Source: an optimization exercise on an open RTL-to-GDS flow (aim: small area, a short achievable clock period and few clock cycles). Production flows keep margins and buffers that such runs may drop.
At most, simulation tests tie the RTL to the original design; equivalence was not proved.
Not every run is shown, and edits may drop behaviour that the tests do not exercise.
Only the layout flow was run in runs 2 to 4, 11 to 14, 17 to 20, 22, 23 and 32; the RTL was not checked for function there.

File: flow/config.mk
export PLATFORM = sky130hd
export DESIGN_NAME = divider1
export DESIGN_NICKNAME = divider1
export VERILOG_FILES = /design/flow/design.v
export SDC_FILE = /design/flow/constraint.sdc
export NUM_CORES = 8
export LEC_CHECK = 0
export CAP_MARGIN = 20
export CORE_MARGIN = 2
export CORE_UTILIZATION = 40
export SLEW_MARGIN = 20
File: flow/constraint.sdc
create_clock -name core_clock -period 32.0 [get_ports {clk}]
set_input_delay 6.4000 -clock core_clock [delete_from_list [all_inputs] [get_ports {clk}]]
set_output_delay 6.4000 -clock core_clock [all_outputs]
set_load 0.01 [all_outputs]
File: flow/design.v
module D_FF (q, d, reset, clk);
	output logic q;
	input logic d, reset, clk;
	always_ff @(posedge clk)
		if (reset)
			q <= 0;  
		else
			q <= d;  
endmodule
module FF_en(q, d, en, reset, clk);
	output q;
	input d, en, reset, clk;
	wire dat;
	D_FF ff(.q, .d(dat), .reset, .clk);
	NAND_MUX_2x1 muxs(.out(dat), .select(en), .invSelect(~en), .in({d, q}));
endmodule
module NAND_MUX_2x1(out, select, invSelect, in);
	output out;
	input select, invSelect;
	input [1:0] in;
	wire one, zero;
	nand oneNand(one, select, in[1]);
	nand zeroNand(zero, invSelect, in[0]);
	nand sumNand(out, one, zero);
endmodule
module NAND_MUX_4x1(out, select, invSelect, in);
	output out;
	input [1:0] select, invSelect;
	input [3:0] in;
	wire three, two, one, zero;
	nand zeroNand(zero, in[0], invSelect[1], invSelect[0]);
	nand oneNand(one, in[1], invSelect[1], select[0]);
	nand twoNand(two, in[2], select[1], invSelect[0]);
	nand threeNand(three, in[3], select[1], select[0]);
	nand sumNand(out, three, two, one, zero);
endmodule
module adderC65 (val1, val2, Cin, valOut);
	input logic [64:0] val1, val2;
	input logic Cin;
	output logic [64:0] valOut; 
	logic [64:0] cinToCout;
	genvar i;
	generate
		for(i=0; i<64; i++) begin : eachAdder
			full_adder adder(.S(valOut[i+1]), .Cout(cinToCout[i+1]), .A(val1[i+1]), .B(val2[i+1]), .Cin(cinToCout[i]));
		end
	endgenerate
	full_adder startAdder(.S(valOut[0]), .Cout(cinToCout[0]), .A(val1[0]), .B(val2[0]), .Cin);
endmodule
module divider1(quotient, valid_out, divisor, dividend, valid_in, rst, clk);
	output [63:0] quotient;
	output valid_out;
	input [63:0] divisor, dividend;
	input valid_in, rst, clk;
	wire [64:0] opA, opB, opC;
	assign quotient=opC[63:0];
	wire divisor_msb, divident_msb;
	logic latch_inputs;
	wire [63:0] dividend_r, divisor_r;
	registerX64 dividendReg(.outs(dividend_r[63:0]), .ins(dividend[63:0]), .en(latch_inputs), .rst, .clk);
	registerX64 divisorReg(.outs(divisor_r[63:0]), .ins(divisor[63:0]), .en(latch_inputs), .rst, .clk);
	logic opA_sel;
	logic[1:0] opB_sel, opC_sel;
  logic [64:0] opCnegated;
	logic [64:0] opA_mux, opB_mux, opC_mux, add_out;
	mux_2x1_X65 muxA(.outs(opA_mux), .select(opA_sel), .invSelect(~opA_sel), .ins({divisor_r[63], divisor_r[63:0], add_out}));
	mux_4x1_X65 muxB(.outs(opB_mux), .select(opB_sel), .invSelect(~opB_sel), .ins({65'h0, opC[64:0], add_out[64:0], add_out[63:0], opC[64]}));
  always_comb begin
    if(opC_sel == 3) begin
      opC_mux = 0;
    end
    else if (opC_sel == 2) begin
      opC_mux[64] = dividend_r[63];
      opC_mux[63:0] = dividend_r;
    end
    else if (opC_sel == 1) begin
      opC_mux = add_out;
    end
    else begin
      opC_mux[0] = ~add_out[64];
      opC_mux[64:1] = opC[63:0];
    end
  end
	logic opA_ld, opB_ld, opC_ld;
	registerX65 regA(.outs(opA), .ins(opA_mux), .en(opA_ld), .rst, .clk);
	registerX65 regB(.outs(opB), .ins(opB_mux), .en(opB_ld), .rst, .clk);
	registerX65 regC(.outs(opC), .ins(opC_mux), .en(opC_ld), .rst, .clk);
	logic opA_inv, opB_inv;
	wire [64:0] opA_inv_buf, opB_inv_buf;
	assign opA_inv_buf[64:0]={65{opA_inv}};
	assign opB_inv_buf[64:0]={65{opB_inv}};
	logic opA_clr_l, opB_clr_l;
	wire [64:0] opA_clr_buf, opB_clr_buf;
	assign opA_clr_buf[64:0]={65{~opA_clr_l}};
	assign opB_clr_buf[64:0]={65{~opB_clr_l}};
	wire [64:0] opA_xnor, opB_xnor;
	xnorifier xnorA(.outs(opA_xnor[63:0]), .ins1(opA_inv_buf[63:0]), .ins0(opA[63:0]));	xnor(opA_xnor[64], opA_inv_buf[64], opA[64]);
	xnorifier xnorB(.outs(opB_xnor[63:0]), .ins1(opB_inv_buf[63:0]), .ins0(opB[63:0]));	xnor(opB_xnor[64], opB_inv_buf[64], opB[64]);
	wire [64:0] add_in0, add_in1;
	norifier norA(.outs(add_in0[63:0]), .ins1(opA_xnor[63:0]), .ins0(opA_clr_buf[63:0]));	nor(add_in0[64], opA_xnor[64], opA_clr_buf[64]);
	norifier norB(.outs(add_in1[63:0]), .ins1(opB_xnor[63:0]), .ins0(opB_clr_buf[63:0]));	nor(add_in1[64], opB_xnor[64], opB_clr_buf[64]);
	logic adder_cin;
	adderC65 adder(.val1(add_in0[64:0]), .val2(add_in1[64:0]), .Cin(adder_cin), .valOut(add_out[64:0]));
	wire adder_result_is_neg_i, opA_is_neg_i, opC_is_neg_i;
	assign adder_result_is_neg_i=add_out[64];
	assign opA_is_neg_i=opA[64];
	assign opC_is_neg_i=opC[64];
	reg q_neg;
	reg r_neg;
	logic neg_ld;
	reg add_neg_last;
	localparam [6:0] WAIT = 7'b0000000, START = 7'b0000001, NEG0 = 7'b0000010, NEG1 = 7'b0000011, SHIFT = 7'b0000100, CALC0 = 7'b0000101, CALC1 = 7'b0000110, CALC2 = 7'b0000111, CALC3 = 7'b0001000, CALC4 = 7'b0001001, CALC5 = 7'b0001010, CALC6 = 7'b0001011, CALC7 = 7'b0001100, CALC8 = 7'b0001101, CALC9 = 7'b0001110, CALC10 = 7'b0001111,
  CALC11 = 7'b0010000, CALC12 = 7'b0010001, CALC13 = 7'b0010010, CALC14 = 7'b0010011, CALC15 = 7'b0010100, CALC16 = 7'b0010101, CALC17 = 7'b0010110, CALC18 = 7'b0010111, CALC19 = 7'b0011000, CALC20 = 7'b0011001, CALC21 = 7'b0011010, CALC22 = 7'b0011011, CALC23 = 7'b0011100, CALC24 = 7'b0011101, CALC25 = 7'b0011110, CALC26 = 7'b0011111,
  CALC27 = 7'b0100000, CALC28 = 7'b0100001, CALC29 = 7'b0100010, CALC30 = 7'b0100011, CALC31 = 7'b0100100, CALC32 = 7'b0100101, CALC33 = 7'b0100110, CALC34 = 7'b0100111, CALC35 = 7'b0101000, CALC36 = 7'b0101001, CALC37 = 7'b0101010, CALC38 = 7'b0101011, CALC39 = 7'b0101100, CALC40 = 7'b0101101, CALC41 = 7'b0101110, CALC42 = 7'b0101111,
  CALC43 = 7'b0110000, CALC44 = 7'b0110001, CALC45 = 7'b0110010, CALC46 = 7'b0110011, CALC47 = 7'b0110100, CALC48 = 7'b0110101, CALC49 = 7'b0110110, CALC50 = 7'b0110111, CALC51 = 7'b0111000, CALC52 = 7'b0111001, CALC53 = 7'b0111010, CALC54 = 7'b0111011, CALC55 = 7'b0111100, CALC56 = 7'b0111101, CALC57 = 7'b0111110, CALC58 = 7'b0111111,
  CALC59 = 7'b1000000, CALC60 = 7'b1000001, CALC61 = 7'b1000010, CALC62 = 7'b1000011, CALC63 = 7'b1000100, CALC64 = 7'b1000101, REPAIR = 7'b1000110, REMAIN = 7'b1000111, QUOT = 7'b1001000, DONE = 7'b1001001;
  logic [6:0] state, next_state;
	always_ff @(posedge clk) begin
		add_neg_last <= adder_result_is_neg_i;
	if (neg_ld) begin
			q_neg <= opA_is_neg_i ^ opC_is_neg_i;  
			r_neg <= opC_is_neg_i;  
		end 
	end
  always_ff @(posedge clk) begin
		if(rst)
      state <= WAIT;
    else
      state <= next_state;
  end
	always_comb begin
		opA_sel = 1'b0;
		opA_ld = 1'b0;
		opA_inv = !add_neg_last;
		opA_clr_l = 1'b1;
		opB_sel[1:0] = 2'b0;
		opB_ld = 1'b1;
		opB_inv = 1'b0;
		opB_clr_l = 1'b1;
		opC_sel[1:0] = 2'h0;
		opC_ld = 1'b1;
		adder_cin = !add_neg_last;
		neg_ld = 1'b0;
		latch_inputs = 1'b0;
		next_state = WAIT;
		case (state)
			WAIT: begin
				if (valid_in) begin
					next_state = START;
				end
					latch_inputs = 1'b1;
			end
			START: begin
				next_state = NEG0;
				opA_sel = 1'b1;
				opA_ld = 1'b1;
				opB_ld = 1'b0;
				opC_sel[1:0] = 2'h2;
				opC_ld = 1'b1;
			end
			NEG0: begin  
				next_state = NEG1;
				opA_ld = opA_is_neg_i;
				opA_inv = 1'b1;
				opB_sel[1:0] = 2'h2;
				opB_clr_l = 1'b0;
				opC_ld = 1'b0;
				adder_cin = 1'b1;
				neg_ld = 1'b1;
			end
			NEG1: begin  
				next_state = SHIFT;
				opA_clr_l = 1'b0;
				opB_ld = 1'b0;
				opB_inv = 1'b1;
				opC_sel[1:0] = 2'h1;
				opC_ld = opC_is_neg_i;
				adder_cin = 1'b1;
			end
			SHIFT: begin
				next_state = CALC0;
				opA_clr_l = 1'b0;
				opB_clr_l = 1'b0;
				adder_cin = 1'b0;
			end
			CALC0: next_state = CALC1;
			CALC1: next_state = CALC2;
			CALC2: next_state = CALC3;
			CALC3: next_state = CALC4;
			CALC4: next_state = CALC5;
			CALC5: next_state = CALC6;
			CALC6: next_state = CALC7;
			CALC7: next_state = CALC8;
			CALC8: next_state = CALC9;
			CALC9: next_state = CALC10;
			CALC10: next_state = CALC11;
			CALC11: next_state = CALC12;
			CALC12: next_state = CALC13;
			CALC13: next_state = CALC14;
			CALC14: next_state = CALC15;
			CALC15: next_state = CALC16;
			CALC16: next_state = CALC17;
			CALC17: next_state = CALC18;
			CALC18: next_state = CALC19;
			CALC19: next_state = CALC20;
			CALC20: next_state = CALC21;
			CALC21: next_state = CALC22;
			CALC22: next_state = CALC23;
			CALC23: next_state = CALC24;
			CALC24: next_state = CALC25;
			CALC25: next_state = CALC26;
			CALC26: next_state = CALC27;
			CALC27: next_state = CALC28;
			CALC28: next_state = CALC29;
			CALC29: next_state = CALC30;
			CALC30: next_state = CALC31;
			CALC31: next_state = CALC32;
			CALC32: next_state = CALC33;
			CALC33: next_state = CALC34;
			CALC34: next_state = CALC35;
			CALC35: next_state = CALC36;
			CALC36: next_state = CALC37;
			CALC37: next_state = CALC38;
			CALC38: next_state = CALC39;
			CALC39: next_state = CALC40;
			CALC40: next_state = CALC41;
			CALC41: next_state = CALC42;
			CALC42: next_state = CALC43;
			CALC43: next_state = CALC44;
			CALC44: next_state = CALC45;
			CALC45: next_state = CALC46;
			CALC46: next_state = CALC47;
			CALC47: next_state = CALC48;
			CALC48: next_state = CALC49;
			CALC49: next_state = CALC50;
			CALC50: next_state = CALC51;
			CALC51: next_state = CALC52;
			CALC52: next_state = CALC53;
			CALC53: next_state = CALC54;
			CALC54: next_state = CALC55;
			CALC55: next_state = CALC56;
			CALC56: next_state = CALC57;
			CALC57: next_state = CALC58;
			CALC58: next_state = CALC59;
			CALC59: next_state = CALC60;
			CALC60: next_state = CALC61;
			CALC61: next_state = CALC62;
			CALC62: next_state = CALC63;
			CALC63: next_state = CALC64;
			CALC64: begin
				next_state = REPAIR;
				opB_sel[1:0] = 2'h1;
			end
			REPAIR: begin
				next_state = REMAIN;
				opA_inv = 1'b0;
				opB_sel[1:0] = 2'h1;
				opC_ld = 1'b0;
				adder_cin = 1'b0;
				opB_ld = add_neg_last;
			end
			REMAIN: begin
				next_state = QUOT;
				opA_ld = 1'b1;
				opA_clr_l = 1'b0;
				opB_sel[1:0] = 2'h2;
				opC_ld = 1'b0;
				opB_inv = r_neg;
				adder_cin = r_neg;
			end
			QUOT: begin
				next_state = DONE;
				opA_clr_l = 1'b0;
				opB_inv = 1'b1;
				opB_ld = 1'b0;
				opC_sel[1:0] = 2'h1;
				adder_cin = 1'b1;
				opC_ld = q_neg;
			end
			DONE: begin
				next_state = WAIT;
				opA_ld = 1'b0;
				opB_ld = 1'b0;
				opC_ld = 1'b0;
			end
		endcase
	end
	assign valid_out = (state==DONE);
endmodule
module full_adder(S, Cout, A, B, Cin);
	output S, Cout;
	input A, B, Cin;
	wire AB, AC, BC;
	xor sum(S, A, B, Cin);
	nand ab(AB, A, B);
	nand ac(AC, A, Cin);
	nand bc(BC, B, Cin);
	nand abc(Cout, AB, AC, BC);
endmodule
module mux_2x1_X65(outs, select, invSelect, ins);
	output [64:0] outs;
	input select, invSelect;
	input [1:0][64:0] ins;
		NAND_MUX_2x1 m7(.out(outs[7]), .select, .invSelect, .in({ins[1][7], ins[0][7]}));
	NAND_MUX_2x1 m6(.out(outs[6]), .select, .invSelect, .in({ins[1][6], ins[0][6]}));
	NAND_MUX_2x1 m5(.out(outs[5]), .select, .invSelect, .in({ins[1][5], ins[0][5]}));
	NAND_MUX_2x1 m4(.out(outs[4]), .select, .invSelect, .in({ins[1][4], ins[0][4]}));
	NAND_MUX_2x1 m3(.out(outs[3]), .select, .invSelect, .in({ins[1][3], ins[0][3]}));
	NAND_MUX_2x1 m2(.out(outs[2]), .select, .invSelect, .in({ins[1][2], ins[0][2]}));
	NAND_MUX_2x1 m1(.out(outs[1]), .select, .invSelect, .in({ins[1][1], ins[0][1]}));
	NAND_MUX_2x1 m0(.out(outs[0]), .select, .invSelect, .in({ins[1][0], ins[0][0]}));
		NAND_MUX_2x1 m15(.out(outs[15]), .select, .invSelect, .in({ins[1][15], ins[0][15]}));
	NAND_MUX_2x1 m14(.out(outs[14]), .select, .invSelect, .in({ins[1][14], ins[0][14]}));
	NAND_MUX_2x1 m13(.out(outs[13]), .select, .invSelect, .in({ins[1][13], ins[0][13]}));
	NAND_MUX_2x1 m12(.out(outs[12]), .select, .invSelect, .in({ins[1][12], ins[0][12]}));
	NAND_MUX_2x1 m11(.out(outs[11]), .select, .invSelect, .in({ins[1][11], ins[0][11]}));
	NAND_MUX_2x1 m10(.out(outs[10]), .select, .invSelect, .in({ins[1][10], ins[0][10]}));
	NAND_MUX_2x1 m9(.out(outs[9]), .select, .invSelect, .in({ins[1][9], ins[0][9]}));
	NAND_MUX_2x1 m8(.out(outs[8]), .select, .invSelect, .in({ins[1][8], ins[0][8]}));
		NAND_MUX_2x1 m23(.out(outs[23]), .select, .invSelect, .in({ins[1][23], ins[0][23]}));
	NAND_MUX_2x1 m22(.out(outs[22]), .select, .invSelect, .in({ins[1][22], ins[0][22]}));
	NAND_MUX_2x1 m21(.out(outs[21]), .select, .invSelect, .in({ins[1][21], ins[0][21]}));
	NAND_MUX_2x1 m20(.out(outs[20]), .select, .invSelect, .in({ins[1][20], ins[0][20]}));
	NAND_MUX_2x1 m19(.out(outs[19]), .select, .invSelect, .in({ins[1][19], ins[0][19]}));
	NAND_MUX_2x1 m18(.out(outs[18]), .select, .invSelect, .in({ins[1][18], ins[0][18]}));
	NAND_MUX_2x1 m17(.out(outs[17]), .select, .invSelect, .in({ins[1][17], ins[0][17]}));
	NAND_MUX_2x1 m16(.out(outs[16]), .select, .invSelect, .in({ins[1][16], ins[0][16]}));
		NAND_MUX_2x1 m31(.out(outs[31]), .select, .invSelect, .in({ins[1][31], ins[0][31]}));
	NAND_MUX_2x1 m30(.out(outs[30]), .select, .invSelect, .in({ins[1][30], ins[0][30]}));
	NAND_MUX_2x1 m29(.out(outs[29]), .select, .invSelect, .in({ins[1][29], ins[0][29]}));
	NAND_MUX_2x1 m28(.out(outs[28]), .select, .invSelect, .in({ins[1][28], ins[0][28]}));
	NAND_MUX_2x1 m27(.out(outs[27]), .select, .invSelect, .in({ins[1][27], ins[0][27]}));
	NAND_MUX_2x1 m26(.out(outs[26]), .select, .invSelect, .in({ins[1][26], ins[0][26]}));
	NAND_MUX_2x1 m25(.out(outs[25]), .select, .invSelect, .in({ins[1][25], ins[0][25]}));
	NAND_MUX_2x1 m24(.out(outs[24]), .select, .invSelect, .in({ins[1][24], ins[0][24]}));
		NAND_MUX_2x1 m39(.out(outs[39]), .select, .invSelect, .in({ins[1][39], ins[0][39]}));
	NAND_MUX_2x1 m38(.out(outs[38]), .select, .invSelect, .in({ins[1][38], ins[0][38]}));
	NAND_MUX_2x1 m37(.out(outs[37]), .select, .invSelect, .in({ins[1][37], ins[0][37]}));
	NAND_MUX_2x1 m36(.out(outs[36]), .select, .invSelect, .in({ins[1][36], ins[0][36]}));
	NAND_MUX_2x1 m35(.out(outs[35]), .select, .invSelect, .in({ins[1][35], ins[0][35]}));
	NAND_MUX_2x1 m34(.out(outs[34]), .select, .invSelect, .in({ins[1][34], ins[0][34]}));
	NAND_MUX_2x1 m33(.out(outs[33]), .select, .invSelect, .in({ins[1][33], ins[0][33]}));
	NAND_MUX_2x1 m32(.out(outs[32]), .select, .invSelect, .in({ins[1][32], ins[0][32]}));
		NAND_MUX_2x1 m47(.out(outs[47]), .select, .invSelect, .in({ins[1][47], ins[0][47]}));
	NAND_MUX_2x1 m46(.out(outs[46]), .select, .invSelect, .in({ins[1][46], ins[0][46]}));
	NAND_MUX_2x1 m45(.out(outs[45]), .select, .invSelect, .in({ins[1][45], ins[0][45]}));
	NAND_MUX_2x1 m44(.out(outs[44]), .select, .invSelect, .in({ins[1][44], ins[0][44]}));
	NAND_MUX_2x1 m43(.out(outs[43]), .select, .invSelect, .in({ins[1][43], ins[0][43]}));
	NAND_MUX_2x1 m42(.out(outs[42]), .select, .invSelect, .in({ins[1][42], ins[0][42]}));
	NAND_MUX_2x1 m41(.out(outs[41]), .select, .invSelect, .in({ins[1][41], ins[0][41]}));
	NAND_MUX_2x1 m40(.out(outs[40]), .select, .invSelect, .in({ins[1][40], ins[0][40]}));
		NAND_MUX_2x1 m55(.out(outs[55]), .select, .invSelect, .in({ins[1][55], ins[0][55]}));
	NAND_MUX_2x1 m54(.out(outs[54]), .select, .invSelect, .in({ins[1][54], ins[0][54]}));
	NAND_MUX_2x1 m53(.out(outs[53]), .select, .invSelect, .in({ins[1][53], ins[0][53]}));
	NAND_MUX_2x1 m52(.out(outs[52]), .select, .invSelect, .in({ins[1][52], ins[0][52]}));
	NAND_MUX_2x1 m51(.out(outs[51]), .select, .invSelect, .in({ins[1][51], ins[0][51]}));
	NAND_MUX_2x1 m50(.out(outs[50]), .select, .invSelect, .in({ins[1][50], ins[0][50]}));
	NAND_MUX_2x1 m49(.out(outs[49]), .select, .invSelect, .in({ins[1][49], ins[0][49]}));
	NAND_MUX_2x1 m48(.out(outs[48]), .select, .invSelect, .in({ins[1][48], ins[0][48]}));
		NAND_MUX_2x1 m63(.out(outs[63]), .select, .invSelect, .in({ins[1][63], ins[0][63]}));
	NAND_MUX_2x1 m62(.out(outs[62]), .select, .invSelect, .in({ins[1][62], ins[0][62]}));
	NAND_MUX_2x1 m61(.out(outs[61]), .select, .invSelect, .in({ins[1][61], ins[0][61]}));
	NAND_MUX_2x1 m60(.out(outs[60]), .select, .invSelect, .in({ins[1][60], ins[0][60]}));
	NAND_MUX_2x1 m59(.out(outs[59]), .select, .invSelect, .in({ins[1][59], ins[0][59]}));
	NAND_MUX_2x1 m58(.out(outs[58]), .select, .invSelect, .in({ins[1][58], ins[0][58]}));
	NAND_MUX_2x1 m57(.out(outs[57]), .select, .invSelect, .in({ins[1][57], ins[0][57]}));
	NAND_MUX_2x1 m56(.out(outs[56]), .select, .invSelect, .in({ins[1][56], ins[0][56]}));
		NAND_MUX_2x1 m64(.out(outs[64]), .select, .invSelect, .in({ins[1][64], ins[0][64]}));
endmodule
module mux_4x1_X65(outs, select, invSelect, ins);
	output [64:0] outs;
	input [1:0] select, invSelect;
	input [3:0][64:0] ins;
		NAND_MUX_4x1 m7(.out(outs[7]), .select, .invSelect, .in({ins[3][7], ins[2][7], ins[1][7], ins[0][7]}));
	NAND_MUX_4x1 m6(.out(outs[6]), .select, .invSelect, .in({ins[3][6], ins[2][6], ins[1][6], ins[0][6]}));
	NAND_MUX_4x1 m5(.out(outs[5]), .select, .invSelect, .in({ins[3][5], ins[2][5], ins[1][5], ins[0][5]}));
	NAND_MUX_4x1 m4(.out(outs[4]), .select, .invSelect, .in({ins[3][4], ins[2][4], ins[1][4], ins[0][4]}));
	NAND_MUX_4x1 m3(.out(outs[3]), .select, .invSelect, .in({ins[3][3], ins[2][3], ins[1][3], ins[0][3]}));
	NAND_MUX_4x1 m2(.out(outs[2]), .select, .invSelect, .in({ins[3][2], ins[2][2], ins[1][2], ins[0][2]}));
	NAND_MUX_4x1 m1(.out(outs[1]), .select, .invSelect, .in({ins[3][1], ins[2][1], ins[1][1], ins[0][1]}));
	NAND_MUX_4x1 m0(.out(outs[0]), .select, .invSelect, .in({ins[3][0], ins[2][0], ins[1][0], ins[0][0]}));
		NAND_MUX_4x1 m15(.out(outs[15]), .select, .invSelect, .in({ins[3][15], ins[2][15], ins[1][7], ins[0][15]}));
	NAND_MUX_4x1 m14(.out(outs[14]), .select, .invSelect, .in({ins[3][14], ins[2][14], ins[1][7], ins[0][14]}));
	NAND_MUX_4x1 m13(.out(outs[13]), .select, .invSelect, .in({ins[3][13], ins[2][13], ins[1][7], ins[0][13]}));
	NAND_MUX_4x1 m12(.out(outs[12]), .select, .invSelect, .in({ins[3][12], ins[2][12], ins[1][7], ins[0][12]}));
	NAND_MUX_4x1 m11(.out(outs[11]), .select, .invSelect, .in({ins[3][11], ins[2][11], ins[1][7], ins[0][11]}));
	NAND_MUX_4x1 m10(.out(outs[10]), .select, .invSelect, .in({ins[3][10], ins[2][10], ins[1][7], ins[0][10]}));
	NAND_MUX_4x1 m9(.out(outs[9]), .select, .invSelect, .in({ins[3][9], ins[2][9], ins[1][7], ins[0][9]}));
	NAND_MUX_4x1 m8(.out(outs[8]), .select, .invSelect, .in({ins[3][8], ins[2][8], ins[1][7], ins[0][8]}));
		NAND_MUX_4x1 m23(.out(outs[23]), .select, .invSelect, .in({ins[3][23], ins[2][23], ins[1][23], ins[0][23]}));
	NAND_MUX_4x1 m22(.out(outs[22]), .select, .invSelect, .in({ins[3][22], ins[2][22], ins[1][22], ins[0][22]}));
	NAND_MUX_4x1 m21(.out(outs[21]), .select, .invSelect, .in({ins[3][21], ins[2][21], ins[1][21], ins[0][21]}));
	NAND_MUX_4x1 m20(.out(outs[20]), .select, .invSelect, .in({ins[3][20], ins[2][20], ins[1][20], ins[0][20]}));
	NAND_MUX_4x1 m19(.out(outs[19]), .select, .invSelect, .in({ins[3][19], ins[2][19], ins[1][19], ins[0][19]}));
	NAND_MUX_4x1 m18(.out(outs[18]), .select, .invSelect, .in({ins[3][18], ins[2][18], ins[1][18], ins[0][18]}));
	NAND_MUX_4x1 m17(.out(outs[17]), .select, .invSelect, .in({ins[3][17], ins[2][17], ins[1][17], ins[0][17]}));
	NAND_MUX_4x1 m16(.out(outs[16]), .select, .invSelect, .in({ins[3][16], ins[2][16], ins[1][16], ins[0][16]}));
		NAND_MUX_4x1 m31(.out(outs[31]), .select, .invSelect, .in({ins[3][31], ins[2][31], ins[1][31], ins[0][31]}));
	NAND_MUX_4x1 m30(.out(outs[30]), .select, .invSelect, .in({ins[3][30], ins[2][30], ins[1][30], ins[0][30]}));
	NAND_MUX_4x1 m29(.out(outs[29]), .select, .invSelect, .in({ins[3][29], ins[2][29], ins[1][29], ins[0][29]}));
	NAND_MUX_4x1 m28(.out(outs[28]), .select, .invSelect, .in({ins[3][28], ins[2][28], ins[1][28], ins[0][28]}));
	NAND_MUX_4x1 m27(.out(outs[27]), .select, .invSelect, .in({ins[3][27], ins[2][27], ins[1][27], ins[0][27]}));
	NAND_MUX_4x1 m26(.out(outs[26]), .select, .invSelect, .in({ins[3][26], ins[2][26], ins[1][26], ins[0][26]}));
	NAND_MUX_4x1 m25(.out(outs[25]), .select, .invSelect, .in({ins[3][25], ins[2][25], ins[1][25], ins[0][25]}));
	NAND_MUX_4x1 m24(.out(outs[24]), .select, .invSelect, .in({ins[3][24], ins[2][24], ins[1][24], ins[0][24]}));
		NAND_MUX_4x1 m39(.out(outs[39]), .select, .invSelect, .in({ins[3][39], ins[2][39], ins[1][39], ins[0][39]}));
	NAND_MUX_4x1 m38(.out(outs[38]), .select, .invSelect, .in({ins[3][38], ins[2][38], ins[1][38], ins[0][38]}));
	NAND_MUX_4x1 m37(.out(outs[37]), .select, .invSelect, .in({ins[3][37], ins[2][37], ins[1][37], ins[0][37]}));
	NAND_MUX_4x1 m36(.out(outs[36]), .select, .invSelect, .in({ins[3][36], ins[2][36], ins[1][36], ins[0][36]}));
	NAND_MUX_4x1 m35(.out(outs[35]), .select, .invSelect, .in({ins[3][35], ins[2][35], ins[1][35], ins[0][35]}));
	NAND_MUX_4x1 m34(.out(outs[34]), .select, .invSelect, .in({ins[3][34], ins[2][34], ins[1][34], ins[0][34]}));
	NAND_MUX_4x1 m33(.out(outs[33]), .select, .invSelect, .in({ins[3][33], ins[2][33], ins[1][33], ins[0][33]}));
	NAND_MUX_4x1 m32(.out(outs[32]), .select, .invSelect, .in({ins[3][32], ins[2][32], ins[1][32], ins[0][32]}));
		NAND_MUX_4x1 m47(.out(outs[47]), .select, .invSelect, .in({ins[3][47], ins[2][47], ins[1][47], ins[0][47]}));
	NAND_MUX_4x1 m46(.out(outs[46]), .select, .invSelect, .in({ins[3][46], ins[2][46], ins[1][46], ins[0][46]}));
	NAND_MUX_4x1 m45(.out(outs[45]), .select, .invSelect, .in({ins[3][45], ins[2][45], ins[1][45], ins[0][45]}));
	NAND_MUX_4x1 m44(.out(outs[44]), .select, .invSelect, .in({ins[3][44], ins[2][44], ins[1][44], ins[0][44]}));
	NAND_MUX_4x1 m43(.out(outs[43]), .select, .invSelect, .in({ins[3][43], ins[2][43], ins[1][43], ins[0][43]}));
	NAND_MUX_4x1 m42(.out(outs[42]), .select, .invSelect, .in({ins[3][42], ins[2][42], ins[1][42], ins[0][42]}));
	NAND_MUX_4x1 m41(.out(outs[41]), .select, .invSelect, .in({ins[3][41], ins[2][41], ins[1][41], ins[0][41]}));
	NAND_MUX_4x1 m40(.out(outs[40]), .select, .invSelect, .in({ins[3][40], ins[2][40], ins[1][40], ins[0][40]}));
		NAND_MUX_4x1 m55(.out(outs[55]), .select, .invSelect, .in({ins[3][55], ins[2][55], ins[1][55], ins[0][55]}));
	NAND_MUX_4x1 m54(.out(outs[54]), .select, .invSelect, .in({ins[3][54], ins[2][54], ins[1][54], ins[0][54]}));
	NAND_MUX_4x1 m53(.out(outs[53]), .select, .invSelect, .in({ins[3][53], ins[2][53], ins[1][53], ins[0][53]}));
	NAND_MUX_4x1 m52(.out(outs[52]), .select, .invSelect, .in({ins[3][52], ins[2][52], ins[1][52], ins[0][52]}));
	NAND_MUX_4x1 m51(.out(outs[51]), .select, .invSelect, .in({ins[3][51], ins[2][51], ins[1][51], ins[0][51]}));
	NAND_MUX_4x1 m50(.out(outs[50]), .select, .invSelect, .in({ins[3][50], ins[2][50], ins[1][50], ins[0][50]}));
	NAND_MUX_4x1 m49(.out(outs[49]), .select, .invSelect, .in({ins[3][49], ins[2][49], ins[1][49], ins[0][49]}));
	NAND_MUX_4x1 m48(.out(outs[48]), .select, .invSelect, .in({ins[3][48], ins[2][48], ins[1][48], ins[0][48]}));
		NAND_MUX_4x1 m63(.out(outs[63]), .select, .invSelect, .in({ins[3][63], ins[2][63], ins[1][63], ins[0][63]}));
	NAND_MUX_4x1 m62(.out(outs[62]), .select, .invSelect, .in({ins[3][62], ins[2][62], ins[1][62], ins[0][62]}));
	NAND_MUX_4x1 m61(.out(outs[61]), .select, .invSelect, .in({ins[3][61], ins[2][61], ins[1][61], ins[0][61]}));
	NAND_MUX_4x1 m60(.out(outs[60]), .select, .invSelect, .in({ins[3][60], ins[2][60], ins[1][60], ins[0][60]}));
	NAND_MUX_4x1 m59(.out(outs[59]), .select, .invSelect, .in({ins[3][59], ins[2][59], ins[1][59], ins[0][59]}));
	NAND_MUX_4x1 m58(.out(outs[58]), .select, .invSelect, .in({ins[3][58], ins[2][58], ins[1][58], ins[0][58]}));
	NAND_MUX_4x1 m57(.out(outs[57]), .select, .invSelect, .in({ins[3][57], ins[2][57], ins[1][57], ins[0][57]}));
	NAND_MUX_4x1 m56(.out(outs[56]), .select, .invSelect, .in({ins[3][56], ins[2][56], ins[1][56], ins[0][56]}));
		NAND_MUX_4x1 m64(.out(outs[64]), .select, .invSelect, .in({ins[3][64], ins[2][64], ins[1][64], ins[0][64]}));
endmodule
module norifier(outs, ins1, ins0);
	output [63:0] outs;
	input [63:0] ins1, ins0;
		nor oa7(outs[7], ins1[7], ins0[7]);
	nor oa6(outs[6], ins1[6], ins0[6]);
	nor oa5(outs[5], ins1[5], ins0[5]);
	nor oa4(outs[4], ins1[4], ins0[4]);
	nor oa3(outs[3], ins1[3], ins0[3]);
	nor oa2(outs[2], ins1[2], ins0[2]);
	nor oa1(outs[1], ins1[1], ins0[1]);
	nor oa0(outs[0], ins1[0], ins0[0]);
		nor oa15(outs[15], ins1[15], ins0[15]);
	nor oa14(outs[14], ins1[14], ins0[14]);
	nor oa13(outs[13], ins1[13], ins0[13]);
	nor oa12(outs[12], ins1[12], ins0[12]);
	nor oa11(outs[11], ins1[11], ins0[11]);
	nor oa10(outs[10], ins1[10], ins0[10]);
	nor oa9(outs[9], ins1[9], ins0[9]);
	nor oa8(outs[8], ins1[8], ins0[8]);
		nor oa23(outs[23], ins1[23], ins0[23]);
	nor oa22(outs[22], ins1[22], ins0[22]);
	nor oa21(outs[21], ins1[21], ins0[21]);
	nor oa20(outs[20], ins1[20], ins0[20]);
	nor oa19(outs[19], ins1[19], ins0[19]);
	nor oa18(outs[18], ins1[18], ins0[18]);
	nor oa17(outs[17], ins1[17], ins0[17]);
	nor oa16(outs[16], ins1[16], ins0[16]);
		nor oa31(outs[31], ins1[31], ins0[31]);
	nor oa30(outs[30], ins1[30], ins0[30]);
	nor oa29(outs[29], ins1[29], ins0[29]);
	nor oa28(outs[28], ins1[28], ins0[28]);
	nor oa27(outs[27], ins1[27], ins0[27]);
	nor oa26(outs[26], ins1[26], ins0[26]);
	nor oa25(outs[25], ins1[25], ins0[25]);
	nor oa24(outs[24], ins1[24], ins0[24]);
		nor oa39(outs[39], ins1[39], ins0[39]);
	nor oa38(outs[38], ins1[38], ins0[38]);
	nor oa37(outs[37], ins1[37], ins0[37]);
	nor oa36(outs[36], ins1[36], ins0[36]);
	nor oa35(outs[35], ins1[35], ins0[35]);
	nor oa34(outs[34], ins1[34], ins0[34]);
	nor oa33(outs[33], ins1[33], ins0[33]);
	nor oa32(outs[32], ins1[32], ins0[32]);
		nor oa47(outs[47], ins1[47], ins0[47]);
	nor oa46(outs[46], ins1[46], ins0[46]);
	nor oa45(outs[45], ins1[45], ins0[45]);
	nor oa44(outs[44], ins1[44], ins0[44]);
	nor oa43(outs[43], ins1[43], ins0[43]);
	nor oa42(outs[42], ins1[42], ins0[42]);
	nor oa41(outs[41], ins1[41], ins0[41]);
	nor oa40(outs[40], ins1[40], ins0[40]);
		nor oa55(outs[55], ins1[55], ins0[55]);
	nor oa54(outs[54], ins1[54], ins0[54]);
	nor oa53(outs[53], ins1[53], ins0[53]);
	nor oa52(outs[52], ins1[52], ins0[52]);
	nor oa51(outs[51], ins1[51], ins0[51]);
	nor oa50(outs[50], ins1[50], ins0[50]);
	nor oa49(outs[49], ins1[49], ins0[49]);
	nor oa48(outs[48], ins1[48], ins0[48]);
		nor oa63(outs[63], ins1[63], ins0[63]);
	nor oa62(outs[62], ins1[62], ins0[62]);
	nor oa61(outs[61], ins1[61], ins0[61]);
	nor oa60(outs[60], ins1[60], ins0[60]);
	nor oa59(outs[59], ins1[59], ins0[59]);
	nor oa58(outs[58], ins1[58], ins0[58]);
	nor oa57(outs[57], ins1[57], ins0[57]);
	nor oa56(outs[56], ins1[56], ins0[56]);
endmodule
module registerX64(outs, ins, en, rst, clk);
	output [63:0] outs;
	input [63:0] ins;
	input en, rst, clk;
		FF_en r7(.q(outs[7]), .d(ins[7]), .en, .reset(rst), .clk);
	FF_en r6(.q(outs[6]), .d(ins[6]), .en, .reset(rst), .clk);
	FF_en r5(.q(outs[5]), .d(ins[5]), .en, .reset(rst), .clk);
	FF_en r4(.q(outs[4]), .d(ins[4]), .en, .reset(rst), .clk);
	FF_en r3(.q(outs[3]), .d(ins[3]), .en, .reset(rst), .clk);
	FF_en r2(.q(outs[2]), .d(ins[2]), .en, .reset(rst), .clk);
	FF_en r1(.q(outs[1]), .d(ins[1]), .en, .reset(rst), .clk);
	FF_en r0(.q(outs[0]), .d(ins[0]), .en, .reset(rst), .clk);
		FF_en r15(.q(outs[15]), .d(ins[15]), .en, .reset(rst), .clk);
	FF_en r14(.q(outs[14]), .d(ins[14]), .en, .reset(rst), .clk);
	FF_en r13(.q(outs[13]), .d(ins[13]), .en, .reset(rst), .clk);
	FF_en r12(.q(outs[12]), .d(ins[12]), .en, .reset(rst), .clk);
	FF_en r11(.q(outs[11]), .d(ins[11]), .en, .reset(rst), .clk);
	FF_en r10(.q(outs[10]), .d(ins[10]), .en, .reset(rst), .clk);
	FF_en r9(.q(outs[9]), .d(ins[9]), .en, .reset(rst), .clk);
	FF_en r8(.q(outs[8]), .d(ins[8]), .en, .reset(rst), .clk);
		FF_en r23(.q(outs[23]), .d(ins[23]), .en, .reset(rst), .clk);
	FF_en r22(.q(outs[22]), .d(ins[22]), .en, .reset(rst), .clk);
	FF_en r21(.q(outs[21]), .d(ins[21]), .en, .reset(rst), .clk);
	FF_en r20(.q(outs[20]), .d(ins[20]), .en, .reset(rst), .clk);
	FF_en r19(.q(outs[19]), .d(ins[19]), .en, .reset(rst), .clk);
	FF_en r18(.q(outs[18]), .d(ins[18]), .en, .reset(rst), .clk);
	FF_en r17(.q(outs[17]), .d(ins[17]), .en, .reset(rst), .clk);
	FF_en r16(.q(outs[16]), .d(ins[16]), .en, .reset(rst), .clk);
		FF_en r31(.q(outs[31]), .d(ins[31]), .en, .reset(rst), .clk);
	FF_en r30(.q(outs[30]), .d(ins[30]), .en, .reset(rst), .clk);
	FF_en r29(.q(outs[29]), .d(ins[29]), .en, .reset(rst), .clk);
	FF_en r28(.q(outs[28]), .d(ins[28]), .en, .reset(rst), .clk);
	FF_en r27(.q(outs[27]), .d(ins[27]), .en, .reset(rst), .clk);
	FF_en r26(.q(outs[26]), .d(ins[26]), .en, .reset(rst), .clk);
	FF_en r25(.q(outs[25]), .d(ins[25]), .en, .reset(rst), .clk);
	FF_en r24(.q(outs[24]), .d(ins[24]), .en, .reset(rst), .clk);
		FF_en r39(.q(outs[39]), .d(ins[39]), .en, .reset(rst), .clk);
	FF_en r38(.q(outs[38]), .d(ins[38]), .en, .reset(rst), .clk);
	FF_en r37(.q(outs[37]), .d(ins[37]), .en, .reset(rst), .clk);
	FF_en r36(.q(outs[36]), .d(ins[36]), .en, .reset(rst), .clk);
	FF_en r35(.q(outs[35]), .d(ins[35]), .en, .reset(rst), .clk);
	FF_en r34(.q(outs[34]), .d(ins[34]), .en, .reset(rst), .clk);
	FF_en r33(.q(outs[33]), .d(ins[33]), .en, .reset(rst), .clk);
	FF_en r32(.q(outs[32]), .d(ins[32]), .en, .reset(rst), .clk);
		FF_en r47(.q(outs[47]), .d(ins[47]), .en, .reset(rst), .clk);
	FF_en r46(.q(outs[46]), .d(ins[46]), .en, .reset(rst), .clk);
	FF_en r45(.q(outs[45]), .d(ins[45]), .en, .reset(rst), .clk);
	FF_en r44(.q(outs[44]), .d(ins[44]), .en, .reset(rst), .clk);
	FF_en r43(.q(outs[43]), .d(ins[43]), .en, .reset(rst), .clk);
	FF_en r42(.q(outs[42]), .d(ins[42]), .en, .reset(rst), .clk);
	FF_en r41(.q(outs[41]), .d(ins[41]), .en, .reset(rst), .clk);
	FF_en r40(.q(outs[40]), .d(ins[40]), .en, .reset(rst), .clk);
		FF_en r55(.q(outs[55]), .d(ins[55]), .en, .reset(rst), .clk);
	FF_en r54(.q(outs[54]), .d(ins[54]), .en, .reset(rst), .clk);
	FF_en r53(.q(outs[53]), .d(ins[53]), .en, .reset(rst), .clk);
	FF_en r52(.q(outs[52]), .d(ins[52]), .en, .reset(rst), .clk);
	FF_en r51(.q(outs[51]), .d(ins[51]), .en, .reset(rst), .clk);
	FF_en r50(.q(outs[50]), .d(ins[50]), .en, .reset(rst), .clk);
	FF_en r49(.q(outs[49]), .d(ins[49]), .en, .reset(rst), .clk);
	FF_en r48(.q(outs[48]), .d(ins[48]), .en, .reset(rst), .clk);
		FF_en r63(.q(outs[63]), .d(ins[63]), .en, .reset(rst), .clk);
	FF_en r62(.q(outs[62]), .d(ins[62]), .en, .reset(rst), .clk);
	FF_en r61(.q(outs[61]), .d(ins[61]), .en, .reset(rst), .clk);
	FF_en r60(.q(outs[60]), .d(ins[60]), .en, .reset(rst), .clk);
	FF_en r59(.q(outs[59]), .d(ins[59]), .en, .reset(rst), .clk);
	FF_en r58(.q(outs[58]), .d(ins[58]), .en, .reset(rst), .clk);
	FF_en r57(.q(outs[57]), .d(ins[57]), .en, .reset(rst), .clk);
	FF_en r56(.q(outs[56]), .d(ins[56]), .en, .reset(rst), .clk);
endmodule
module registerX65(outs, ins, en, rst, clk);
	output [64:0] outs;
	input [64:0] ins;
	input en, rst, clk;
		FF_en r7(.q(outs[7]), .d(ins[7]), .en, .reset(rst), .clk);
	FF_en r6(.q(outs[6]), .d(ins[6]), .en, .reset(rst), .clk);
	FF_en r5(.q(outs[5]), .d(ins[5]), .en, .reset(rst), .clk);
	FF_en r4(.q(outs[4]), .d(ins[4]), .en, .reset(rst), .clk);
	FF_en r3(.q(outs[3]), .d(ins[3]), .en, .reset(rst), .clk);
	FF_en r2(.q(outs[2]), .d(ins[2]), .en, .reset(rst), .clk);
	FF_en r1(.q(outs[1]), .d(ins[1]), .en, .reset(rst), .clk);
	FF_en r0(.q(outs[0]), .d(ins[0]), .en, .reset(rst), .clk);
		FF_en r15(.q(outs[15]), .d(ins[15]), .en, .reset(rst), .clk);
	FF_en r14(.q(outs[14]), .d(ins[14]), .en, .reset(rst), .clk);
	FF_en r13(.q(outs[13]), .d(ins[13]), .en, .reset(rst), .clk);
	FF_en r12(.q(outs[12]), .d(ins[12]), .en, .reset(rst), .clk);
	FF_en r11(.q(outs[11]), .d(ins[11]), .en, .reset(rst), .clk);
	FF_en r10(.q(outs[10]), .d(ins[10]), .en, .reset(rst), .clk);
	FF_en r9(.q(outs[9]), .d(ins[9]), .en, .reset(rst), .clk);
	FF_en r8(.q(outs[8]), .d(ins[8]), .en, .reset(rst), .clk);
		FF_en r23(.q(outs[23]), .d(ins[23]), .en, .reset(rst), .clk);
	FF_en r22(.q(outs[22]), .d(ins[22]), .en, .reset(rst), .clk);
	FF_en r21(.q(outs[21]), .d(ins[21]), .en, .reset(rst), .clk);
	FF_en r20(.q(outs[20]), .d(ins[20]), .en, .reset(rst), .clk);
	FF_en r19(.q(outs[19]), .d(ins[19]), .en, .reset(rst), .clk);
	FF_en r18(.q(outs[18]), .d(ins[18]), .en, .reset(rst), .clk);
	FF_en r17(.q(outs[17]), .d(ins[17]), .en, .reset(rst), .clk);
	FF_en r16(.q(outs[16]), .d(ins[16]), .en, .reset(rst), .clk);
		FF_en r31(.q(outs[31]), .d(ins[31]), .en, .reset(rst), .clk);
	FF_en r30(.q(outs[30]), .d(ins[30]), .en, .reset(rst), .clk);
	FF_en r29(.q(outs[29]), .d(ins[29]), .en, .reset(rst), .clk);
	FF_en r28(.q(outs[28]), .d(ins[28]), .en, .reset(rst), .clk);
	FF_en r27(.q(outs[27]), .d(ins[27]), .en, .reset(rst), .clk);
	FF_en r26(.q(outs[26]), .d(ins[26]), .en, .reset(rst), .clk);
	FF_en r25(.q(outs[25]), .d(ins[25]), .en, .reset(rst), .clk);
	FF_en r24(.q(outs[24]), .d(ins[24]), .en, .reset(rst), .clk);
		FF_en r39(.q(outs[39]), .d(ins[39]), .en, .reset(rst), .clk);
	FF_en r38(.q(outs[38]), .d(ins[38]), .en, .reset(rst), .clk);
	FF_en r37(.q(outs[37]), .d(ins[37]), .en, .reset(rst), .clk);
	FF_en r36(.q(outs[36]), .d(ins[36]), .en, .reset(rst), .clk);
	FF_en r35(.q(outs[35]), .d(ins[35]), .en, .reset(rst), .clk);
	FF_en r34(.q(outs[34]), .d(ins[34]), .en, .reset(rst), .clk);
	FF_en r33(.q(outs[33]), .d(ins[33]), .en, .reset(rst), .clk);
	FF_en r32(.q(outs[32]), .d(ins[32]), .en, .reset(rst), .clk);
		FF_en r47(.q(outs[47]), .d(ins[47]), .en, .reset(rst), .clk);
	FF_en r46(.q(outs[46]), .d(ins[46]), .en, .reset(rst), .clk);
	FF_en r45(.q(outs[45]), .d(ins[45]), .en, .reset(rst), .clk);
	FF_en r44(.q(outs[44]), .d(ins[44]), .en, .reset(rst), .clk);
	FF_en r43(.q(outs[43]), .d(ins[43]), .en, .reset(rst), .clk);
	FF_en r42(.q(outs[42]), .d(ins[42]), .en, .reset(rst), .clk);
	FF_en r41(.q(outs[41]), .d(ins[41]), .en, .reset(rst), .clk);
	FF_en r40(.q(outs[40]), .d(ins[40]), .en, .reset(rst), .clk);
		FF_en r55(.q(outs[55]), .d(ins[55]), .en, .reset(rst), .clk);
	FF_en r54(.q(outs[54]), .d(ins[54]), .en, .reset(rst), .clk);
	FF_en r53(.q(outs[53]), .d(ins[53]), .en, .reset(rst), .clk);
	FF_en r52(.q(outs[52]), .d(ins[52]), .en, .reset(rst), .clk);
	FF_en r51(.q(outs[51]), .d(ins[51]), .en, .reset(rst), .clk);
	FF_en r50(.q(outs[50]), .d(ins[50]), .en, .reset(rst), .clk);
	FF_en r49(.q(outs[49]), .d(ins[49]), .en, .reset(rst), .clk);
	FF_en r48(.q(outs[48]), .d(ins[48]), .en, .reset(rst), .clk);
		FF_en r63(.q(outs[63]), .d(ins[63]), .en, .reset(rst), .clk);
	FF_en r62(.q(outs[62]), .d(ins[62]), .en, .reset(rst), .clk);
	FF_en r61(.q(outs[61]), .d(ins[61]), .en, .reset(rst), .clk);
	FF_en r60(.q(outs[60]), .d(ins[60]), .en, .reset(rst), .clk);
	FF_en r59(.q(outs[59]), .d(ins[59]), .en, .reset(rst), .clk);
	FF_en r58(.q(outs[58]), .d(ins[58]), .en, .reset(rst), .clk);
	FF_en r57(.q(outs[57]), .d(ins[57]), .en, .reset(rst), .clk);
	FF_en r56(.q(outs[56]), .d(ins[56]), .en, .reset(rst), .clk);
		FF_en r64(.q(outs[64]), .d(ins[64]), .en, .reset(rst), .clk);
endmodule
module xnorifier(outs, ins1, ins0);
	output [63:0] outs;
	input [63:0] ins1, ins0;
		xnor  xoa7(outs[7], ins1[7], ins0[7]);
	xnor xoa6(outs[6], ins1[6], ins0[6]);
	xnor xoa5(outs[5], ins1[5], ins0[5]);
	xnor xoa4(outs[4], ins1[4], ins0[4]);
	xnor xoa3(outs[3], ins1[3], ins0[3]);
	xnor xoa2(outs[2], ins1[2], ins0[2]);
	xnor xoa1(outs[1], ins1[1], ins0[1]);
	xnor xoa0(outs[0], ins1[0], ins0[0]);
		xnor xoa15(outs[15], ins1[15], ins0[15]);
	xnor xoa14(outs[14], ins1[14], ins0[14]);
	xnor xoa13(outs[13], ins1[13], ins0[13]);
	xnor xoa12(outs[12], ins1[12], ins0[12]);
	xnor xoa11(outs[11], ins1[11], ins0[11]);
	xnor xoa10(outs[10], ins1[10], ins0[10]);
	xnor xoa9(outs[9], ins1[9], ins0[9]);
	xnor xoa8(outs[8], ins1[8], ins0[8]);
		xnor xoa23(outs[23], ins1[23], ins0[23]);
	xnor xoa22(outs[22], ins1[22], ins0[22]);
	xnor xoa21(outs[21], ins1[21], ins0[21]);
	xnor xoa20(outs[20], ins1[20], ins0[20]);
	xnor xoa19(outs[19], ins1[19], ins0[19]);
	xnor xoa18(outs[18], ins1[18], ins0[18]);
	xnor xoa17(outs[17], ins1[17], ins0[17]);
	xnor xoa16(outs[16], ins1[16], ins0[16]);
		xnor xoa31(outs[31], ins1[31], ins0[31]);
	xnor xoa30(outs[30], ins1[30], ins0[30]);
	xnor xoa29(outs[29], ins1[29], ins0[29]);
	xnor xoa28(outs[28], ins1[28], ins0[28]);
	xnor xoa27(outs[27], ins1[27], ins0[27]);
	xnor xoa26(outs[26], ins1[26], ins0[26]);
	xnor xoa25(outs[25], ins1[25], ins0[25]);
	xnor xoa24(outs[24], ins1[24], ins0[24]);
		xnor xoa39(outs[39], ins1[39], ins0[39]);
	xnor xoa38(outs[38], ins1[38], ins0[38]);
	xnor xoa37(outs[37], ins1[37], ins0[37]);
	xnor xoa36(outs[36], ins1[36], ins0[36]);
	xnor xoa35(outs[35], ins1[35], ins0[35]);
	xnor xoa34(outs[34], ins1[34], ins0[34]);
	xnor xoa33(outs[33], ins1[33], ins0[33]);
	xnor xoa32(outs[32], ins1[32], ins0[32]);
		xnor xoa47(outs[47], ins1[47], ins0[47]);
	xnor xoa46(outs[46], ins1[46], ins0[46]);
	xnor xoa45(outs[45], ins1[45], ins0[45]);
	xnor xoa44(outs[44], ins1[44], ins0[44]);
	xnor xoa43(outs[43], ins1[43], ins0[43]);
	xnor xoa42(outs[42], ins1[42], ins0[42]);
	xnor xoa41(outs[41], ins1[41], ins0[41]);
	xnor xoa40(outs[40], ins1[40], ins0[40]);
		xnor xoa55(outs[55], ins1[55], ins0[55]);
	xnor xoa54(outs[54], ins1[54], ins0[54]);
	xnor xoa53(outs[53], ins1[53], ins0[53]);
	xnor xoa52(outs[52], ins1[52], ins0[52]);
	xnor xoa51(outs[51], ins1[51], ins0[51]);
	xnor xoa50(outs[50], ins1[50], ins0[50]);
	xnor xoa49(outs[49], ins1[49], ins0[49]);
	xnor xoa48(outs[48], ins1[48], ins0[48]);
		xnor xoa63(outs[63], ins1[63], ins0[63]);
	xnor xoa62(outs[62], ins1[62], ins0[62]);
	xnor xoa61(outs[61], ins1[61], ins0[61]);
	xnor xoa60(outs[60], ins1[60], ins0[60]);
	xnor xoa59(outs[59], ins1[59], ins0[59]);
	xnor xoa58(outs[58], ins1[58], ins0[58]);
	xnor xoa57(outs[57], ins1[57], ins0[57]);
	xnor xoa56(outs[56], ins1[56], ins0[56]);
endmodule
File: flow/run.sh
#!/bin/bash
# synth_recipe.tcl (not shown) runs the flow's synth.tcl, then flattens the netlist and writes it again
# the make line also repeats each setting of config.mk as NAME=value (left out here)
make -C /OpenROAD-flow-scripts/flow DESIGN_CONFIG=/design/flow/config.mk WORK_HOME=/design/flow/orfs CLKGATE_MAP_FILE= SYNTH_SCRIPT=/design/flow/synth_recipe.tcl finish
**Run 1: power grid**

Pins as bars on the die edge. Tap cells in grey.
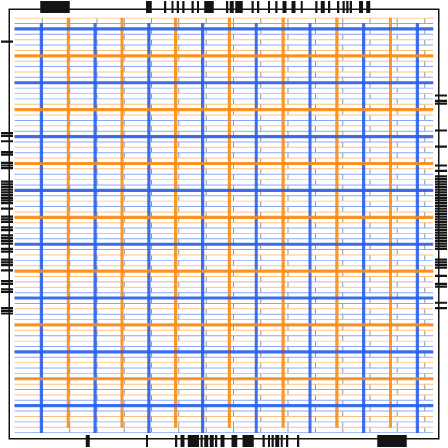
Key: VSS = blue; VDD = orange
15 straps on met5. 78 met1 rails follow the rows. 15 straps on met4. 196 signal pins sit on the boundary. The core has 77 rows.

**Run 1: cells coloured by class**

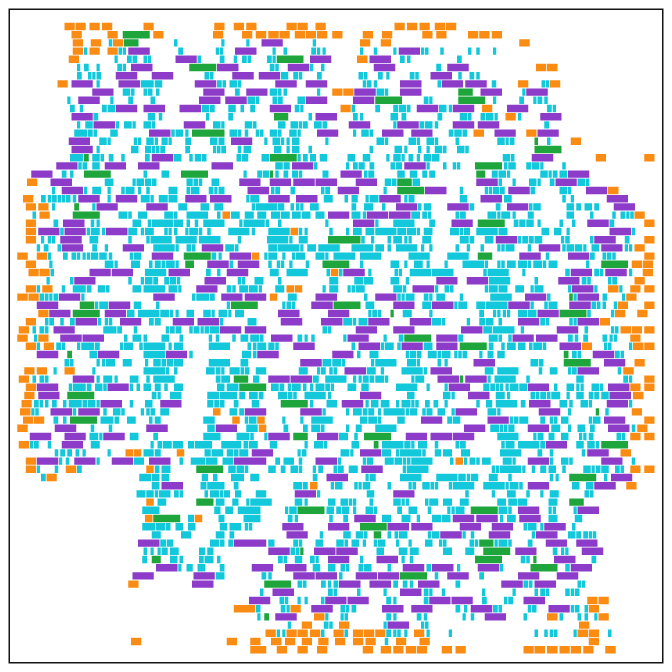
Key: all other logic = cyan [cells 1662, share of their area 50%]; other buffers and delay cells = orange [cells 216, share of their area 11%]; clock drivers and dummy loads = green [cells 71, share of their area 6.5%]; flip-flops = purple [cells 333, share of their area 33%]
core area: 44320 sq um
Final Instance Area: 20880 sq um
row cnt: 77
final core utilization: 47.11%
sequential share of cell area: 32.02%

**Run 1: routed clock nets over the placement**

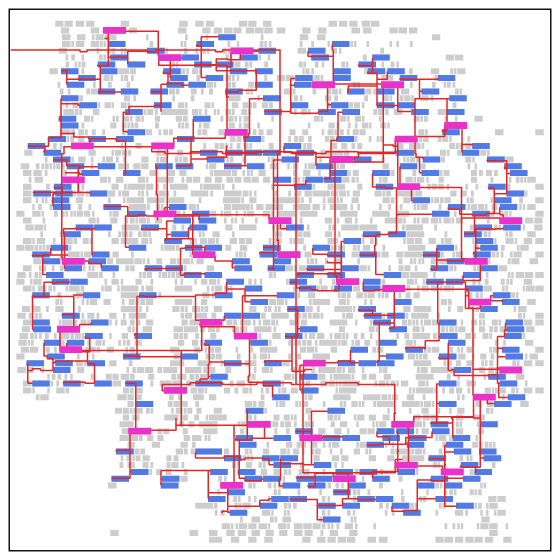
Key: clock wires = red [length 4630 um]; flip-flops = blue [count 333]; cells driving clock nets = magenta [count 39]
There are 40 routed clock nets. Position of the flops: widely spread.
clock latency (worst-skew pair): 0.57 ns
skew final: 0.02624 ns

==> flow_metrics.env, run 1 <==
export IMPL_synth_nets=2459
export IMPL_cpLargestDelayFamily="adder cells"
export IMPL_muxShareOfSynthArea_pct=0.2846
export IMPL_multiInputGateArea_sq_um=10000
export IMPL_clock_fmax_mhz=34.93
export IMPL_synth_most_common_cell="nand2_1"
export IMPL_synthXorXnorAreaFrac_pct=6.561
export IMPL_finalSetupViolCount=0
export IMPL_n_tap_cell=592
export IMPL_cts_buffer_depth=3
export IMPL_die_h_um=216.3
export IMPL_timing_rr_start="state[1]"
export IMPL_grt_pass1_wl_um=83720
export IMPL_status="timing/DRC/antenna clean"
export IMPL_clkTransAtPathRegs_ns=0.06
export IMPL_worstSetupEndpointType="flop"
export IMPL_multi_input_cells=1659
export IMPL_n_clock_buffer=58
export IMPL_whs_ns=0.4557
export IMPL_mostFrequentLayoutCell="nand2_1"
export IMPL_crit_fanout=46
export IMPL_final_cell_mix="nand2_1, nor2_1, dfxtp_1"
export IMPL_slew_headroom_pct=34.61
export IMPL_cts_buffers=39
export IMPL_regToRegSetupSlack_ns=3.37
export IMPL_drt_initial_drc_count=1257
export IMPL_crit_slowest_cell="dfxtp_1"
export IMPL_place_ws_ns=3.543
export IMPL_synthAdderAreaFrac_pct=7.165
export IMPL_area_share_nonclk_buffers_pct=10.19
export IMPL_viasPerCell=5.475
export IMPL_postRouteAntennaNets=0
export IMPL_fin_ws_ns=3.373
export IMPL_grtUsageTotal_pct=22.05
export IMPL_gp_congestion=0.8917
export IMPL_arrival_ns=29.02
export IMPL_yosysTopAreaCell="dfxtp_1"
export IMPL_synth_cell_types=64
export IMPL_start_util_pct=40.67
export IMPL_place_area_sq_um=19570
Testbench counts for the RTL of run 1, summed over its fixed seeds: cycles 87,600.
==> inputs of run 2 (changes only) <==
--- a/flow/design.v
+++ b/flow/design.v
@@ -49,242 +49,114 @@
 endmodule
 module divider1(quotient, valid_out, divisor, dividend, valid_in, rst, clk);
-	output [63:0] quotient;
-	output valid_out;
-	input [63:0] divisor, dividend;
-	input valid_in, rst, clk;
-	wire [64:0] opA, opB, opC;
-	assign quotient=opC[63:0];
-	wire divisor_msb, divident_msb;
-	logic latch_inputs;
-	wire [63:0] dividend_r, divisor_r;
-	registerX64 dividendReg(.outs(dividend_r[63:0]), .ins(dividend[63:0]), .en(latch_inputs), .rst, .clk);
-	registerX64 divisorReg(.outs(divisor_r[63:0]), .ins(divisor[63:0]), .en(latch_inputs), .rst, .clk);
-	logic opA_sel;
-	logic[1:0] opB_sel, opC_sel;
-  logic [64:0] opCnegated;
-	logic [64:0] opA_mux, opB_mux, opC_mux, add_out;
-	mux_2x1_X65 muxA(.outs(opA_mux), .select(opA_sel), .invSelect(~opA_sel), .ins({divisor_r[63], divisor_r[63:0], add_out}));
-	mux_4x1_X65 muxB(.outs(opB_mux), .select(opB_sel), .invSelect(~opB_sel), .ins({65'h0, opC[64:0], add_out[64:0], add_out[63:0], opC[64]}));
+  output [63:0] quotient;
+  output valid_out;
+  input [63:0] divisor, dividend;
+  input valid_in, rst, clk;
+  localparam int K  = 2;           
+  localparam int LK = $clog2(K);
+  localparam int DW = 64 + K - 1;  
+  localparam [1:0] IDLE = 2'd0, PREP = 2'd1, ITER = 2'd2;
+  logic [1:0]    state;
+  logic          vo;
+  logic [63:0]   ra;    
+  logic [63:0]   rb;    
+  logic [DW-1:0] rd;    
+  logic [63:0]   rq;    
+  logic [5:0]    cnt;
+  logic          neg;
+  assign valid_out = vo;
+  assign quotient  = rq;
+  wire sa = ra[63];
+  wire sb = rb[63];
+  wire [63:0] ma = sa ? (64'd0 - ra) : ra;
+  wire [63:0] mb = sb ? (64'd0 - rb) : rb;
+  function automatic logic [6:0] msb64(input logic [63:0] x);
+    logic [63:0] v0;
+    logic [31:0] v1; logic [15:0] v2; logic [7:0] v3; logic [3:0] v4; logic [1:0] v5; logic v6;
+    logic [0:0] p1 [32]; logic [1:0] p2 [16]; logic [2:0] p3 [8]; logic [3:0] p4 [4];
+    logic [4:0] p5 [2]; logic [5:0] p6;
+    v0 = x;
+    for (int i = 0; i < 32; i++) begin v1[i] = v0[2*i+1] | v0[2*i]; p1[i] = v0[2*i+1]; end
+    for (int i = 0; i < 16; i++) begin v2[i] = v1[2*i+1] | v1[2*i]; p2[i] = v1[2*i+1] ? {1'b1, p1[2*i+1]} : {1'b0, p1[2*i]}; end
+    for (int i = 0; i < 8; i++)  begin v3[i] = v2[2*i+1] | v2[2*i]; p3[i] = v2[2*i+1] ? {1'b1, p2[2*i+1]} : {1'b0, p2[2*i]}; end
+    for (int i = 0; i < 4; i++)  begin v4[i] = v3[2*i+1] | v3[2*i]; p4[i] = v3[2*i+1] ? {1'b1, p3[2*i+1]} : {1'b0, p3[2*i]}; end
+    for (int i = 0; i < 2; i++)  begin v5[i] = v4[2*i+1] | v4[2*i]; p5[i] = v4[2*i+1] ? {1'b1, p4[2*i+1]} : {1'b0, p4[2*i]}; end
+    v6 = v5[1] | v5[0]; p6 = v5[1] ? {1'b1, p5[1]} : {1'b0, p5[0]};
+    msb64 = {v6, p6};
+  endfunction
+  wire [6:0] la = msb64(ma);
+  wire [6:0] lb = msb64(mb);
+  wire       bz = ~lb[6];                      
+  wire       az = ~la[6];                      
+  wire [6:0] sdiff = {1'b0, la[5:0]} - {1'b0, lb[5:0]};
+  wire       zq = az | sdiff[6];               
+  wire [5:0] s  = sdiff[5:0];
+  wire [5:0] kmask = K - 1;
+  wire [5:0] sk = s & ~kmask;
+  wire [DW-1:0] dal = {{(K-1){1'b0}}, mb} << (K - 1);
+  wire [DW-1:0] dsh = dal << sk;
+  logic [63:0]   rnext;
+  logic [K-1:0]  qb;
   always_comb begin
-    if(opC_sel == 3) begin
-      opC_mux = 0;
+    logic [63:0] r;
+    logic [64+K:0] t;
+    r = ra;
+    for (int j = 0; j < K; j++) begin
+      t = {{(K+1){1'b0}}, r} - {2'b0, (rd >> j)};
+      qb[K-1-j] = ~t[64+K];
+      if (~t[64+K]) r = t[63:0];
     end
-    else if (opC_sel == 2) begin
-      opC_mux[64] = dividend_r[63];
-      opC_mux[63:0] = dividend_r;
-    end
-    else if (opC_sel == 1) begin
-      opC_mux = add_out;
-    end
-    else begin
-      opC_mux[0] = ~add_out[64];
-      opC_mux[64:1] = opC[63:0];
+    rnext = r;
+  end
+  wire [63:0] qn   = {rq[63-K:0], qb};
+  wire [63-K:0] qhn = ~rq[63-K:0] + 1'b1;
+  wire [63:0] qneg = {(qb == '0) ? qhn : ~rq[63-K:0], (~qb) + 1'b1};
+  wire last = (cnt == 6'd0);
+  always_ff @(posedge clk) begin
+    if (rst) begin
+      state <= IDLE;
+      vo    <= 1'b0;
+    end else begin
+      vo <= 1'b0;
+      case (state)
+        IDLE: if (valid_in) state <= PREP;
+        PREP: begin
+          if (bz | zq) begin
+            state <= IDLE;
+            vo    <= 1'b1;
+          end else begin
+            state <= ITER;
+          end
+        end
+        ITER: if (last) begin
+          state <= IDLE;
+          vo    <= 1'b1;
+        end
+        default: state <= IDLE;
+      endcase
     end
   end
-	logic opA_ld, opB_ld, opC_ld;
-	registerX65 regA(.outs(opA), .ins(opA_mux), .en(opA_ld), .rst, .clk);
-	registerX65 regB(.outs(opB), .ins(opB_mux), .en(opB_ld), .rst, .clk);
-	registerX65 regC(.outs(opC), .ins(opC_mux), .en(opC_ld), .rst, .clk);
-	logic opA_inv, opB_inv;
-	wire [64:0] opA_inv_buf, opB_inv_buf;
-	assign opA_inv_buf[64:0]={65{opA_inv}};
-	assign opB_inv_buf[64:0]={65{opB_inv}};
-	logic opA_clr_l, opB_clr_l;
-	wire [64:0] opA_clr_buf, opB_clr_buf;
-	assign opA_clr_buf[64:0]={65{~opA_clr_l}};
-	assign opB_clr_buf[64:0]={65{~opB_clr_l}};
-	wire [64:0] opA_xnor, opB_xnor;
-	xnorifier xnorA(.outs(opA_xnor[63:0]), .ins1(opA_inv_buf[63:0]), .ins0(opA[63:0]));	xnor(opA_xnor[64], opA_inv_buf[64], opA[64]);
-	xnorifier xnorB(.outs(opB_xnor[63:0]), .ins1(opB_inv_buf[63:0]), .ins0(opB[63:0]));	xnor(opB_xnor[64], opB_inv_buf[64], opB[64]);
-	wire [64:0] add_in0, add_in1;
-	norifier norA(.outs(add_in0[63:0]), .ins1(opA_xnor[63:0]), .ins0(opA_clr_buf[63:0]));	nor(add_in0[64], opA_xnor[64], opA_clr_buf[64]);
-	norifier norB(.outs(add_in1[63:0]), .ins1(opB_xnor[63:0]), .ins0(opB_clr_buf[63:0]));	nor(add_in1[64], opB_xnor[64], opB_clr_buf[64]);
-	logic adder_cin;
-	adderC65 adder(.val1(add_in0[64:0]), .val2(add_in1[64:0]), .Cin(adder_cin), .valOut(add_out[64:0]));
-	wire adder_result_is_neg_i, opA_is_neg_i, opC_is_neg_i;
-	assign adder_result_is_neg_i=add_out[64];
-	assign opA_is_neg_i=opA[64];
-	assign opC_is_neg_i=opC[64];
-	reg q_neg;
-	reg r_neg;
-	logic neg_ld;
-	reg add_neg_last;
-	localparam [6:0] WAIT = 7'b0000000, START = 7'b0000001, NEG0 = 7'b0000010, NEG1 = 7'b0000011, SHIFT = 7'b0000100, CALC0 = 7'b0000101, CALC1 = 7'b0000110, CALC2 = 7'b0000111, CALC3 = 7'b0001000, CALC4 = 7'b0001001, CALC5 = 7'b0001010, CALC6 = 7'b0001011, CALC7 = 7'b0001100, CALC8 = 7'b0001101, CALC9 = 7'b0001110, CALC10 = 7'b0001111,
-  CALC11 = 7'b0010000, CALC12 = 7'b0010001, CALC13 = 7'b0010010, CALC14 = 7'b0010011, CALC15 = 7'b0010100, CALC16 = 7'b0010101, CALC17 = 7'b0010110, CALC18 = 7'b0010111, CALC19 = 7'b0011000, CALC20 = 7'b0011001, CALC21 = 7'b0011010, CALC22 = 7'b0011011, CALC23 = 7'b0011100, CALC24 = 7'b0011101, CALC25 = 7'b0011110, CALC26 = 7'b0011111,
-  CALC27 = 7'b0100000, CALC28 = 7'b0100001, CALC29 = 7'b0100010, CALC30 = 7'b0100011, CALC31 = 7'b0100100, CALC32 = 7'b0100101, CALC33 = 7'b0100110, CALC34 = 7'b0100111, CALC35 = 7'b0101000, CALC36 = 7'b0101001, CALC37 = 7'b0101010, CALC38 = 7'b0101011, CALC39 = 7'b0101100, CALC40 = 7'b0101101, CALC41 = 7'b0101110, CALC42 = 7'b0101111,
-  CALC43 = 7'b0110000, CALC44 = 7'b0110001, CALC45 = 7'b0110010, CALC46 = 7'b0110011, CALC47 = 7'b0110100, CALC48 = 7'b0110101, CALC49 = 7'b0110110, CALC50 = 7'b0110111, CALC51 = 7'b0111000, CALC52 = 7'b0111001, CALC53 = 7'b0111010, CALC54 = 7'b0111011, CALC55 = 7'b0111100, CALC56 = 7'b0111101, CALC57 = 7'b0111110, CALC58 = 7'b0111111,
-  CALC59 = 7'b1000000, CALC60 = 7'b1000001, CALC61 = 7'b1000010, CALC62 = 7'b1000011, CALC63 = 7'b1000100, CALC64 = 7'b1000101, REPAIR = 7'b1000110, REMAIN = 7'b1000111, QUOT = 7'b1001000, DONE = 7'b1001001;
-  logic [6:0] state, next_state;
-	always_ff @(posedge clk) begin
-		add_neg_last <= adder_result_is_neg_i;
-	if (neg_ld) begin
-			q_neg <= opA_is_neg_i ^ opC_is_neg_i;  
-			r_neg <= opC_is_neg_i;  
-		end 
-	end
   always_ff @(posedge clk) begin
-		if(rst)
-      state <= WAIT;
-    else
-      state <= next_state;
+    case (state)
+      IDLE: begin
+        ra <= dividend;
+        rb <= divisor;
+      end
+      PREP: begin
+        ra  <= ma;
+        rd  <= dsh;
+        rq  <= bz ? {{63{~sa}}, 1'b1} : 64'd0;
+        neg <= sa ^ sb;
+        cnt <= s >> LK;
+      end
+      ITER: begin
+        ra  <= rnext;
+        rd  <= rd >> K;
+        rq  <= (last & neg) ? qneg : qn;
+        cnt <= cnt - 1'b1;
+      end
+      default: ;
+    endcase
   end
-	always_comb begin
-		opA_sel = 1'b0;
-		opA_ld = 1'b0;
-		opA_inv = !add_neg_last;
-		opA_clr_l = 1'b1;
-		opB_sel[1:0] = 2'b0;
-		opB_ld = 1'b1;
-		opB_inv = 1'b0;
-		opB_clr_l = 1'b1;
-		opC_sel[1:0] = 2'h0;
-		opC_ld = 1'b1;
-		adder_cin = !add_neg_last;
-		neg_ld = 1'b0;
-		latch_inputs = 1'b0;
-		next_state = WAIT;
-		case (state)
-			WAIT: begin
-				if (valid_in) begin
-					next_state = START;
-				end
-					latch_inputs = 1'b1;
-			end
-			START: begin
-				next_state = NEG0;
-				opA_sel = 1'b1;
-				opA_ld = 1'b1;
-				opB_ld = 1'b0;
-				opC_sel[1:0] = 2'h2;
-				opC_ld = 1'b1;
-			end
-			NEG0: begin  
-				next_state = NEG1;
-				opA_ld = opA_is_neg_i;
-				opA_inv = 1'b1;
-				opB_sel[1:0] = 2'h2;
-				opB_clr_l = 1'b0;
-				opC_ld = 1'b0;
-				adder_cin = 1'b1;
-				neg_ld = 1'b1;
-			end
-			NEG1: begin  
-				next_state = SHIFT;
-				opA_clr_l = 1'b0;
-				opB_ld = 1'b0;
-				opB_inv = 1'b1;
-				opC_sel[1:0] = 2'h1;
-				opC_ld = opC_is_neg_i;
-				adder_cin = 1'b1;
-			end
-			SHIFT: begin
-				next_state = CALC0;
-				opA_clr_l = 1'b0;
-				opB_clr_l = 1'b0;
-				adder_cin = 1'b0;
-			end
-			CALC0: next_state = CALC1;
-			CALC1: next_state = CALC2;
-			CALC2: next_state = CALC3;
-			CALC3: next_state = CALC4;
-			CALC4: next_state = CALC5;
-			CALC5: next_state = CALC6;
-			CALC6: next_state = CALC7;
-			CALC7: next_state = CALC8;
-			CALC8: next_state = CALC9;
-			CALC9: next_state = CALC10;
-			CALC10: next_state = CALC11;
-			CALC11: next_state = CALC12;
-			CALC12: next_state = CALC13;
-			CALC13: next_state = CALC14;
-			CALC14: next_state = CALC15;
-			CALC15: next_state = CALC16;
-			CALC16: next_state = CALC17;
-			CALC17: next_state = CALC18;
-			CALC18: next_state = CALC19;
-			CALC19: next_state = CALC20;
-			CALC20: next_state = CALC21;
-			CALC21: next_state = CALC22;
-			CALC22: next_state = CALC23;
-			CALC23: next_state = CALC24;
-			CALC24: next_state = CALC25;
-			CALC25: next_state = CALC26;
-			CALC26: next_state = CALC27;
-			CALC27: next_state = CALC28;
-			CALC28: next_state = CALC29;
-			CALC29: next_state = CALC30;
-			CALC30: next_state = CALC31;
-			CALC31: next_state = CALC32;
-			CALC32: next_state = CALC33;
-			CALC33: next_state = CALC34;
-			CALC34: next_state = CALC35;
-			CALC35: next_state = CALC36;
-			CALC36: next_state = CALC37;
-			CALC37: next_state = CALC38;
-			CALC38: next_state = CALC39;
-			CALC39: next_state = CALC40;
-			CALC40: next_state = CALC41;
-			CALC41: next_state = CALC42;
-			CALC42: next_state = CALC43;
-			CALC43: next_state = CALC44;
-			CALC44: next_state = CALC45;
-			CALC45: next_state = CALC46;
-			CALC46: next_state = CALC47;
-			CALC47: next_state = CALC48;
-			CALC48: next_state = CALC49;
-			CALC49: next_state = CALC50;
-			CALC50: next_state = CALC51;
-			CALC51: next_state = CALC52;
-			CALC52: next_state = CALC53;
-			CALC53: next_state = CALC54;
-			CALC54: next_state = CALC55;
-			CALC55: next_state = CALC56;
-			CALC56: next_state = CALC57;
-			CALC57: next_state = CALC58;
-			CALC58: next_state = CALC59;
-			CALC59: next_state = CALC60;
-			CALC60: next_state = CALC61;
-			CALC61: next_state = CALC62;
-			CALC62: next_state = CALC63;
-			CALC63: next_state = CALC64;
-			CALC64: begin
-				next_state = REPAIR;
-				opB_sel[1:0] = 2'h1;
-			end
-			REPAIR: begin
-				next_state = REMAIN;
-				opA_inv = 1'b0;
-				opB_sel[1:0] = 2'h1;
-				opC_ld = 1'b0;
-				adder_cin = 1'b0;
-				opB_ld = add_neg_last;
-			end
-			REMAIN: begin
-				next_state = QUOT;
-				opA_ld = 1'b1;
-				opA_clr_l = 1'b0;
-				opB_sel[1:0] = 2'h2;
-				opC_ld = 1'b0;
-				opB_inv = r_neg;
-				adder_cin = r_neg;
-			end
-			QUOT: begin
-				next_state = DONE;
-				opA_clr_l = 1'b0;
-				opB_inv = 1'b1;
-				opB_ld = 1'b0;
-				opC_sel[1:0] = 2'h1;
-				adder_cin = 1'b1;
-				opC_ld = q_neg;
-			end
-			DONE: begin
-				next_state = WAIT;
-				opA_ld = 1'b0;
-				opB_ld = 1'b0;
-				opC_ld = 1'b0;
-			end
-		endcase
-	end
-	assign valid_out = (state==DONE);
 endmodule
 module full_adder(S, Cout, A, B, Cin);
**Run 2: routed metal, one colour a layer**

Scale bar: 100 um. Only two layers are drawn.
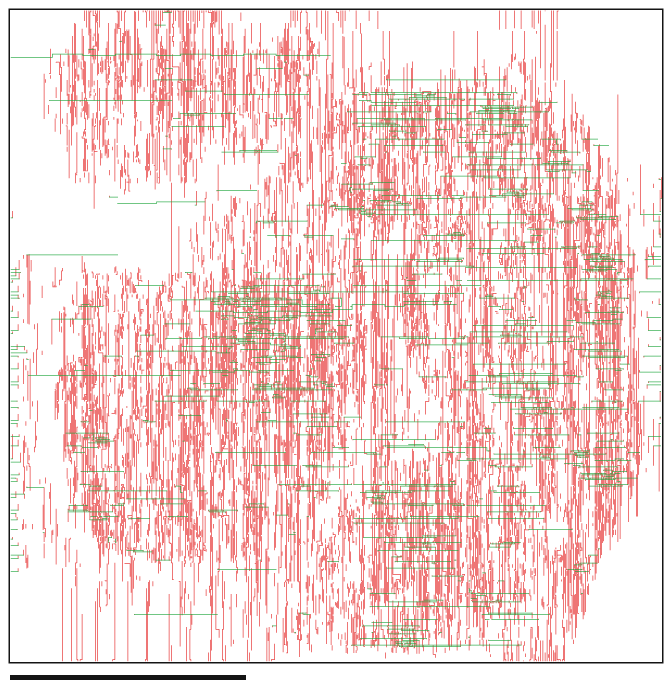
Key: met3 = green [wire length 7870 um]; met2 = red [wire length 48.9 mm]

**Run 2: cells coloured by class**

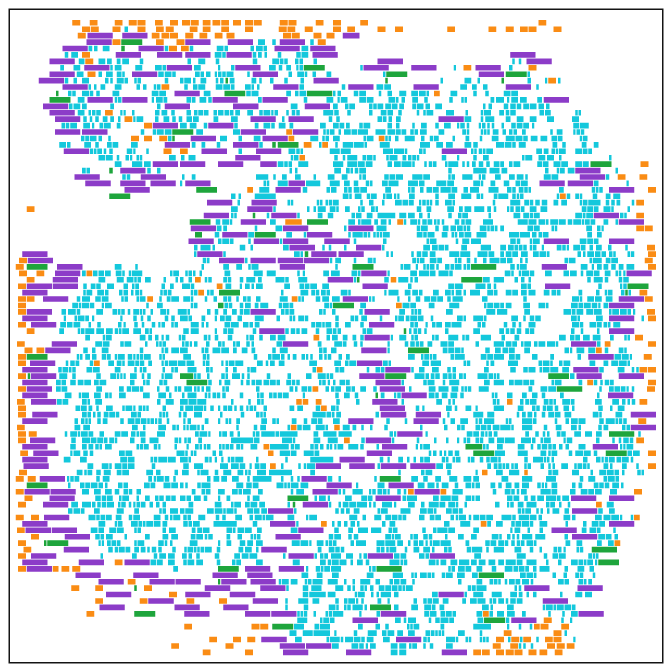
sequential share of cell area: 23.83%
final core utilization: 45.87%
Final Instance Area: 33520 sq um

**Run 2: routed clock nets over the placement**

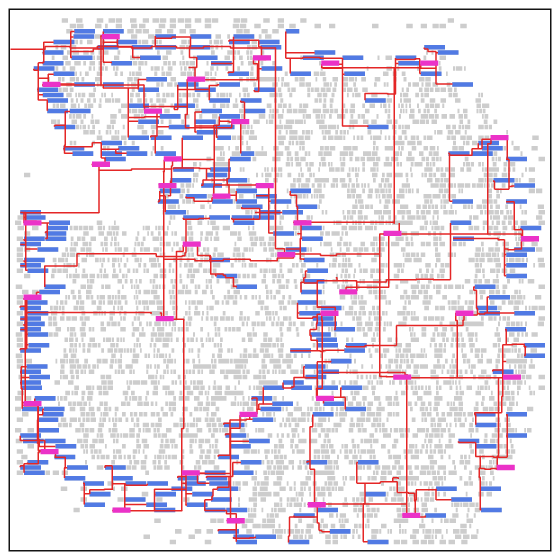
clock latency (worst-skew pair): 0.60 ns

==> flow_metrics.env, run 2 <==
export IMPL_synthAdderAreaFrac_pct=6.246
export IMPL_muxShareOfSynthArea_pct=2.552
export IMPL_grt_pass1_wl_um=169900
export IMPL_fin_ws_ns=19.54
export IMPL_timing_rr_start="ra[4]"
export IMPL_whs_ns=0.5576
export IMPL_synth_simple_area_share_pct=21.38
export IMPL_htree_levels=2
export IMPL_n_tap_cell=959
export IMPL_core_area_sq_um=73080
export IMPL_status="timing/DRC/antenna clean"
export IMPL_n_clock_buffer=45
export IMPL_worstSetupEndpointType="flop"
export IMPL_viasPerCell=6.262
export IMPL_finalSetupViolCount=0
export IMPL_critPathLaunch="ra[4]"
export IMPL_first_global_vias=27801
export IMPL_cts_buffer_depth=3
export IMPL_synthXorXnorAreaFrac_pct=9.052
export IMPL_met3_usage_pct=3.397
export IMPL_synth_most_common_cell="nor2_1"
export IMPL_cpLargestDelayFamily="compound AO/OA/AOI/OAI gates"
export IMPL_synth_area_leaders="edfxtp_1, ha_1, a21oi_1"
export IMPL_postRouteAntennaNets=0
export IMPL_multi_input_cells=3126
export IMPL_clkTransAtPathRegs_ns=0.06
export IMPL_ys_warn_count=11
export IMPL_cts_buffers=37
export IMPL_seq_cells=267
export IMPL_yosysTopAreaCell="edfxtp_1"
export IMPL_std_cell_rows=99
export IMPL_start_util_pct=40.51
export IMPL_n_fill_cell=7381
export IMPL_multiInputGateArea_sq_um=20200
export IMPL_fin_crit_ns=12.46
export IMPL_fin_worst_skew_ns=0.02907
export IMPL_gp_congestion=0.9811
export IMPL_area_share_nonclk_buffers_pct=6.928
export IMPL_slew_headroom_pct=21.31
export IMPL_drt_initial_drc_count=3192
export IMPL_synth_nets=4069
export IMPL_final_cell_mix="nor2_1, nand2_1, a21oi_1"
export IMPL_ys_seq_area_share_pct=26.98
export IMPL_clock_fmax_mhz=80.23
export IMPL_crit_fanout=54
export IMPL_io_pins=196
export IMPL_place_area_sq_um=32240
export IMPL_mostFrequentLayoutCell="nor2_1"
export IMPL_regToRegSetupSlack_ns=19.54
==> inputs of run 3 (changes only) <==
--- a/flow/design.v
+++ b/flow/design.v
@@ -53,5 +53,5 @@
   input [63:0] divisor, dividend;
   input valid_in, rst, clk;
-  localparam int K  = 2;           
+  localparam int K  = 4;           
   localparam int LK = $clog2(K);
   localparam int DW = 64 + K - 1;  
**Run 3: cells coloured by class**

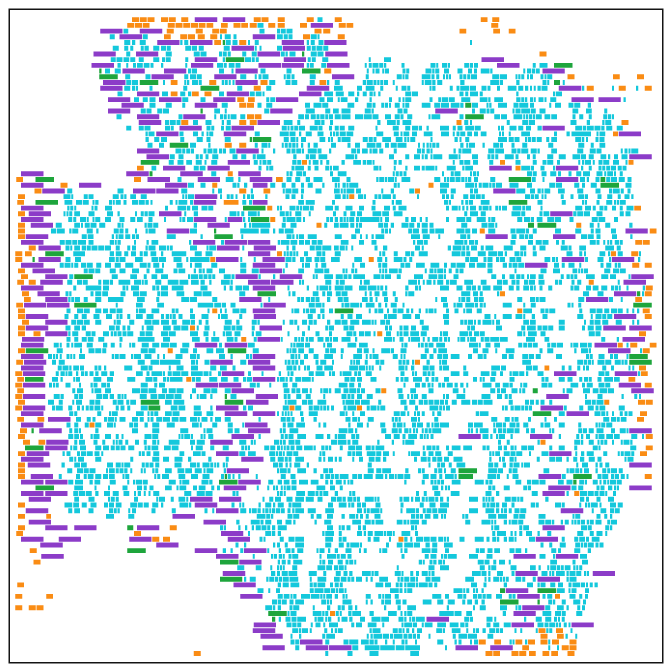
final core utilization: 44.89%
row cnt: 112

**Run 3: final layout**

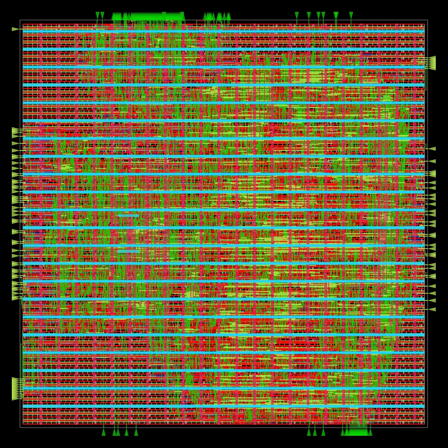
IO Count: 196
Die H: 310.6 um
non-filler cells, final: 6050
die width: 310.6 um
total die area: 96480 sq um

**Run 3: routed metal, one colour a layer**

Scale bar: 100 um. Only two layers are drawn.
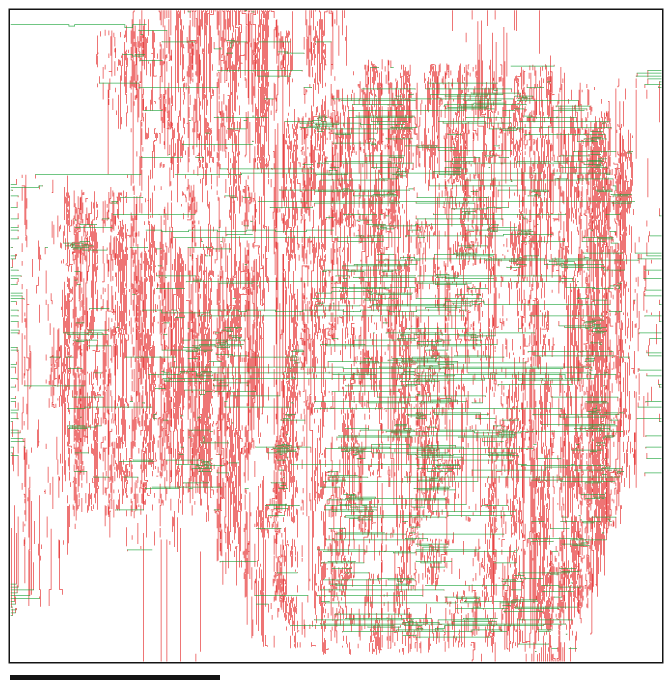
Key: met3 = green [wire length 13500 um]; met2 = red [wire length 58.7 mm]
GRT Overall Usage: 28.30%
drt total wl: 142400 um

==> flow_metrics.env, run 3 <==
export IMPL_status="timing/DRC/antenna clean"
export IMPL_n_fill_cell=9385
export IMPL_grt_pass1_wl_um=214700
export IMPL_n_clock_buffer=43
export IMPL_regMostFlops="rd"
export IMPL_synth_nets=5146
export IMPL_final_cell_mix="a21oi_1, nor2_1, nand2_1"
export IMPL_timing_rr_start="ra[10]"
export IMPL_regToRegSetupSlack_ns=11.92
export IMPL_arrival_ns=20.44
export IMPL_synth_simple_area_share_pct=19.01
export IMPL_core_area_sq_um=93190
export IMPL_finalSetupViolCount=0
export IMPL_viasPerCell=6.252
export IMPL_dominant_cells="multi-input combinational cells"
export IMPL_cts_buffers=37
export IMPL_regToRegEndpoint="rq[56]"
export IMPL_cts_buffer_depth=3
export IMPL_synth_most_common_cell="a21oi_1"
export IMPL_area_share_nonclk_buffers_pct=5.486
export IMPL_drc_errors=0
export IMPL_fin_ws_ns=11.92
export IMPL_met3_usage_pct=5.372
export IMPL_slew_headroom_pct=15.34
export IMPL_mostFrequentLayoutCell="a21oi_1"
export IMPL_htree_levels=2
export IMPL_gp_congestion=0.9906
export IMPL_seq_cells=269
export IMPL_critPathLaunch="ra[10]"
export IMPL_synth_area_leaders="edfxtp_1, ha_1, xnor2_1"
export IMPL_first_global_vias=34934
export IMPL_clkLatencyLatePin_ns=0.63
export IMPL_seq_share_pct=19.24
export IMPL_cpLargestDelayFamily="compound AO/OA/AOI/OAI gates"
export IMPL_fin_crit_ns=20.08
export IMPL_clkTransAtPathRegs_ns=0.06
export IMPL_worstSetupEndpointType="flop"
export IMPL_crit_fanout=77
export IMPL_ys_warn_count=11
export IMPL_n_tap_cell=1254
export IMPL_muxShareOfSynthArea_pct=5.730
export IMPL_synthXorXnorAreaFrac_pct=9.829
export IMPL_multi_input_cells=3991
export IMPL_multiInputGateArea_sq_um=27770
export IMPL_fin_worst_skew_ns=0.03135
export IMPL_finalInstanceArea_sq_um=41830
export IMPL_yosysTopAreaCell="edfxtp_1"
export IMPL_place_area_sq_um=40520
export IMPL_postRouteAntennaNets=0
export IMPL_synthAdderAreaFrac_pct=9.230
export IMPL_ys_seq_area_share_pct=21.40
export IMPL_drt_initial_drc_count=4220
export IMPL_busiest_layer="met1"
export IMPL_syn2layout_area_growth_pct=11.24
==> inputs of run 4 (changes only) <==
--- a/flow/design.v
+++ b/flow/design.v
@@ -53,109 +53,106 @@
   input [63:0] divisor, dividend;
   input valid_in, rst, clk;
-  localparam int K  = 4;           
-  localparam int LK = $clog2(K);
-  localparam int DW = 64 + K - 1;  
-  localparam [1:0] IDLE = 2'd0, PREP = 2'd1, ITER = 2'd2;
-  logic [1:0]    state;
+  localparam int K  = 3;                     
+  localparam int DW = 67 + K;                
+  localparam int JW = $clog2(67 / K + 2);    
+  logic          busy;
+  logic          first;   
   logic          vo;
-  logic [63:0]   ra;    
-  logic [63:0]   rb;    
-  logic [DW-1:0] rd;    
-  logic [63:0]   rq;    
-  logic [5:0]    cnt;
-  logic          neg;
+  logic [63:0]   rr;      
+  logic [DW-1:0] rd;      
+  logic          sbn;     
+  logic [63:0]   rq;      
+  logic          neg;     
+  logic [JW-1:0] cnt;     
   assign valid_out = vo;
-  assign quotient  = rq;
-  wire sa = ra[63];
-  wire sb = rb[63];
-  wire [63:0] ma = sa ? (64'd0 - ra) : ra;
-  wire [63:0] mb = sb ? (64'd0 - rb) : rb;
-  function automatic logic [6:0] msb64(input logic [63:0] x);
-    logic [63:0] v0;
-    logic [31:0] v1; logic [15:0] v2; logic [7:0] v3; logic [3:0] v4; logic [1:0] v5; logic v6;
-    logic [0:0] p1 [32]; logic [1:0] p2 [16]; logic [2:0] p3 [8]; logic [3:0] p4 [4];
-    logic [4:0] p5 [2]; logic [5:0] p6;
-    v0 = x;
-    for (int i = 0; i < 32; i++) begin v1[i] = v0[2*i+1] | v0[2*i]; p1[i] = v0[2*i+1]; end
-    for (int i = 0; i < 16; i++) begin v2[i] = v1[2*i+1] | v1[2*i]; p2[i] = v1[2*i+1] ? {1'b1, p1[2*i+1]} : {1'b0, p1[2*i]}; end
-    for (int i = 0; i < 8; i++)  begin v3[i] = v2[2*i+1] | v2[2*i]; p3[i] = v2[2*i+1] ? {1'b1, p2[2*i+1]} : {1'b0, p2[2*i]}; end
-    for (int i = 0; i < 4; i++)  begin v4[i] = v3[2*i+1] | v3[2*i]; p4[i] = v3[2*i+1] ? {1'b1, p3[2*i+1]} : {1'b0, p3[2*i]}; end
-    for (int i = 0; i < 2; i++)  begin v5[i] = v4[2*i+1] | v4[2*i]; p5[i] = v4[2*i+1] ? {1'b1, p4[2*i+1]} : {1'b0, p4[2*i]}; end
-    v6 = v5[1] | v5[0]; p6 = v5[1] ? {1'b1, p5[1]} : {1'b0, p5[0]};
-    msb64 = {v6, p6};
+  assign quotient  = neg ? (64'd0 - rq) : rq;
+  function automatic logic [6:0] bitlen(input logic [63:0] x);
+    bitlen = 7'd0;
+    for (int i = 0; i < 64; i++) if (x[i]) bitlen = 7'(i + 1);
+  endfunction
+  wire        sa = dividend[63];
+  wire        sb = divisor[63];
+  wire [63:0] ma = sa ? (64'd0 - dividend) : dividend;
+  wire [6:0]  la = bitlen({1'b0, dividend[62:0] ^ dividend[63:1]}) + {6'd0, sa};
+  wire [6:0]  lb = bitlen({1'b0, divisor[62:0] ^ divisor[63:1]});
+  wire        bz = (divisor == 64'd0);
+  wire        az = (dividend == 64'd0);
+  wire [7:0]  sdiff = {1'b0, la} - {1'b0, lb};
+  wire        zq = az | sdiff[7];                  
+  wire [6:0]  s  = sdiff[6:0];                     
+  function automatic logic [JW-1:0] ncyc(input logic [6:0] x);   
+    ncyc = '0;
+    for (int i = 0; i < 128; i++) if (x == 7'(i)) ncyc = JW'((i + 1) / K);
+  endfunction
+  logic [6:0]   sr;     
+  wire [JW-1:0] j0 = ncyc(sr);
+  logic [DW-1:0] dsh;
+  always_comb begin
+    dsh = rd;
+    for (int k = 0; k < JW; k++) if (first & j0[k]) dsh = dsh << (K << k);
+  end
+  wire [DW-1:0] deff = dsh ^ {DW{first & sbn}};
+  function automatic logic [64:0] addc(input logic [DW-1:0] a, input logic [DW-1:0] b, input logic cin);
+    logic [DW:0] g, p, G, P;
+    g = {a & b, cin};
+    p = {a ^ b, 1'b0};
+    G = g; P = p;
+    for (int l = 0; (1 << l) < DW + 1; l++) begin
+      logic [DW:0] G2, P2;
+      G2 = G; P2 = P;
+      for (int i = 0; i < DW + 1; i++) begin
+        if ((i >> l) & 1) begin
+          G2[i] = G[i] | (P[i] & G[((i >> l) << l) - 1]);
+          P2[i] = P[i] & P[((i >> l) << l) - 1];
+        end
+      end
+      G = G2; P = P2;
+    end
+    addc[64] = G[DW];
+    for (int i = 0; i < 64; i++) addc[i] = p[i+1] ^ G[i];
   endfunction
-  wire [6:0] la = msb64(ma);
-  wire [6:0] lb = msb64(mb);
-  wire       bz = ~lb[6];                      
-  wire       az = ~la[6];                      
-  wire [6:0] sdiff = {1'b0, la[5:0]} - {1'b0, lb[5:0]};
-  wire       zq = az | sdiff[6];               
-  wire [5:0] s  = sdiff[5:0];
-  wire [5:0] kmask = K - 1;
-  wire [5:0] sk = s & ~kmask;
-  wire [DW-1:0] dal = {{(K-1){1'b0}}, mb} << (K - 1);
-  wire [DW-1:0] dsh = dal << sk;
   logic [63:0]   rnext;
   logic [K-1:0]  qb;
   always_comb begin
-    logic [63:0] r;
-    logic [64+K:0] t;
-    r = ra;
+    logic [63:0]   r;
+    logic [64:0]   t;
+    r = rr;
     for (int j = 0; j < K; j++) begin
-      t = {{(K+1){1'b0}}, r} - {2'b0, (rd >> j)};
-      qb[K-1-j] = ~t[64+K];
-      if (~t[64+K]) r = t[63:0];
+      if (j == 0) t = addc({{(DW-64){1'b0}}, r}, ~rd, ~sbn);
+      else        t = addc({{(DW-64){1'b0}}, r}, ~(deff >> j), ~sbn);
+      qb[K-1-j] = t[64] & ~(j == 0 && first);
+      if (qb[K-1-j]) r = t[63:0];
     end
     rnext = r;
   end
-  wire [63:0] qn   = {rq[63-K:0], qb};
-  wire [63-K:0] qhn = ~rq[63-K:0] + 1'b1;
-  wire [63:0] qneg = {(qb == '0) ? qhn : ~rq[63-K:0], (~qb) + 1'b1};
-  wire last = (cnt == 6'd0);
+  wire last = ((first ? j0 : cnt) == '0);
   always_ff @(posedge clk) begin
     if (rst) begin
-      state <= IDLE;
-      vo    <= 1'b0;
+      busy <= 1'b0;
+      vo   <= 1'b0;
+    end else if (!busy) begin
+      busy <= valid_in & ~(zq | bz);
+      vo   <= valid_in & (zq | bz);
     end else begin
-      vo <= 1'b0;
-      case (state)
-        IDLE: if (valid_in) state <= PREP;
-        PREP: begin
-          if (bz | zq) begin
-            state <= IDLE;
-            vo    <= 1'b1;
-          end else begin
-            state <= ITER;
-          end
-        end
-        ITER: if (last) begin
-          state <= IDLE;
-          vo    <= 1'b1;
-        end
-        default: state <= IDLE;
-      endcase
+      busy <= ~last;
+      vo   <= last;
     end
   end
   always_ff @(posedge clk) begin
-    case (state)
-      IDLE: begin
-        ra <= dividend;
-        rb <= divisor;
-      end
-      PREP: begin
-        ra  <= ma;
-        rd  <= dsh;
-        rq  <= bz ? {{63{~sa}}, 1'b1} : 64'd0;
-        neg <= sa ^ sb;
-        cnt <= s >> LK;
-      end
-      ITER: begin
-        ra  <= rnext;
-        rd  <= rd >> K;
-        rq  <= (last & neg) ? qneg : qn;
-        cnt <= cnt - 1'b1;
-      end
-      default: ;
-    endcase
+    if (!busy) begin
+      first <= 1'b1;
+      rr    <= ma;
+      rd    <= {{(DW-64){sb}}, divisor} << (K - 1);
+      sr    <= s;
+      sbn   <= sb;
+      rq    <= {63'd0, bz};
+      neg   <= bz ? ~sa : (sa ^ sb);
+    end else begin
+      first <= 1'b0;
+      rr    <= rnext;
+      rd    <= deff >> K;
+      cnt   <= (first ? j0 : cnt) - 1'b1;
+      rq    <= {rq[63-K:0], qb};
+    end
   end
 endmodule
**Run 4: cells coloured by class**

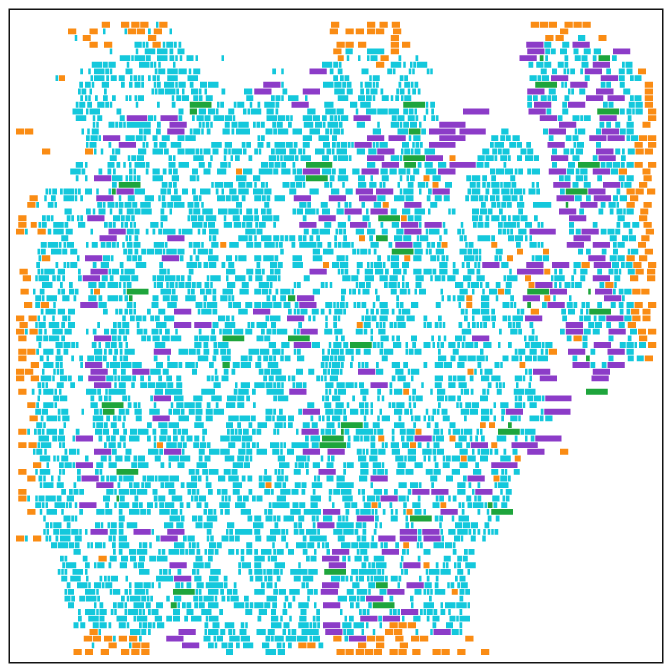
Final Instance Area: 31130 sq um
final core utilization: 46.10%
sequential share of cell area: 14.16%
core area: 67510 sq um

**Run 4: power grid**

Pins as bars on the die edge. Tap cells in grey.
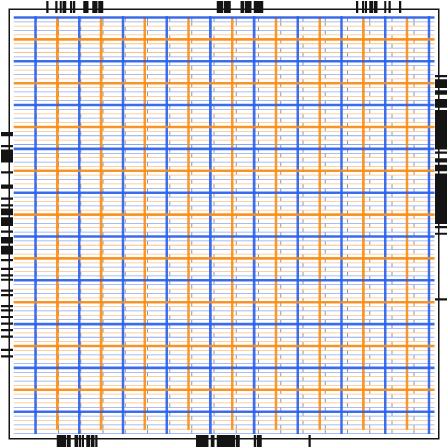
Key: VSS = blue; VDD = orange
19 straps on met5. 19 straps on met4. 96 met1 rails follow the rows. The core has 95 rows. 873 tap cells.
die width: 265.8 um
Die H: 265.8 um

**Run 4: routed clock nets over the placement**

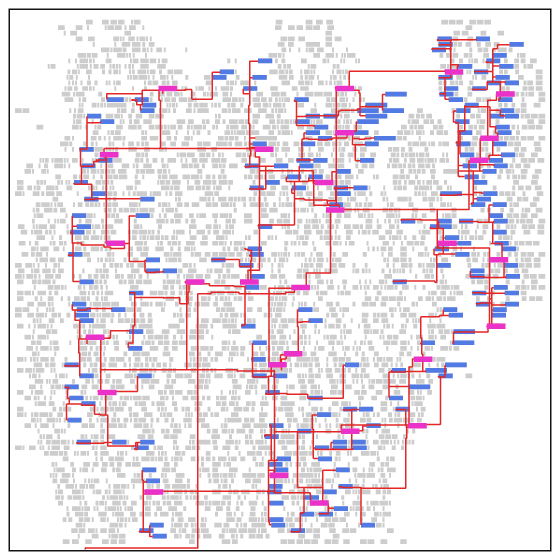
Key: cells driving clock nets = magenta [count 28]; flip-flops = blue [count 213]; clock wires = red [length 3890 um]
Position of the flops: widely spread.

==> flow_metrics.env, run 4 <==
export IMPL_fin_crit_ns=14.37
export IMPL_gp_congestion=1.011
export IMPL_seq_cells=213
export IMPL_grtUsageTotal_pct=28.10
export IMPL_crit_fanout=80
export IMPL_timing_rr_start="sr[3]"
export IMPL_yosysTopAreaCell="dfxtp_1"
export IMPL_final_cell_mix="nor2_1, a21oi_1, nand2_1"
export IMPL_grt_pass1_wl_um=153800
export IMPL_synth_simple_area_share_pct=19.79
export IMPL_ys_seq_area_share_pct=16.07
export IMPL_fin_cells=4700
export IMPL_n_fill_cell=6920
export IMPL_mostFrequentLayoutCell="nor2_1"
export IMPL_place_area_sq_um=30200
export IMPL_ys_warn_count=1
export IMPL_dominant_cells="multi-input combinational cells"
export IMPL_arrival_ns=14.82
export IMPL_busiest_layer="met2"
export IMPL_critPathLaunch="sr[3]"
export IMPL_synth_area_leaders="dfxtp_1, ha_1, xnor2_1"
export IMPL_finalSetupViolCount=0
export IMPL_muxShareOfSynthArea_pct=8.889
export IMPL_status="timing/DRC/antenna clean"
export IMPL_cts_buffer_depth=3
export IMPL_regToRegEndpoint="rr[27]"
export IMPL_syn2layout_area_growth_pct=13.57
export IMPL_fin_worst_skew_ns=0.04023
export IMPL_multi_input_cells=3016
export IMPL_regMostFlops="rd"
export IMPL_first_global_vias=25599
export IMPL_n_clock_buffer=38
export IMPL_synth_nets=4128
export IMPL_die_area_sq_um=70630
export IMPL_viasPerCell=5.781
export IMPL_synth_most_common_cell="nor2_1"
export IMPL_clkTransAtPathRegs_ns=0.06
==> inputs of run 5 (changes only) <==
--- a/flow/design.v
+++ b/flow/design.v
@@ -55,5 +55,5 @@
   localparam int K  = 3;                     
   localparam int DW = 67 + K;                
-  localparam int JW = $clog2(67 / K + 2);    
+  localparam int JW = 5;                     
   logic          busy;
   logic          first;   
**Run 5: final layout**

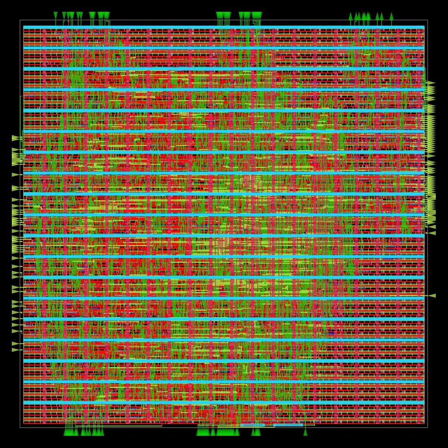
row cnt: 95
total die area: 70630 sq um

**Run 5: routed metal, one colour a layer**

Scale bar: 100 um. Only two layers are drawn.
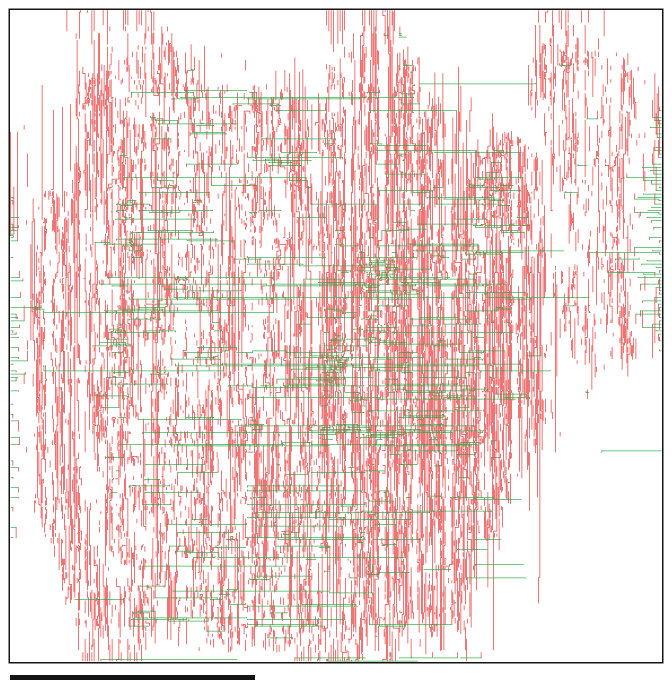
Key: met3 = green [wire length 7770 um]; met2 = red [wire length 43.2 mm]
drt total wl: 101600 um
via count: 27171
Avg WL per Cell: 21.61 um
GRT Overall Usage: 28.10%

==> flow_metrics.env, run 5 <==
export IMPL_status="timing/DRC/antenna clean"
export IMPL_finalInstanceArea_sq_um=31130
export IMPL_critPathLaunch="sr[3]"
export IMPL_ys_seq_area_share_pct=16.07
export IMPL_viasPerCell=5.781
export IMPL_clkTransAtPathRegs_ns=0.06
export IMPL_die_w_um=265.8
export IMPL_yosysTopAreaCell="dfxtp_1"
export IMPL_arrival_ns=14.82
export IMPL_finalSetupViolCount=0
export IMPL_core_area_sq_um=67510
export IMPL_synth_simple_area_share_pct=19.79
export IMPL_ys_warn_count=1
export IMPL_fin_util_pct=46.10
export IMPL_regToRegEndpoint="rr[27]"
export IMPL_multi_input_cells=3016
export IMPL_dominant_cells="multi-input combinational cells"
export IMPL_first_global_vias=25599
export IMPL_mostFrequentLayoutCell="nor2_1"
export IMPL_synth_area_leaders="dfxtp_1, ha_1, xnor2_1"
export IMPL_fin_worst_skew_ns=0.04023
export IMPL_n_clock_buffer=38
export IMPL_n_fill_cell=6920
export IMPL_final_cell_mix="nor2_1, a21oi_1, nand2_1"
export IMPL_seq_share_pct=14.16
export IMPL_synth_most_common_cell="nor2_1"
export IMPL_timing_rr_start="sr[3]"
Testbench counts for the RTL of run 5, summed over its fixed seeds: cycles 6,098.
==> inputs of run 6 (changes only) <==
==> flow/flow/run.sh (new file) <==
#!/bin/bash
# Own flow: the standard layout (standard synthesis, floorplan, placement,
# CTS, routing), with ORFS's timing repair asked to leave 19 ns of setup slack
# (the clock and constraints are unchanged; only the repair aims further).
set -e
bash standard.sh SETUP_SLACK_MARGIN=19 finish > standard_finish.log 2>&1
==> flow/standard.sh (new file) <==
#!/bin/bash
# synth_recipe.tcl (not shown) runs the flow's synth.tcl, then flattens the netlist and writes it again
# the make line also repeats each setting of config.mk as NAME=value (left out here)
make -C /OpenROAD-flow-scripts/flow DESIGN_CONFIG=/design/flow/config.mk WORK_HOME=/design/flow/orfs CLKGATE_MAP_FILE= SYNTH_SCRIPT=/design/flow/synth_recipe.tcl "${@:-finish}"
removed: flow/run.sh
**Run 6: routed clock nets over the placement**

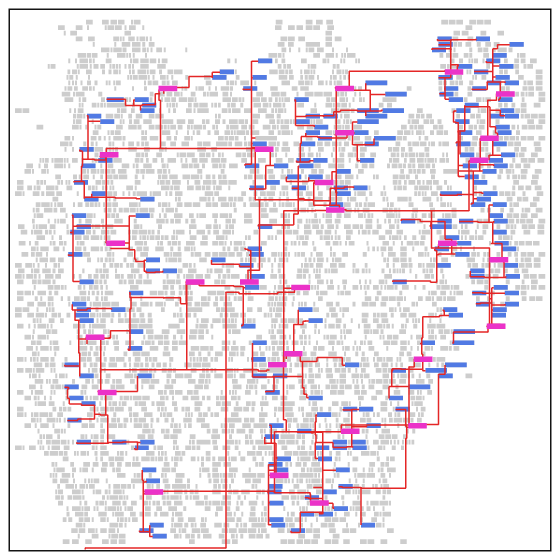
Key: clock wires = red [length 3860 um]; cells driving clock nets = magenta [count 28]; flip-flops = blue [count 213]
Position of the flops: widely spread. There are 29 routed clock nets.

**Run 6: routed metal, one colour a layer**

Scale bar: 100 um. Only two layers are drawn.
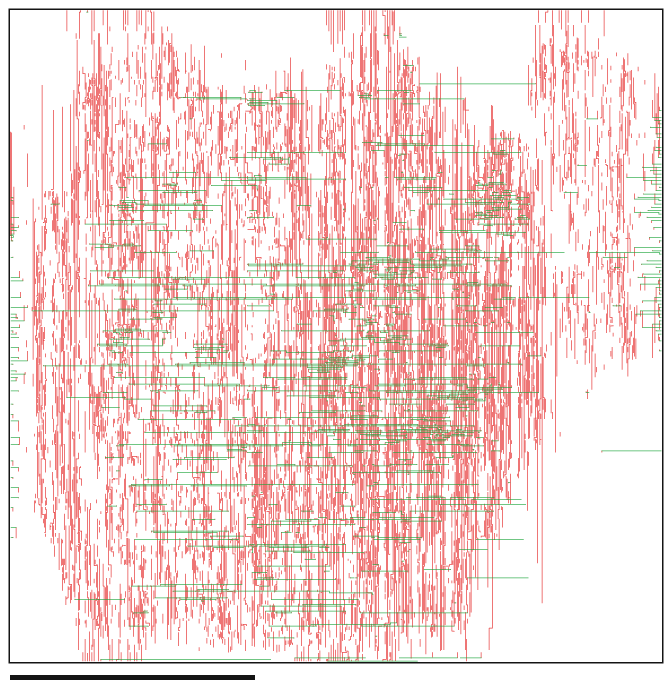
Key: met2 = red [wire length 43.8 mm]; met3 = green [wire length 8150 um]

**Run 6: final layout**

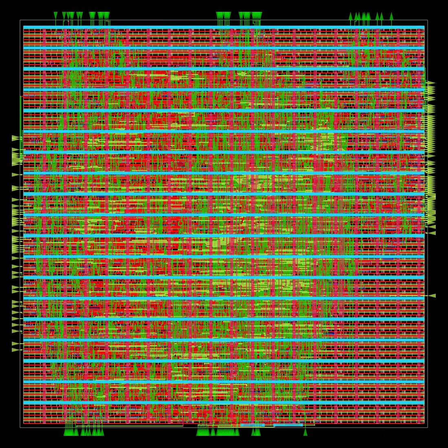
drt total wl: 102600 um
non-filler cells, final: 4718
final core utilization: 46.44%
Final Instance Area: 31350 sq um

==> flow_metrics.env, run 6 <==
export IMPL_status="timing/DRC/antenna clean"
export IMPL_core_area_sq_um=67510
export IMPL_dominant_cells="multi-input combinational cells"
export IMPL_reg_top3="rd x68, rq x64, rr x64"
export IMPL_drt_pass1_iterations=6
export IMPL_met3_usage_pct=3.891
export IMPL_die_w_um=265.8
export IMPL_portBuffers=195
export IMPL_critPathLaunch="sr[3]"
export IMPL_synth_simple_area_share_pct=19.79
export IMPL_met1_length_um=46260
export IMPL_synth_enable_flop_cells=14
export IMPL_regToRegEndpoint="rq[0]"
export IMPL_overflow=0
export IMPL_ys_warn_count=1
export IMPL_clkTransAtPathRegs_ns=0.06
export IMPL_busiest_layer="met2"
export IMPL_fin_worst_skew_ns=0.03930
export IMPL_arrival_ns=12.86
export IMPL_die_area_sq_um=70630
export IMPL_yosysTopAreaCell="dfxtp_1"
export IMPL_endpoint="rq[0]"
export IMPL_final_cell_mix="nor2_1, a21oi_1, nand2_1"
export IMPL_nets=4267
export IMPL_htree_levels=1
export IMPL_std_cell_rows=95
export IMPL_n_antenna_cell=0
export IMPL_cts_root_buf="clkbuf_16"
export IMPL_timing_rr_start="sr[3]"
export IMPL_grtUsageTotal_pct=28.29
export IMPL_synth_area_leaders="dfxtp_1, ha_1, xnor2_1"
export IMPL_n_fill_cell=6899
export IMPL_rsz0062_at_grt="false"
export IMPL_synth_most_common_cell="nor2_1"
export IMPL_vias=27349
export IMPL_first_global_vias=25689
export IMPL_viasPerCell=5.797
export IMPL_finalSetupViolCount=0
export IMPL_ys_seq_area_share_pct=16.07
export IMPL_n_clock_buffer=38
export IMPL_multi_input_cells=3019
export IMPL_mostFrequentLayoutCell="nor2_1"
export IMPL_avgRoutedWirePerCell_um=21.75
export IMPL_seq_share_pct=14.06
export IMPL_drt_initial_drc_count=2769
==> inputs of run 7 (changes only) <==
==> flow/flow/run.sh (replaced) <==
#!/bin/bash
# Own flow: the standard layout (standard synthesis, floorplan, placement,
# CTS, routing), with ORFS's timing repair asked to leave 22 ns of setup slack
# (the clock and constraints are unchanged; only the repair aims further).
set -e
bash standard.sh SETUP_SLACK_MARGIN=22 finish > standard_finish.log 2>&1
**Run 7: final layout**

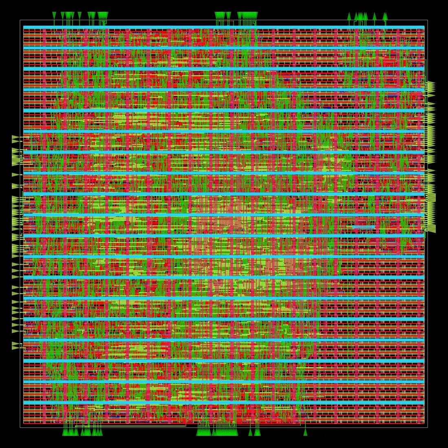
Final Instance Area: 36960 sq um
final core utilization: 54.74%
non-filler cells, final: 4955
drt total wl: 114700 um

**Run 7: cells coloured by class**

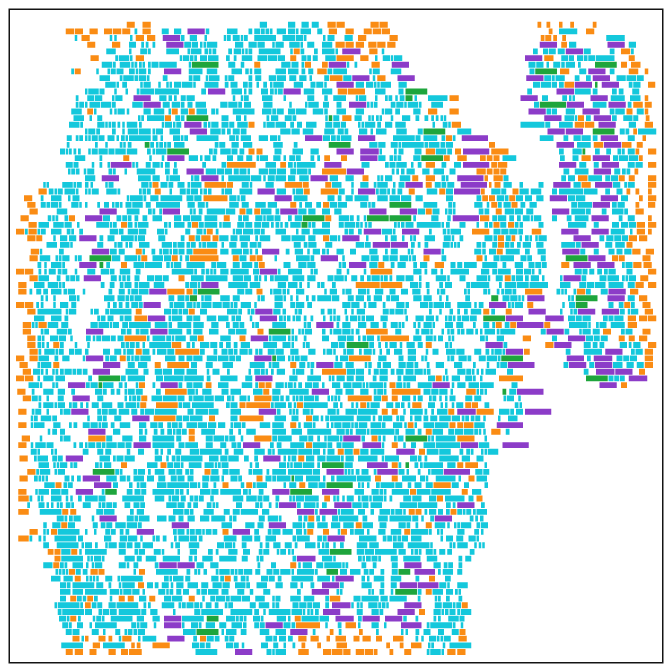
sequential share of cell area: 12.02%

**Run 7: routed clock nets over the placement**

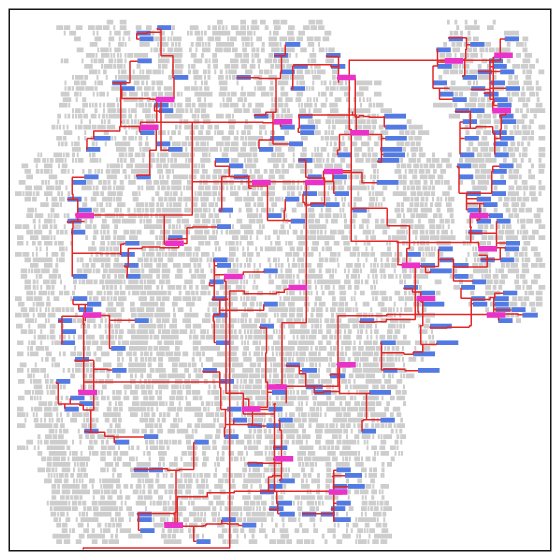
Key: clock wires = red [length 4050 um]; flip-flops = blue [count 213]; cells driving clock nets = magenta [count 28]
There are 29 routed clock nets. Position of the flops: widely spread.

==> flow_metrics.env, run 7 <==
export IMPL_status="timing/DRC/antenna clean"
export IMPL_timing_rr_start="sr[5]"
export IMPL_overflow=0
export IMPL_num_nonclk_buffers=493
export IMPL_post_cts_setup_buffers=128
export IMPL_mostFrequentLayoutCell="nor2_1"
export IMPL_regToRegEndpoint="rr[8]"
export IMPL_yosysTopAreaCell="dfxtp_1"
export IMPL_die_w_um=265.8
export IMPL_ys_seq_area_share_pct=16.07
export IMPL_hp_start="rq[0]"
export IMPL_reg_top3="rd x68, rq x64, rr x64"
export IMPL_first_global_vias=27124
export IMPL_clkTransAtPathRegs_ns=0.06
export IMPL_multi_input_cells=3020
export IMPL_viasPerCell=5.960
export IMPL_synth_area_leaders="dfxtp_1, ha_1, xnor2_1"
export IMPL_endpoint="quotient[60]"
export IMPL_met3_usage_pct=4.020
export IMPL_vias=29531
export IMPL_finalSetupViolCount=0
export IMPL_clock_fmax_mhz=89.02
export IMPL_avgRoutedWirePerCell_um=23.15
export IMPL_std_cell_rows=95
export IMPL_cts_root_buf="clkbuf_16"
export IMPL_busiest_layer="met2"
export IMPL_dominant_cells="multi-input combinational cells"
export IMPL_nets=4503
export IMPL_max_stage_delay_ns=0.54
export IMPL_die_area_sq_um=70630
export IMPL_met1_length_um=46560
export IMPL_grtUsageTotal_pct=29.78
export IMPL_synth_most_common_cell="nor2_1"
export IMPL_final_cell_mix="nor2_1, nand2_1, inv_1"
export IMPL_fin_worst_skew_ns=0.01388
export IMPL_synth_enable_flop_cells=14
export IMPL_ys_warn_count=1
export IMPL_drt_pass1_iterations=7
export IMPL_arrival_ns=4.83
export IMPL_n_antenna_cell=0
==> inputs of run 8 (changes only) <==
==> flow/flow/run.sh (replaced) <==
#!/bin/bash
# Own flow: the standard layout (standard synthesis, floorplan, placement,
# CTS, routing); only the timing repair is asked to leave a setup margin,
# and port buffers may use another buffer cell. Clock and constraints unchanged.
set -e
bash standard.sh SETUP_SLACK_MARGIN=20 finish > standard_finish.log 2>&1
**Run 8: routed clock nets over the placement**

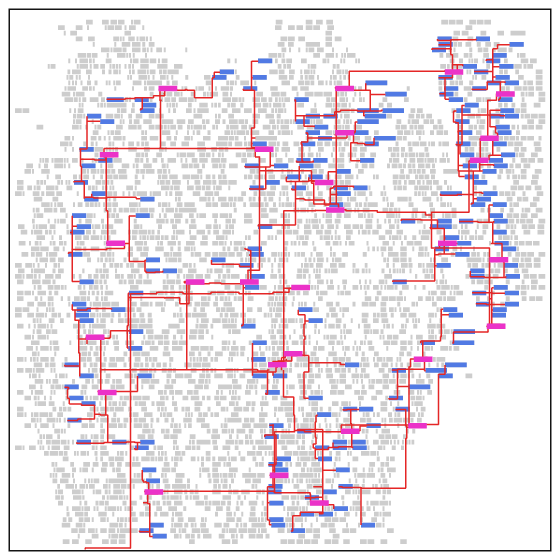
Key: cells driving clock nets = magenta [count 28]; clock wires = red [length 3880 um]; flip-flops = blue [count 213]
There are 29 routed clock nets. Position of the flops: widely spread.

**Run 8: routed metal, one colour a layer**

Scale bar: 100 um. Only two layers are drawn.
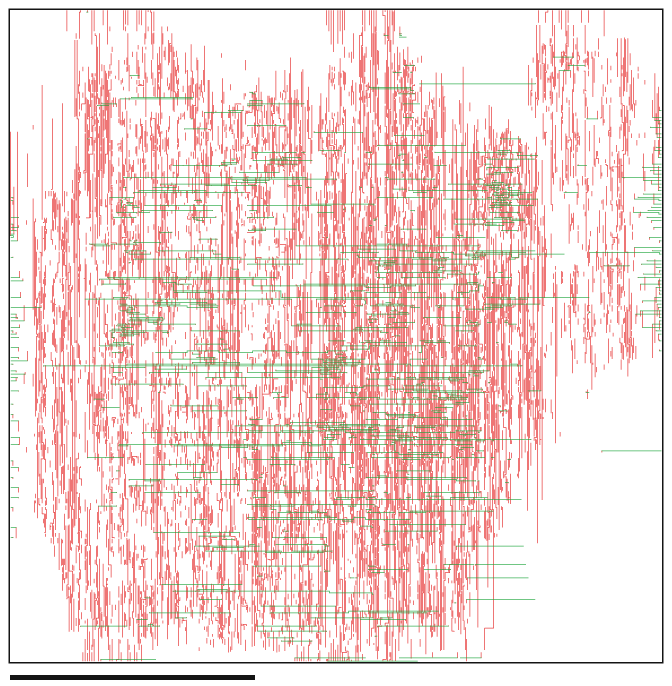
Key: met3 = green [wire length 8070 um]; met2 = red [wire length 44.3 mm]
GRT Overall Usage: 28.54%
via count: 27557
drt total wl: 103800 um

**Run 8: final layout**

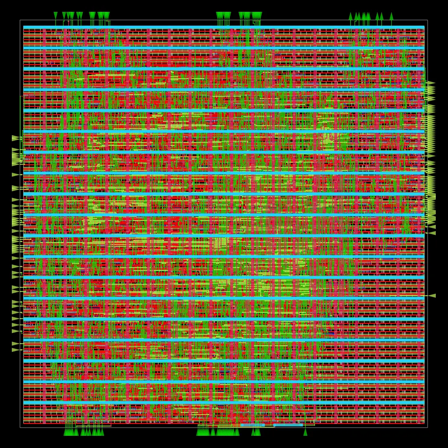
Final Instance Area: 31680 sq um
final core utilization: 46.92%
non-filler cells, final: 4726

==> flow_metrics.env, run 8 <==
export IMPL_synth_most_common_cell="nor2_1"
export IMPL_synth_area_leaders="dfxtp_1, ha_1, xnor2_1"
export IMPL_seq_share_pct=13.91
export IMPL_dominant_cells="multi-input combinational cells"
export IMPL_die_w_um=265.8
export IMPL_clkTransAtPathRegs_ns=0.06
export IMPL_muxShareOfSynthArea_pct=8.889
export IMPL_num_nonclk_buffers=266
export IMPL_arrival_ns=5.34
export IMPL_cts_root_buf="clkbuf_16"
export IMPL_status="timing/DRC/antenna clean"
export IMPL_met1_length_um=46750
export IMPL_finalSetupViolCount=0
export IMPL_timing_rr_start="sr[5]"
export IMPL_avgRoutedWirePerCell_um=21.96
export IMPL_path_buf_inv=2
export IMPL_first_global_vias=25863
export IMPL_std_cell_rows=95
export IMPL_rr_worst_depth=50
export IMPL_cap_viol_max_count=0
export IMPL_fin_crit_sh_pct=36.70
export IMPL_worstSetupEndpointType="primary output"
export IMPL_regToRegEndpoint="rq[0]"
export IMPL_drc_errors=0
export IMPL_clock_fmax_mhz=85.16
export IMPL_busiest_layer="met2"
export IMPL_drt_pass1_iterations=8
export IMPL_yosysTopAreaCell="dfxtp_1"
export IMPL_met3_usage_pct=3.854
export IMPL_die_area_sq_um=70630
export IMPL_post_cts_setup_buffers=13
export IMPL_fin_worst_skew_ns=0.04077
export IMPL_overflow=0
export IMPL_multi_input_cells=3019
export IMPL_multi_input_area_share_pct=68.08
export IMPL_n_antenna_cell=0
export IMPL_hp_start="rq[1]"
export IMPL_synth_enable_flop_cells=14
export IMPL_reg_top3="rd x68, rq x64, rr x64"
export IMPL_endpoint="quotient[56]"
export IMPL_mostFrequentLayoutCell="nor2_1"
==> inputs of run 9 (changes only) <==
--- a/flow/flow/run.sh
+++ b/flow/flow/run.sh
@@ -4,3 +4,3 @@
 # and port buffers may use another buffer cell. Clock and constraints unchanged.
 set -e
-bash standard.sh SETUP_SLACK_MARGIN=20 finish > standard_finish.log 2>&1
+bash standard.sh SETUP_SLACK_MARGIN=21 "BUFFER_PORTS_ARGS=-buffer_cell sky130_fd_sc_hd__buf_2" finish > standard_finish.log 2>&1
**Run 9: final layout**

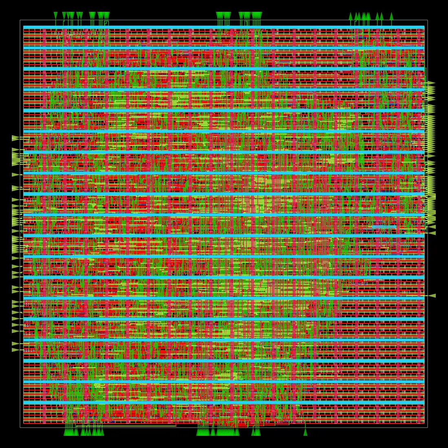
non-filler cells, final: 4783
final core utilization: 47.34%
drt total wl: 108400 um
Final Instance Area: 31960 sq um

**Run 9: routed clock nets over the placement**

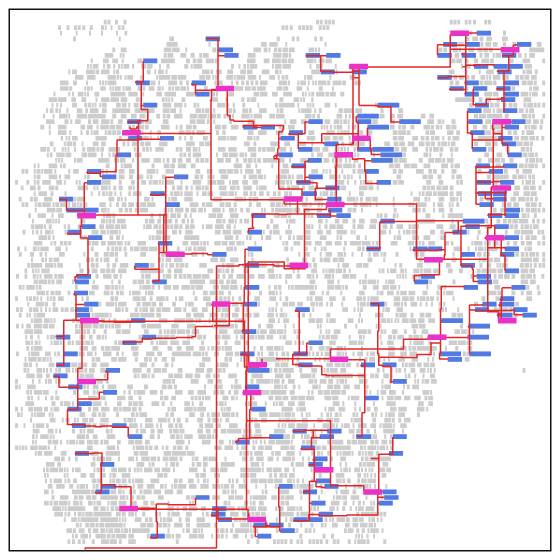
Key: flip-flops = blue [count 213]; cells driving clock nets = magenta [count 28]; clock wires = red [length 4090 um]
There are 29 routed clock nets. Position of the flops: widely spread.

**Run 9: routed metal, one colour a layer**

Scale bar: 100 um. Only two layers are drawn.
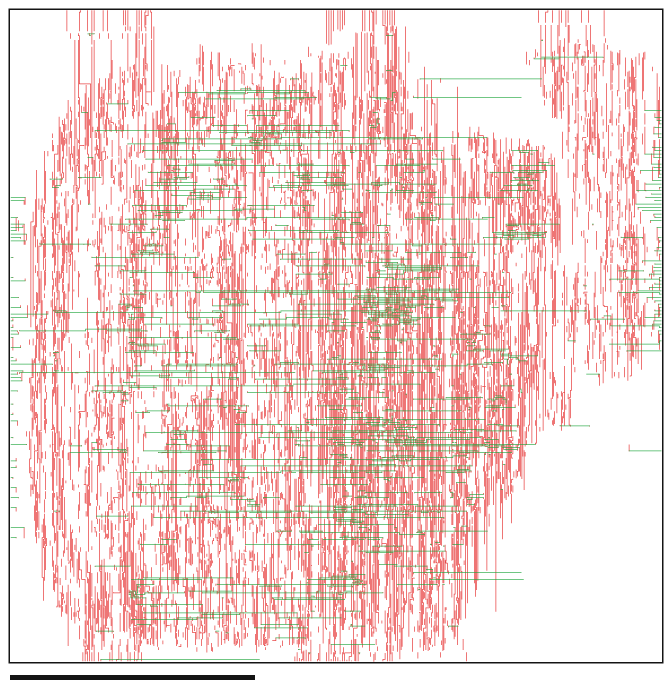
Key: met3 = green [wire length 9450 um]; met2 = red [wire length 45.4 mm]
GRT Overall Usage: 29.42%
via count: 27941

==> flow_metrics.env, run 9 <==
export IMPL_worstSetupEndpointType="primary output"
export IMPL_dominant_cells="multi-input combinational cells"
export IMPL_overflow=0
export IMPL_synth_most_common_cell="nor2_1"
export IMPL_yosysTopAreaCell="dfxtp_1"
export IMPL_n_antenna_cell=0
export IMPL_fin_crit_sh_pct=35.33
export IMPL_drc_errors=0
export IMPL_synth_area_leaders="dfxtp_1, ha_1, xnor2_1"
export IMPL_multi_input_cells=3020
export IMPL_path_buf_inv=4
export IMPL_clock_fmax_mhz=88.44
export IMPL_drt_pass1_iterations=6
export IMPL_finalSetupViolCount=0
export IMPL_first_global_vias=25972
export IMPL_met1_length_um=47630
export IMPL_status="timing/DRC/antenna clean"
export IMPL_regToRegEndpoint="rr[40]"
export IMPL_timing_rr_start="sr[1]"
export IMPL_die_area_sq_um=70630
export IMPL_muxShareOfSynthArea_pct=8.889
export IMPL_die_w_um=265.8
export IMPL_busiest_layer="met2"
export IMPL_fin_worst_skew_ns=0.03119
==> inputs of run 10 (changes only) <==
==> flow/flow/run.sh (replaced) <==
#!/bin/bash
# Own flow: the standard layout (standard synthesis, floorplan, placement,
# CTS, routing); only the timing repair is asked to leave a setup margin,
# and port buffers use another buffer cell. Clock and constraints unchanged.
set -e
bash standard.sh SETUP_SLACK_MARGIN=22 "BUFFER_PORTS_ARGS=-buffer_cell sky130_fd_sc_hd__buf_2" finish > standard_finish.log 2>&1
**Run 10: final layout**

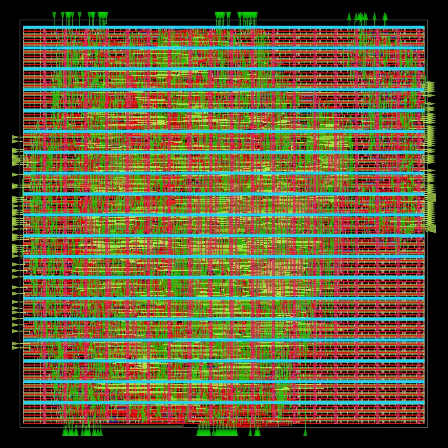
final core utilization: 53.74%
non-filler cells, final: 4928

**Run 10: power grid**

Pins as bars on the die edge. Tap cells in grey.
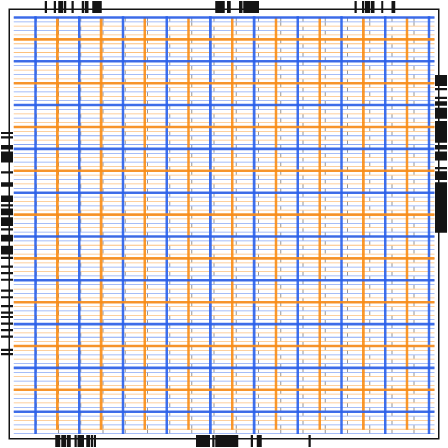
Key: VDD = orange; VSS = blue
19 straps on met4. 196 signal pins sit on the boundary. 19 straps on met5.

**Run 10: routed clock nets over the placement**

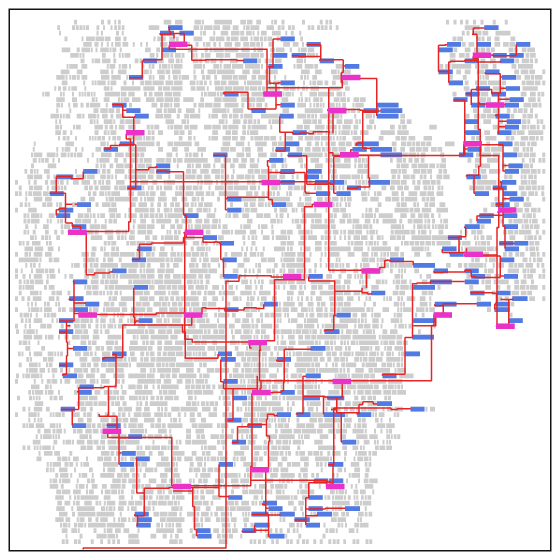
Key: cells driving clock nets = magenta [count 28]; clock wires = red [length 4190 um]; flip-flops = blue [count 213]
Position of the flops: widely spread. There are 29 routed clock nets.
clock latency (worst-skew pair): 0.62 ns

==> flow_metrics.env, run 10 <==
export IMPL_synth_most_common_cell="nor2_1"
export IMPL_htree_levels=1
export IMPL_fin_crit_sh_pct=35.21
export IMPL_muxShareOfSynthArea_pct=8.889
export IMPL_placed_cells=4644
export IMPL_overflow=0
export IMPL_dominant_cells="multi-input combinational cells"
export IMPL_met1_length_um=46930
export IMPL_worstSetupEndpointType="primary output"
export IMPL_clkTransAtPathRegs_ns=0.06
export IMPL_multi_input_cells=3020
export IMPL_n_antenna_cell=2
export IMPL_die_area_sq_um=70630
export IMPL_fin_ws_ns=20.73
export IMPL_die_w_um=265.8
export IMPL_wl_met2_um=50660
export IMPL_status="timing/DRC/antenna clean"
export IMPL_busiest_layer="met2"
export IMPL_finalSetupViolCount=0
export IMPL_path_depth=16
export IMPL_drt_total_wl_um=118300
export IMPL_yosysTopAreaCell="dfxtp_1"
export IMPL_drc_errors=0
export IMPL_synth_area_leaders="dfxtp_1, ha_1, xnor2_1"
export IMPL_timing_setup_tns_ns=0
export IMPL_fin_worst_skew_ns=0.03410
export IMPL_path_buf_inv=2
export IMPL_clock_fmax_mhz=88.74
export IMPL_num_nonclk_buffers=465
export IMPL_grtUsageTotal_pct=30.43
export IMPL_vias=29673
export IMPL_regToRegEndpoint="rr[38]"
export IMPL_first_global_vias=27296
==> inputs of run 11 (changes only) <==
--- a/flow/design.v
+++ b/flow/design.v
@@ -66,5 +66,5 @@
   logic [JW-1:0] cnt;     
   assign valid_out = vo;
-  assign quotient  = neg ? (64'd0 - rq) : rq;
+  div_neg u_neg(.q(rq), .neg(neg), .y(quotient));
   function automatic logic [6:0] bitlen(input logic [63:0] x);
     bitlen = 7'd0;
@@ -157,4 +157,7 @@
   end
 endmodule
+module div_neg(input [63:0] q, input neg, output [63:0] y);
+  assign y = neg ? (64'd0 - q) : q;
+endmodule
 module full_adder(S, Cout, A, B, Cin);
 	output S, Cout;
==> flow/flow/run.sh (replaced) <==
#!/bin/bash
# Own flow: the standard layout (standard synthesis, floorplan, placement,
# CTS, routing); only the timing repair is asked to leave a setup margin,
# and port buffers use another buffer cell. Clock and constraints unchanged.
set -e
bash standard.sh SETUP_SLACK_MARGIN=21 "BUFFER_PORTS_ARGS=-buffer_cell sky130_fd_sc_hd__buf_2" finish > standard_finish.log 2>&1
--- a/flow/config.mk
+++ b/flow/config.mk
@@ -10,2 +10,3 @@
 export CORE_UTILIZATION = 40
 export SLEW_MARGIN = 20
+export SYNTH_HIERARCHICAL = 1
**Run 11: power grid**

Pins as bars on the die edge. Tap cells in grey.
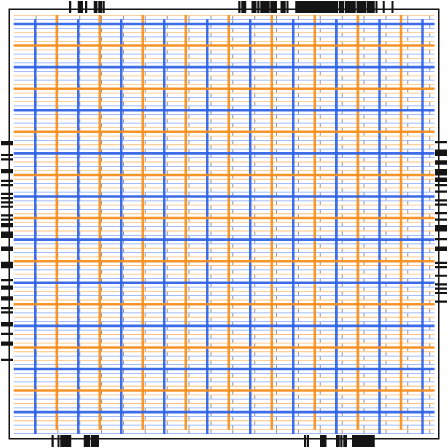
die width: 270.0 um
core area: 70030 sq um

**Run 11: routed metal, one colour a layer**

Scale bar: 100 um. Only two layers are drawn.
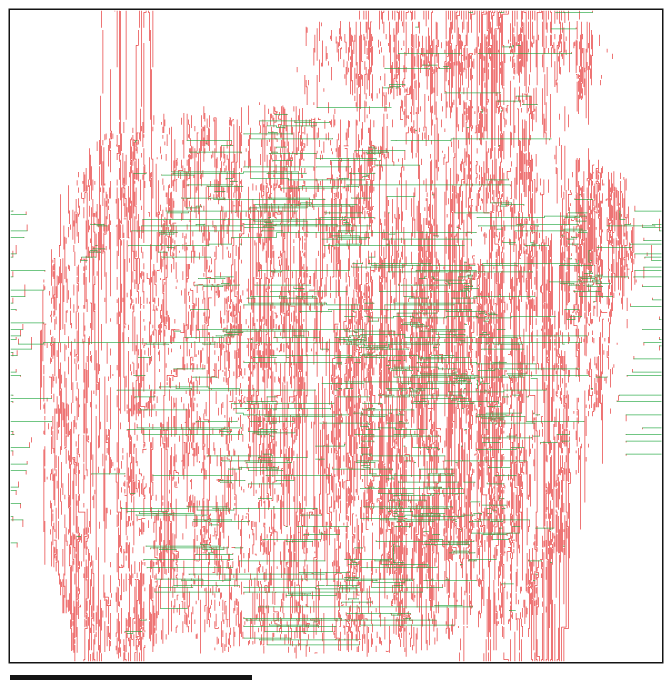
Key: met2 = red [wire length 46.1 mm]; met3 = green [wire length 8980 um]

**Run 11: final layout**

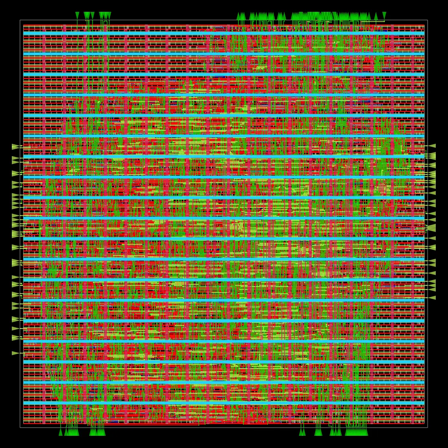
non-filler cells, final: 5012
Die H: 270.0 um
final core utilization: 46.61%
total die area: 72880 sq um
Final Instance Area: 32640 sq um

==> flow_metrics.env, run 11 <==
export IMPL_status="timing/DRC/antenna clean"
export IMPL_n_antenna_cell=8
export IMPL_num_nonclk_buffers=303
export IMPL_grtUsageTotal_pct=28.40
export IMPL_ys_seq_area_share_pct=15.57
export IMPL_drc_errors=0
export IMPL_muxShareOfSynthArea_pct=6.293
export IMPL_multi_input_cells=3203
export IMPL_finalSetupViolCount=0
export IMPL_seq_cells=213
export IMPL_first_global_vias=27299
export IMPL_synth_cell_types=101
export IMPL_place_ws_ns=18.61
export IMPL_clkTransAtPathRegs_ns=0.06
export IMPL_path_depth=30
export IMPL_synth_most_common_cell="nor2_1"
export IMPL_path_buf_inv=3
export IMPL_dominant_cells="multi-input combinational cells"
export IMPL_post_cts_setup_buffers=43
export IMPL_drt_total_wl_um=108800
export IMPL_met1_length_um=50000
export IMPL_reg_top3="rd x68, rq x64, rr x64"
export IMPL_busiest_layer="met2"
export IMPL_clock_fmax_mhz=92.30
export IMPL_syn_cell_area_sq_um=28290
export IMPL_drt_initial_drc_count=3138
export IMPL_ys_async_sr_fraction_pct=0
export IMPL_yosysTopAreaCell="dfxtp_1"
export IMPL_regToRegEndpoint="rr[56]"
export IMPL_fin_worst_skew_ns=0.01852
export IMPL_ff_latch_area_sq_um=4410
export IMPL_ys_warn_count=7
export IMPL_overflow=0
export IMPL_vias=29258
export IMPL_htree_levels=1
export IMPL_worstSetupEndpointType="flop"
export IMPL_timing_setup_tns_ns=0
export IMPL_cts_tree="done"
export IMPL_wl_met2_um=46140
export IMPL_cts_root_buf="clkbuf_16"
export IMPL_yosys_register_bits=213
export IMPL_largest_reg_flops=68
export IMPL_synth_area_leaders="dfxtp_1, ha_1, xnor2_1"
==> inputs of run 12 (changes only) <==
--- a/flow/design.v
+++ b/flow/design.v
@@ -65,5 +65,5 @@
   logic          neg;     
   logic [JW-1:0] cnt;     
-  assign valid_out = vo;
+  assign valid_out = vo | quick;
   div_neg u_neg(.q(rq), .neg(neg), .y(quotient));
   function automatic logic [6:0] bitlen(input logic [63:0] x);
@@ -78,13 +78,15 @@
   wire        bz = (divisor == 64'd0);
   wire        az = (dividend == 64'd0);
-  wire [7:0]  sdiff = {1'b0, la} - {1'b0, lb};
-  wire        zq = az | sdiff[7];                  
+  logic [6:0]   lar, lbr;    
+  logic         azr, bzr;    
+  wire [7:0]  sdiff = {1'b0, lar} - {1'b0, lbr};
+  wire        zq = azr | sdiff[7];                 
   wire [6:0]  s  = sdiff[6:0];                     
+  wire        quick = first & (zq | bzr);          
   function automatic logic [JW-1:0] ncyc(input logic [6:0] x);   
     ncyc = '0;
     for (int i = 0; i < 128; i++) if (x == 7'(i)) ncyc = JW'((i + 1) / K);
   endfunction
-  logic [6:0]   sr;     
-  wire [JW-1:0] j0 = ncyc(sr);
+  wire [JW-1:0] j0 = ncyc(s);
   logic [DW-1:0] dsh;
   always_comb begin
@@ -129,25 +131,29 @@
   always_ff @(posedge clk) begin
     if (rst) begin
-      busy <= 1'b0;
-      vo   <= 1'b0;
+      busy  <= 1'b0;
+      first <= 1'b0;
+      vo    <= 1'b0;
     end else if (!busy) begin
-      busy <= valid_in & ~(zq | bz);
-      vo   <= valid_in & (zq | bz);
+      busy  <= valid_in;
+      first <= valid_in;
+      vo    <= 1'b0;
     end else begin
-      busy <= ~last;
-      vo   <= last;
+      busy  <= ~last & ~quick;
+      first <= 1'b0;
+      vo    <= last & ~quick;
     end
   end
   always_ff @(posedge clk) begin
     if (!busy) begin
-      first <= 1'b1;
       rr    <= ma;
       rd    <= {{(DW-64){sb}}, divisor} << (K - 1);
-      sr    <= s;
+      lar   <= la;
+      lbr   <= lb;
+      azr   <= az;
+      bzr   <= bz;
       sbn   <= sb;
       rq    <= {63'd0, bz};
       neg   <= bz ? ~sa : (sa ^ sb);
     end else begin
-      first <= 1'b0;
       rr    <= rnext;
       rd    <= deff >> K;
**Run 12: power grid**

Pins as bars on the die edge. Tap cells in grey.
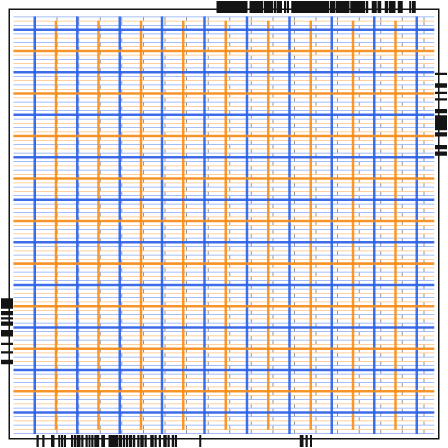
Die H: 273.7 um
core area: 71730 sq um

**Run 12: routed metal, one colour a layer**

Scale bar: 100 um. Only two layers are drawn.
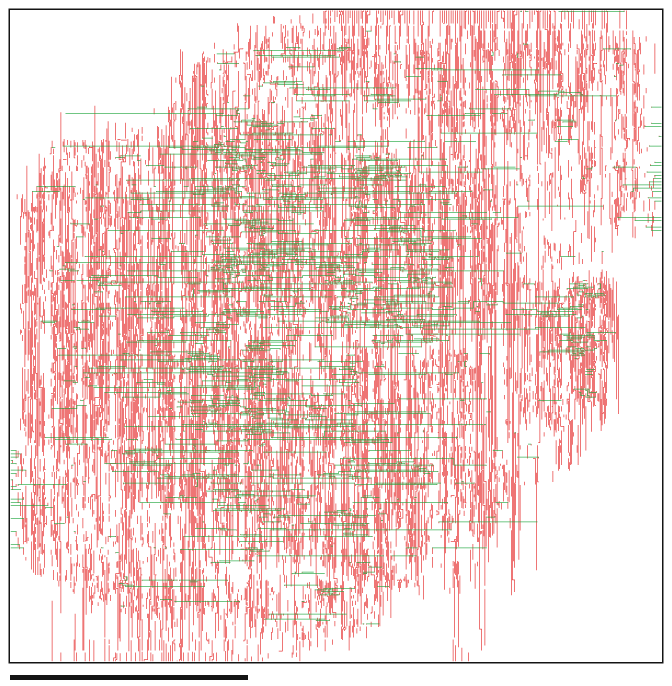
Key: met2 = red [wire length 55.8 mm]; met3 = green [wire length 11800 um]

**Run 12: cells coloured by class**

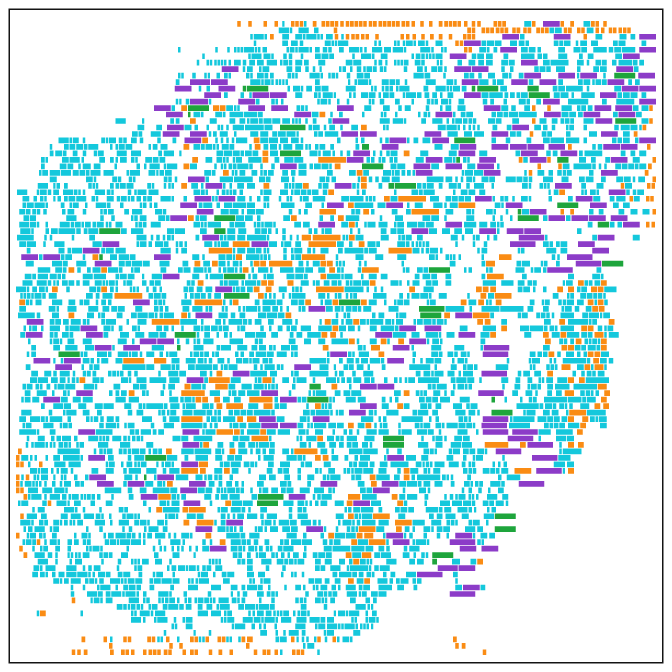
Key: other buffers and delay cells = orange [cells 434, share of their area 10%]; flip-flops = purple [cells 221, share of their area 14%]; clock drivers and dummy loads = green [cells 51, share of their area 2.9%]; all other logic = cyan [cells 3544, share of their area 73%]

==> flow_metrics.env, run 12 <==
export IMPL_status="timing/DRC/antenna clean"
export IMPL_yosys_register_bits=221
export IMPL_seq_cells=221
export IMPL_grtUsageTotal_pct=33.00
export IMPL_muxShareOfSynthArea_pct=5.774
export IMPL_num_nonclk_buffers=434
export IMPL_die_w_um=273.7
export IMPL_first_global_vias=29130
export IMPL_path_buf_inv=6
export IMPL_busiest_layer="met2"
export IMPL_ys_warn_count=7
export IMPL_cts_tree="done"
export IMPL_ys_async_sr_fraction_pct=0
export IMPL_fin_cells=5201
export IMPL_clkTransAtPathRegs_ns=0.06
export IMPL_post_cts_setup_buffers=109
export IMPL_path_depth=50
export IMPL_ys_seq_area_share_pct=15.96
export IMPL_clock_fmax_mhz=87.80
export IMPL_met1_length_um=51430
export IMPL_die_area_sq_um=74930
export IMPL_reg_top3="rd x68, rq x64, rr x64"
export IMPL_synth_area_leaders="dfxtp_1, ha_1, xnor2_1"
export IMPL_fin_util_pct=49.32
export IMPL_place_ws_ns=16.97
export IMPL_drt_initial_drc_count=3479
export IMPL_dominant_cells="multi-input combinational cells"
export IMPL_finalInstanceArea_sq_um=35380
export IMPL_timing_setup_tns_ns=0
==> inputs of run 13 (changes only) <==
--- a/flow/design.v
+++ b/flow/design.v
@@ -53,5 +53,5 @@
   input [63:0] divisor, dividend;
   input valid_in, rst, clk;
-  localparam int K  = 3;                     
+  localparam int K  = 4;                     
   localparam int DW = 67 + K;                
   localparam int JW = 5;                     
**Run 13: routed clock nets over the placement**

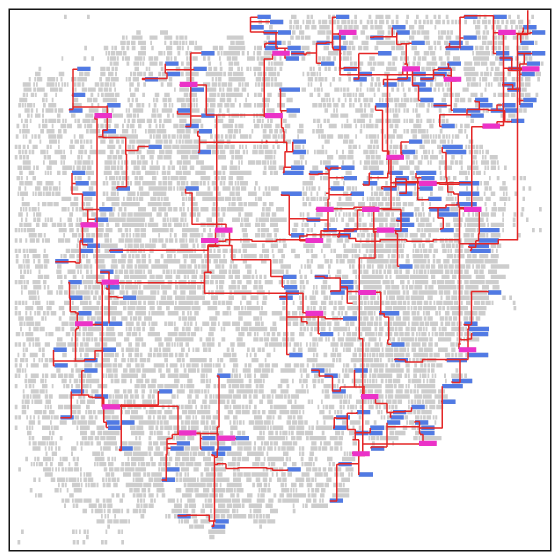
Key: cells driving clock nets = magenta [count 31]; clock wires = red [length 4310 um]; flip-flops = blue [count 221]
There are 32 routed clock nets.

**Run 13: final layout**

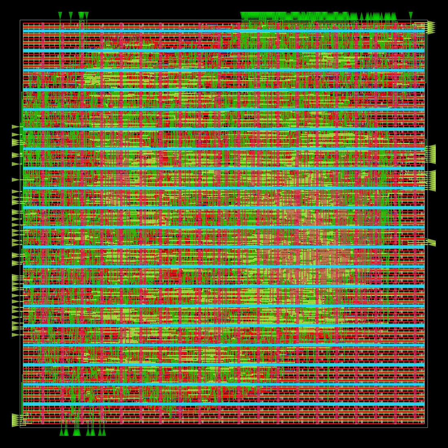
die width: 282.4 um
Die H: 282.4 um

**Run 13: routed metal, one colour a layer**

Scale bar: 100 um. Only two layers are drawn.
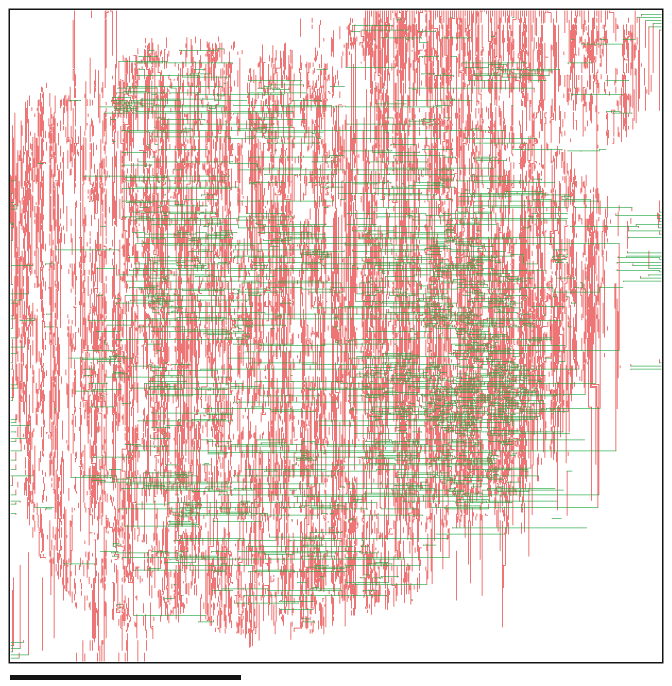
GRT Overall Usage: 34.42%
via count: 34945

==> flow_metrics.env, run 13 <==
export IMPL_core_area_sq_um=77080
export IMPL_busiest_layer="met2"
export IMPL_path_buf_inv=13
export IMPL_die_area_sq_um=79730
export IMPL_drt_initial_drc_count=4372
export IMPL_first_global_vias=32499
export IMPL_cts_tree="done"
export IMPL_ys_seq_area_share_pct=14.98
export IMPL_min_path_cells=1
export IMPL_status="timing/DRC/antenna clean"
export IMPL_dominant_cells="multi-input combinational cells"
export IMPL_ys_warn_count=7
export IMPL_yosys_register_bits=221
export IMPL_synth_area_leaders="ha_1, dfxtp_1, xnor2_1"
export IMPL_fin_cells=5697
export IMPL_reg_top3="rd x68, rq x64, rr x64"
export IMPL_hp_class="reg -> reg"
export IMPL_finalInstanceArea_sq_um=40810
export IMPL_clock_fmax_mhz=76.44
export IMPL_place_ws_ns=14.92
export IMPL_met1_length_um=57900
export IMPL_placed_cells=5346
export IMPL_ys_async_sr_fraction_pct=0
export IMPL_path_depth=67
export IMPL_num_nonclk_buffers=560
export IMPL_timing_setup_tns_ns=0
export IMPL_synthXorXnorAreaFrac_pct=11.88
export IMPL_post_cts_setup_buffers=167
==> inputs of run 14 (changes only) <==
--- a/flow/design.v
+++ b/flow/design.v
@@ -53,5 +53,5 @@
   input [63:0] divisor, dividend;
   input valid_in, rst, clk;
-  localparam int K  = 4;                     
+  localparam int K  = 3;                     
   localparam int DW = 67 + K;                
   localparam int JW = 5;                     
==> flow/flow/run.sh (replaced) <==
#!/bin/bash
# Own flow: the standard layout (standard synthesis, floorplan, placement,
# CTS, routing); only the timing repair is asked to leave a setup margin,
# and port buffers use another buffer cell. Clock and constraints unchanged.
set -e
bash standard.sh SETUP_SLACK_MARGIN=22 "BUFFER_PORTS_ARGS=-buffer_cell sky130_fd_sc_hd__buf_2" finish > standard_finish.log 2>&1
**Run 14: final layout**

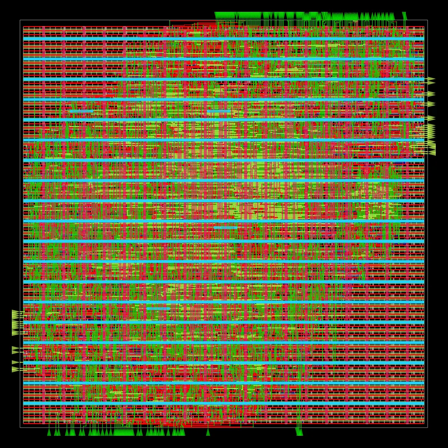
final core utilization: 49.91%
non-filler cells, final: 5197
total die area: 74930 sq um
Final Instance Area: 35800 sq um
Die H: 273.7 um

**Run 14: routed metal, one colour a layer**

Scale bar: 100 um. Only two layers are drawn.
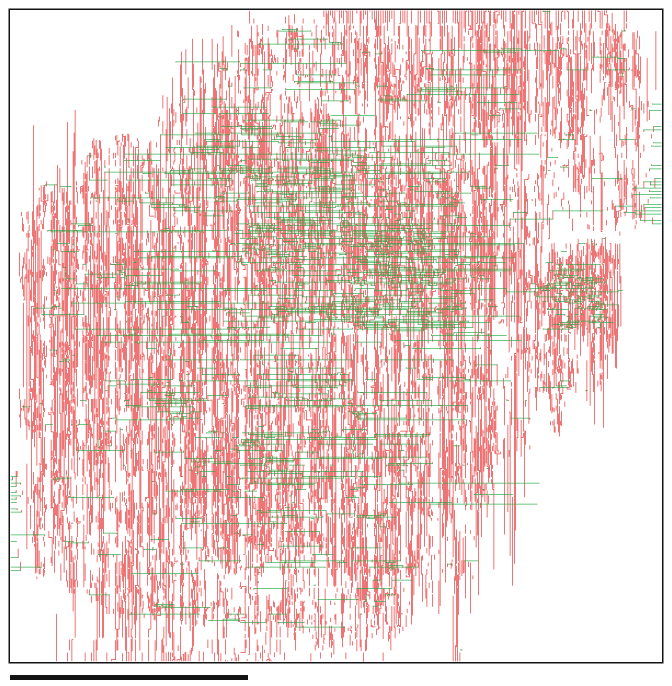
Key: met2 = red [wire length 55.5 mm]; met3 = green [wire length 11300 um]

**Run 14: power grid**

Pins as bars on the die edge. Tap cells in grey.
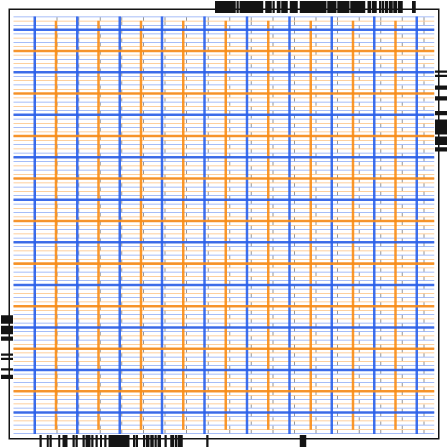
Key: VSS = blue; VDD = orange
19 straps on met4. 99 met1 rails follow the rows. 950 tap cells. The core has 98 rows. 196 signal pins sit on the boundary.
die width: 273.7 um

==> flow_metrics.env, run 14 <==
export IMPL_status="timing/DRC/antenna clean"
export IMPL_clock_fmax_mhz=87.72
export IMPL_ys_seq_area_share_pct=15.96
export IMPL_synthXorXnorAreaFrac_pct=11.87
export IMPL_regMostFlops="rd"
export IMPL_max_stage_delay_ns=0.51
export IMPL_num_nonclk_buffers=423
export IMPL_vias=31550
export IMPL_maxSlewViolCount=0
export IMPL_synth_simple_area_share_pct=21.10
export IMPL_core_area_sq_um=71730
export IMPL_drive_gt1_share_pct=19.28
export IMPL_hp_class="reg -> reg"
export IMPL_n_antenna_cell=0
export IMPL_busiest_layer="met2"
export IMPL_grtUsageTotal_pct=32.66
export IMPL_first_global_vias=29319
export IMPL_start_kind="flop"
export IMPL_path_buf_inv=2
export IMPL_n_clock_buffer=43
export IMPL_met1_length_um=50920
export IMPL_timing_setup_tns_ns=0
export IMPL_synth_enable_flop_cells=22
export IMPL_dominant_cells="multi-input combinational cells"
export IMPL_min_path_cells=1
export IMPL_ys_async_sr_fraction_pct=0
export IMPL_drt_initial_drc_count=3371
export IMPL_hp_start="rq[49]"
export IMPL_synth_area_leaders="dfxtp_1, ha_1, xnor2_1"
export IMPL_placed_cells=4964
export IMPL_cts_tree="done"
export IMPL_whs_ns=0.5115
export IMPL_ys_warn_count=7
export IMPL_cts_root_buf="clkbuf_16"
export IMPL_viasPerCell=6.071
export IMPL_path_depth=53
export IMPL_reg_top3="rd x68, rq x64, rr x64"
export IMPL_place_ws_ns=17.28
export IMPL_yosys_register_bits=221
export IMPL_cpLargestDelayFamily="compound AO/OA/AOI/OAI gates"
export IMPL_post_cts_setup_buffers=115
export IMPL_yosysTopAreaCellShare_pct=13.69
==> inputs of run 15 (changes only) <==
--- a/flow/design.v
+++ b/flow/design.v
@@ -67,26 +67,34 @@
   assign valid_out = vo | quick;
   div_neg u_neg(.q(rq), .neg(neg), .y(quotient));
-  function automatic logic [6:0] bitlen(input logic [63:0] x);
-    bitlen = 7'd0;
-    for (int i = 0; i < 64; i++) if (x[i]) bitlen = 7'(i + 1);
+  function automatic logic [6:0] msb(input logic [63:0] x);
+    logic [63:0] v; logic [5:0] p [64];
+    for (int i = 0; i < 64; i++) begin v[i] = x[i]; p[i] = 6'(i); end
+    for (int l = 0; l < 6; l++) begin
+      for (int i = 0; i < (32 >> l); i++) begin
+        p[i] = v[2*i+1] ? p[2*i+1] : p[2*i];
+        v[i] = v[2*i+1] | v[2*i];
+      end
+    end
+    msb = {v[0], p[0]};
   endfunction
   wire        sa = dividend[63];
   wire        sb = divisor[63];
   wire [63:0] ma = sa ? (64'd0 - dividend) : dividend;
-  wire [6:0]  la = bitlen({1'b0, dividend[62:0] ^ dividend[63:1]}) + {6'd0, sa};
-  wire [6:0]  lb = bitlen({1'b0, divisor[62:0] ^ divisor[63:1]});
+  wire [6:0]  ta = msb({1'b0, dividend[62:0] ^ dividend[63:1]});
+  wire [6:0]  tb = msb({1'b0, divisor[62:0] ^ divisor[63:1]});
+  wire [7:0]  ia = ta[6] ? {2'b0, ta[5:0]} : 8'hff;
+  wire [7:0]  nib = tb[6] ? ~{2'b0, tb[5:0]} : 8'h00;    
+  wire [7:0]  t  = ia + nib + {7'd0, sa};
   wire        bz = (divisor == 64'd0);
   wire        az = (dividend == 64'd0);
-  logic [6:0]   lar, lbr;    
+  logic [7:0]   tr;          
   logic         azr, bzr;    
-  wire [7:0]  sdiff = {1'b0, lar} - {1'b0, lbr};
-  wire        zq = azr | sdiff[7];                 
-  wire [6:0]  s  = sdiff[6:0];                     
-  wire        quick = first & (zq | bzr);          
+  wire        zq = azr | (tr[7] & (tr != 8'hff));     
+  wire        quick = first & (zq | bzr);              
   function automatic logic [JW-1:0] ncyc(input logic [6:0] x);   
     ncyc = '0;
-    for (int i = 0; i < 128; i++) if (x == 7'(i)) ncyc = JW'((i + 1) / K);
+    for (int i = 0; i < 128; i++) if (x == 7'(i)) ncyc = JW'((((i + 1) % 128) + 1) / K);
   endfunction
-  wire [JW-1:0] j0 = ncyc(s);
+  wire [JW-1:0] j0 = ncyc(tr[6:0]);
   logic [DW-1:0] dsh;
   always_comb begin
@@ -148,6 +156,5 @@
       rr    <= ma;
       rd    <= {{(DW-64){sb}}, divisor} << (K - 1);
-      lar   <= la;
-      lbr   <= lb;
+      tr    <= t;
       azr   <= az;
       bzr   <= bz;
**Run 15: power grid**

Pins as bars on the die edge. Tap cells in grey.
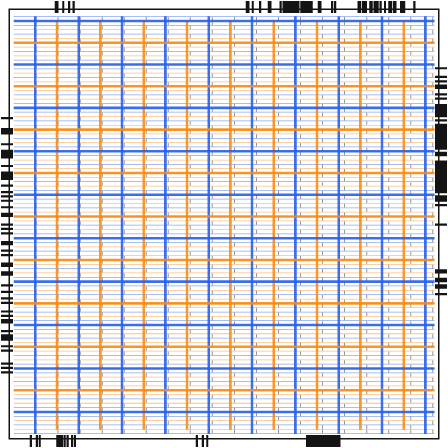
Key: VSS = blue; VDD = orange
19 straps on met5. 97 met1 rails follow the rows.
Die H: 268.0 um
core area: 68830 sq um
die width: 268.0 um

**Run 15: final layout**

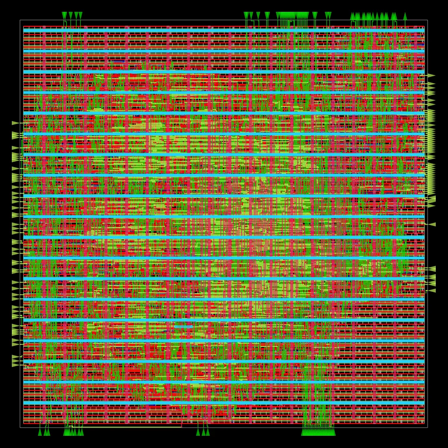
row cnt: 96
drt total wl: 118200 um
final core utilization: 49.90%
total die area: 71840 sq um

**Run 15: routed clock nets over the placement**

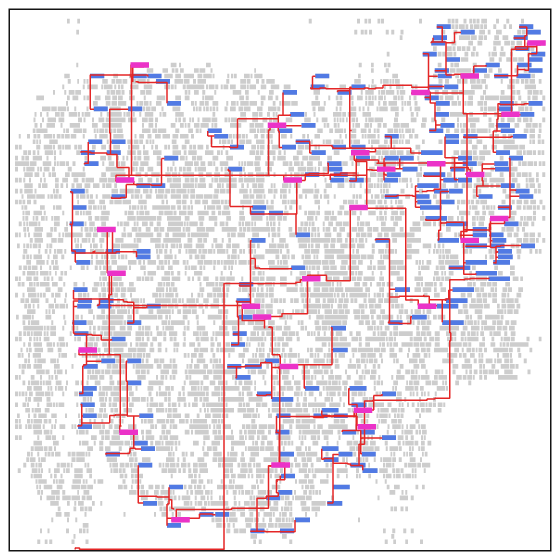
Key: cells driving clock nets = magenta [count 28]; flip-flops = blue [count 216]; clock wires = red [length 3950 um]
There are 29 routed clock nets. Position of the flops: widely spread.
clock latency (worst-skew pair): 0.61 ns
skew final: 0.03419 ns

==> flow_metrics.env, run 15 <==
export IMPL_path_depth=44
export IMPL_min_path_cells=1
export IMPL_met1_length_um=48810
export IMPL_placed_cells=4804
export IMPL_clock_fmax_mhz=99.82
export IMPL_n_clock_buffer=34
export IMPL_post_cts_setup_buffers=63
export IMPL_ys_async_sr_fraction_pct=0
export IMPL_ys_warn_count=9
export IMPL_hp_start="rq[1]"
export IMPL_multiInputGateArea_sq_um=22980
export IMPL_drt_initial_drc_count=3767
export IMPL_n_antenna_cell=4
export IMPL_nNonClkInverters=293
export IMPL_portBuffers=195
export IMPL_arrival_ns=10.54
export IMPL_synth_area_leaders="dfxtp_1, ha_1, xnor2_1"
export IMPL_cts_root_buf="clkbuf_16"
export IMPL_vias=30133
export IMPL_dominant_cells="multi-input combinational cells"
export IMPL_status="timing/DRC/antenna clean"
export IMPL_timing_setup_tns_ns=0
export IMPL_start_kind="flop"
export IMPL_syn_cell_area_sq_um=27880
export IMPL_num_nonclk_buffers=429
export IMPL_largest_reg_flops=68
export IMPL_hp_class="reg -> reg"
export IMPL_drive_gt1_share_pct=19.81
export IMPL_ys_seq_area_share_pct=16.12
export IMPL_synth_simple_area_share_pct=21.93
export IMPL_yosys_register_bits=216
export IMPL_viasPerCell=5.974
export IMPL_multi_input_area_share_pct=66.93
export IMPL_synthXorXnorAreaFrac_pct=11.81
export IMPL_met3_usage_pct=6.616
export IMPL_multi_input_cells=3119
export IMPL_place_ws_ns=19.16
export IMPL_finalInstanceArea_sq_um=34340
export IMPL_final_cell_mix="nand2_1, nor2_1, inv_1"
export IMPL_maxSlewViolCount=0
export IMPL_grtUsageTotal_pct=30.84
export IMPL_busiest_layer="met2"
export IMPL_dp_hpwl_um=85650
export IMPL_yosysTopAreaCellShare_pct=14.29
export IMPL_cts_tree="done"
export IMPL_whs_ns=0.4984
export IMPL_path_buf_inv=8
export IMPL_cpLargestDelayFamily="compound AO/OA/AOI/OAI gates"
export IMPL_regMostFlops="rd"
export IMPL_fin_crit_sh_pct=31.31
export IMPL_cts_buffers=28
Testbench counts for the RTL of run 15, summed over its fixed seeds: cycles 6,098.
==> inputs of run 16 (changes only) <==
==> flow/flow/run.sh (replaced) <==
#!/bin/bash
# Own flow: the standard layout (standard synthesis, floorplan, placement,
# CTS, routing); only the timing repair is asked to leave a setup margin,
# and port buffers use another buffer cell. Clock and constraints unchanged.
set -e
bash standard.sh SETUP_SLACK_MARGIN=21 "BUFFER_PORTS_ARGS=-buffer_cell sky130_fd_sc_hd__buf_2" finish > standard_finish.log 2>&1
**Run 16: routed clock nets over the placement**

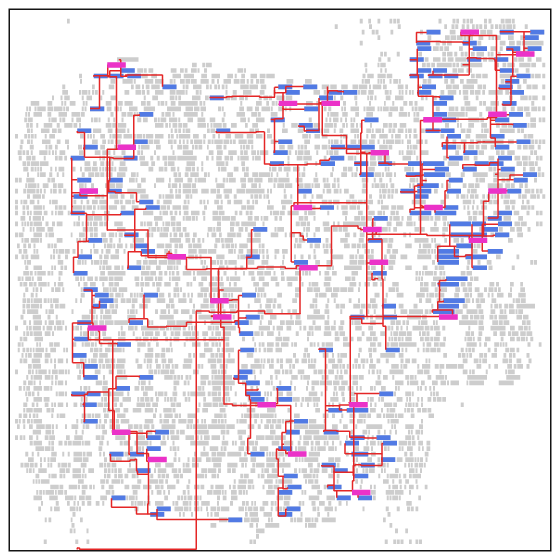
Key: clock wires = red [length 3900 um]; flip-flops = blue [count 216]; cells driving clock nets = magenta [count 28]
Position of the flops: widely spread. There are 29 routed clock nets.

**Run 16: final layout**

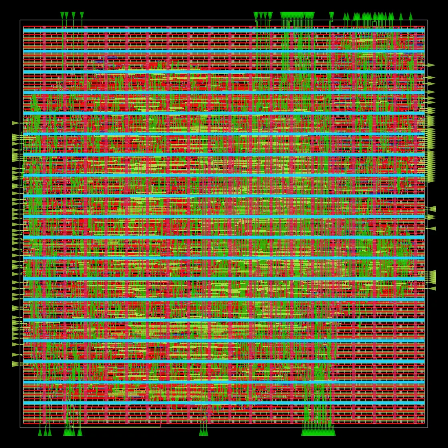
non-filler cells, final: 4916
final core utilization: 46.59%
Final Instance Area: 32060 sq um

**Run 16: routed metal, one colour a layer**

Scale bar: 100 um. Only two layers are drawn.
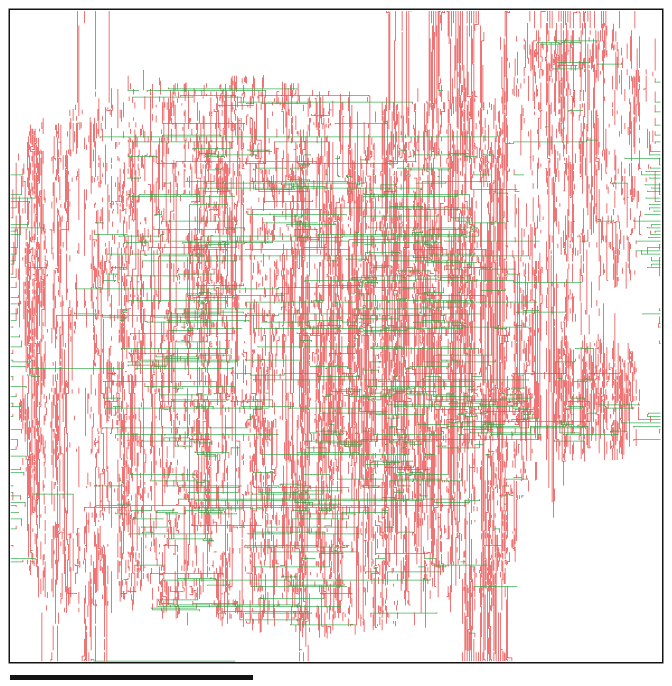
drt total wl: 111700 um
via count: 28775

==> flow_metrics.env, run 16 <==
export IMPL_largest_reg_flops=68
export IMPL_hp_start="rq[1]"
export IMPL_met1_length_um=48520
export IMPL_n_antenna_cell=0
export IMPL_core_area_sq_um=68830
export IMPL_busiest_layer="met2"
export IMPL_ys_async_sr_fraction_pct=0
export IMPL_n_clock_buffer=34
export IMPL_drive_gt1_share_pct=13.53
export IMPL_drt_initial_drc_count=2904
export IMPL_synth_simple_area_share_pct=21.93
export IMPL_arrival_ns=11.07
export IMPL_status="timing/DRC/antenna clean"
export IMPL_multi_input_area_share_pct=68.99
export IMPL_std_cell_rows=96
export IMPL_die_w_um=268.0
export IMPL_portBuffers=195
export IMPL_whs_ns=0.5116
export IMPL_placed_cells=4800
export IMPL_clock_fmax_mhz=93.39
export IMPL_cts_root_buf="clkbuf_16"
export IMPL_multi_input_cells=3120
export IMPL_min_path_cells=1
export IMPL_regMostFlops="rd"
export IMPL_path_buf_inv=5
export IMPL_yosysTopAreaCellShare_pct=14.29
export IMPL_dp_hpwl_um=84790
export IMPL_multiInputGateArea_sq_um=22120
==> inputs of run 17 (changes only) <==
--- a/flow/design.v
+++ b/flow/design.v
@@ -86,6 +86,6 @@
   wire [7:0]  nib = tb[6] ? ~{2'b0, tb[5:0]} : 8'h00;    
   wire [7:0]  t  = ia + nib + {7'd0, sa};
-  wire        bz = (divisor == 64'd0);
-  wire        az = (dividend == 64'd0);
+  wire        bz = ~tb[6] & ~sb;
+  wire        az = ~ta[6] & ~sa;
   logic [7:0]   tr;          
   logic         azr, bzr;    
--- a/flow/config.mk
+++ b/flow/config.mk
@@ -8,5 +8,5 @@
 export CAP_MARGIN = 20
 export CORE_MARGIN = 2
-export CORE_UTILIZATION = 40
+export CORE_UTILIZATION = 55
 export SLEW_MARGIN = 20
 export SYNTH_HIERARCHICAL = 1
**Run 17: cells coloured by class**

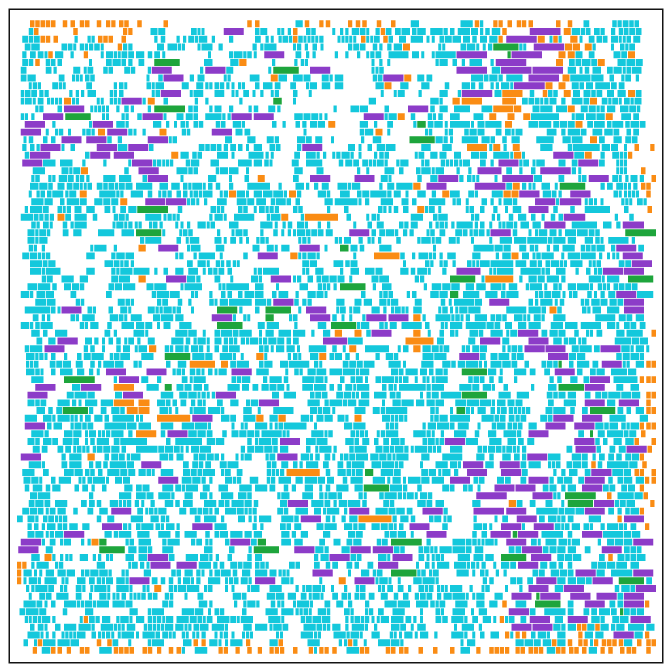
Key: clock drivers and dummy loads = green [cells 50, share of their area 3.2%]; other buffers and delay cells = orange [cells 297, share of their area 6.6%]; all other logic = cyan [cells 3505, share of their area 76%]; flip-flops = purple [cells 216, share of their area 15%]
sequential share of cell area: 14.29%
core area: 50170 sq um

**Run 17: routed metal, one colour a layer**

Scale bar: 50 um. Only two layers are drawn.
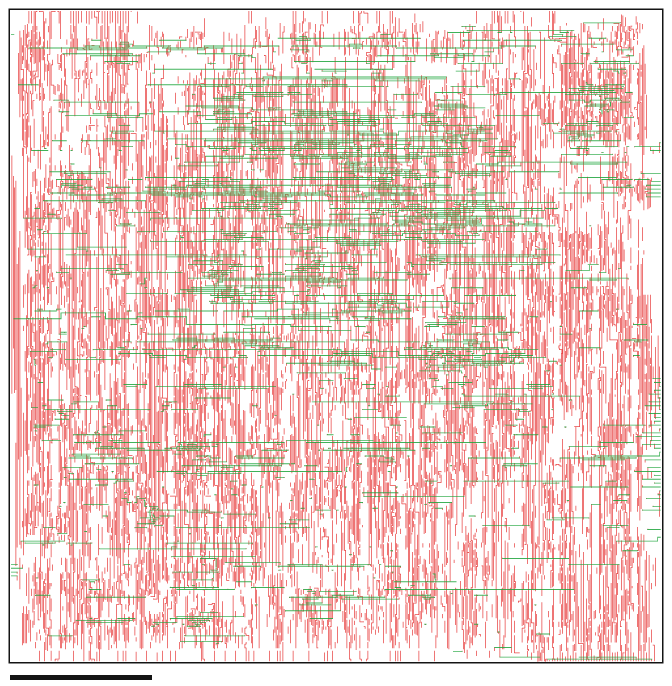
Key: met2 = red [wire length 49.4 mm]; met3 = green [wire length 11600 um]
GRT Overall Usage: 42.09%
Avg WL per Cell: 24.57 um

**Run 17: routed clock nets over the placement**

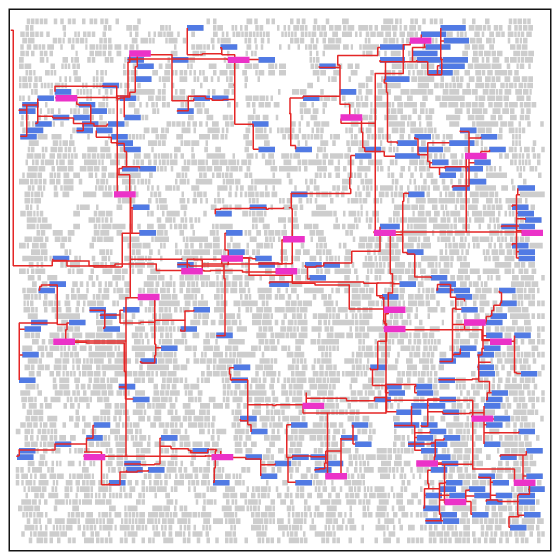
Key: flip-flops = blue [count 216]; cells driving clock nets = magenta [count 27]; clock wires = red [length 3850 um]
Position of the flops: widely spread.

==> flow_metrics.env, run 17 <==
export IMPL_status="timing/DRC/antenna clean"
export IMPL_cap_viol_max_count=0
export IMPL_max_stage_delay_ns=0.55
export IMPL_drive_gt1_share_pct=13.47
export IMPL_clock_fmax_mhz=92.59
export IMPL_cts_root_buf="clkbuf_16"
export IMPL_path_buf_inv=3
export IMPL_n_antenna_cell=0
export IMPL_overflow=0
export IMPL_nets=4456
export IMPL_ys_async_sr_fraction_pct=0
export IMPL_die_w_um=229.3
export IMPL_synth_simple_area_share_pct=24.44
export IMPL_placed_cells=4634
export IMPL_multi_input_cells=3273
export IMPL_multi_input_area_share_pct=70.76
export IMPL_hp_start="rq[29]"
export IMPL_io_pins=196
export IMPL_met1_length_um=44690
export IMPL_fin_crit_ns=10.80
export IMPL_arrival_ns=11.28
export IMPL_maxSlewViolCount=0
export IMPL_multiInputGateArea_sq_um=22340
export IMPL_regMostFlops="rd"
export IMPL_finalInstanceArea_sq_um=31570
export IMPL_hp_class="reg -> reg"
export IMPL_std_cell_rows=82
export IMPL_worst_pin_slew_ns=1.185
export IMPL_n_clock_buffer=30
export IMPL_portBuffers=195
export IMPL_largest_reg_flops=68
export IMPL_drt_initial_drc_count=3400
export IMPL_yosysTopAreaCellShare_pct=14.28
export IMPL_drt_total_wl_um=116500
export IMPL_n_fill_cell=4640
export IMPL_busiest_layer="met2"
export IMPL_fin_util_pct=62.92
export IMPL_whs_ns=0.5056
export IMPL_min_path_cells=1
==> inputs of run 18 (changes only) <==
--- a/flow/config.mk
+++ b/flow/config.mk
@@ -8,5 +8,6 @@
 export CAP_MARGIN = 20
 export CORE_MARGIN = 2
-export CORE_UTILIZATION = 55
+export CORE_UTILIZATION = 40
+export GPL_TIMING_DRIVEN = 1
 export SLEW_MARGIN = 20
 export SYNTH_HIERARCHICAL = 1
**Run 18: cells coloured by class**

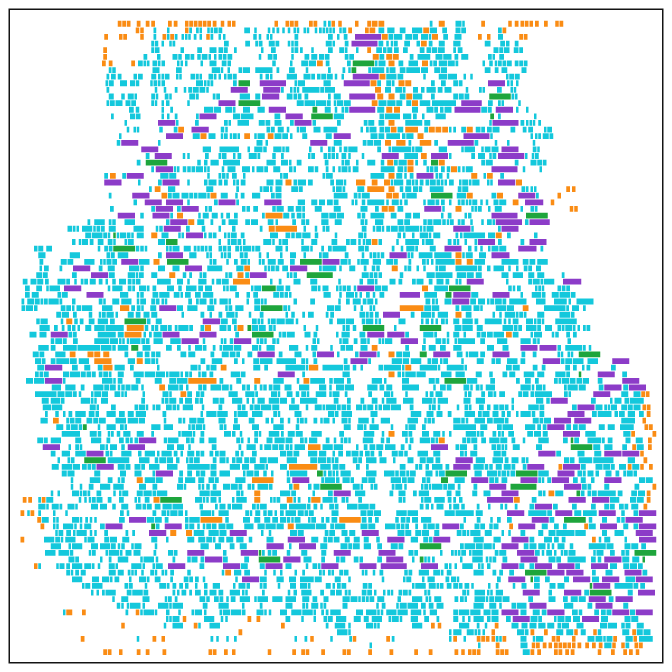
final core utilization: 46.69%
sequential share of cell area: 14.04%
Final Instance Area: 32130 sq um
core area: 68830 sq um

**Run 18: routed metal, one colour a layer**

Scale bar: 100 um. Only two layers are drawn.
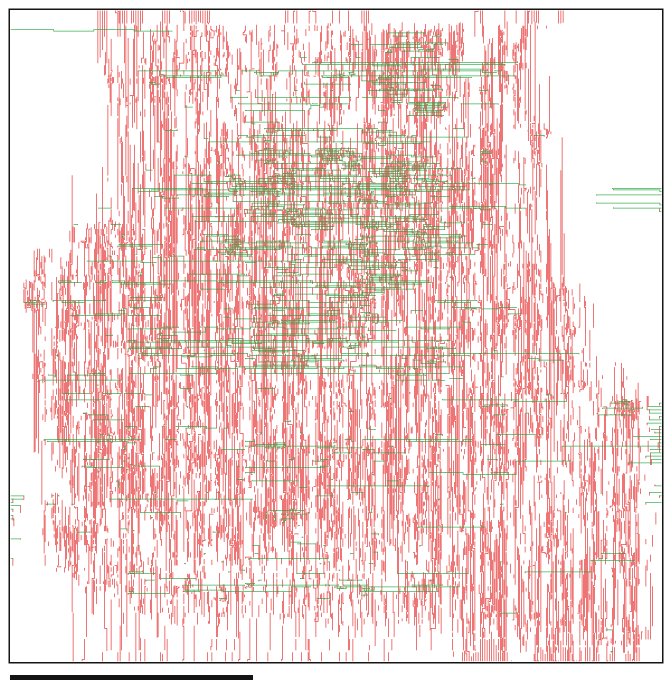
Key: met3 = green [wire length 9010 um]; met2 = red [wire length 50.7 mm]

**Run 18: final layout**

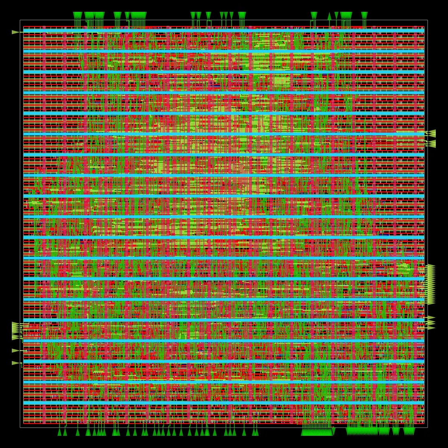
non-filler cells, final: 5044
Die H: 268.1 um
drt total wl: 115000 um

==> flow_metrics.env, run 18 <==
export IMPL_overflow=0
export IMPL_wl_met2_um=50720
export IMPL_hp_start="rq[1]"
export IMPL_clock_fmax_mhz=92.60
export IMPL_placed_cells=4903
export IMPL_nets=4498
export IMPL_regMostFlops="rd"
export IMPL_arrival_ns=11.32
export IMPL_whs_ns=0.5022
export IMPL_worst_pin_slew_ns=1.113
export IMPL_drive_gt1_share_pct=14.10
export IMPL_multi_input_cells=3277
export IMPL_multiInputGateArea_sq_um=22340
export IMPL_multi_input_area_share_pct=69.53
export IMPL_die_w_um=268.1
export IMPL_cts_root_buf="clkbuf_16"
export IMPL_avgRoutedWirePerCell_um=22.79
export IMPL_yosysTopAreaCellShare_pct=14.28
export IMPL_synthCells=3911
export IMPL_cap_viol_max_count=0
export IMPL_seq_cells=216
export IMPL_cts_tree="done"
export IMPL_htree_levels=1
export IMPL_status="timing/DRC/antenna clean"
export IMPL_synth_simple_area_share_pct=24.44
export IMPL_clkTransAtPathRegs_ns=0.06
export IMPL_largest_reg_flops=68
export IMPL_maxSlewViolCount=0
export IMPL_drt_initial_drc_count=3162
export IMPL_n_antenna_cell=0
export IMPL_io_pins=196
export IMPL_std_cell_rows=96
export IMPL_n_clock_buffer=38
export IMPL_gp_congestion=0.9946
export IMPL_max_stage_delay_ns=0.71
export IMPL_nNonClkInverters=232
export IMPL_path_buf_inv=8
export IMPL_yosysTopAreaCell="dfxtp_1"
export IMPL_fin_crit_ns=10.80
export IMPL_grtUsageTotal_pct=30.33
export IMPL_n_fill_cell=7069
export IMPL_portBuffers=195
export IMPL_busiest_layer="met2"
export IMPL_min_path_cells=1
export IMPL_fin_ws_ns=21.20
export IMPL_met1_length_um=45350
export IMPL_grtUsageMet1_pct=37.07
export IMPL_hp_class="reg -> reg"
export IMPL_ys_async_sr_fraction_pct=0
==> inputs of run 19 (changes only) <==
--- a/flow/design.v
+++ b/flow/design.v
@@ -60,5 +60,5 @@
   logic          vo;
   logic [63:0]   rr;      
-  logic [DW-1:0] rd;      
+  logic [DW-1:0] nd;      
   logic          sbn;     
   logic [63:0]   rq;      
@@ -99,8 +99,8 @@
   logic [DW-1:0] dsh;
   always_comb begin
-    dsh = rd;
-    for (int k = 0; k < JW; k++) if (first & j0[k]) dsh = dsh << (K << k);
+    dsh = nd;
+    for (int k = 0; k < JW; k++) if (first & j0[k]) dsh = (dsh << (K << k)) | ~({DW{1'b1}} << (K << k));
   end
-  wire [DW-1:0] deff = dsh ^ {DW{first & sbn}};
+  wire [DW-1:0] ndeff = dsh ^ {DW{first & sbn}};    
   function automatic logic [64:0] addc(input logic [DW-1:0] a, input logic [DW-1:0] b, input logic cin);
     logic [DW:0] g, p, G, P;
@@ -129,6 +129,6 @@
     r = rr;
     for (int j = 0; j < K; j++) begin
-      if (j == 0) t = addc({{(DW-64){1'b0}}, r}, ~rd, ~sbn);
-      else        t = addc({{(DW-64){1'b0}}, r}, ~(deff >> j), ~sbn);
+      if (j == 0) t = addc({{(DW-64){1'b0}}, r}, nd, ~sbn);
+      else        t = addc({{(DW-64){1'b0}}, r}, ~(~ndeff >> j), ~sbn);
       qb[K-1-j] = t[64] & ~(j == 0 && first);
       if (qb[K-1-j]) r = t[63:0];
@@ -155,5 +155,5 @@
     if (!busy) begin
       rr    <= ma;
-      rd    <= {{(DW-64){sb}}, divisor} << (K - 1);
+      nd    <= ~({{(DW-64){sb}}, divisor} << (K - 1));
       tr    <= t;
       azr   <= az;
@@ -164,5 +164,5 @@
     end else begin
       rr    <= rnext;
-      rd    <= deff >> K;
+      nd    <= ~(~ndeff >> K);
       cnt   <= (first ? j0 : cnt) - 1'b1;
       rq    <= {rq[63-K:0], qb};
--- a/flow/config.mk
+++ b/flow/config.mk
@@ -9,5 +9,4 @@
 export CORE_MARGIN = 2
 export CORE_UTILIZATION = 40
-export GPL_TIMING_DRIVEN = 1
 export SLEW_MARGIN = 20
 export SYNTH_HIERARCHICAL = 1
**Run 19: power grid**

Pins as bars on the die edge. Tap cells in grey.
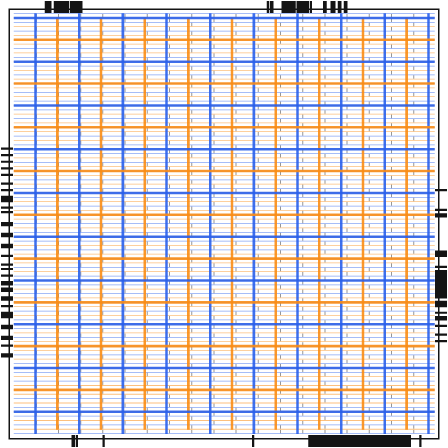
Key: VSS = blue; VDD = orange
The core has 96 rows. 196 signal pins sit on the boundary. 19 straps on met5.
Die H: 266.0 um
core area: 68350 sq um
die width: 266.0 um

**Run 19: final layout**

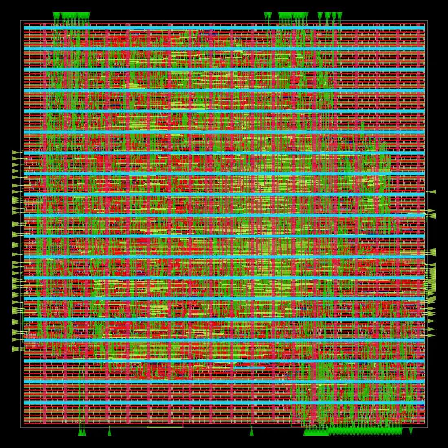
final core utilization: 47.89%
non-filler cells, final: 4748
total die area: 70780 sq um
Final Instance Area: 32730 sq um
drt total wl: 107000 um

**Run 19: cells coloured by class**

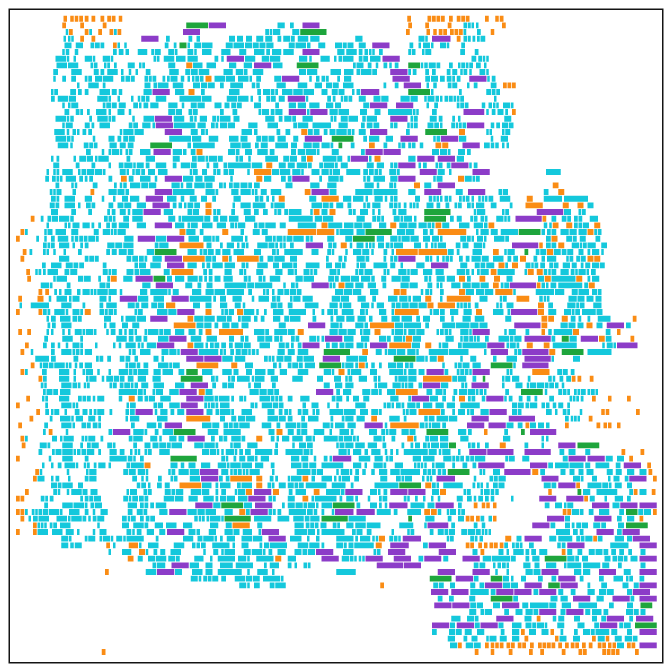
sequential share of cell area: 13.81%

==> flow_metrics.env, run 19 <==
export IMPL_status="timing/DRC/antenna clean"
export IMPL_largest_reg_flops=68
export IMPL_portBuffers=195
export IMPL_n_antenna_cell=7
export IMPL_std_cell_rows=96
export IMPL_grtUsageMet1_pct=39.73
export IMPL_cts_root_buf="clkbuf_16"
export IMPL_min_path_cells=1
export IMPL_maxSlewViolCount=0
export IMPL_overflow=0
export IMPL_hp_start="rq[29]"
export IMPL_yosysTopAreaCell="dfxtp_1"
export IMPL_yosysTopAreaCellShare_pct=14.50
export IMPL_htree_levels=1
export IMPL_seq_cells=216
export IMPL_gp_congestion=0.9725
export IMPL_multi_input_area_share_pct=69.25
export IMPL_synthCells=3617
export IMPL_nets=4248
export IMPL_regMostFlops="nd"
export IMPL_cts_tree="done"
export IMPL_fin_ws_ns=21.20
export IMPL_drt_initial_drc_count=3218
export IMPL_clkTransAtPathRegs_ns=0.07
export IMPL_hp_class="reg -> reg"
export IMPL_arrival_ns=11.27
export IMPL_multiInputGateArea_sq_um=22670
export IMPL_path_buf_inv=10
export IMPL_drive_gt1_share_pct=19.36
==> inputs of run 20 (changes only) <==
==> flow/flow/run.sh (replaced) <==
#!/bin/bash
# Own flow: the standard layout (standard synthesis, floorplan, placement,
# CTS, routing); only the timing repair is asked to leave a setup margin,
# and port buffers use another buffer cell. Clock and constraints unchanged.
set -e
bash standard.sh SETUP_SLACK_MARGIN=21 "BUFFER_PORTS_ARGS=-buffer_cell sky130_fd_sc_hd__buf_1" finish > standard_finish.log 2>&1
**Run 20: cells coloured by class**

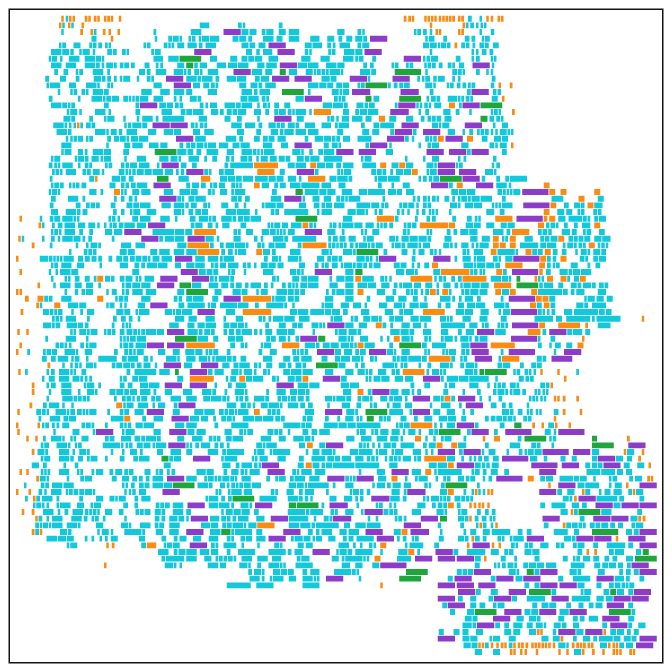
Key: other buffers and delay cells = orange [cells 317, share of their area 7.2%]; all other logic = cyan [cells 3237, share of their area 75%]; clock drivers and dummy loads = green [cells 54, share of their area 3.3%]; flip-flops = purple [cells 216, share of their area 15%]

**Run 20: final layout**

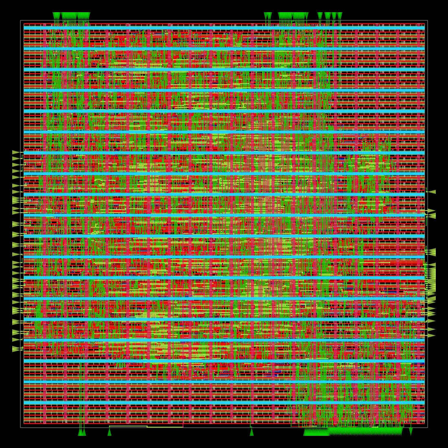
Final Instance Area: 31820 sq um
non-filler cells, final: 4710
final core utilization: 46.55%

**Run 20: routed clock nets over the placement**

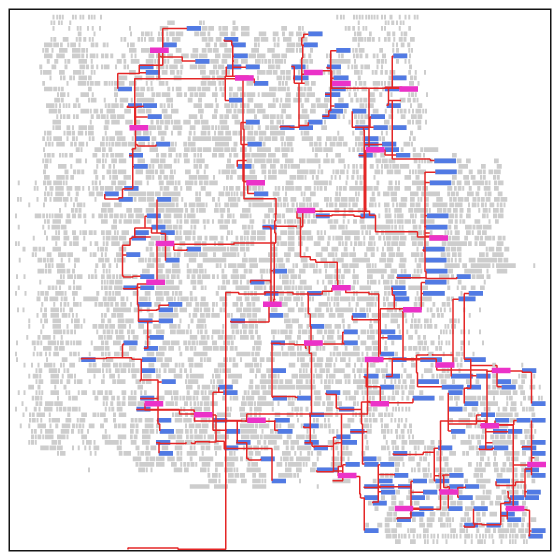
Key: flip-flops = blue [count 216]; clock wires = red [length 3860 um]; cells driving clock nets = magenta [count 29]
Position of the flops: widely spread.

==> flow_metrics.env, run 20 <==
export IMPL_grtUsageMet1_pct=39.65
export IMPL_core_area_sq_um=68350
export IMPL_drt_total_wl_um=105800
export IMPL_yosysTopAreaCellShare_pct=14.50
export IMPL_min_path_cells=1
export IMPL_largest_reg_flops=68
export IMPL_die_h_um=266.0
export IMPL_gp_congestion=0.9855
export IMPL_nets=4211
export IMPL_n_antenna_cell=4
export IMPL_maxSlewViolCount=0
export IMPL_status="timing/DRC/antenna clean"
export IMPL_cts_tree="done"
export IMPL_hp_start="rq[59]"
export IMPL_hp_class="reg -> reg"
export IMPL_fin_ws_ns=21.18
export IMPL_clkTransAtPathRegs_ns=0.06
export IMPL_htree_levels=1
export IMPL_multiInputGateArea_sq_um=22340
export IMPL_multi_input_area_share_pct=70.22
export IMPL_seq_share_pct=14.17
export IMPL_portBuffers=195
export IMPL_arrival_ns=11.32
export IMPL_path_buf_inv=8
==> inputs of run 21 (changes only) <==
--- a/flow/design.v
+++ b/flow/design.v
@@ -67,25 +67,10 @@
   assign valid_out = vo | quick;
   div_neg u_neg(.q(rq), .neg(neg), .y(quotient));
-  function automatic logic [6:0] msb(input logic [63:0] x);
-    logic [63:0] v; logic [5:0] p [64];
-    for (int i = 0; i < 64; i++) begin v[i] = x[i]; p[i] = 6'(i); end
-    for (int l = 0; l < 6; l++) begin
-      for (int i = 0; i < (32 >> l); i++) begin
-        p[i] = v[2*i+1] ? p[2*i+1] : p[2*i];
-        v[i] = v[2*i+1] | v[2*i];
-      end
-    end
-    msb = {v[0], p[0]};
-  endfunction
   wire        sa = dividend[63];
   wire        sb = divisor[63];
   wire [63:0] ma = sa ? (64'd0 - dividend) : dividend;
-  wire [6:0]  ta = msb({1'b0, dividend[62:0] ^ dividend[63:1]});
-  wire [6:0]  tb = msb({1'b0, divisor[62:0] ^ divisor[63:1]});
-  wire [7:0]  ia = ta[6] ? {2'b0, ta[5:0]} : 8'hff;
-  wire [7:0]  nib = tb[6] ? ~{2'b0, tb[5:0]} : 8'h00;    
-  wire [7:0]  t  = ia + nib + {7'd0, sa};
-  wire        bz = ~tb[6] & ~sb;
-  wire        az = ~ta[6] & ~sa;
+  wire [7:0]  t;
+  wire        az, bz;
+  div_len u_len(.a(dividend), .b(divisor), .t(t), .az(az), .bz(bz));
   logic [7:0]   tr;          
   logic         azr, bzr;    
@@ -173,4 +158,25 @@
   assign y = neg ? (64'd0 - q) : q;
 endmodule
+module div_len(input [63:0] a, input [63:0] b, output [7:0] t, output az, output bz);
+  function automatic logic [6:0] msb(input logic [63:0] x);
+    logic [63:0] v; logic [5:0] p [64];
+    for (int i = 0; i < 64; i++) begin v[i] = x[i]; p[i] = 6'(i); end
+    for (int l = 0; l < 6; l++) begin
+      for (int i = 0; i < (32 >> l); i++) begin
+        p[i] = v[2*i+1] ? p[2*i+1] : p[2*i];
+        v[i] = v[2*i+1] | v[2*i];
+      end
+    end
+    msb = {v[0], p[0]};
+  endfunction
+  wire [6:0]  ta = msb({1'b0, a[62:0] ^ a[63:1]});
+  wire [6:0]  tb = msb({1'b0, b[62:0] ^ b[63:1]});
+  wire [7:0]  ia = ta[6] ? {2'b0, ta[5:0]} : 8'hff;
+  wire [7:0]  nib = tb[6] ? ~{2'b0, tb[5:0]} : 8'h00;    
+  wire [8:0]  tt = {ia, 1'b1} + {nib, a[63]};
+  assign t  = tt[8:1];
+  assign bz = ~tb[6] & ~b[63];
+  assign az = ~ta[6] & ~a[63];
+endmodule
 module full_adder(S, Cout, A, B, Cin);
 	output S, Cout;
**Run 21: power grid**

Pins as bars on the die edge. Tap cells in grey.
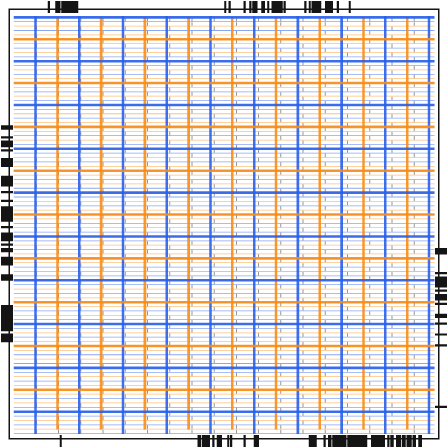
die width: 265.7 um
Die H: 265.7 um

**Run 21: routed metal, one colour a layer**

Scale bar: 100 um. Only two layers are drawn.
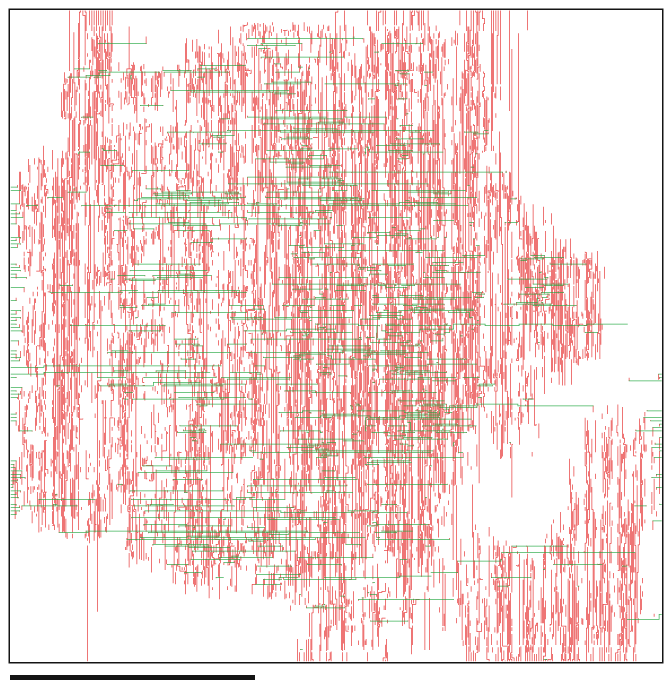
Key: met3 = green [wire length 8370 um]; met2 = red [wire length 44.3 mm]
Avg WL per Cell: 22.27 um
via count: 28076
drt total wl: 103200 um

**Run 21: routed clock nets over the placement**

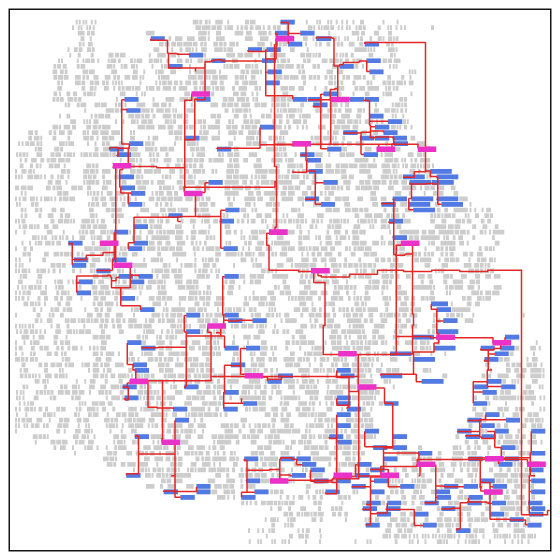
Key: flip-flops = blue [count 216]; clock wires = red [length 3720 um]; cells driving clock nets = magenta [count 28]
There are 29 routed clock nets.
skew final: 0.03083 ns
clock latency (worst-skew pair): 0.60 ns

==> flow_metrics.env, run 21 <==
export IMPL_status="timing/DRC/antenna clean"
export IMPL_drc_errors=0
export IMPL_seq_cells=216
export IMPL_path_depth=14
export IMPL_fin_cells=4635
export IMPL_arrival_ns=11.10
export IMPL_place_ws_ns=18.36
export IMPL_synth_compound_area_share_pct=25.35
export IMPL_overflow=0
export IMPL_core_area_sq_um=67510
export IMPL_seq_share_pct=14.64
export IMPL_largest_reg_flops=68
export IMPL_fin_ws_ns=21.22
export IMPL_synthAdderAreaFrac_pct=10.48
export IMPL_n_antenna_cell=0
export IMPL_start_kind="primary input"
export IMPL_yosysTopAreaCellShare_pct=14.54
export IMPL_finalInstanceArea_sq_um=30730
export IMPL_portBuffers=195
export IMPL_gp_congestion=0.9963
export IMPL_timing_setup_tns_ns=0
export IMPL_htree_levels=1
export IMPL_nets=4089
export IMPL_synth_enable_flop_cells=17
export IMPL_min_path_cells=1
export IMPL_drive_gt1_share_pct=11.19
export IMPL_regToRegEndpoint="rr[54]"
export IMPL_multi_input_area_share_pct=72.15
export IMPL_yosys_register_bits=216
export IMPL_path_buf_inv=1
export IMPL_start_util_pct=40.57
export IMPL_multiInputGateArea_sq_um=22170
export IMPL_grtUsageMet1_pct=39.47
export IMPL_fin_util_pct=45.52
export IMPL_hp_start="rq[29]"
export IMPL_slew_headroom_pct=20.19
export IMPL_cpLargestDelayFamily="compound AO/OA/AOI/OAI gates"
export IMPL_final_cell_mix="nand2_1, nor2_1, xnor2_1"
export IMPL_cts_tree="done"
export IMPL_maxSlewViolCount=0
export IMPL_hp_class="reg -> reg"
export IMPL_n_tap_cell=873
export IMPL_synth_area_leaders="dfxtp_1, xnor2_1, ha_1"
export IMPL_clkTransAtPathRegs_ns=0.07
Testbench counts for the RTL of run 21, summed over its fixed seeds: cycles 6,098.
==> inputs of run 22 (changes only) <==
--- a/flow/design.v
+++ b/flow/design.v
@@ -69,5 +69,6 @@
   wire        sa = dividend[63];
   wire        sb = divisor[63];
-  wire [63:0] ma = sa ? (64'd0 - dividend) : dividend;
+  wire [63:0] ma;
+  div_abs u_abs(.a(dividend), .y(ma));
   wire [7:0]  t;
   wire        az, bz;
@@ -179,4 +180,7 @@
   assign az = ~ta[6] & ~a[63];
 endmodule
+module div_abs(input [63:0] a, output [63:0] y);
+  assign y = a[63] ? (64'd0 - a) : a;
+endmodule
 module full_adder(S, Cout, A, B, Cin);
 	output S, Cout;
**Run 22: power grid**

Pins as bars on the die edge. Tap cells in grey.
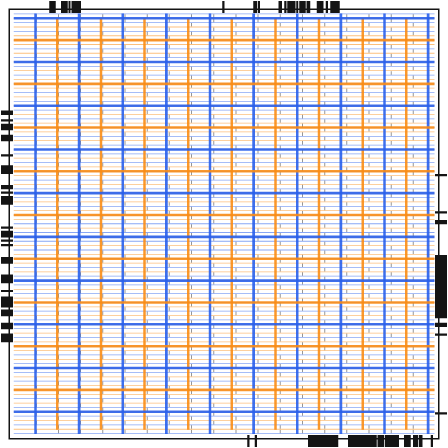
Key: VSS = blue; VDD = orange
97 met1 rails follow the rows. 882 tap cells. 19 straps on met5. The core has 96 rows. 19 straps on met4.

**Run 22: routed clock nets over the placement**

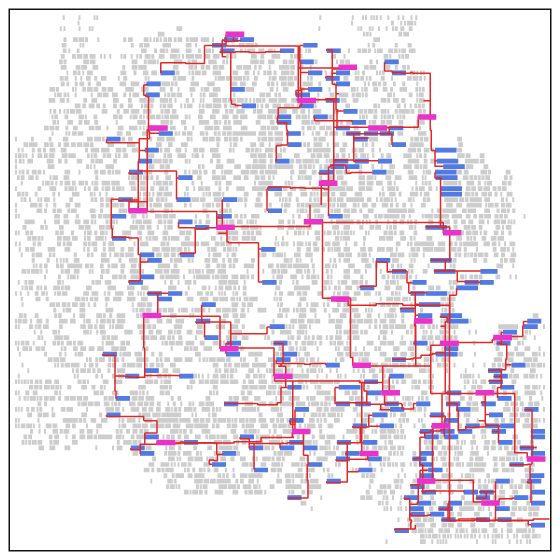
clock latency (worst-skew pair): 0.61 ns
skew final: 0.03343 ns

**Run 22: cells coloured by class**

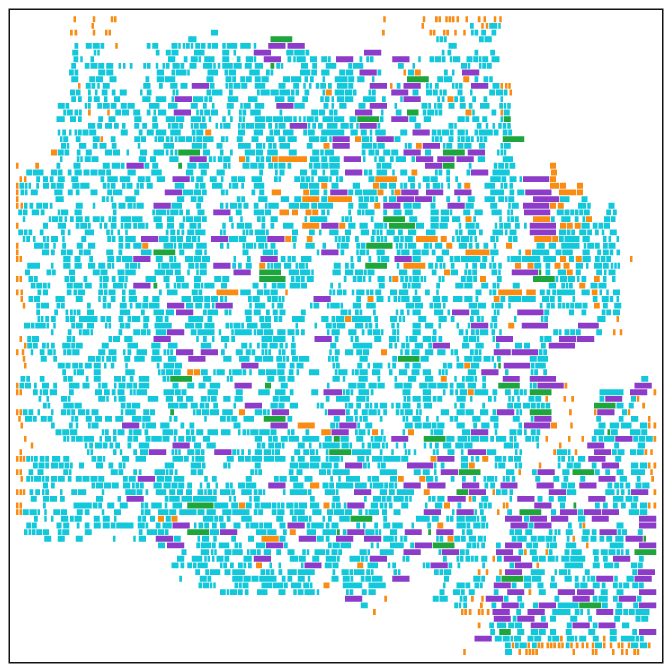
Key: clock drivers and dummy loads = green [cells 51, share of their area 3.3%]; all other logic = cyan [cells 3202, share of their area 76%]; other buffers and delay cells = orange [cells 307, share of their area 6.2%]; flip-flops = purple [cells 216, share of their area 15%]

==> flow_metrics.env, run 22 <==
export IMPL_start_util_pct=40.26
export IMPL_timing_setup_tns_ns=0
export IMPL_synthAdderAreaFrac_pct=10.51
export IMPL_fin_ws_ns=21.22
export IMPL_synth_area_leaders="dfxtp_1, xnor2_1, ha_1"
export IMPL_nets=4105
export IMPL_seq_cells=216
export IMPL_status="timing/DRC/antenna clean"
export IMPL_avgRoutedWirePerCell_um=22.61
export IMPL_die_h_um=266.3
export IMPL_n_antenna_cell=4
export IMPL_portBuffers=195
export IMPL_hp_class="reg -> reg"
export IMPL_core_area_sq_um=68350
export IMPL_largest_reg_flops=68
export IMPL_hp_start="rq[13]"
export IMPL_path_buf_inv=7
export IMPL_multiInputGateArea_sq_um=22010
export IMPL_start_kind="flop"
export IMPL_drive_gt1_share_pct=9.613
export IMPL_finalInstanceArea_sq_um=30980
export IMPL_n_tap_cell=882
export IMPL_place_ws_ns=19.04
export IMPL_path_depth=43
export IMPL_drc_errors=0
export IMPL_seq_share_pct=14.53
export IMPL_arrival_ns=11.23
export IMPL_yosys_register_bits=216
export IMPL_overflow=0
export IMPL_gp_congestion=0.9710
export IMPL_cpLargestDelayFamily="compound AO/OA/AOI/OAI gates"
export IMPL_multi_input_area_share_pct=71.04
export IMPL_clkTransAtPathRegs_ns=0.06
export IMPL_maxSlewViolCount=0
export IMPL_yosysTopAreaCellShare_pct=14.48
export IMPL_fin_util_pct=45.33
export IMPL_final_cell_mix="nand2_1, xnor2_1, nor2_1"
export IMPL_vias=28455
==> inputs of run 23 (changes only) <==
==> flow/flow/run.sh (replaced) <==
#!/bin/bash
# Own flow: the standard layout (standard synthesis, floorplan, placement,
# CTS, routing); only the timing repair is asked to leave a setup margin,
# and port buffers use another buffer cell. Clock and constraints unchanged.
set -e
bash standard.sh SETUP_SLACK_MARGIN=21 "BUFFER_PORTS_ARGS=-buffer_cell sky130_fd_sc_hd__buf_2" finish > standard_finish.log 2>&1
**Run 23: routed metal, one colour a layer**

Scale bar: 100 um. Only two layers are drawn.
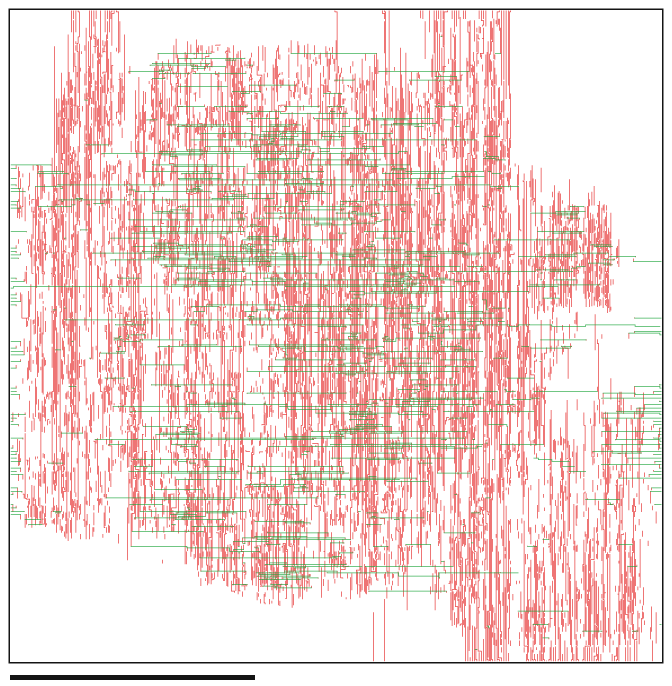
Key: met2 = red [wire length 46.7 mm]; met3 = green [wire length 9920 um]

**Run 23: cells coloured by class**

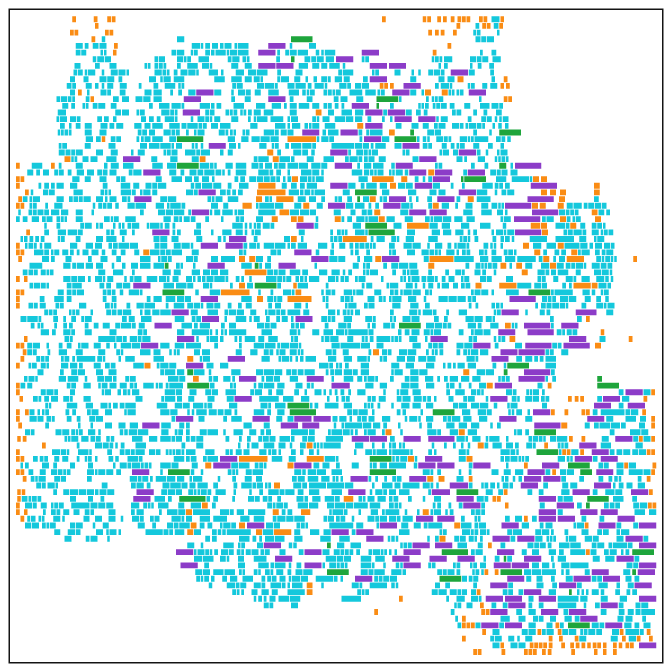
Key: flip-flops = purple [cells 216, share of their area 15%]; clock drivers and dummy loads = green [cells 52, share of their area 3.3%]; all other logic = cyan [cells 3202, share of their area 75%]; other buffers and delay cells = orange [cells 312, share of their area 7.2%]
final core utilization: 45.83%
sequential share of cell area: 14.37%
Final Instance Area: 31330 sq um

**Run 23: final layout**

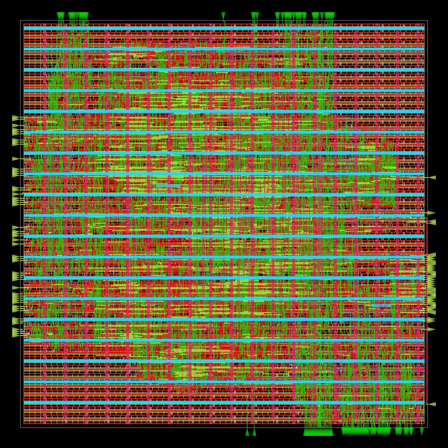
die width: 266.3 um
total die area: 70890 sq um
Die H: 266.3 um
non-filler cells, final: 4668
drt total wl: 107400 um

==> flow_metrics.env, run 23 <==
export IMPL_wl_met2_um=46680
export IMPL_start_util_pct=40.26
export IMPL_yosysTopAreaCellShare_pct=14.48
export IMPL_synthAdderAreaFrac_pct=10.51
export IMPL_vias=28638
export IMPL_n_tap_cell=882
export IMPL_synth_area_leaders="dfxtp_1, xnor2_1, ha_1"
export IMPL_fin_ws_ns=21.20
export IMPL_maxSlewViolCount=0
export IMPL_cap_viol_max_count=0
export IMPL_n_clock_buffer=33
export IMPL_path_buf_inv=7
export IMPL_multiInputGateArea_sq_um=21990
export IMPL_grt_pass1_wl_um=159500
export IMPL_hp_class="reg -> reg"
export IMPL_cpLargestDelayFamily="compound AO/OA/AOI/OAI gates"
export IMPL_hp_start="rq[60]"
export IMPL_cts_hold_buf=0
export IMPL_nNonClkInverters=145
export IMPL_rsz0062_at_grt="false"
export IMPL_busiest_layer="met2"
export IMPL_drive_gt1_share_pct=14.70
export IMPL_dominant_cells="multi-input combinational cells"
export IMPL_portBuffers=195
export IMPL_regToRegEndpoint="rr[12]"
export IMPL_largest_reg_flops=68
export IMPL_nets=4110
export IMPL_overflow=0
export IMPL_arrival_ns=11.27
export IMPL_yosys_register_bits=216
export IMPL_syn_area_per_cell_sq_um=7.647
export IMPL_fin_worst_skew_ns=0.02272
export IMPL_place_ws_ns=18.52
export IMPL_multi_input_area_share_pct=70.20
export IMPL_status="timing/DRC/antenna clean"
export IMPL_ff_latch_area_sq_um=4502
export IMPL_avgRoutedWirePerCell_um=23.01
export IMPL_final_cell_mix="nand2_1, xnor2_1, nor2_1"
export IMPL_mostFrequentLayoutCell="nand2_1"
export IMPL_start_kind="flop"
export IMPL_path_depth=43
export IMPL_clkTransAtPathRegs_ns=0.06
export IMPL_clkLatencyLatePin_ns=0.60
export IMPL_gp_congestion=0.9730
export IMPL_n_antenna_cell=4
export IMPL_seq_cells=216
export IMPL_drc_errors=0
export IMPL_reg_top3="nd x68, rq x64, rr x64"
export IMPL_timing_setup_tns_ns=0
==> inputs of run 24 (changes only) <==
--- a/flow/design.v
+++ b/flow/design.v
@@ -69,6 +69,5 @@
   wire        sa = dividend[63];
   wire        sb = divisor[63];
-  wire [63:0] ma;
-  div_abs u_abs(.a(dividend), .y(ma));
+  wire [63:0] ma = sa ? (64'd0 - dividend) : dividend;
   wire [7:0]  t;
   wire        az, bz;
@@ -180,7 +179,4 @@
   assign az = ~ta[6] & ~a[63];
 endmodule
-module div_abs(input [63:0] a, output [63:0] y);
-  assign y = a[63] ? (64'd0 - a) : a;
-endmodule
 module full_adder(S, Cout, A, B, Cin);
 	output S, Cout;
==> flow/flow/run.sh (replaced) <==
#!/bin/bash
# Own flow: the standard layout (standard synthesis, floorplan, placement,
# CTS, routing); only the timing repair is asked to leave a setup margin,
# and port buffers use another buffer cell. Clock and constraints unchanged.
set -e
bash standard.sh SETUP_SLACK_MARGIN=22 "BUFFER_PORTS_ARGS=-buffer_cell sky130_fd_sc_hd__buf_1" finish > standard_finish.log 2>&1
**Run 24: cells coloured by class**

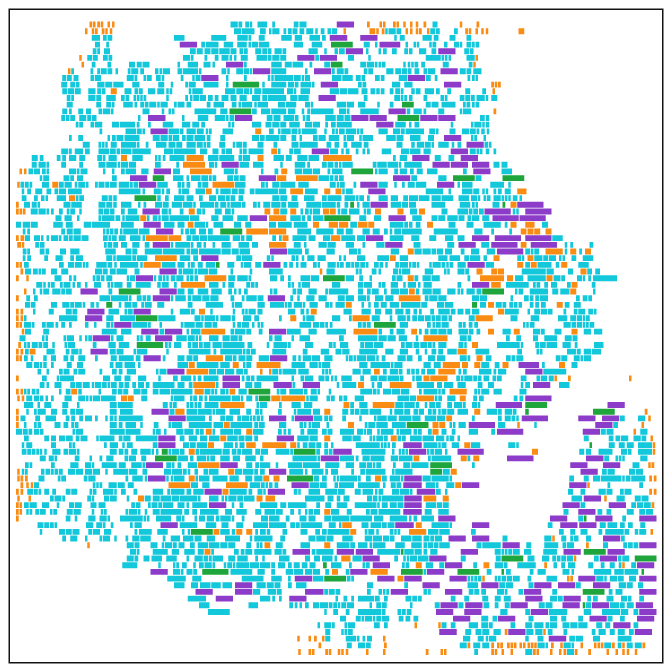
Key: clock drivers and dummy loads = green [cells 52, share of their area 3.0%]; other buffers and delay cells = orange [cells 383, share of their area 8.9%]; flip-flops = purple [cells 216, share of their area 14%]; all other logic = cyan [cells 3202, share of their area 74%]
final core utilization: 50.37%
core area: 67510 sq um
sequential share of cell area: 13.27%
row cnt: 95

**Run 24: final layout**

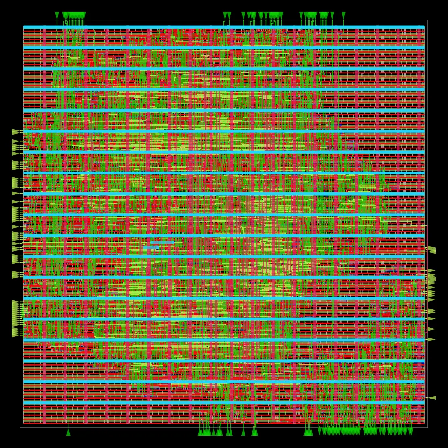
Final Instance Area: 34010 sq um
non-filler cells, final: 4726
drt total wl: 112000 um
Die H: 265.7 um

**Run 24: routed metal, one colour a layer**

Scale bar: 100 um. Only two layers are drawn.
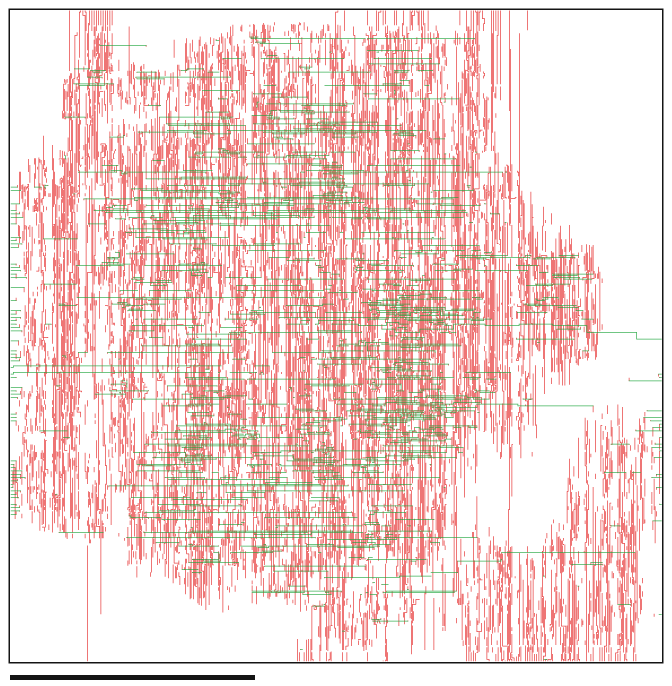
Key: met3 = green [wire length 10500 um]; met2 = red [wire length 48.8 mm]

==> flow_metrics.env, run 24 <==
export IMPL_status="timing/DRC/antenna clean"
export IMPL_start_util_pct=40.57
export IMPL_n_tap_cell=873
export IMPL_timing_setup_tns_ns=0
export IMPL_ff_latch_area_sq_um=4514
export IMPL_portBuffers=195
export IMPL_hp_class="reg -> reg"
export IMPL_place_ws_ns=18.36
export IMPL_yosysTopAreaCellShare_pct=14.54
export IMPL_reg_top3="nd x68, rq x64, rr x64"
export IMPL_regToRegEndpoint="rr[54]"
export IMPL_dominant_cells="multi-input combinational cells"
export IMPL_mostFrequentLayoutCell="nand2_1"
export IMPL_overflow=0
export IMPL_cts_hold_buf=0
export IMPL_seq_cells=216
export IMPL_start_kind="flop"
export IMPL_die_w_um=265.7
export IMPL_synth_area_leaders="dfxtp_1, xnor2_1, ha_1"
export IMPL_vias=29268
export IMPL_nNonClkInverters=94
export IMPL_n_clock_buffer=40
export IMPL_multiInputGateArea_sq_um=24140
export IMPL_syn_area_per_cell_sq_um=7.619
export IMPL_hp_start="rq[1]"
export IMPL_cap_viol_max_count=0
export IMPL_die_area_sq_um=70590
export IMPL_multi_input_area_share_pct=70.99
export IMPL_drc_errors=0
export IMPL_path_buf_inv=8
export IMPL_n_antenna_cell=0
Testbench counts for the RTL of run 24, summed over its fixed seeds: cycles 6,098.
==> inputs of run 25 (changes only) <==
==> flow/flow/run.sh (replaced) <==
#!/bin/bash
# Own flow: the standard layout (standard synthesis, floorplan, placement,
# CTS, routing); only the timing repair is asked to leave a setup margin,
# and port buffers use another buffer cell. Clock and constraints unchanged.
set -e
bash standard.sh SETUP_SLACK_MARGIN=21.5 "BUFFER_PORTS_ARGS=-buffer_cell sky130_fd_sc_hd__buf_1" finish > standard_finish.log 2>&1
--- a/flow/config.mk
+++ b/flow/config.mk
@@ -9,4 +9,5 @@
 export CORE_MARGIN = 2
 export CORE_UTILIZATION = 40
+export PLACE_DENSITY = 0.8
 export SLEW_MARGIN = 20
 export SYNTH_HIERARCHICAL = 1
**Run 25: cells coloured by class**

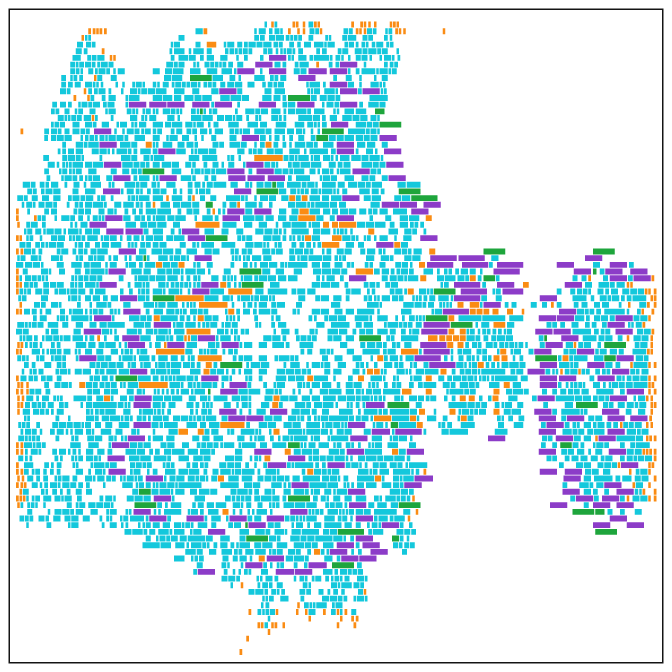
sequential share of cell area: 14.36%
Final Instance Area: 31380 sq um
final core utilization: 46.48%

**Run 25: power grid**

Pins as bars on the die edge. Tap cells in grey.
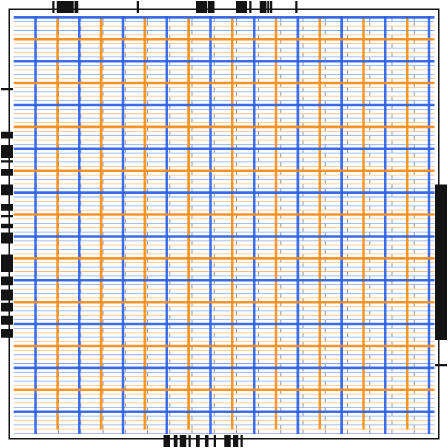
die width: 265.7 um

**Run 25: routed clock nets over the placement**

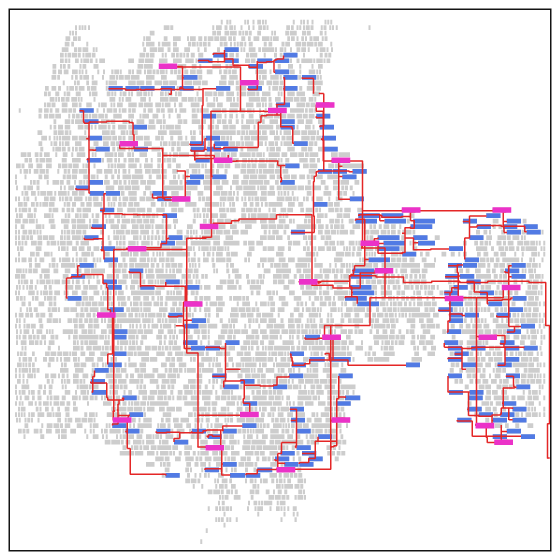
skew final: 0.02906 ns

==> flow_metrics.env, run 25 <==
export IMPL_yosysTopAreaCellShare_pct=14.54
export IMPL_overflow=0
export IMPL_cts_hold_buf=0
export IMPL_synth_area_leaders="dfxtp_1, xnor2_1, ha_1"
export IMPL_n_antenna_cell=1
export IMPL_nNonClkInverters=94
export IMPL_drc_errors=0
export IMPL_start_util_pct=40.57
export IMPL_yosysTopAreaCell="dfxtp_1"
export IMPL_core_area_sq_um=67510
export IMPL_mostFrequentLayoutCell="nand2_1"
export IMPL_multi_input_area_share_pct=72.09
export IMPL_reg_top3="nd x68, rq x64, rr x64"
export IMPL_timing_rr_start="tr[5]"
export IMPL_n_clock_buffer=41
export IMPL_die_area_sq_um=70590
export IMPL_vias=29495
export IMPL_seq_cells=216
export IMPL_ff_latch_area_sq_um=4507
export IMPL_multiInputGateArea_sq_um=22620
export IMPL_cts_buffer_depth=3
export IMPL_portBuffers=195
export IMPL_cap_viol_max_count=0
export IMPL_n_tap_cell=873
export IMPL_grt_pass1_wl_um=156500
export IMPL_timing_setup_tns_ns=0
export IMPL_path_buf_inv=7
export IMPL_hp_class="reg -> reg"
export IMPL_fin_cells=4643
export IMPL_synthCells=3595
export IMPL_hp_start="rq[1]"
export IMPL_dominant_cells="multi-input combinational cells"
export IMPL_status="timing/DRC/antenna clean"
export IMPL_drt_total_wl_um=104900
export IMPL_start_kind="flop"
export IMPL_syn2layout_area_growth_pct=14.55
export IMPL_syn_area_per_cell_sq_um=7.619
export IMPL_regToRegEndpoint="rr[7]"
export IMPL_std_cell_rows=95
==> inputs of run 26 (changes only) <==
--- a/flow/config.mk
+++ b/flow/config.mk
@@ -9,5 +9,4 @@
 export CORE_MARGIN = 2
 export CORE_UTILIZATION = 40
-export PLACE_DENSITY = 0.8
 export SLEW_MARGIN = 20
 export SYNTH_HIERARCHICAL = 1
**Run 26: routed clock nets over the placement**

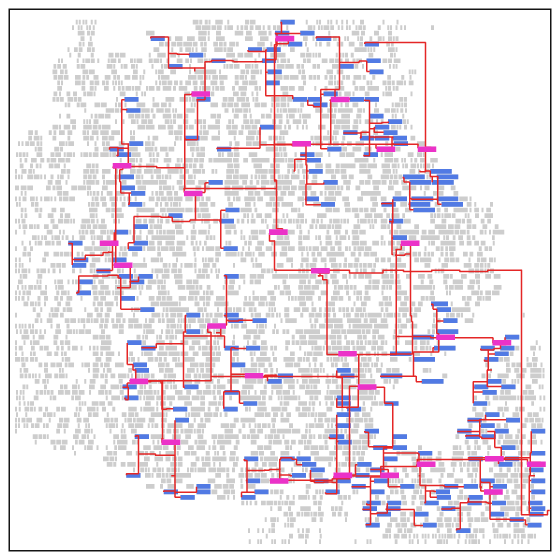
skew final: 0.03280 ns
clock latency (worst-skew pair): 0.60 ns

**Run 26: final layout**

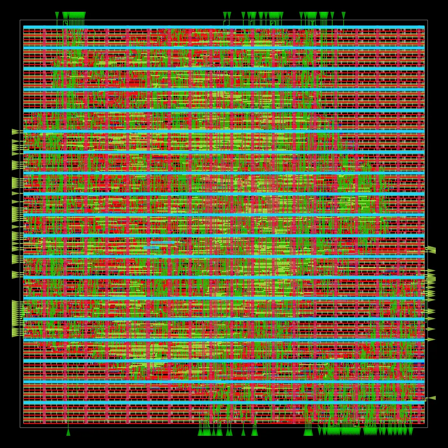
Final Instance Area: 31600 sq um
total die area: 70590 sq um
non-filler cells, final: 4662

**Run 26: cells coloured by class**

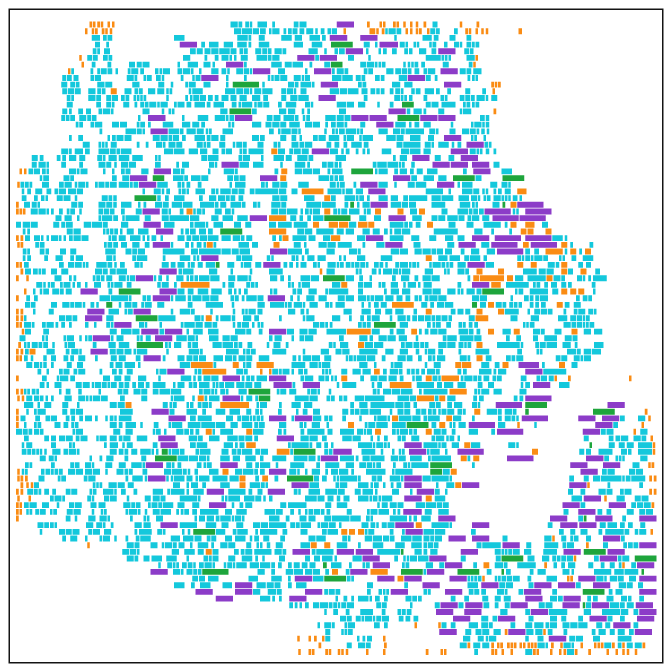
Key: other buffers and delay cells = orange [cells 318, share of their area 6.5%]; all other logic = cyan [cells 3203, share of their area 75%]; clock drivers and dummy loads = green [cells 52, share of their area 3.2%]; flip-flops = purple [cells 216, share of their area 15%]

==> flow_metrics.env, run 26 <==
export IMPL_status="timing/DRC/antenna clean"
export IMPL_drt_initial_drc_count=3013
export IMPL_place_ws_ns=18.36
export IMPL_std_cell_rows=95
export IMPL_cts_buffer_depth=3
export IMPL_grt_max_degree=152
export IMPL_yosysTopAreaCell="dfxtp_1"
export IMPL_ff_latch_area_sq_um=4504
export IMPL_n_clock_buffer=40
export IMPL_grt_pass1_wl_um=157100
export IMPL_start_util_pct=40.57
export IMPL_mostFrequentLayoutCell="nand2_1"
export IMPL_dominant_cells="multi-input combinational cells"
export IMPL_synth_compound_area_share_pct=25.35
export IMPL_synthAdderAreaFrac_pct=10.48
export IMPL_reg_top3="nd x68, rq x64, rr x64"
export IMPL_die_w_um=265.7
export IMPL_portBuffers=195
export IMPL_multiInputGateArea_sq_um=22680
export IMPL_syn2layout_area_growth_pct=15.38
export IMPL_multi_input_area_share_pct=71.76
export IMPL_viasPerCell=6.140
export IMPL_crit_fanout=21
export IMPL_timing_setup_tns_ns=0
export IMPL_clock_fmax_mhz=97.53
export IMPL_drc_errors=0
export IMPL_n_tap_cell=873
export IMPL_core_area_sq_um=67510
export IMPL_gp_congestion=0.9963
export IMPL_overflow=0
export IMPL_clockNetworkAreaShare_pct=3.124
export IMPL_fin_util_pct=46.81
export IMPL_timing_rr_start="tr[4]"
export IMPL_vias=28623
export IMPL_synth_area_leaders="dfxtp_1, xnor2_1, ha_1"
export IMPL_syn_area_per_cell_sq_um=7.619
export IMPL_drt_total_wl_um=106200
export IMPL_n_fill_cell=6726
export IMPL_hp_class="reg -> reg"
export IMPL_regToRegEndpoint="rr[61]"
export IMPL_grt_antenna_before_repair=3
export IMPL_cap_viol_max_count=0
export IMPL_nNonClkInverters=94
export IMPL_cts_hold_buf=0
export IMPL_cts_root_buf="clkbuf_16"
export IMPL_endpoint="rr[61]"
export IMPL_synthCells=3595
export IMPL_start_kind="flop"
export IMPL_n_antenna_cell=0
export IMPL_path_buf_inv=6
export IMPL_yosysTopAreaCellShare_pct=14.54
export IMPL_synth_simple_area_share_pct=23.85
==> inputs of run 27 (changes only) <==
--- a/flow/config.mk
+++ b/flow/config.mk
@@ -8,5 +8,6 @@
 export CAP_MARGIN = 20
 export CORE_MARGIN = 2
-export CORE_UTILIZATION = 40
+export CORE_UTILIZATION = 50
+export PLACE_DENSITY = 0.7
 export SLEW_MARGIN = 20
 export SYNTH_HIERARCHICAL = 1
**Run 27: power grid**

Pins as bars on the die edge. Tap cells in grey.
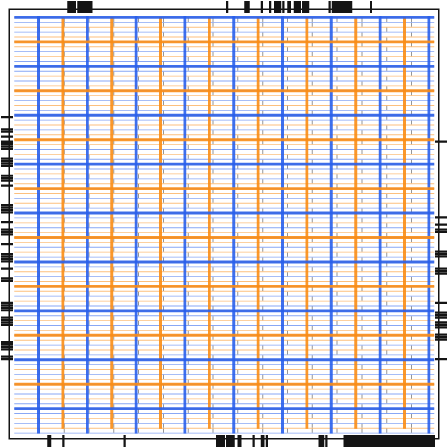
Key: VDD = orange; VSS = blue
The core has 85 rows. 196 signal pins sit on the boundary. 86 met1 rails follow the rows.
Die H: 238.1 um
die width: 238.1 um
core area: 54030 sq um

**Run 27: final layout**

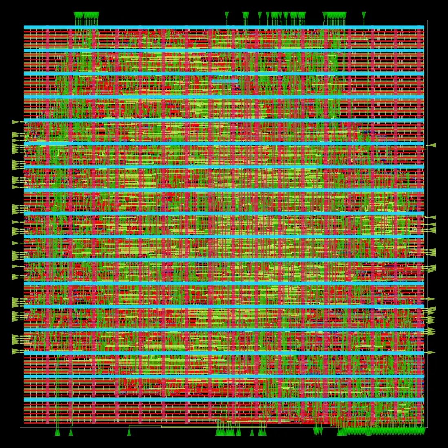
final core utilization: 57.75%
Final Instance Area: 31200 sq um
total die area: 56670 sq um

**Run 27: routed clock nets over the placement**

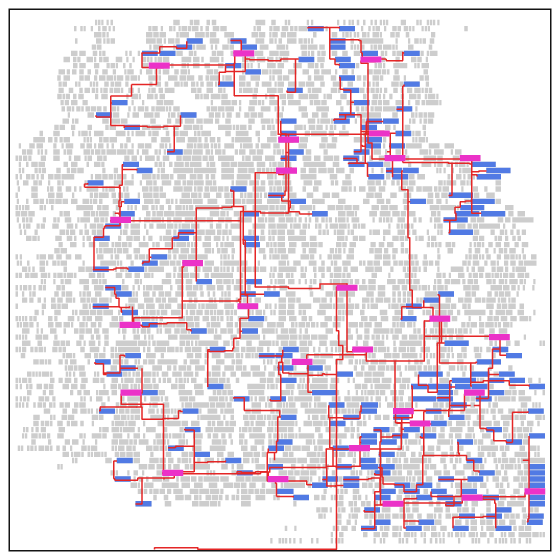
Key: flip-flops = blue [count 216]; cells driving clock nets = magenta [count 27]; clock wires = red [length 3690 um]
There are 28 routed clock nets. Position of the flops: widely spread.
skew final: 0.01731 ns

==> flow_metrics.env, run 27 <==
export IMPL_path_buf_inv=9
export IMPL_multiInputGateArea_sq_um=22500
export IMPL_synth_area_leaders="dfxtp_1, xnor2_1, ha_1"
export IMPL_std_cell_rows=85
export IMPL_n_antenna_cell=0
export IMPL_clockNetworkAreaShare_pct=3.312
export IMPL_synthAdderAreaFrac_pct=10.48
export IMPL_hp_class="reg -> reg"
export IMPL_crit_fanout=24
export IMPL_cts_root_buf="clkbuf_16"
export IMPL_drt_total_wl_um=104400
export IMPL_ff_latch_area_sq_um=4507
export IMPL_yosysTopAreaCellShare_pct=14.54
export IMPL_grt_pass1_wl_um=151700
export IMPL_place_ws_ns=19.02
export IMPL_multi_input_area_share_pct=72.12
export IMPL_mostFrequentLayoutCell="nand2_1"
export IMPL_dominant_cells="multi-input combinational cells"
export IMPL_clkLatencyLatePin_ns=0.59
export IMPL_start_util_pct=50.70
export IMPL_status="timing/DRC/antenna clean"
export IMPL_syn_area_per_cell_sq_um=7.619
export IMPL_cts_hold_buf=0
export IMPL_clock_fmax_mhz=97.10
export IMPL_drt_initial_drc_count=3395
==> inputs of run 28 (changes only) <==
--- a/flow/config.mk
+++ b/flow/config.mk
@@ -8,6 +8,6 @@
 export CAP_MARGIN = 20
 export CORE_MARGIN = 2
-export CORE_UTILIZATION = 50
-export PLACE_DENSITY = 0.7
+export CORE_UTILIZATION = 40
+export CTS_BUF_LIST = sky130_fd_sc_hd__clkbuf_4 sky130_fd_sc_hd__clkbuf_8
 export SLEW_MARGIN = 20
 export SYNTH_HIERARCHICAL = 1
**Run 28: routed clock nets over the placement**

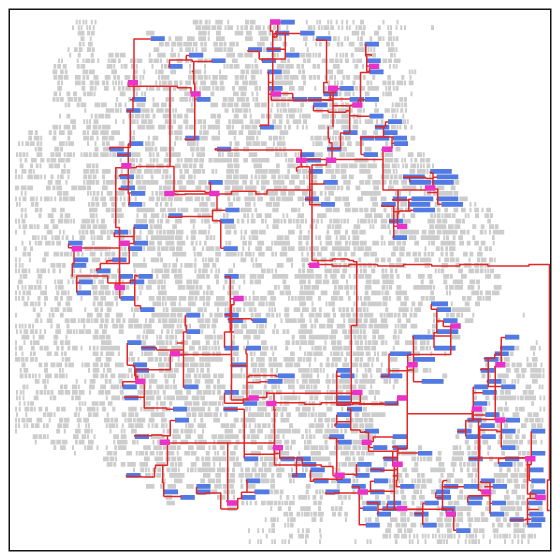
Key: cells driving clock nets = magenta [count 43]; flip-flops = blue [count 216]; clock wires = red [length 3960 um]
Position of the flops: widely spread. There are 44 routed clock nets.
skew final: 0.05809 ns
clock latency (worst-skew pair): 0.66 ns

**Run 28: routed metal, one colour a layer**

Scale bar: 100 um. Only two layers are drawn.
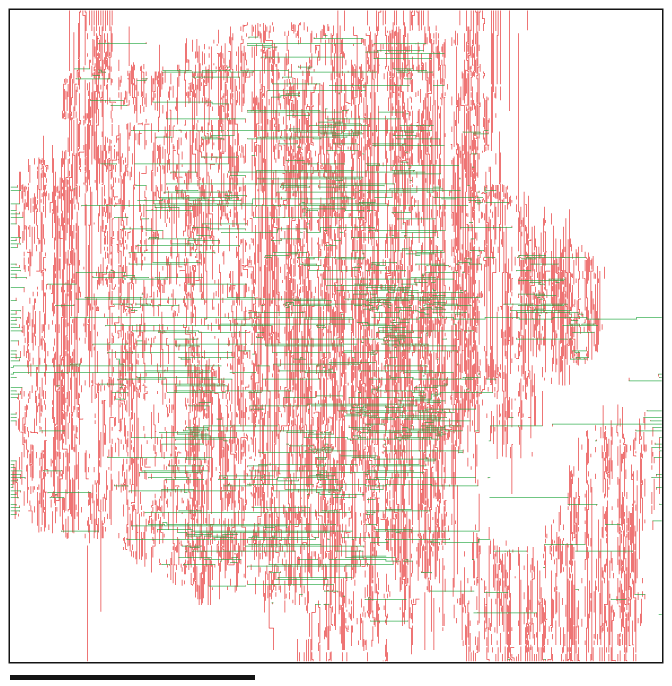
Key: met3 = green [wire length 9550 um]; met2 = red [wire length 45.8 mm]

**Run 28: final layout**

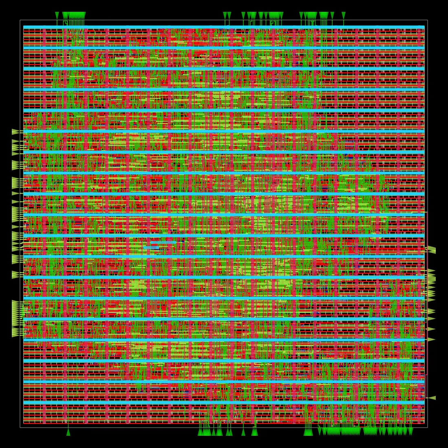
die width: 265.7 um
Final Instance Area: 31660 sq um
non-filler cells, final: 4697
Die H: 265.7 um

==> flow_metrics.env, run 28 <==
export IMPL_hp_class="reg -> reg"
export IMPL_top_layer="met5"
export IMPL_n_antenna_cell=1
export IMPL_synth_cell_types=114
export IMPL_seq_share_pct=14.25
export IMPL_multiInputGateArea_sq_um=22700
export IMPL_synth_top_family_by_area="compound AO/OA/AOI/OAI gates"
export IMPL_std_cell_rows=95
export IMPL_syn_area_per_cell_sq_um=7.619
export IMPL_htree_levels=2
export IMPL_cts_resized=73
export IMPL_fin_util_pct=46.89
export IMPL_drive_gt1_share_pct=14.96
export IMPL_dominant_cells="multi-input combinational cells"
export IMPL_die_area_sq_um=70590
export IMPL_path_buf_inv=8
export IMPL_endpoint="rr[61]"
export IMPL_crit_fanout=21
export IMPL_dp_hpwl_um=78010
export IMPL_clock_fmax_mhz=97.78
export IMPL_multi_input_area_share_pct=71.70
export IMPL_timing_rr_start="nd[25]"
export IMPL_synth_simple_area_share_pct=23.85
export IMPL_portBuffers=195
export IMPL_synth_area_leaders="dfxtp_1, xnor2_1, ha_1"
export IMPL_crit_top_cell="buf_4"
export IMPL_start_util_pct=40.57
export IMPL_drt_initial_drc_count=2900
export IMPL_finalSetupViolCount=0
export IMPL_drt_total_wl_um=106300
export IMPL_cts_tree="done"
export IMPL_ff_latch_area_sq_um=4513
export IMPL_overflow=0
export IMPL_hp_start="rq[29]"
export IMPL_cts_hold_buf=0
export IMPL_clockNetworkAreaShare_pct=3.039
export IMPL_synthCells=3595
export IMPL_fin_crit_ns=10.23
export IMPL_status="timing/DRC/antenna clean"
export IMPL_mostFrequentLayoutCell="nand2_1"
export IMPL_regToRegEndpoint="rr[61]"
export IMPL_cts_buffers=43
export IMPL_yosysTopAreaCellShare_pct=14.54
export IMPL_core_area_sq_um=67510
export IMPL_synthAdderAreaFrac_pct=10.48
export IMPL_grt_max_degree=152
export IMPL_grt_pass1_wl_um=157600
export IMPL_synthFlopType="dfxtp_1"
export IMPL_cts_root_buf="clkbuf_8"
export IMPL_max_stage_delay_ns=0.40
export IMPL_place_ws_ns=18.36
export IMPL_cap_viol_max_count=0
export IMPL_synthXorXnorAreaFrac_pct=11.45
==> inputs of run 29 (changes only) <==
--- a/flow/config.mk
+++ b/flow/config.mk
@@ -9,5 +9,6 @@
 export CORE_MARGIN = 2
 export CORE_UTILIZATION = 40
-export CTS_BUF_LIST = sky130_fd_sc_hd__clkbuf_4 sky130_fd_sc_hd__clkbuf_8
+export CTS_BUF_LIST = sky130_fd_sc_hd__clkbuf_8
+export CTS_CLUSTER_SIZE = 30
 export SLEW_MARGIN = 20
 export SYNTH_HIERARCHICAL = 1
**Run 29: routed metal, one colour a layer**

Scale bar: 100 um. Only two layers are drawn.
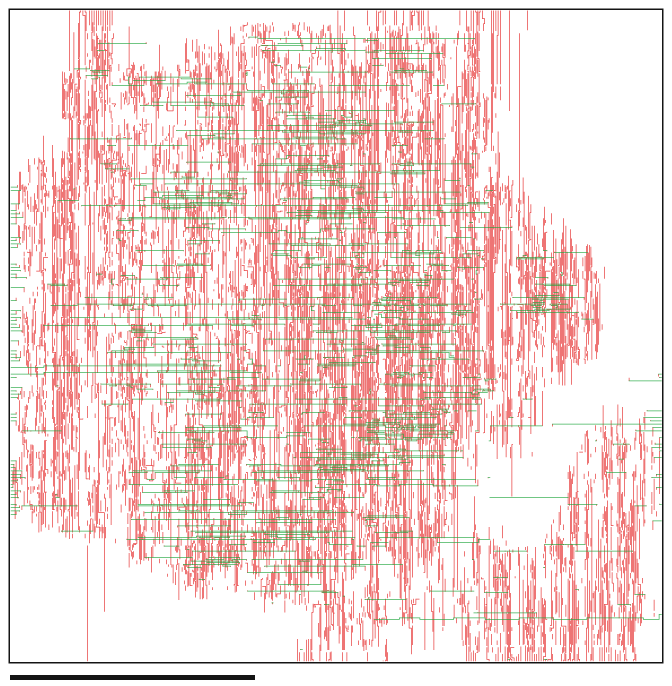
via count: 28594
drt total wl: 107000 um
GRT Overall Usage: 28.65%
Avg WL per Cell: 22.79 um

**Run 29: routed clock nets over the placement**

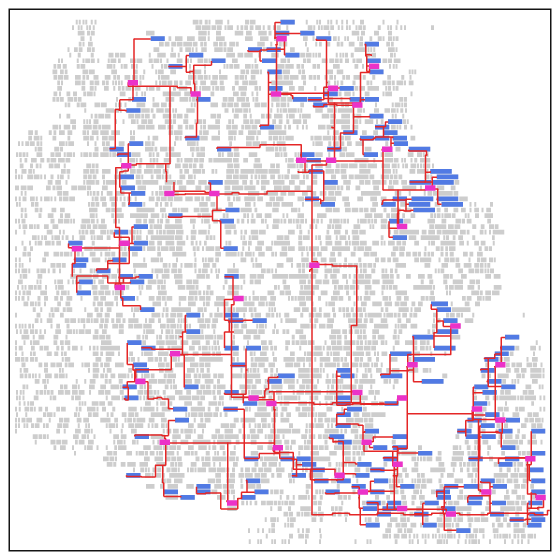
Key: clock wires = red [length 3950 um]; cells driving clock nets = magenta [count 43]; flip-flops = blue [count 216]
Position of the flops: widely spread. There are 44 routed clock nets.
skew final: 0.06126 ns

**Run 29: cells coloured by class**

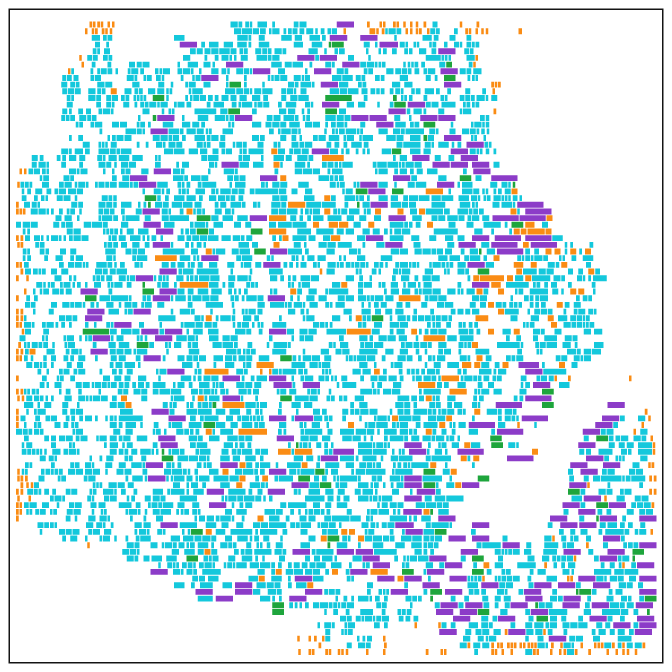
Key: other buffers and delay cells = orange [cells 322, share of their area 6.8%]; all other logic = cyan [cells 3203, share of their area 76%]; clock drivers and dummy loads = green [cells 78, share of their area 3.0%]; flip-flops = purple [cells 216, share of their area 15%]

==> flow_metrics.env, run 29 <==
export IMPL_die_h_um=265.7
export IMPL_cts_buffers=43
export IMPL_fin_util_pct=46.88
export IMPL_core_area_sq_um=67510
export IMPL_clockNetworkAreaShare_pct=2.850
export IMPL_overflow=0
export IMPL_drive_gt1_share_pct=14.30
export IMPL_synth_area_leaders="dfxtp_1, xnor2_1, ha_1"
export IMPL_seq_share_pct=14.25
export IMPL_synth_top_family_by_area="compound AO/OA/AOI/OAI gates"
export IMPL_cts_tree="done"
export IMPL_hp_start="rq[29]"
export IMPL_start_util_pct=40.57
export IMPL_dominant_cells="multi-input combinational cells"
export IMPL_synthFlopType="dfxtp_1"
export IMPL_synthAdderAreaFrac_pct=10.48
export IMPL_drt_initial_drc_count=2985
export IMPL_cts_root_buf="clkbuf_8"
export IMPL_grt_pass1_wl_um=157500
export IMPL_n_antenna_cell=2
export IMPL_synthCells=3595
export IMPL_finalSetupViolCount=0
export IMPL_fin_crit_ns=10.27
export IMPL_place_ws_ns=18.36
export IMPL_multi_input_area_share_pct=71.80
export IMPL_clock_fmax_mhz=97.41
export IMPL_std_cell_rows=95
export IMPL_die_w_um=265.7
export IMPL_timing_rr_start="nd[0]"
export IMPL_finalInstanceArea_sq_um=31650
export IMPL_htree_levels=2
export IMPL_ff_latch_area_sq_um=4509
export IMPL_synth_simple_area_share_pct=23.85
export IMPL_multiInputGateArea_sq_um=22720
export IMPL_yosysTopAreaCellShare_pct=14.54
export IMPL_crit_fanout=12
export IMPL_mostFrequentLayoutCell="nand2_1"
export IMPL_cts_resized=75
export IMPL_top_layer="met5"
export IMPL_clkLatencyLatePin_ns=0.66
export IMPL_max_stage_delay_ns=0.57
export IMPL_synthXorXnorAreaFrac_pct=11.45
export IMPL_hp_class="reg -> reg"
export IMPL_portBuffers=195
export IMPL_synth_cell_types=114
export IMPL_status="timing/DRC/antenna clean"
export IMPL_cts_hold_buf=0
export IMPL_fin_cells=4694
export IMPL_die_area_sq_um=70590
==> inputs of run 30 (changes only) <==
==> flow/run.sh (new file) <==
#!/bin/bash
# synth_recipe.tcl (not shown) runs the flow's synth.tcl, then flattens the netlist and writes it again
# the make line also repeats each setting of config.mk as NAME=value (left out here)
make -C /OpenROAD-flow-scripts/flow DESIGN_CONFIG=/design/flow/config.mk WORK_HOME=/design/flow/orfs CLKGATE_MAP_FILE= SYNTH_SCRIPT=/design/flow/synth_recipe.tcl finish
--- a/flow/config.mk
+++ b/flow/config.mk
@@ -9,6 +9,4 @@
 export CORE_MARGIN = 2
 export CORE_UTILIZATION = 40
-export CTS_BUF_LIST = sky130_fd_sc_hd__clkbuf_8
-export CTS_CLUSTER_SIZE = 30
 export SLEW_MARGIN = 20
 export SYNTH_HIERARCHICAL = 1
removed: flow/flow/run.sh
removed: flow/standard.sh
**Run 30: cells coloured by class**

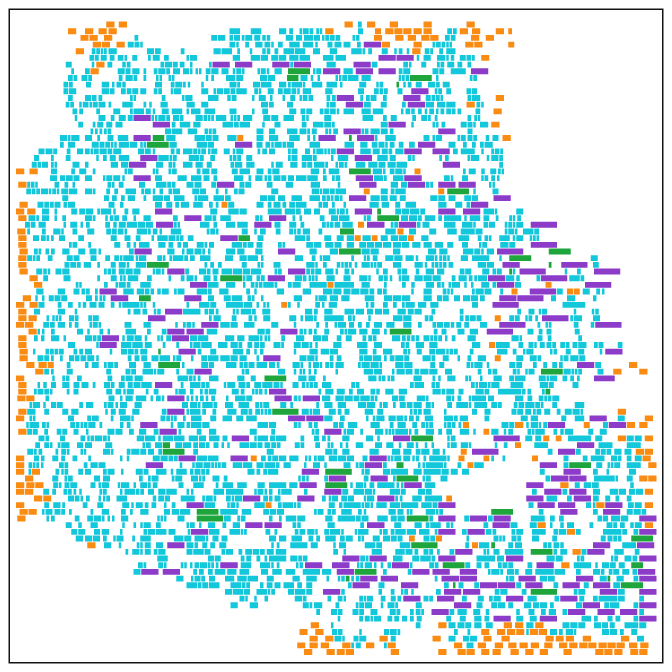
core area: 67510 sq um
Final Instance Area: 31000 sq um
sequential share of cell area: 14.51%
final core utilization: 45.91%

**Run 30: routed clock nets over the placement**

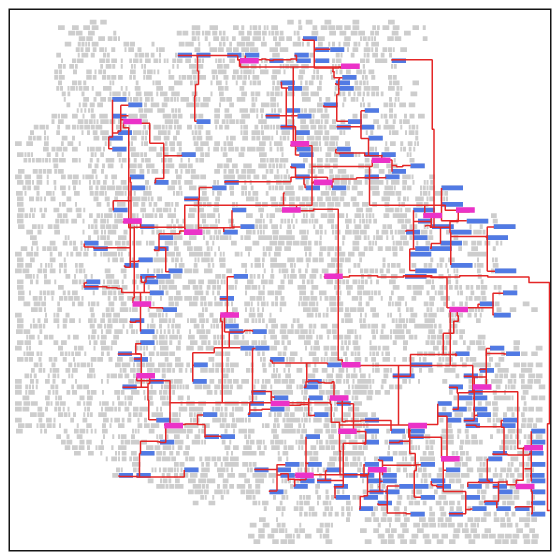
skew final: 0.02466 ns
clock latency (worst-skew pair): 0.59 ns

**Run 30: routed metal, one colour a layer**

Scale bar: 100 um. Only two layers are drawn.
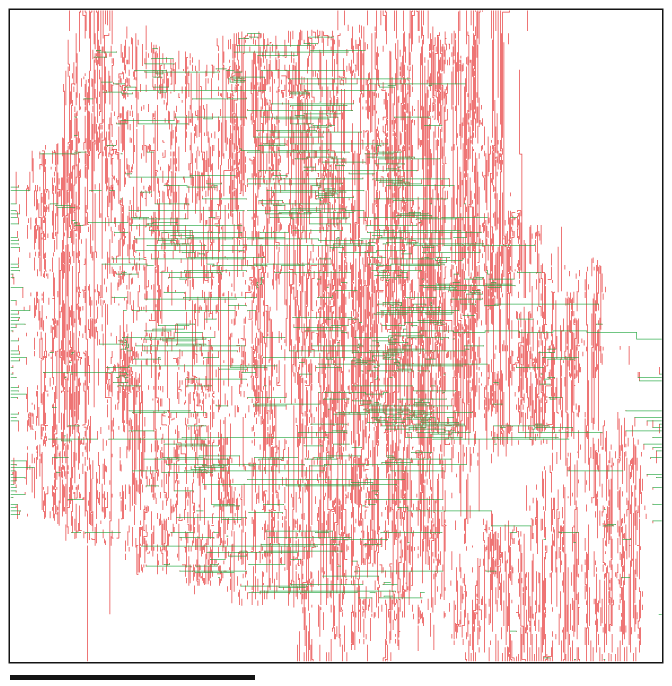
Key: met3 = green [wire length 8060 um]; met2 = red [wire length 43.6 mm]
drt total wl: 99880 um
GRT Overall Usage: 27.37%
via count: 27729
Avg WL per Cell: 21.84 um

==> flow_metrics.env, run 30 <==
export IMPL_status="timing/DRC/antenna clean"
export IMPL_die_w_um=265.7
export IMPL_timing_rr_start="tr[4]"
export IMPL_hp_class="reg -> reg"
export IMPL_cts_tree="done"
export IMPL_start_util_pct=40.57
export IMPL_cts_hold_buf=0
export IMPL_grt_pass1_wl_um=152300
export IMPL_die_area_sq_um=70590
export IMPL_synthFlopType="dfxtp_1"
export IMPL_synth_simple_area_share_pct=23.85
export IMPL_synth_cell_types=114
export IMPL_drive_gt1_share_pct=8.511
export IMPL_drt_initial_drc_count=2591
export IMPL_dominant_cells="multi-input combinational cells"
export IMPL_cts_buffers=28
export IMPL_synth_area_leaders="dfxtp_1, xnor2_1, ha_1"
export IMPL_clockNetworkAreaShare_pct=3.229
export IMPL_multi_input_area_share_pct=70.37
export IMPL_fin_crit_ns=13.56
export IMPL_synth_top_family_by_area="compound AO/OA/AOI/OAI gates"
export IMPL_yosysTopAreaCellShare_pct=14.54
export IMPL_synthAdderAreaFrac_pct=10.48
export IMPL_ff_latch_area_sq_um=4498
export IMPL_overflow=0
export IMPL_hp_start="rq[1]"
==> inputs of run 31 (changes only) <==
--- a/flow/config.mk
+++ b/flow/config.mk
@@ -6,7 +6,7 @@
 export NUM_CORES = 8
 export LEC_CHECK = 0
-export CAP_MARGIN = 20
+export CAP_MARGIN = 50
 export CORE_MARGIN = 2
 export CORE_UTILIZATION = 40
-export SLEW_MARGIN = 20
+export SLEW_MARGIN = 50
 export SYNTH_HIERARCHICAL = 1
**Run 31: routed clock nets over the placement**

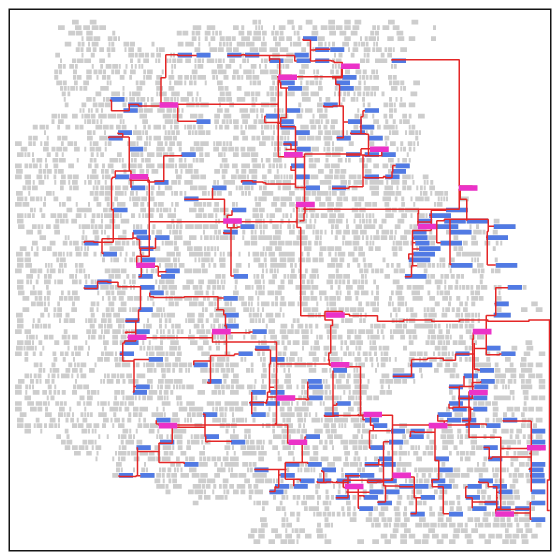
Key: cells driving clock nets = magenta [count 26]; clock wires = red [length 3640 um]; flip-flops = blue [count 216]
There are 27 routed clock nets. Position of the flops: widely spread.

**Run 31: routed metal, one colour a layer**

Scale bar: 100 um. Only two layers are drawn.
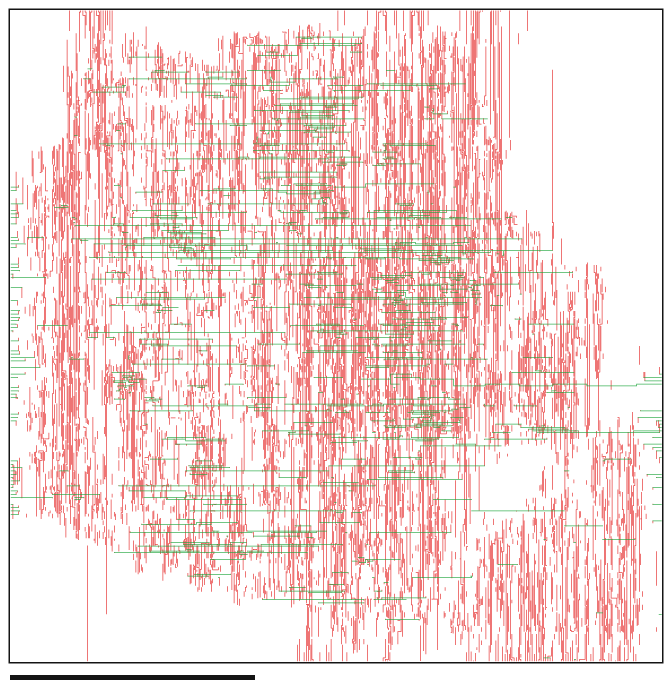
Key: met3 = green [wire length 7860 um]; met2 = red [wire length 43.2 mm]

**Run 31: final layout**

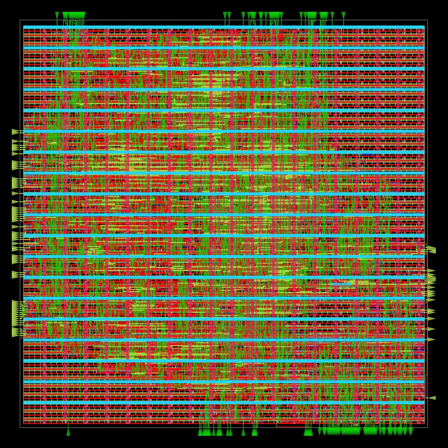
total die area: 70590 sq um
drt total wl: 99440 um

==> flow_metrics.env, run 31 <==
export IMPL_clockNetworkAreaShare_pct=2.713
export IMPL_synthAdderAreaFrac_pct=10.48
export IMPL_finalInstanceArea_sq_um=31080
export IMPL_drive_gt1_share_pct=9.285
export IMPL_dominant_cells="multi-input combinational cells"
export IMPL_synth_simple_area_share_pct=23.85
export IMPL_core_area_sq_um=67510
export IMPL_overflow=0
export IMPL_start_util_pct=40.57
export IMPL_grt_pass1_wl_um=152100
export IMPL_hp_start="rq[1]"
export IMPL_fin_util_pct=46.03
export IMPL_cts_buffers=26
export IMPL_seq_share_pct=14.47
export IMPL_synth_area_leaders="dfxtp_1, xnor2_1, ha_1"
export IMPL_timing_rr_start="sbn"
export IMPL_vias=27412
export IMPL_grtUsageTotal_pct=27.35
export IMPL_cts_hold_buf=0
export IMPL_synthFlopType="dfxtp_1"
export IMPL_ff_latch_area_sq_um=4498
export IMPL_cts_tree="done"
export IMPL_hp_class="reg -> reg"
export IMPL_drt_initial_drc_count=2495
export IMPL_synth_top_family_by_area="compound AO/OA/AOI/OAI gates"
export IMPL_synth_cell_types=114
export IMPL_yosysTopAreaCellShare_pct=14.54
export IMPL_fin_crit_ns=13.35
export IMPL_avgRoutedWirePerCell_um=21.72
export IMPL_status="timing/DRC/antenna clean"
==> inputs of run 32 (changes only) <==
--- a/flow/design.v
+++ b/flow/design.v
@@ -66,5 +66,5 @@
   logic [JW-1:0] cnt;     
   assign valid_out = vo | quick;
-  div_neg u_neg(.q(rq), .neg(neg), .y(quotient));
+  div_inc u_inc(.q(rq), .inc(neg), .y(quotient));
   wire        sa = dividend[63];
   wire        sb = divisor[63];
@@ -73,4 +73,5 @@
   wire        az, bz;
   div_len u_len(.a(dividend), .b(divisor), .t(t), .az(az), .bz(bz));
+  wire        nneg = bz ? ~sa : (sa ^ sb);
   logic [7:0]   tr;          
   logic         azr, bzr;    
@@ -145,16 +146,16 @@
       bzr   <= bz;
       sbn   <= sb;
-      rq    <= {63'd0, bz};
-      neg   <= bz ? ~sa : (sa ^ sb);
+      rq    <= {{63{nneg}}, bz ^ nneg};
+      neg   <= nneg;
     end else begin
       rr    <= rnext;
       nd    <= ~(~ndeff >> K);
       cnt   <= (first ? j0 : cnt) - 1'b1;
-      rq    <= {rq[63-K:0], qb};
+      rq    <= {rq[63-K:0], qb ^ {K{neg}}};
     end
   end
 endmodule
-module div_neg(input [63:0] q, input neg, output [63:0] y);
-  assign y = neg ? (64'd0 - q) : q;
+module div_inc(input [63:0] q, input inc, output [63:0] y);
+  assign y = q + {63'd0, inc};
 endmodule
 module div_len(input [63:0] a, input [63:0] b, output [7:0] t, output az, output bz);
==> flow/flow/run.sh (new file) <==
#!/bin/bash
# Own flow: the standard layout (standard synthesis, floorplan, placement,
# CTS, routing); only the timing repair is asked to leave a setup margin,
# and port buffers use another buffer cell. Clock and constraints unchanged.
set -e
bash standard.sh SETUP_SLACK_MARGIN=21.5 "BUFFER_PORTS_ARGS=-buffer_cell sky130_fd_sc_hd__buf_1" finish > standard_finish.log 2>&1
==> flow/standard.sh (new file) <==
#!/bin/bash
# synth_recipe.tcl (not shown) runs the flow's synth.tcl, then flattens the netlist and writes it again
# the make line also repeats each setting of config.mk as NAME=value (left out here)
make -C /OpenROAD-flow-scripts/flow DESIGN_CONFIG=/design/flow/config.mk WORK_HOME=/design/flow/orfs CLKGATE_MAP_FILE= SYNTH_SCRIPT=/design/flow/synth_recipe.tcl "${@:-finish}"
--- a/flow/config.mk
+++ b/flow/config.mk
@@ -6,7 +6,7 @@
 export NUM_CORES = 8
 export LEC_CHECK = 0
-export CAP_MARGIN = 50
+export CAP_MARGIN = 20
 export CORE_MARGIN = 2
 export CORE_UTILIZATION = 40
-export SLEW_MARGIN = 50
+export SLEW_MARGIN = 20
 export SYNTH_HIERARCHICAL = 1
removed: flow/run.sh
**Run 32: cells coloured by class**

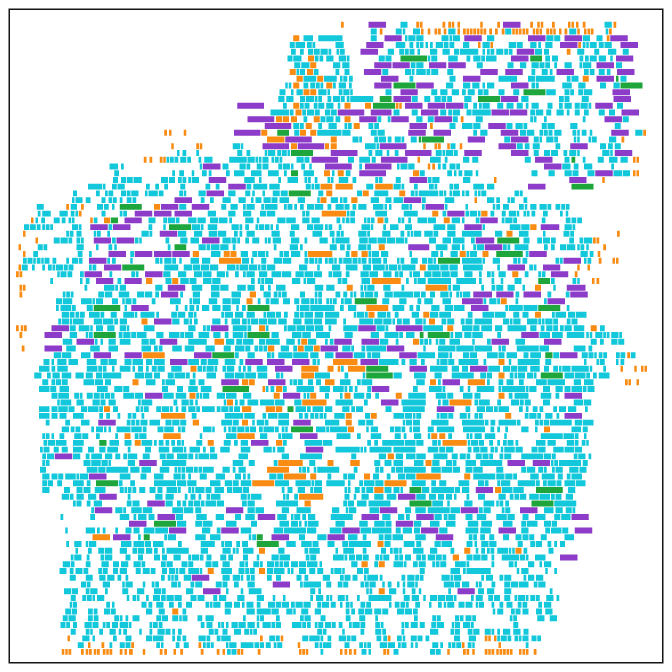
Key: flip-flops = purple [cells 216, share of their area 15%]; other buffers and delay cells = orange [cells 359, share of their area 7.9%]; all other logic = cyan [cells 3061, share of their area 74%]; clock drivers and dummy loads = green [cells 52, share of their area 3.4%]

**Run 32: routed metal, one colour a layer**

Scale bar: 100 um. Only two layers are drawn.
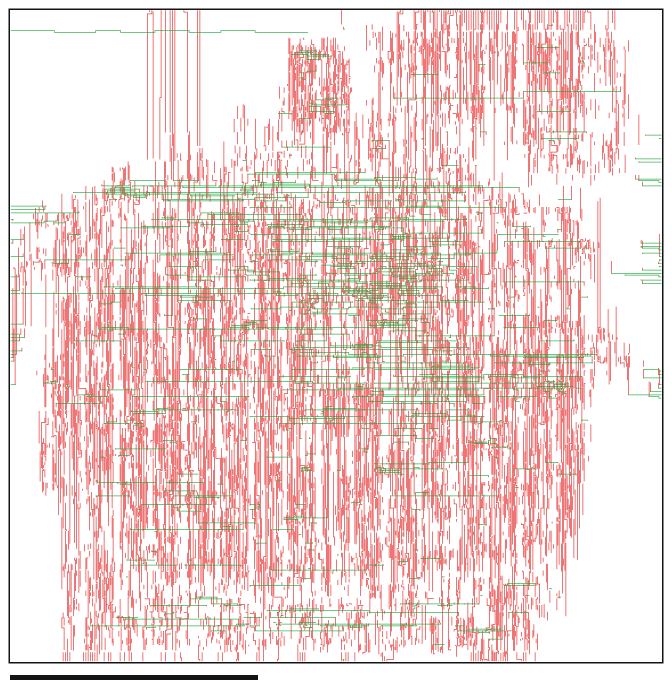
Key: met2 = red [wire length 46.8 mm]; met3 = green [wire length 8190 um]
Avg WL per Cell: 23.38 um
via count: 27719
drt total wl: 106500 um

**Run 32: routed clock nets over the placement**

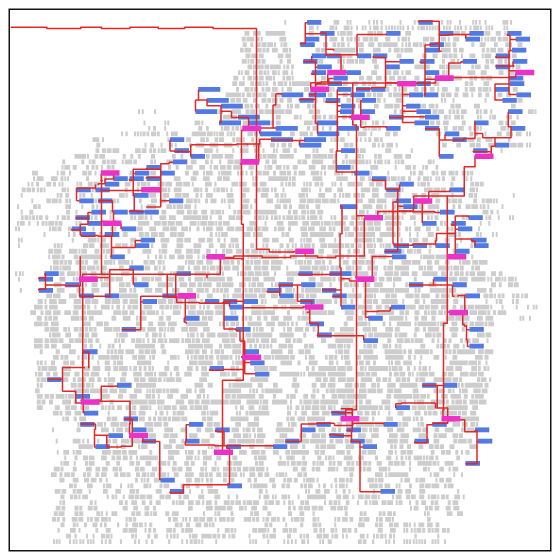
Key: flip-flops = blue [count 216]; clock wires = red [length 3820 um]; cells driving clock nets = magenta [count 28]
Position of the flops: widely spread. There are 29 routed clock nets.
clock latency (worst-skew pair): 0.58 ns

==> flow_metrics.env, run 32 <==
export IMPL_finalInstanceArea_sq_um=32180
export IMPL_dominant_cells="multi-input combinational cells"
export IMPL_worst_pin_slew_ns=1.154
export IMPL_cts_buffers=28
export IMPL_overflow=0
export IMPL_cap_viol_max_count=0
export IMPL_clockNetworkAreaShare_pct=3.305
export IMPL_cts_buffer_depth=3
export IMPL_seq_cells=216
export IMPL_whs_ns=0.5025
export IMPL_synth_area_leaders="dfxtp_1, ha_1, xnor2_1"
export IMPL_fin_util_pct=48.69
export IMPL_cts_hold_buf=0
export IMPL_final_cell_mix="nor2_1, nand2_1, xnor2_1"
export IMPL_synthAdderAreaFrac_pct=10.79
export IMPL_synth_top_family_by_area="compound AO/OA/AOI/OAI gates"
export IMPL_synthFlopType="dfxtp_1"
export IMPL_start_util_pct=40.60
export IMPL_synth_cell_types=105
export IMPL_synth_most_common_cell="nor2_1"
export IMPL_die_area_sq_um=69180
export IMPL_maxSlewViolCount=0
export IMPL_status="timing/DRC/antenna clean"
export IMPL_cts_tree="done"
export IMPL_synth_simple_area_share_pct=20.45
export IMPL_synth_compound_area_share_pct=24.16
export IMPL_grt_antenna_before_repair=5
export IMPL_start_kind="flop"
export IMPL_yosysTopAreaCellShare_pct=14.84
export IMPL_timing_rr_start="nd[0]"
export IMPL_grt_pass1_wl_um=153900
export IMPL_core_area_sq_um=66100
export IMPL_seq_share_pct=14.02
export IMPL_drive_gt1_share_pct=15.35
export IMPL_grtUsageTotal_pct=28.50
export IMPL_hp_start="rq[56]"
export IMPL_arrival_ns=10.85
export IMPL_drt_initial_drc_count=2634
export IMPL_fin_crit_ns=10.38
export IMPL_yosys_register_bits=216
export IMPL_ff_latch_area_sq_um=4512

## Gallery

Routed clock nets over the placement.
Plate I
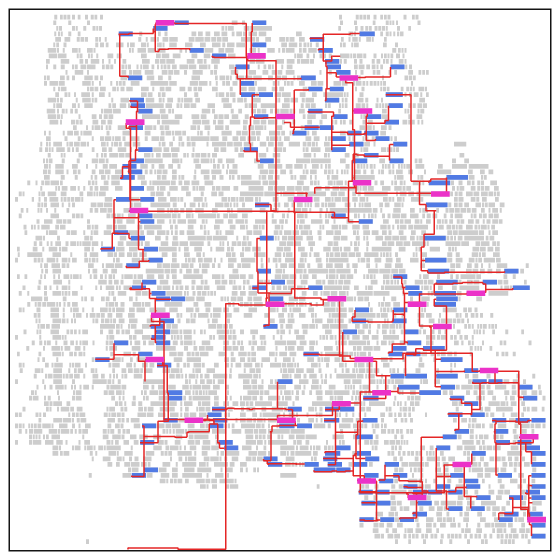
Plate II
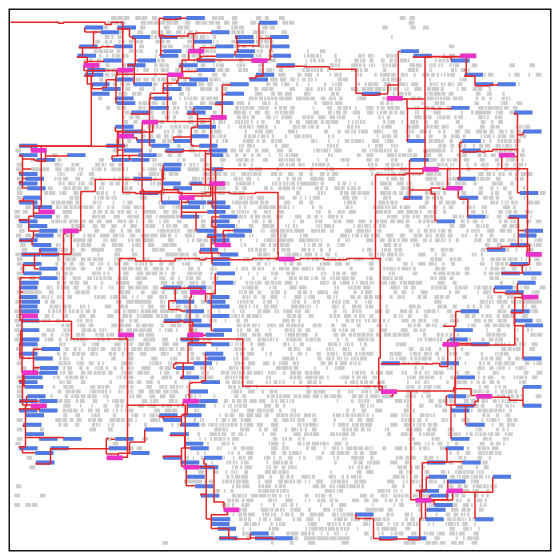
Plate III
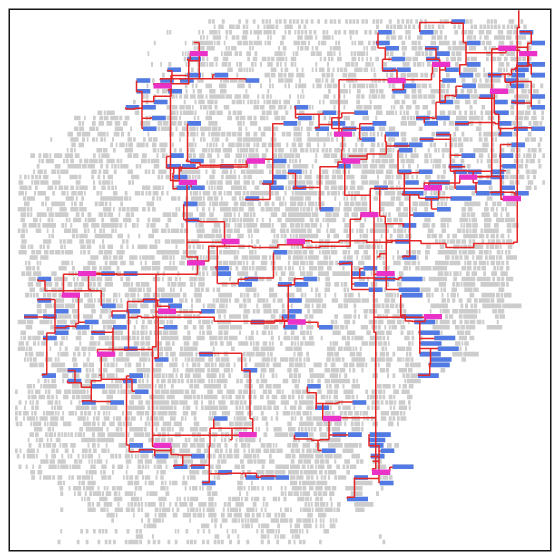
Plate IV
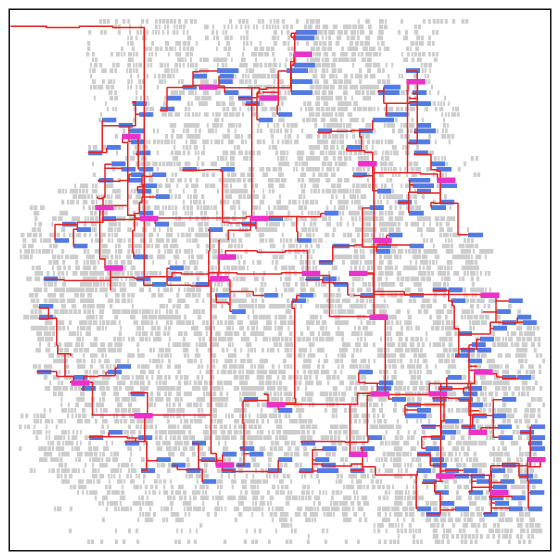
Plate V
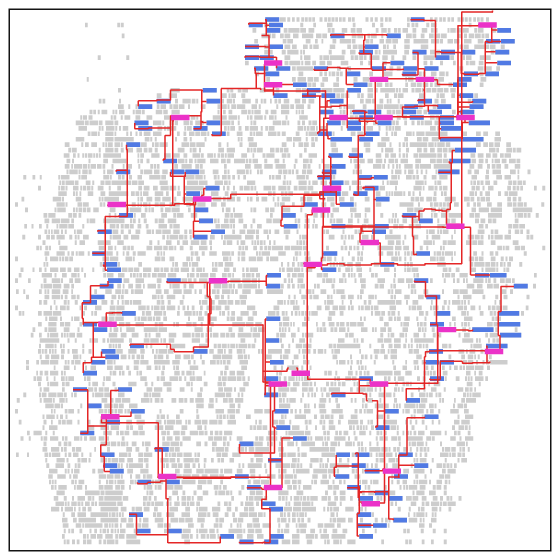
Of these, most sequential cells: Plate II
- Plate I = run 19
- Plate IV = run 18
- Plate II = run 3
- Plate V = run 11
- Plate III = run 14


==> notes/layouts.md <==
Pictures saved along the way, in no particular order.

Power grid.
Pins as bars on the die edge. Tap cells in grey.
(a)
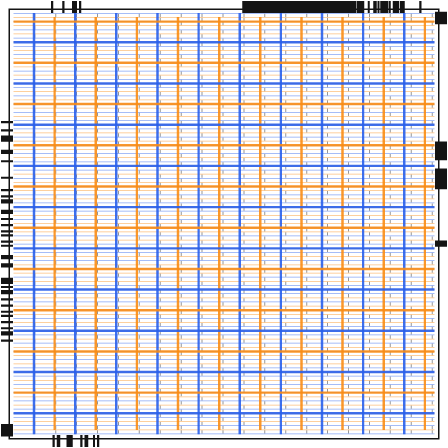
(b)
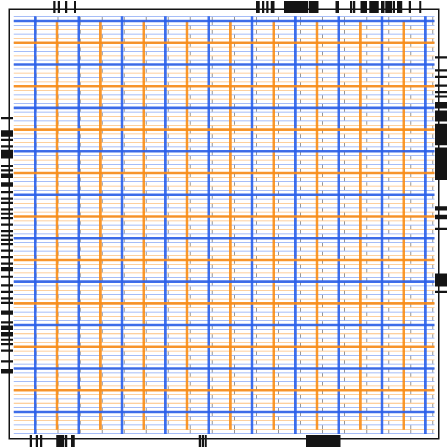
(c)
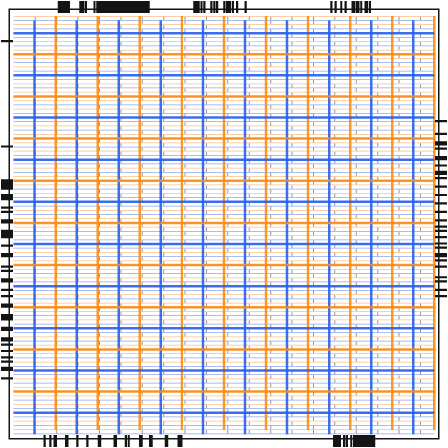
(d)
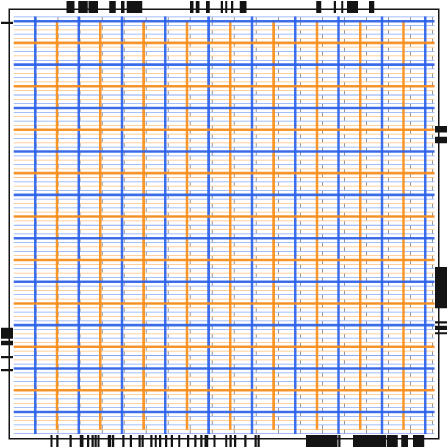
(e)
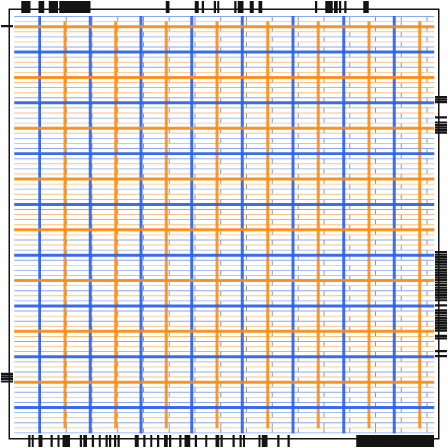
(f)
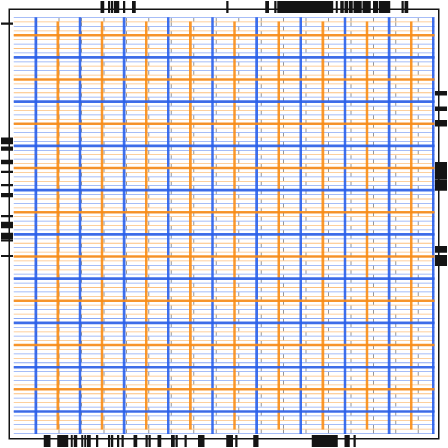
- run 32 = (f)
- run 13 = (a)
- run 18 = (d)
- run 16 = (b)
- run 2 = (c)
- run 17 = (e)
- smallest die: (e)

Key to (b):
Key: VDD = orange; VSS = blue
The core has 96 rows. 196 signal pins sit on the boundary. 19 straps on met4.

what the ideal ports hide:
No port has a modelled driver above. Below, the same layouts with a new extraction and two added sets of constraints.
Step 1 sets driving cells, clkbuf_16 on the clock port and buf_2 on the other inputs (assumed; they add their load-dependent delay and slew).
Step 2 also shifts input and output timing later by t, the mid clock arrival at the registers, as if the neighbouring blocks saw the same clock.
a / b / c = no drivers / after step 1 / after step 2; a / b = the first two.
run	shift t [ns]	setup slack, ns	hold slack, ns	cell pins on the clock port's net
run 1	0.608	3.373 / 3.373 / 3.373	0.456 / 0.456 / 0.456	1
run 2	0.649	19.535 / 19.535 / 19.535	0.558 / 0.558 / 0.558	1
run 3	0.685	11.917 / 11.917 / 11.917	0.564 / 0.564 / 0.564	1
run 4	0.658	17.626 / 17.626 / 17.626	0.491 / 0.491 / 0.491	1
run 5	0.658	17.626 / 17.626 / 17.626	0.491 / 0.491 / 0.491	1
run 6	0.655	19.536 / 19.536 / 18.985	0.492 / 0.492 / 0.492	1
run 7	0.663	20.766 / 20.706 / 20.421	0.500 / 0.500 / 0.500	1
run 8	0.667	20.258 / 20.192 / 19.799	0.490 / 0.490 / 0.490	1
run 9	0.667	20.693 / 20.630 / 20.527	0.493 / 0.493 / 0.493	1
run 10	0.669	20.732 / 20.667 / 20.451	0.496 / 0.496 / 0.496	1
run 11	0.643	21.166 / 21.179 / 20.536	0.489 / 0.489 / 0.489	1
run 12	0.665	20.610 / 20.610 / 20.610	0.489 / 0.489 / 0.489	1
run 13	0.688	18.918 / 18.918 / 18.918	0.515 / 0.515 / 0.515	1
run 14	0.661	20.601 / 20.601 / 20.601	0.512 / 0.512 / 0.512	1
run 15	0.658	21.981 / 21.981 / 21.498	0.498 / 0.498 / 0.498	1
run 16	0.665	21.292 / 21.325 / 20.660	0.512 / 0.512 / 0.512	1
run 17	0.653	21.200 / 21.200 / 20.813	0.506 / 0.506 / 0.506	1
run 18	0.671	21.200 / 21.200 / 20.854	0.502 / 0.502 / 0.502	1
run 19	0.650	21.204 / 21.204 / 20.649	0.508 / 0.508 / 0.508	1
run 20	0.651	21.177 / 21.177 / 20.603	0.511 / 0.511 / 0.511	1
run 21	0.651	21.220 / 21.209 / 20.557	0.503 / 0.503 / 0.503	1
run 22	0.654	21.220 / 21.220 / 20.835	0.506 / 0.506 / 0.506	1
run 23	0.652	21.196 / 21.196 / 21.055	0.498 / 0.498 / 0.498	1
run 24	0.644	21.899 / 21.899 / 21.474	0.500 / 0.500 / 0.500	1
run 25	0.643	21.640 / 21.640 / 21.131	0.493 / 0.493 / 0.493	1
run 26	0.652	21.747 / 21.747 / 21.133	0.502 / 0.502 / 0.502	1
run 27	0.639	21.701 / 21.701 / 21.149	0.512 / 0.512 / 0.512	1
run 28	0.692	21.773 / 21.773 / 21.121	0.500 / 0.500 / 0.500	1
run 29	0.697	21.734 / 21.760 / 21.064	0.501 / 0.501 / 0.501	1
run 30	0.637	18.442 / 18.442 / 18.442	0.490 / 0.490 / 0.490	1
run 31	0.625	18.655 / 18.655 / 18.655	0.484 / 0.484 / 0.484	1
run 32	0.633	21.618 / 21.618 / 21.081	0.502 / 0.502 / 0.502	1
After both steps setup and hold are still met in every run listed. For run 29, which loses most, drivers alone change the setup slack by +0.026 ns; drivers and shift together by -0.670 ns.
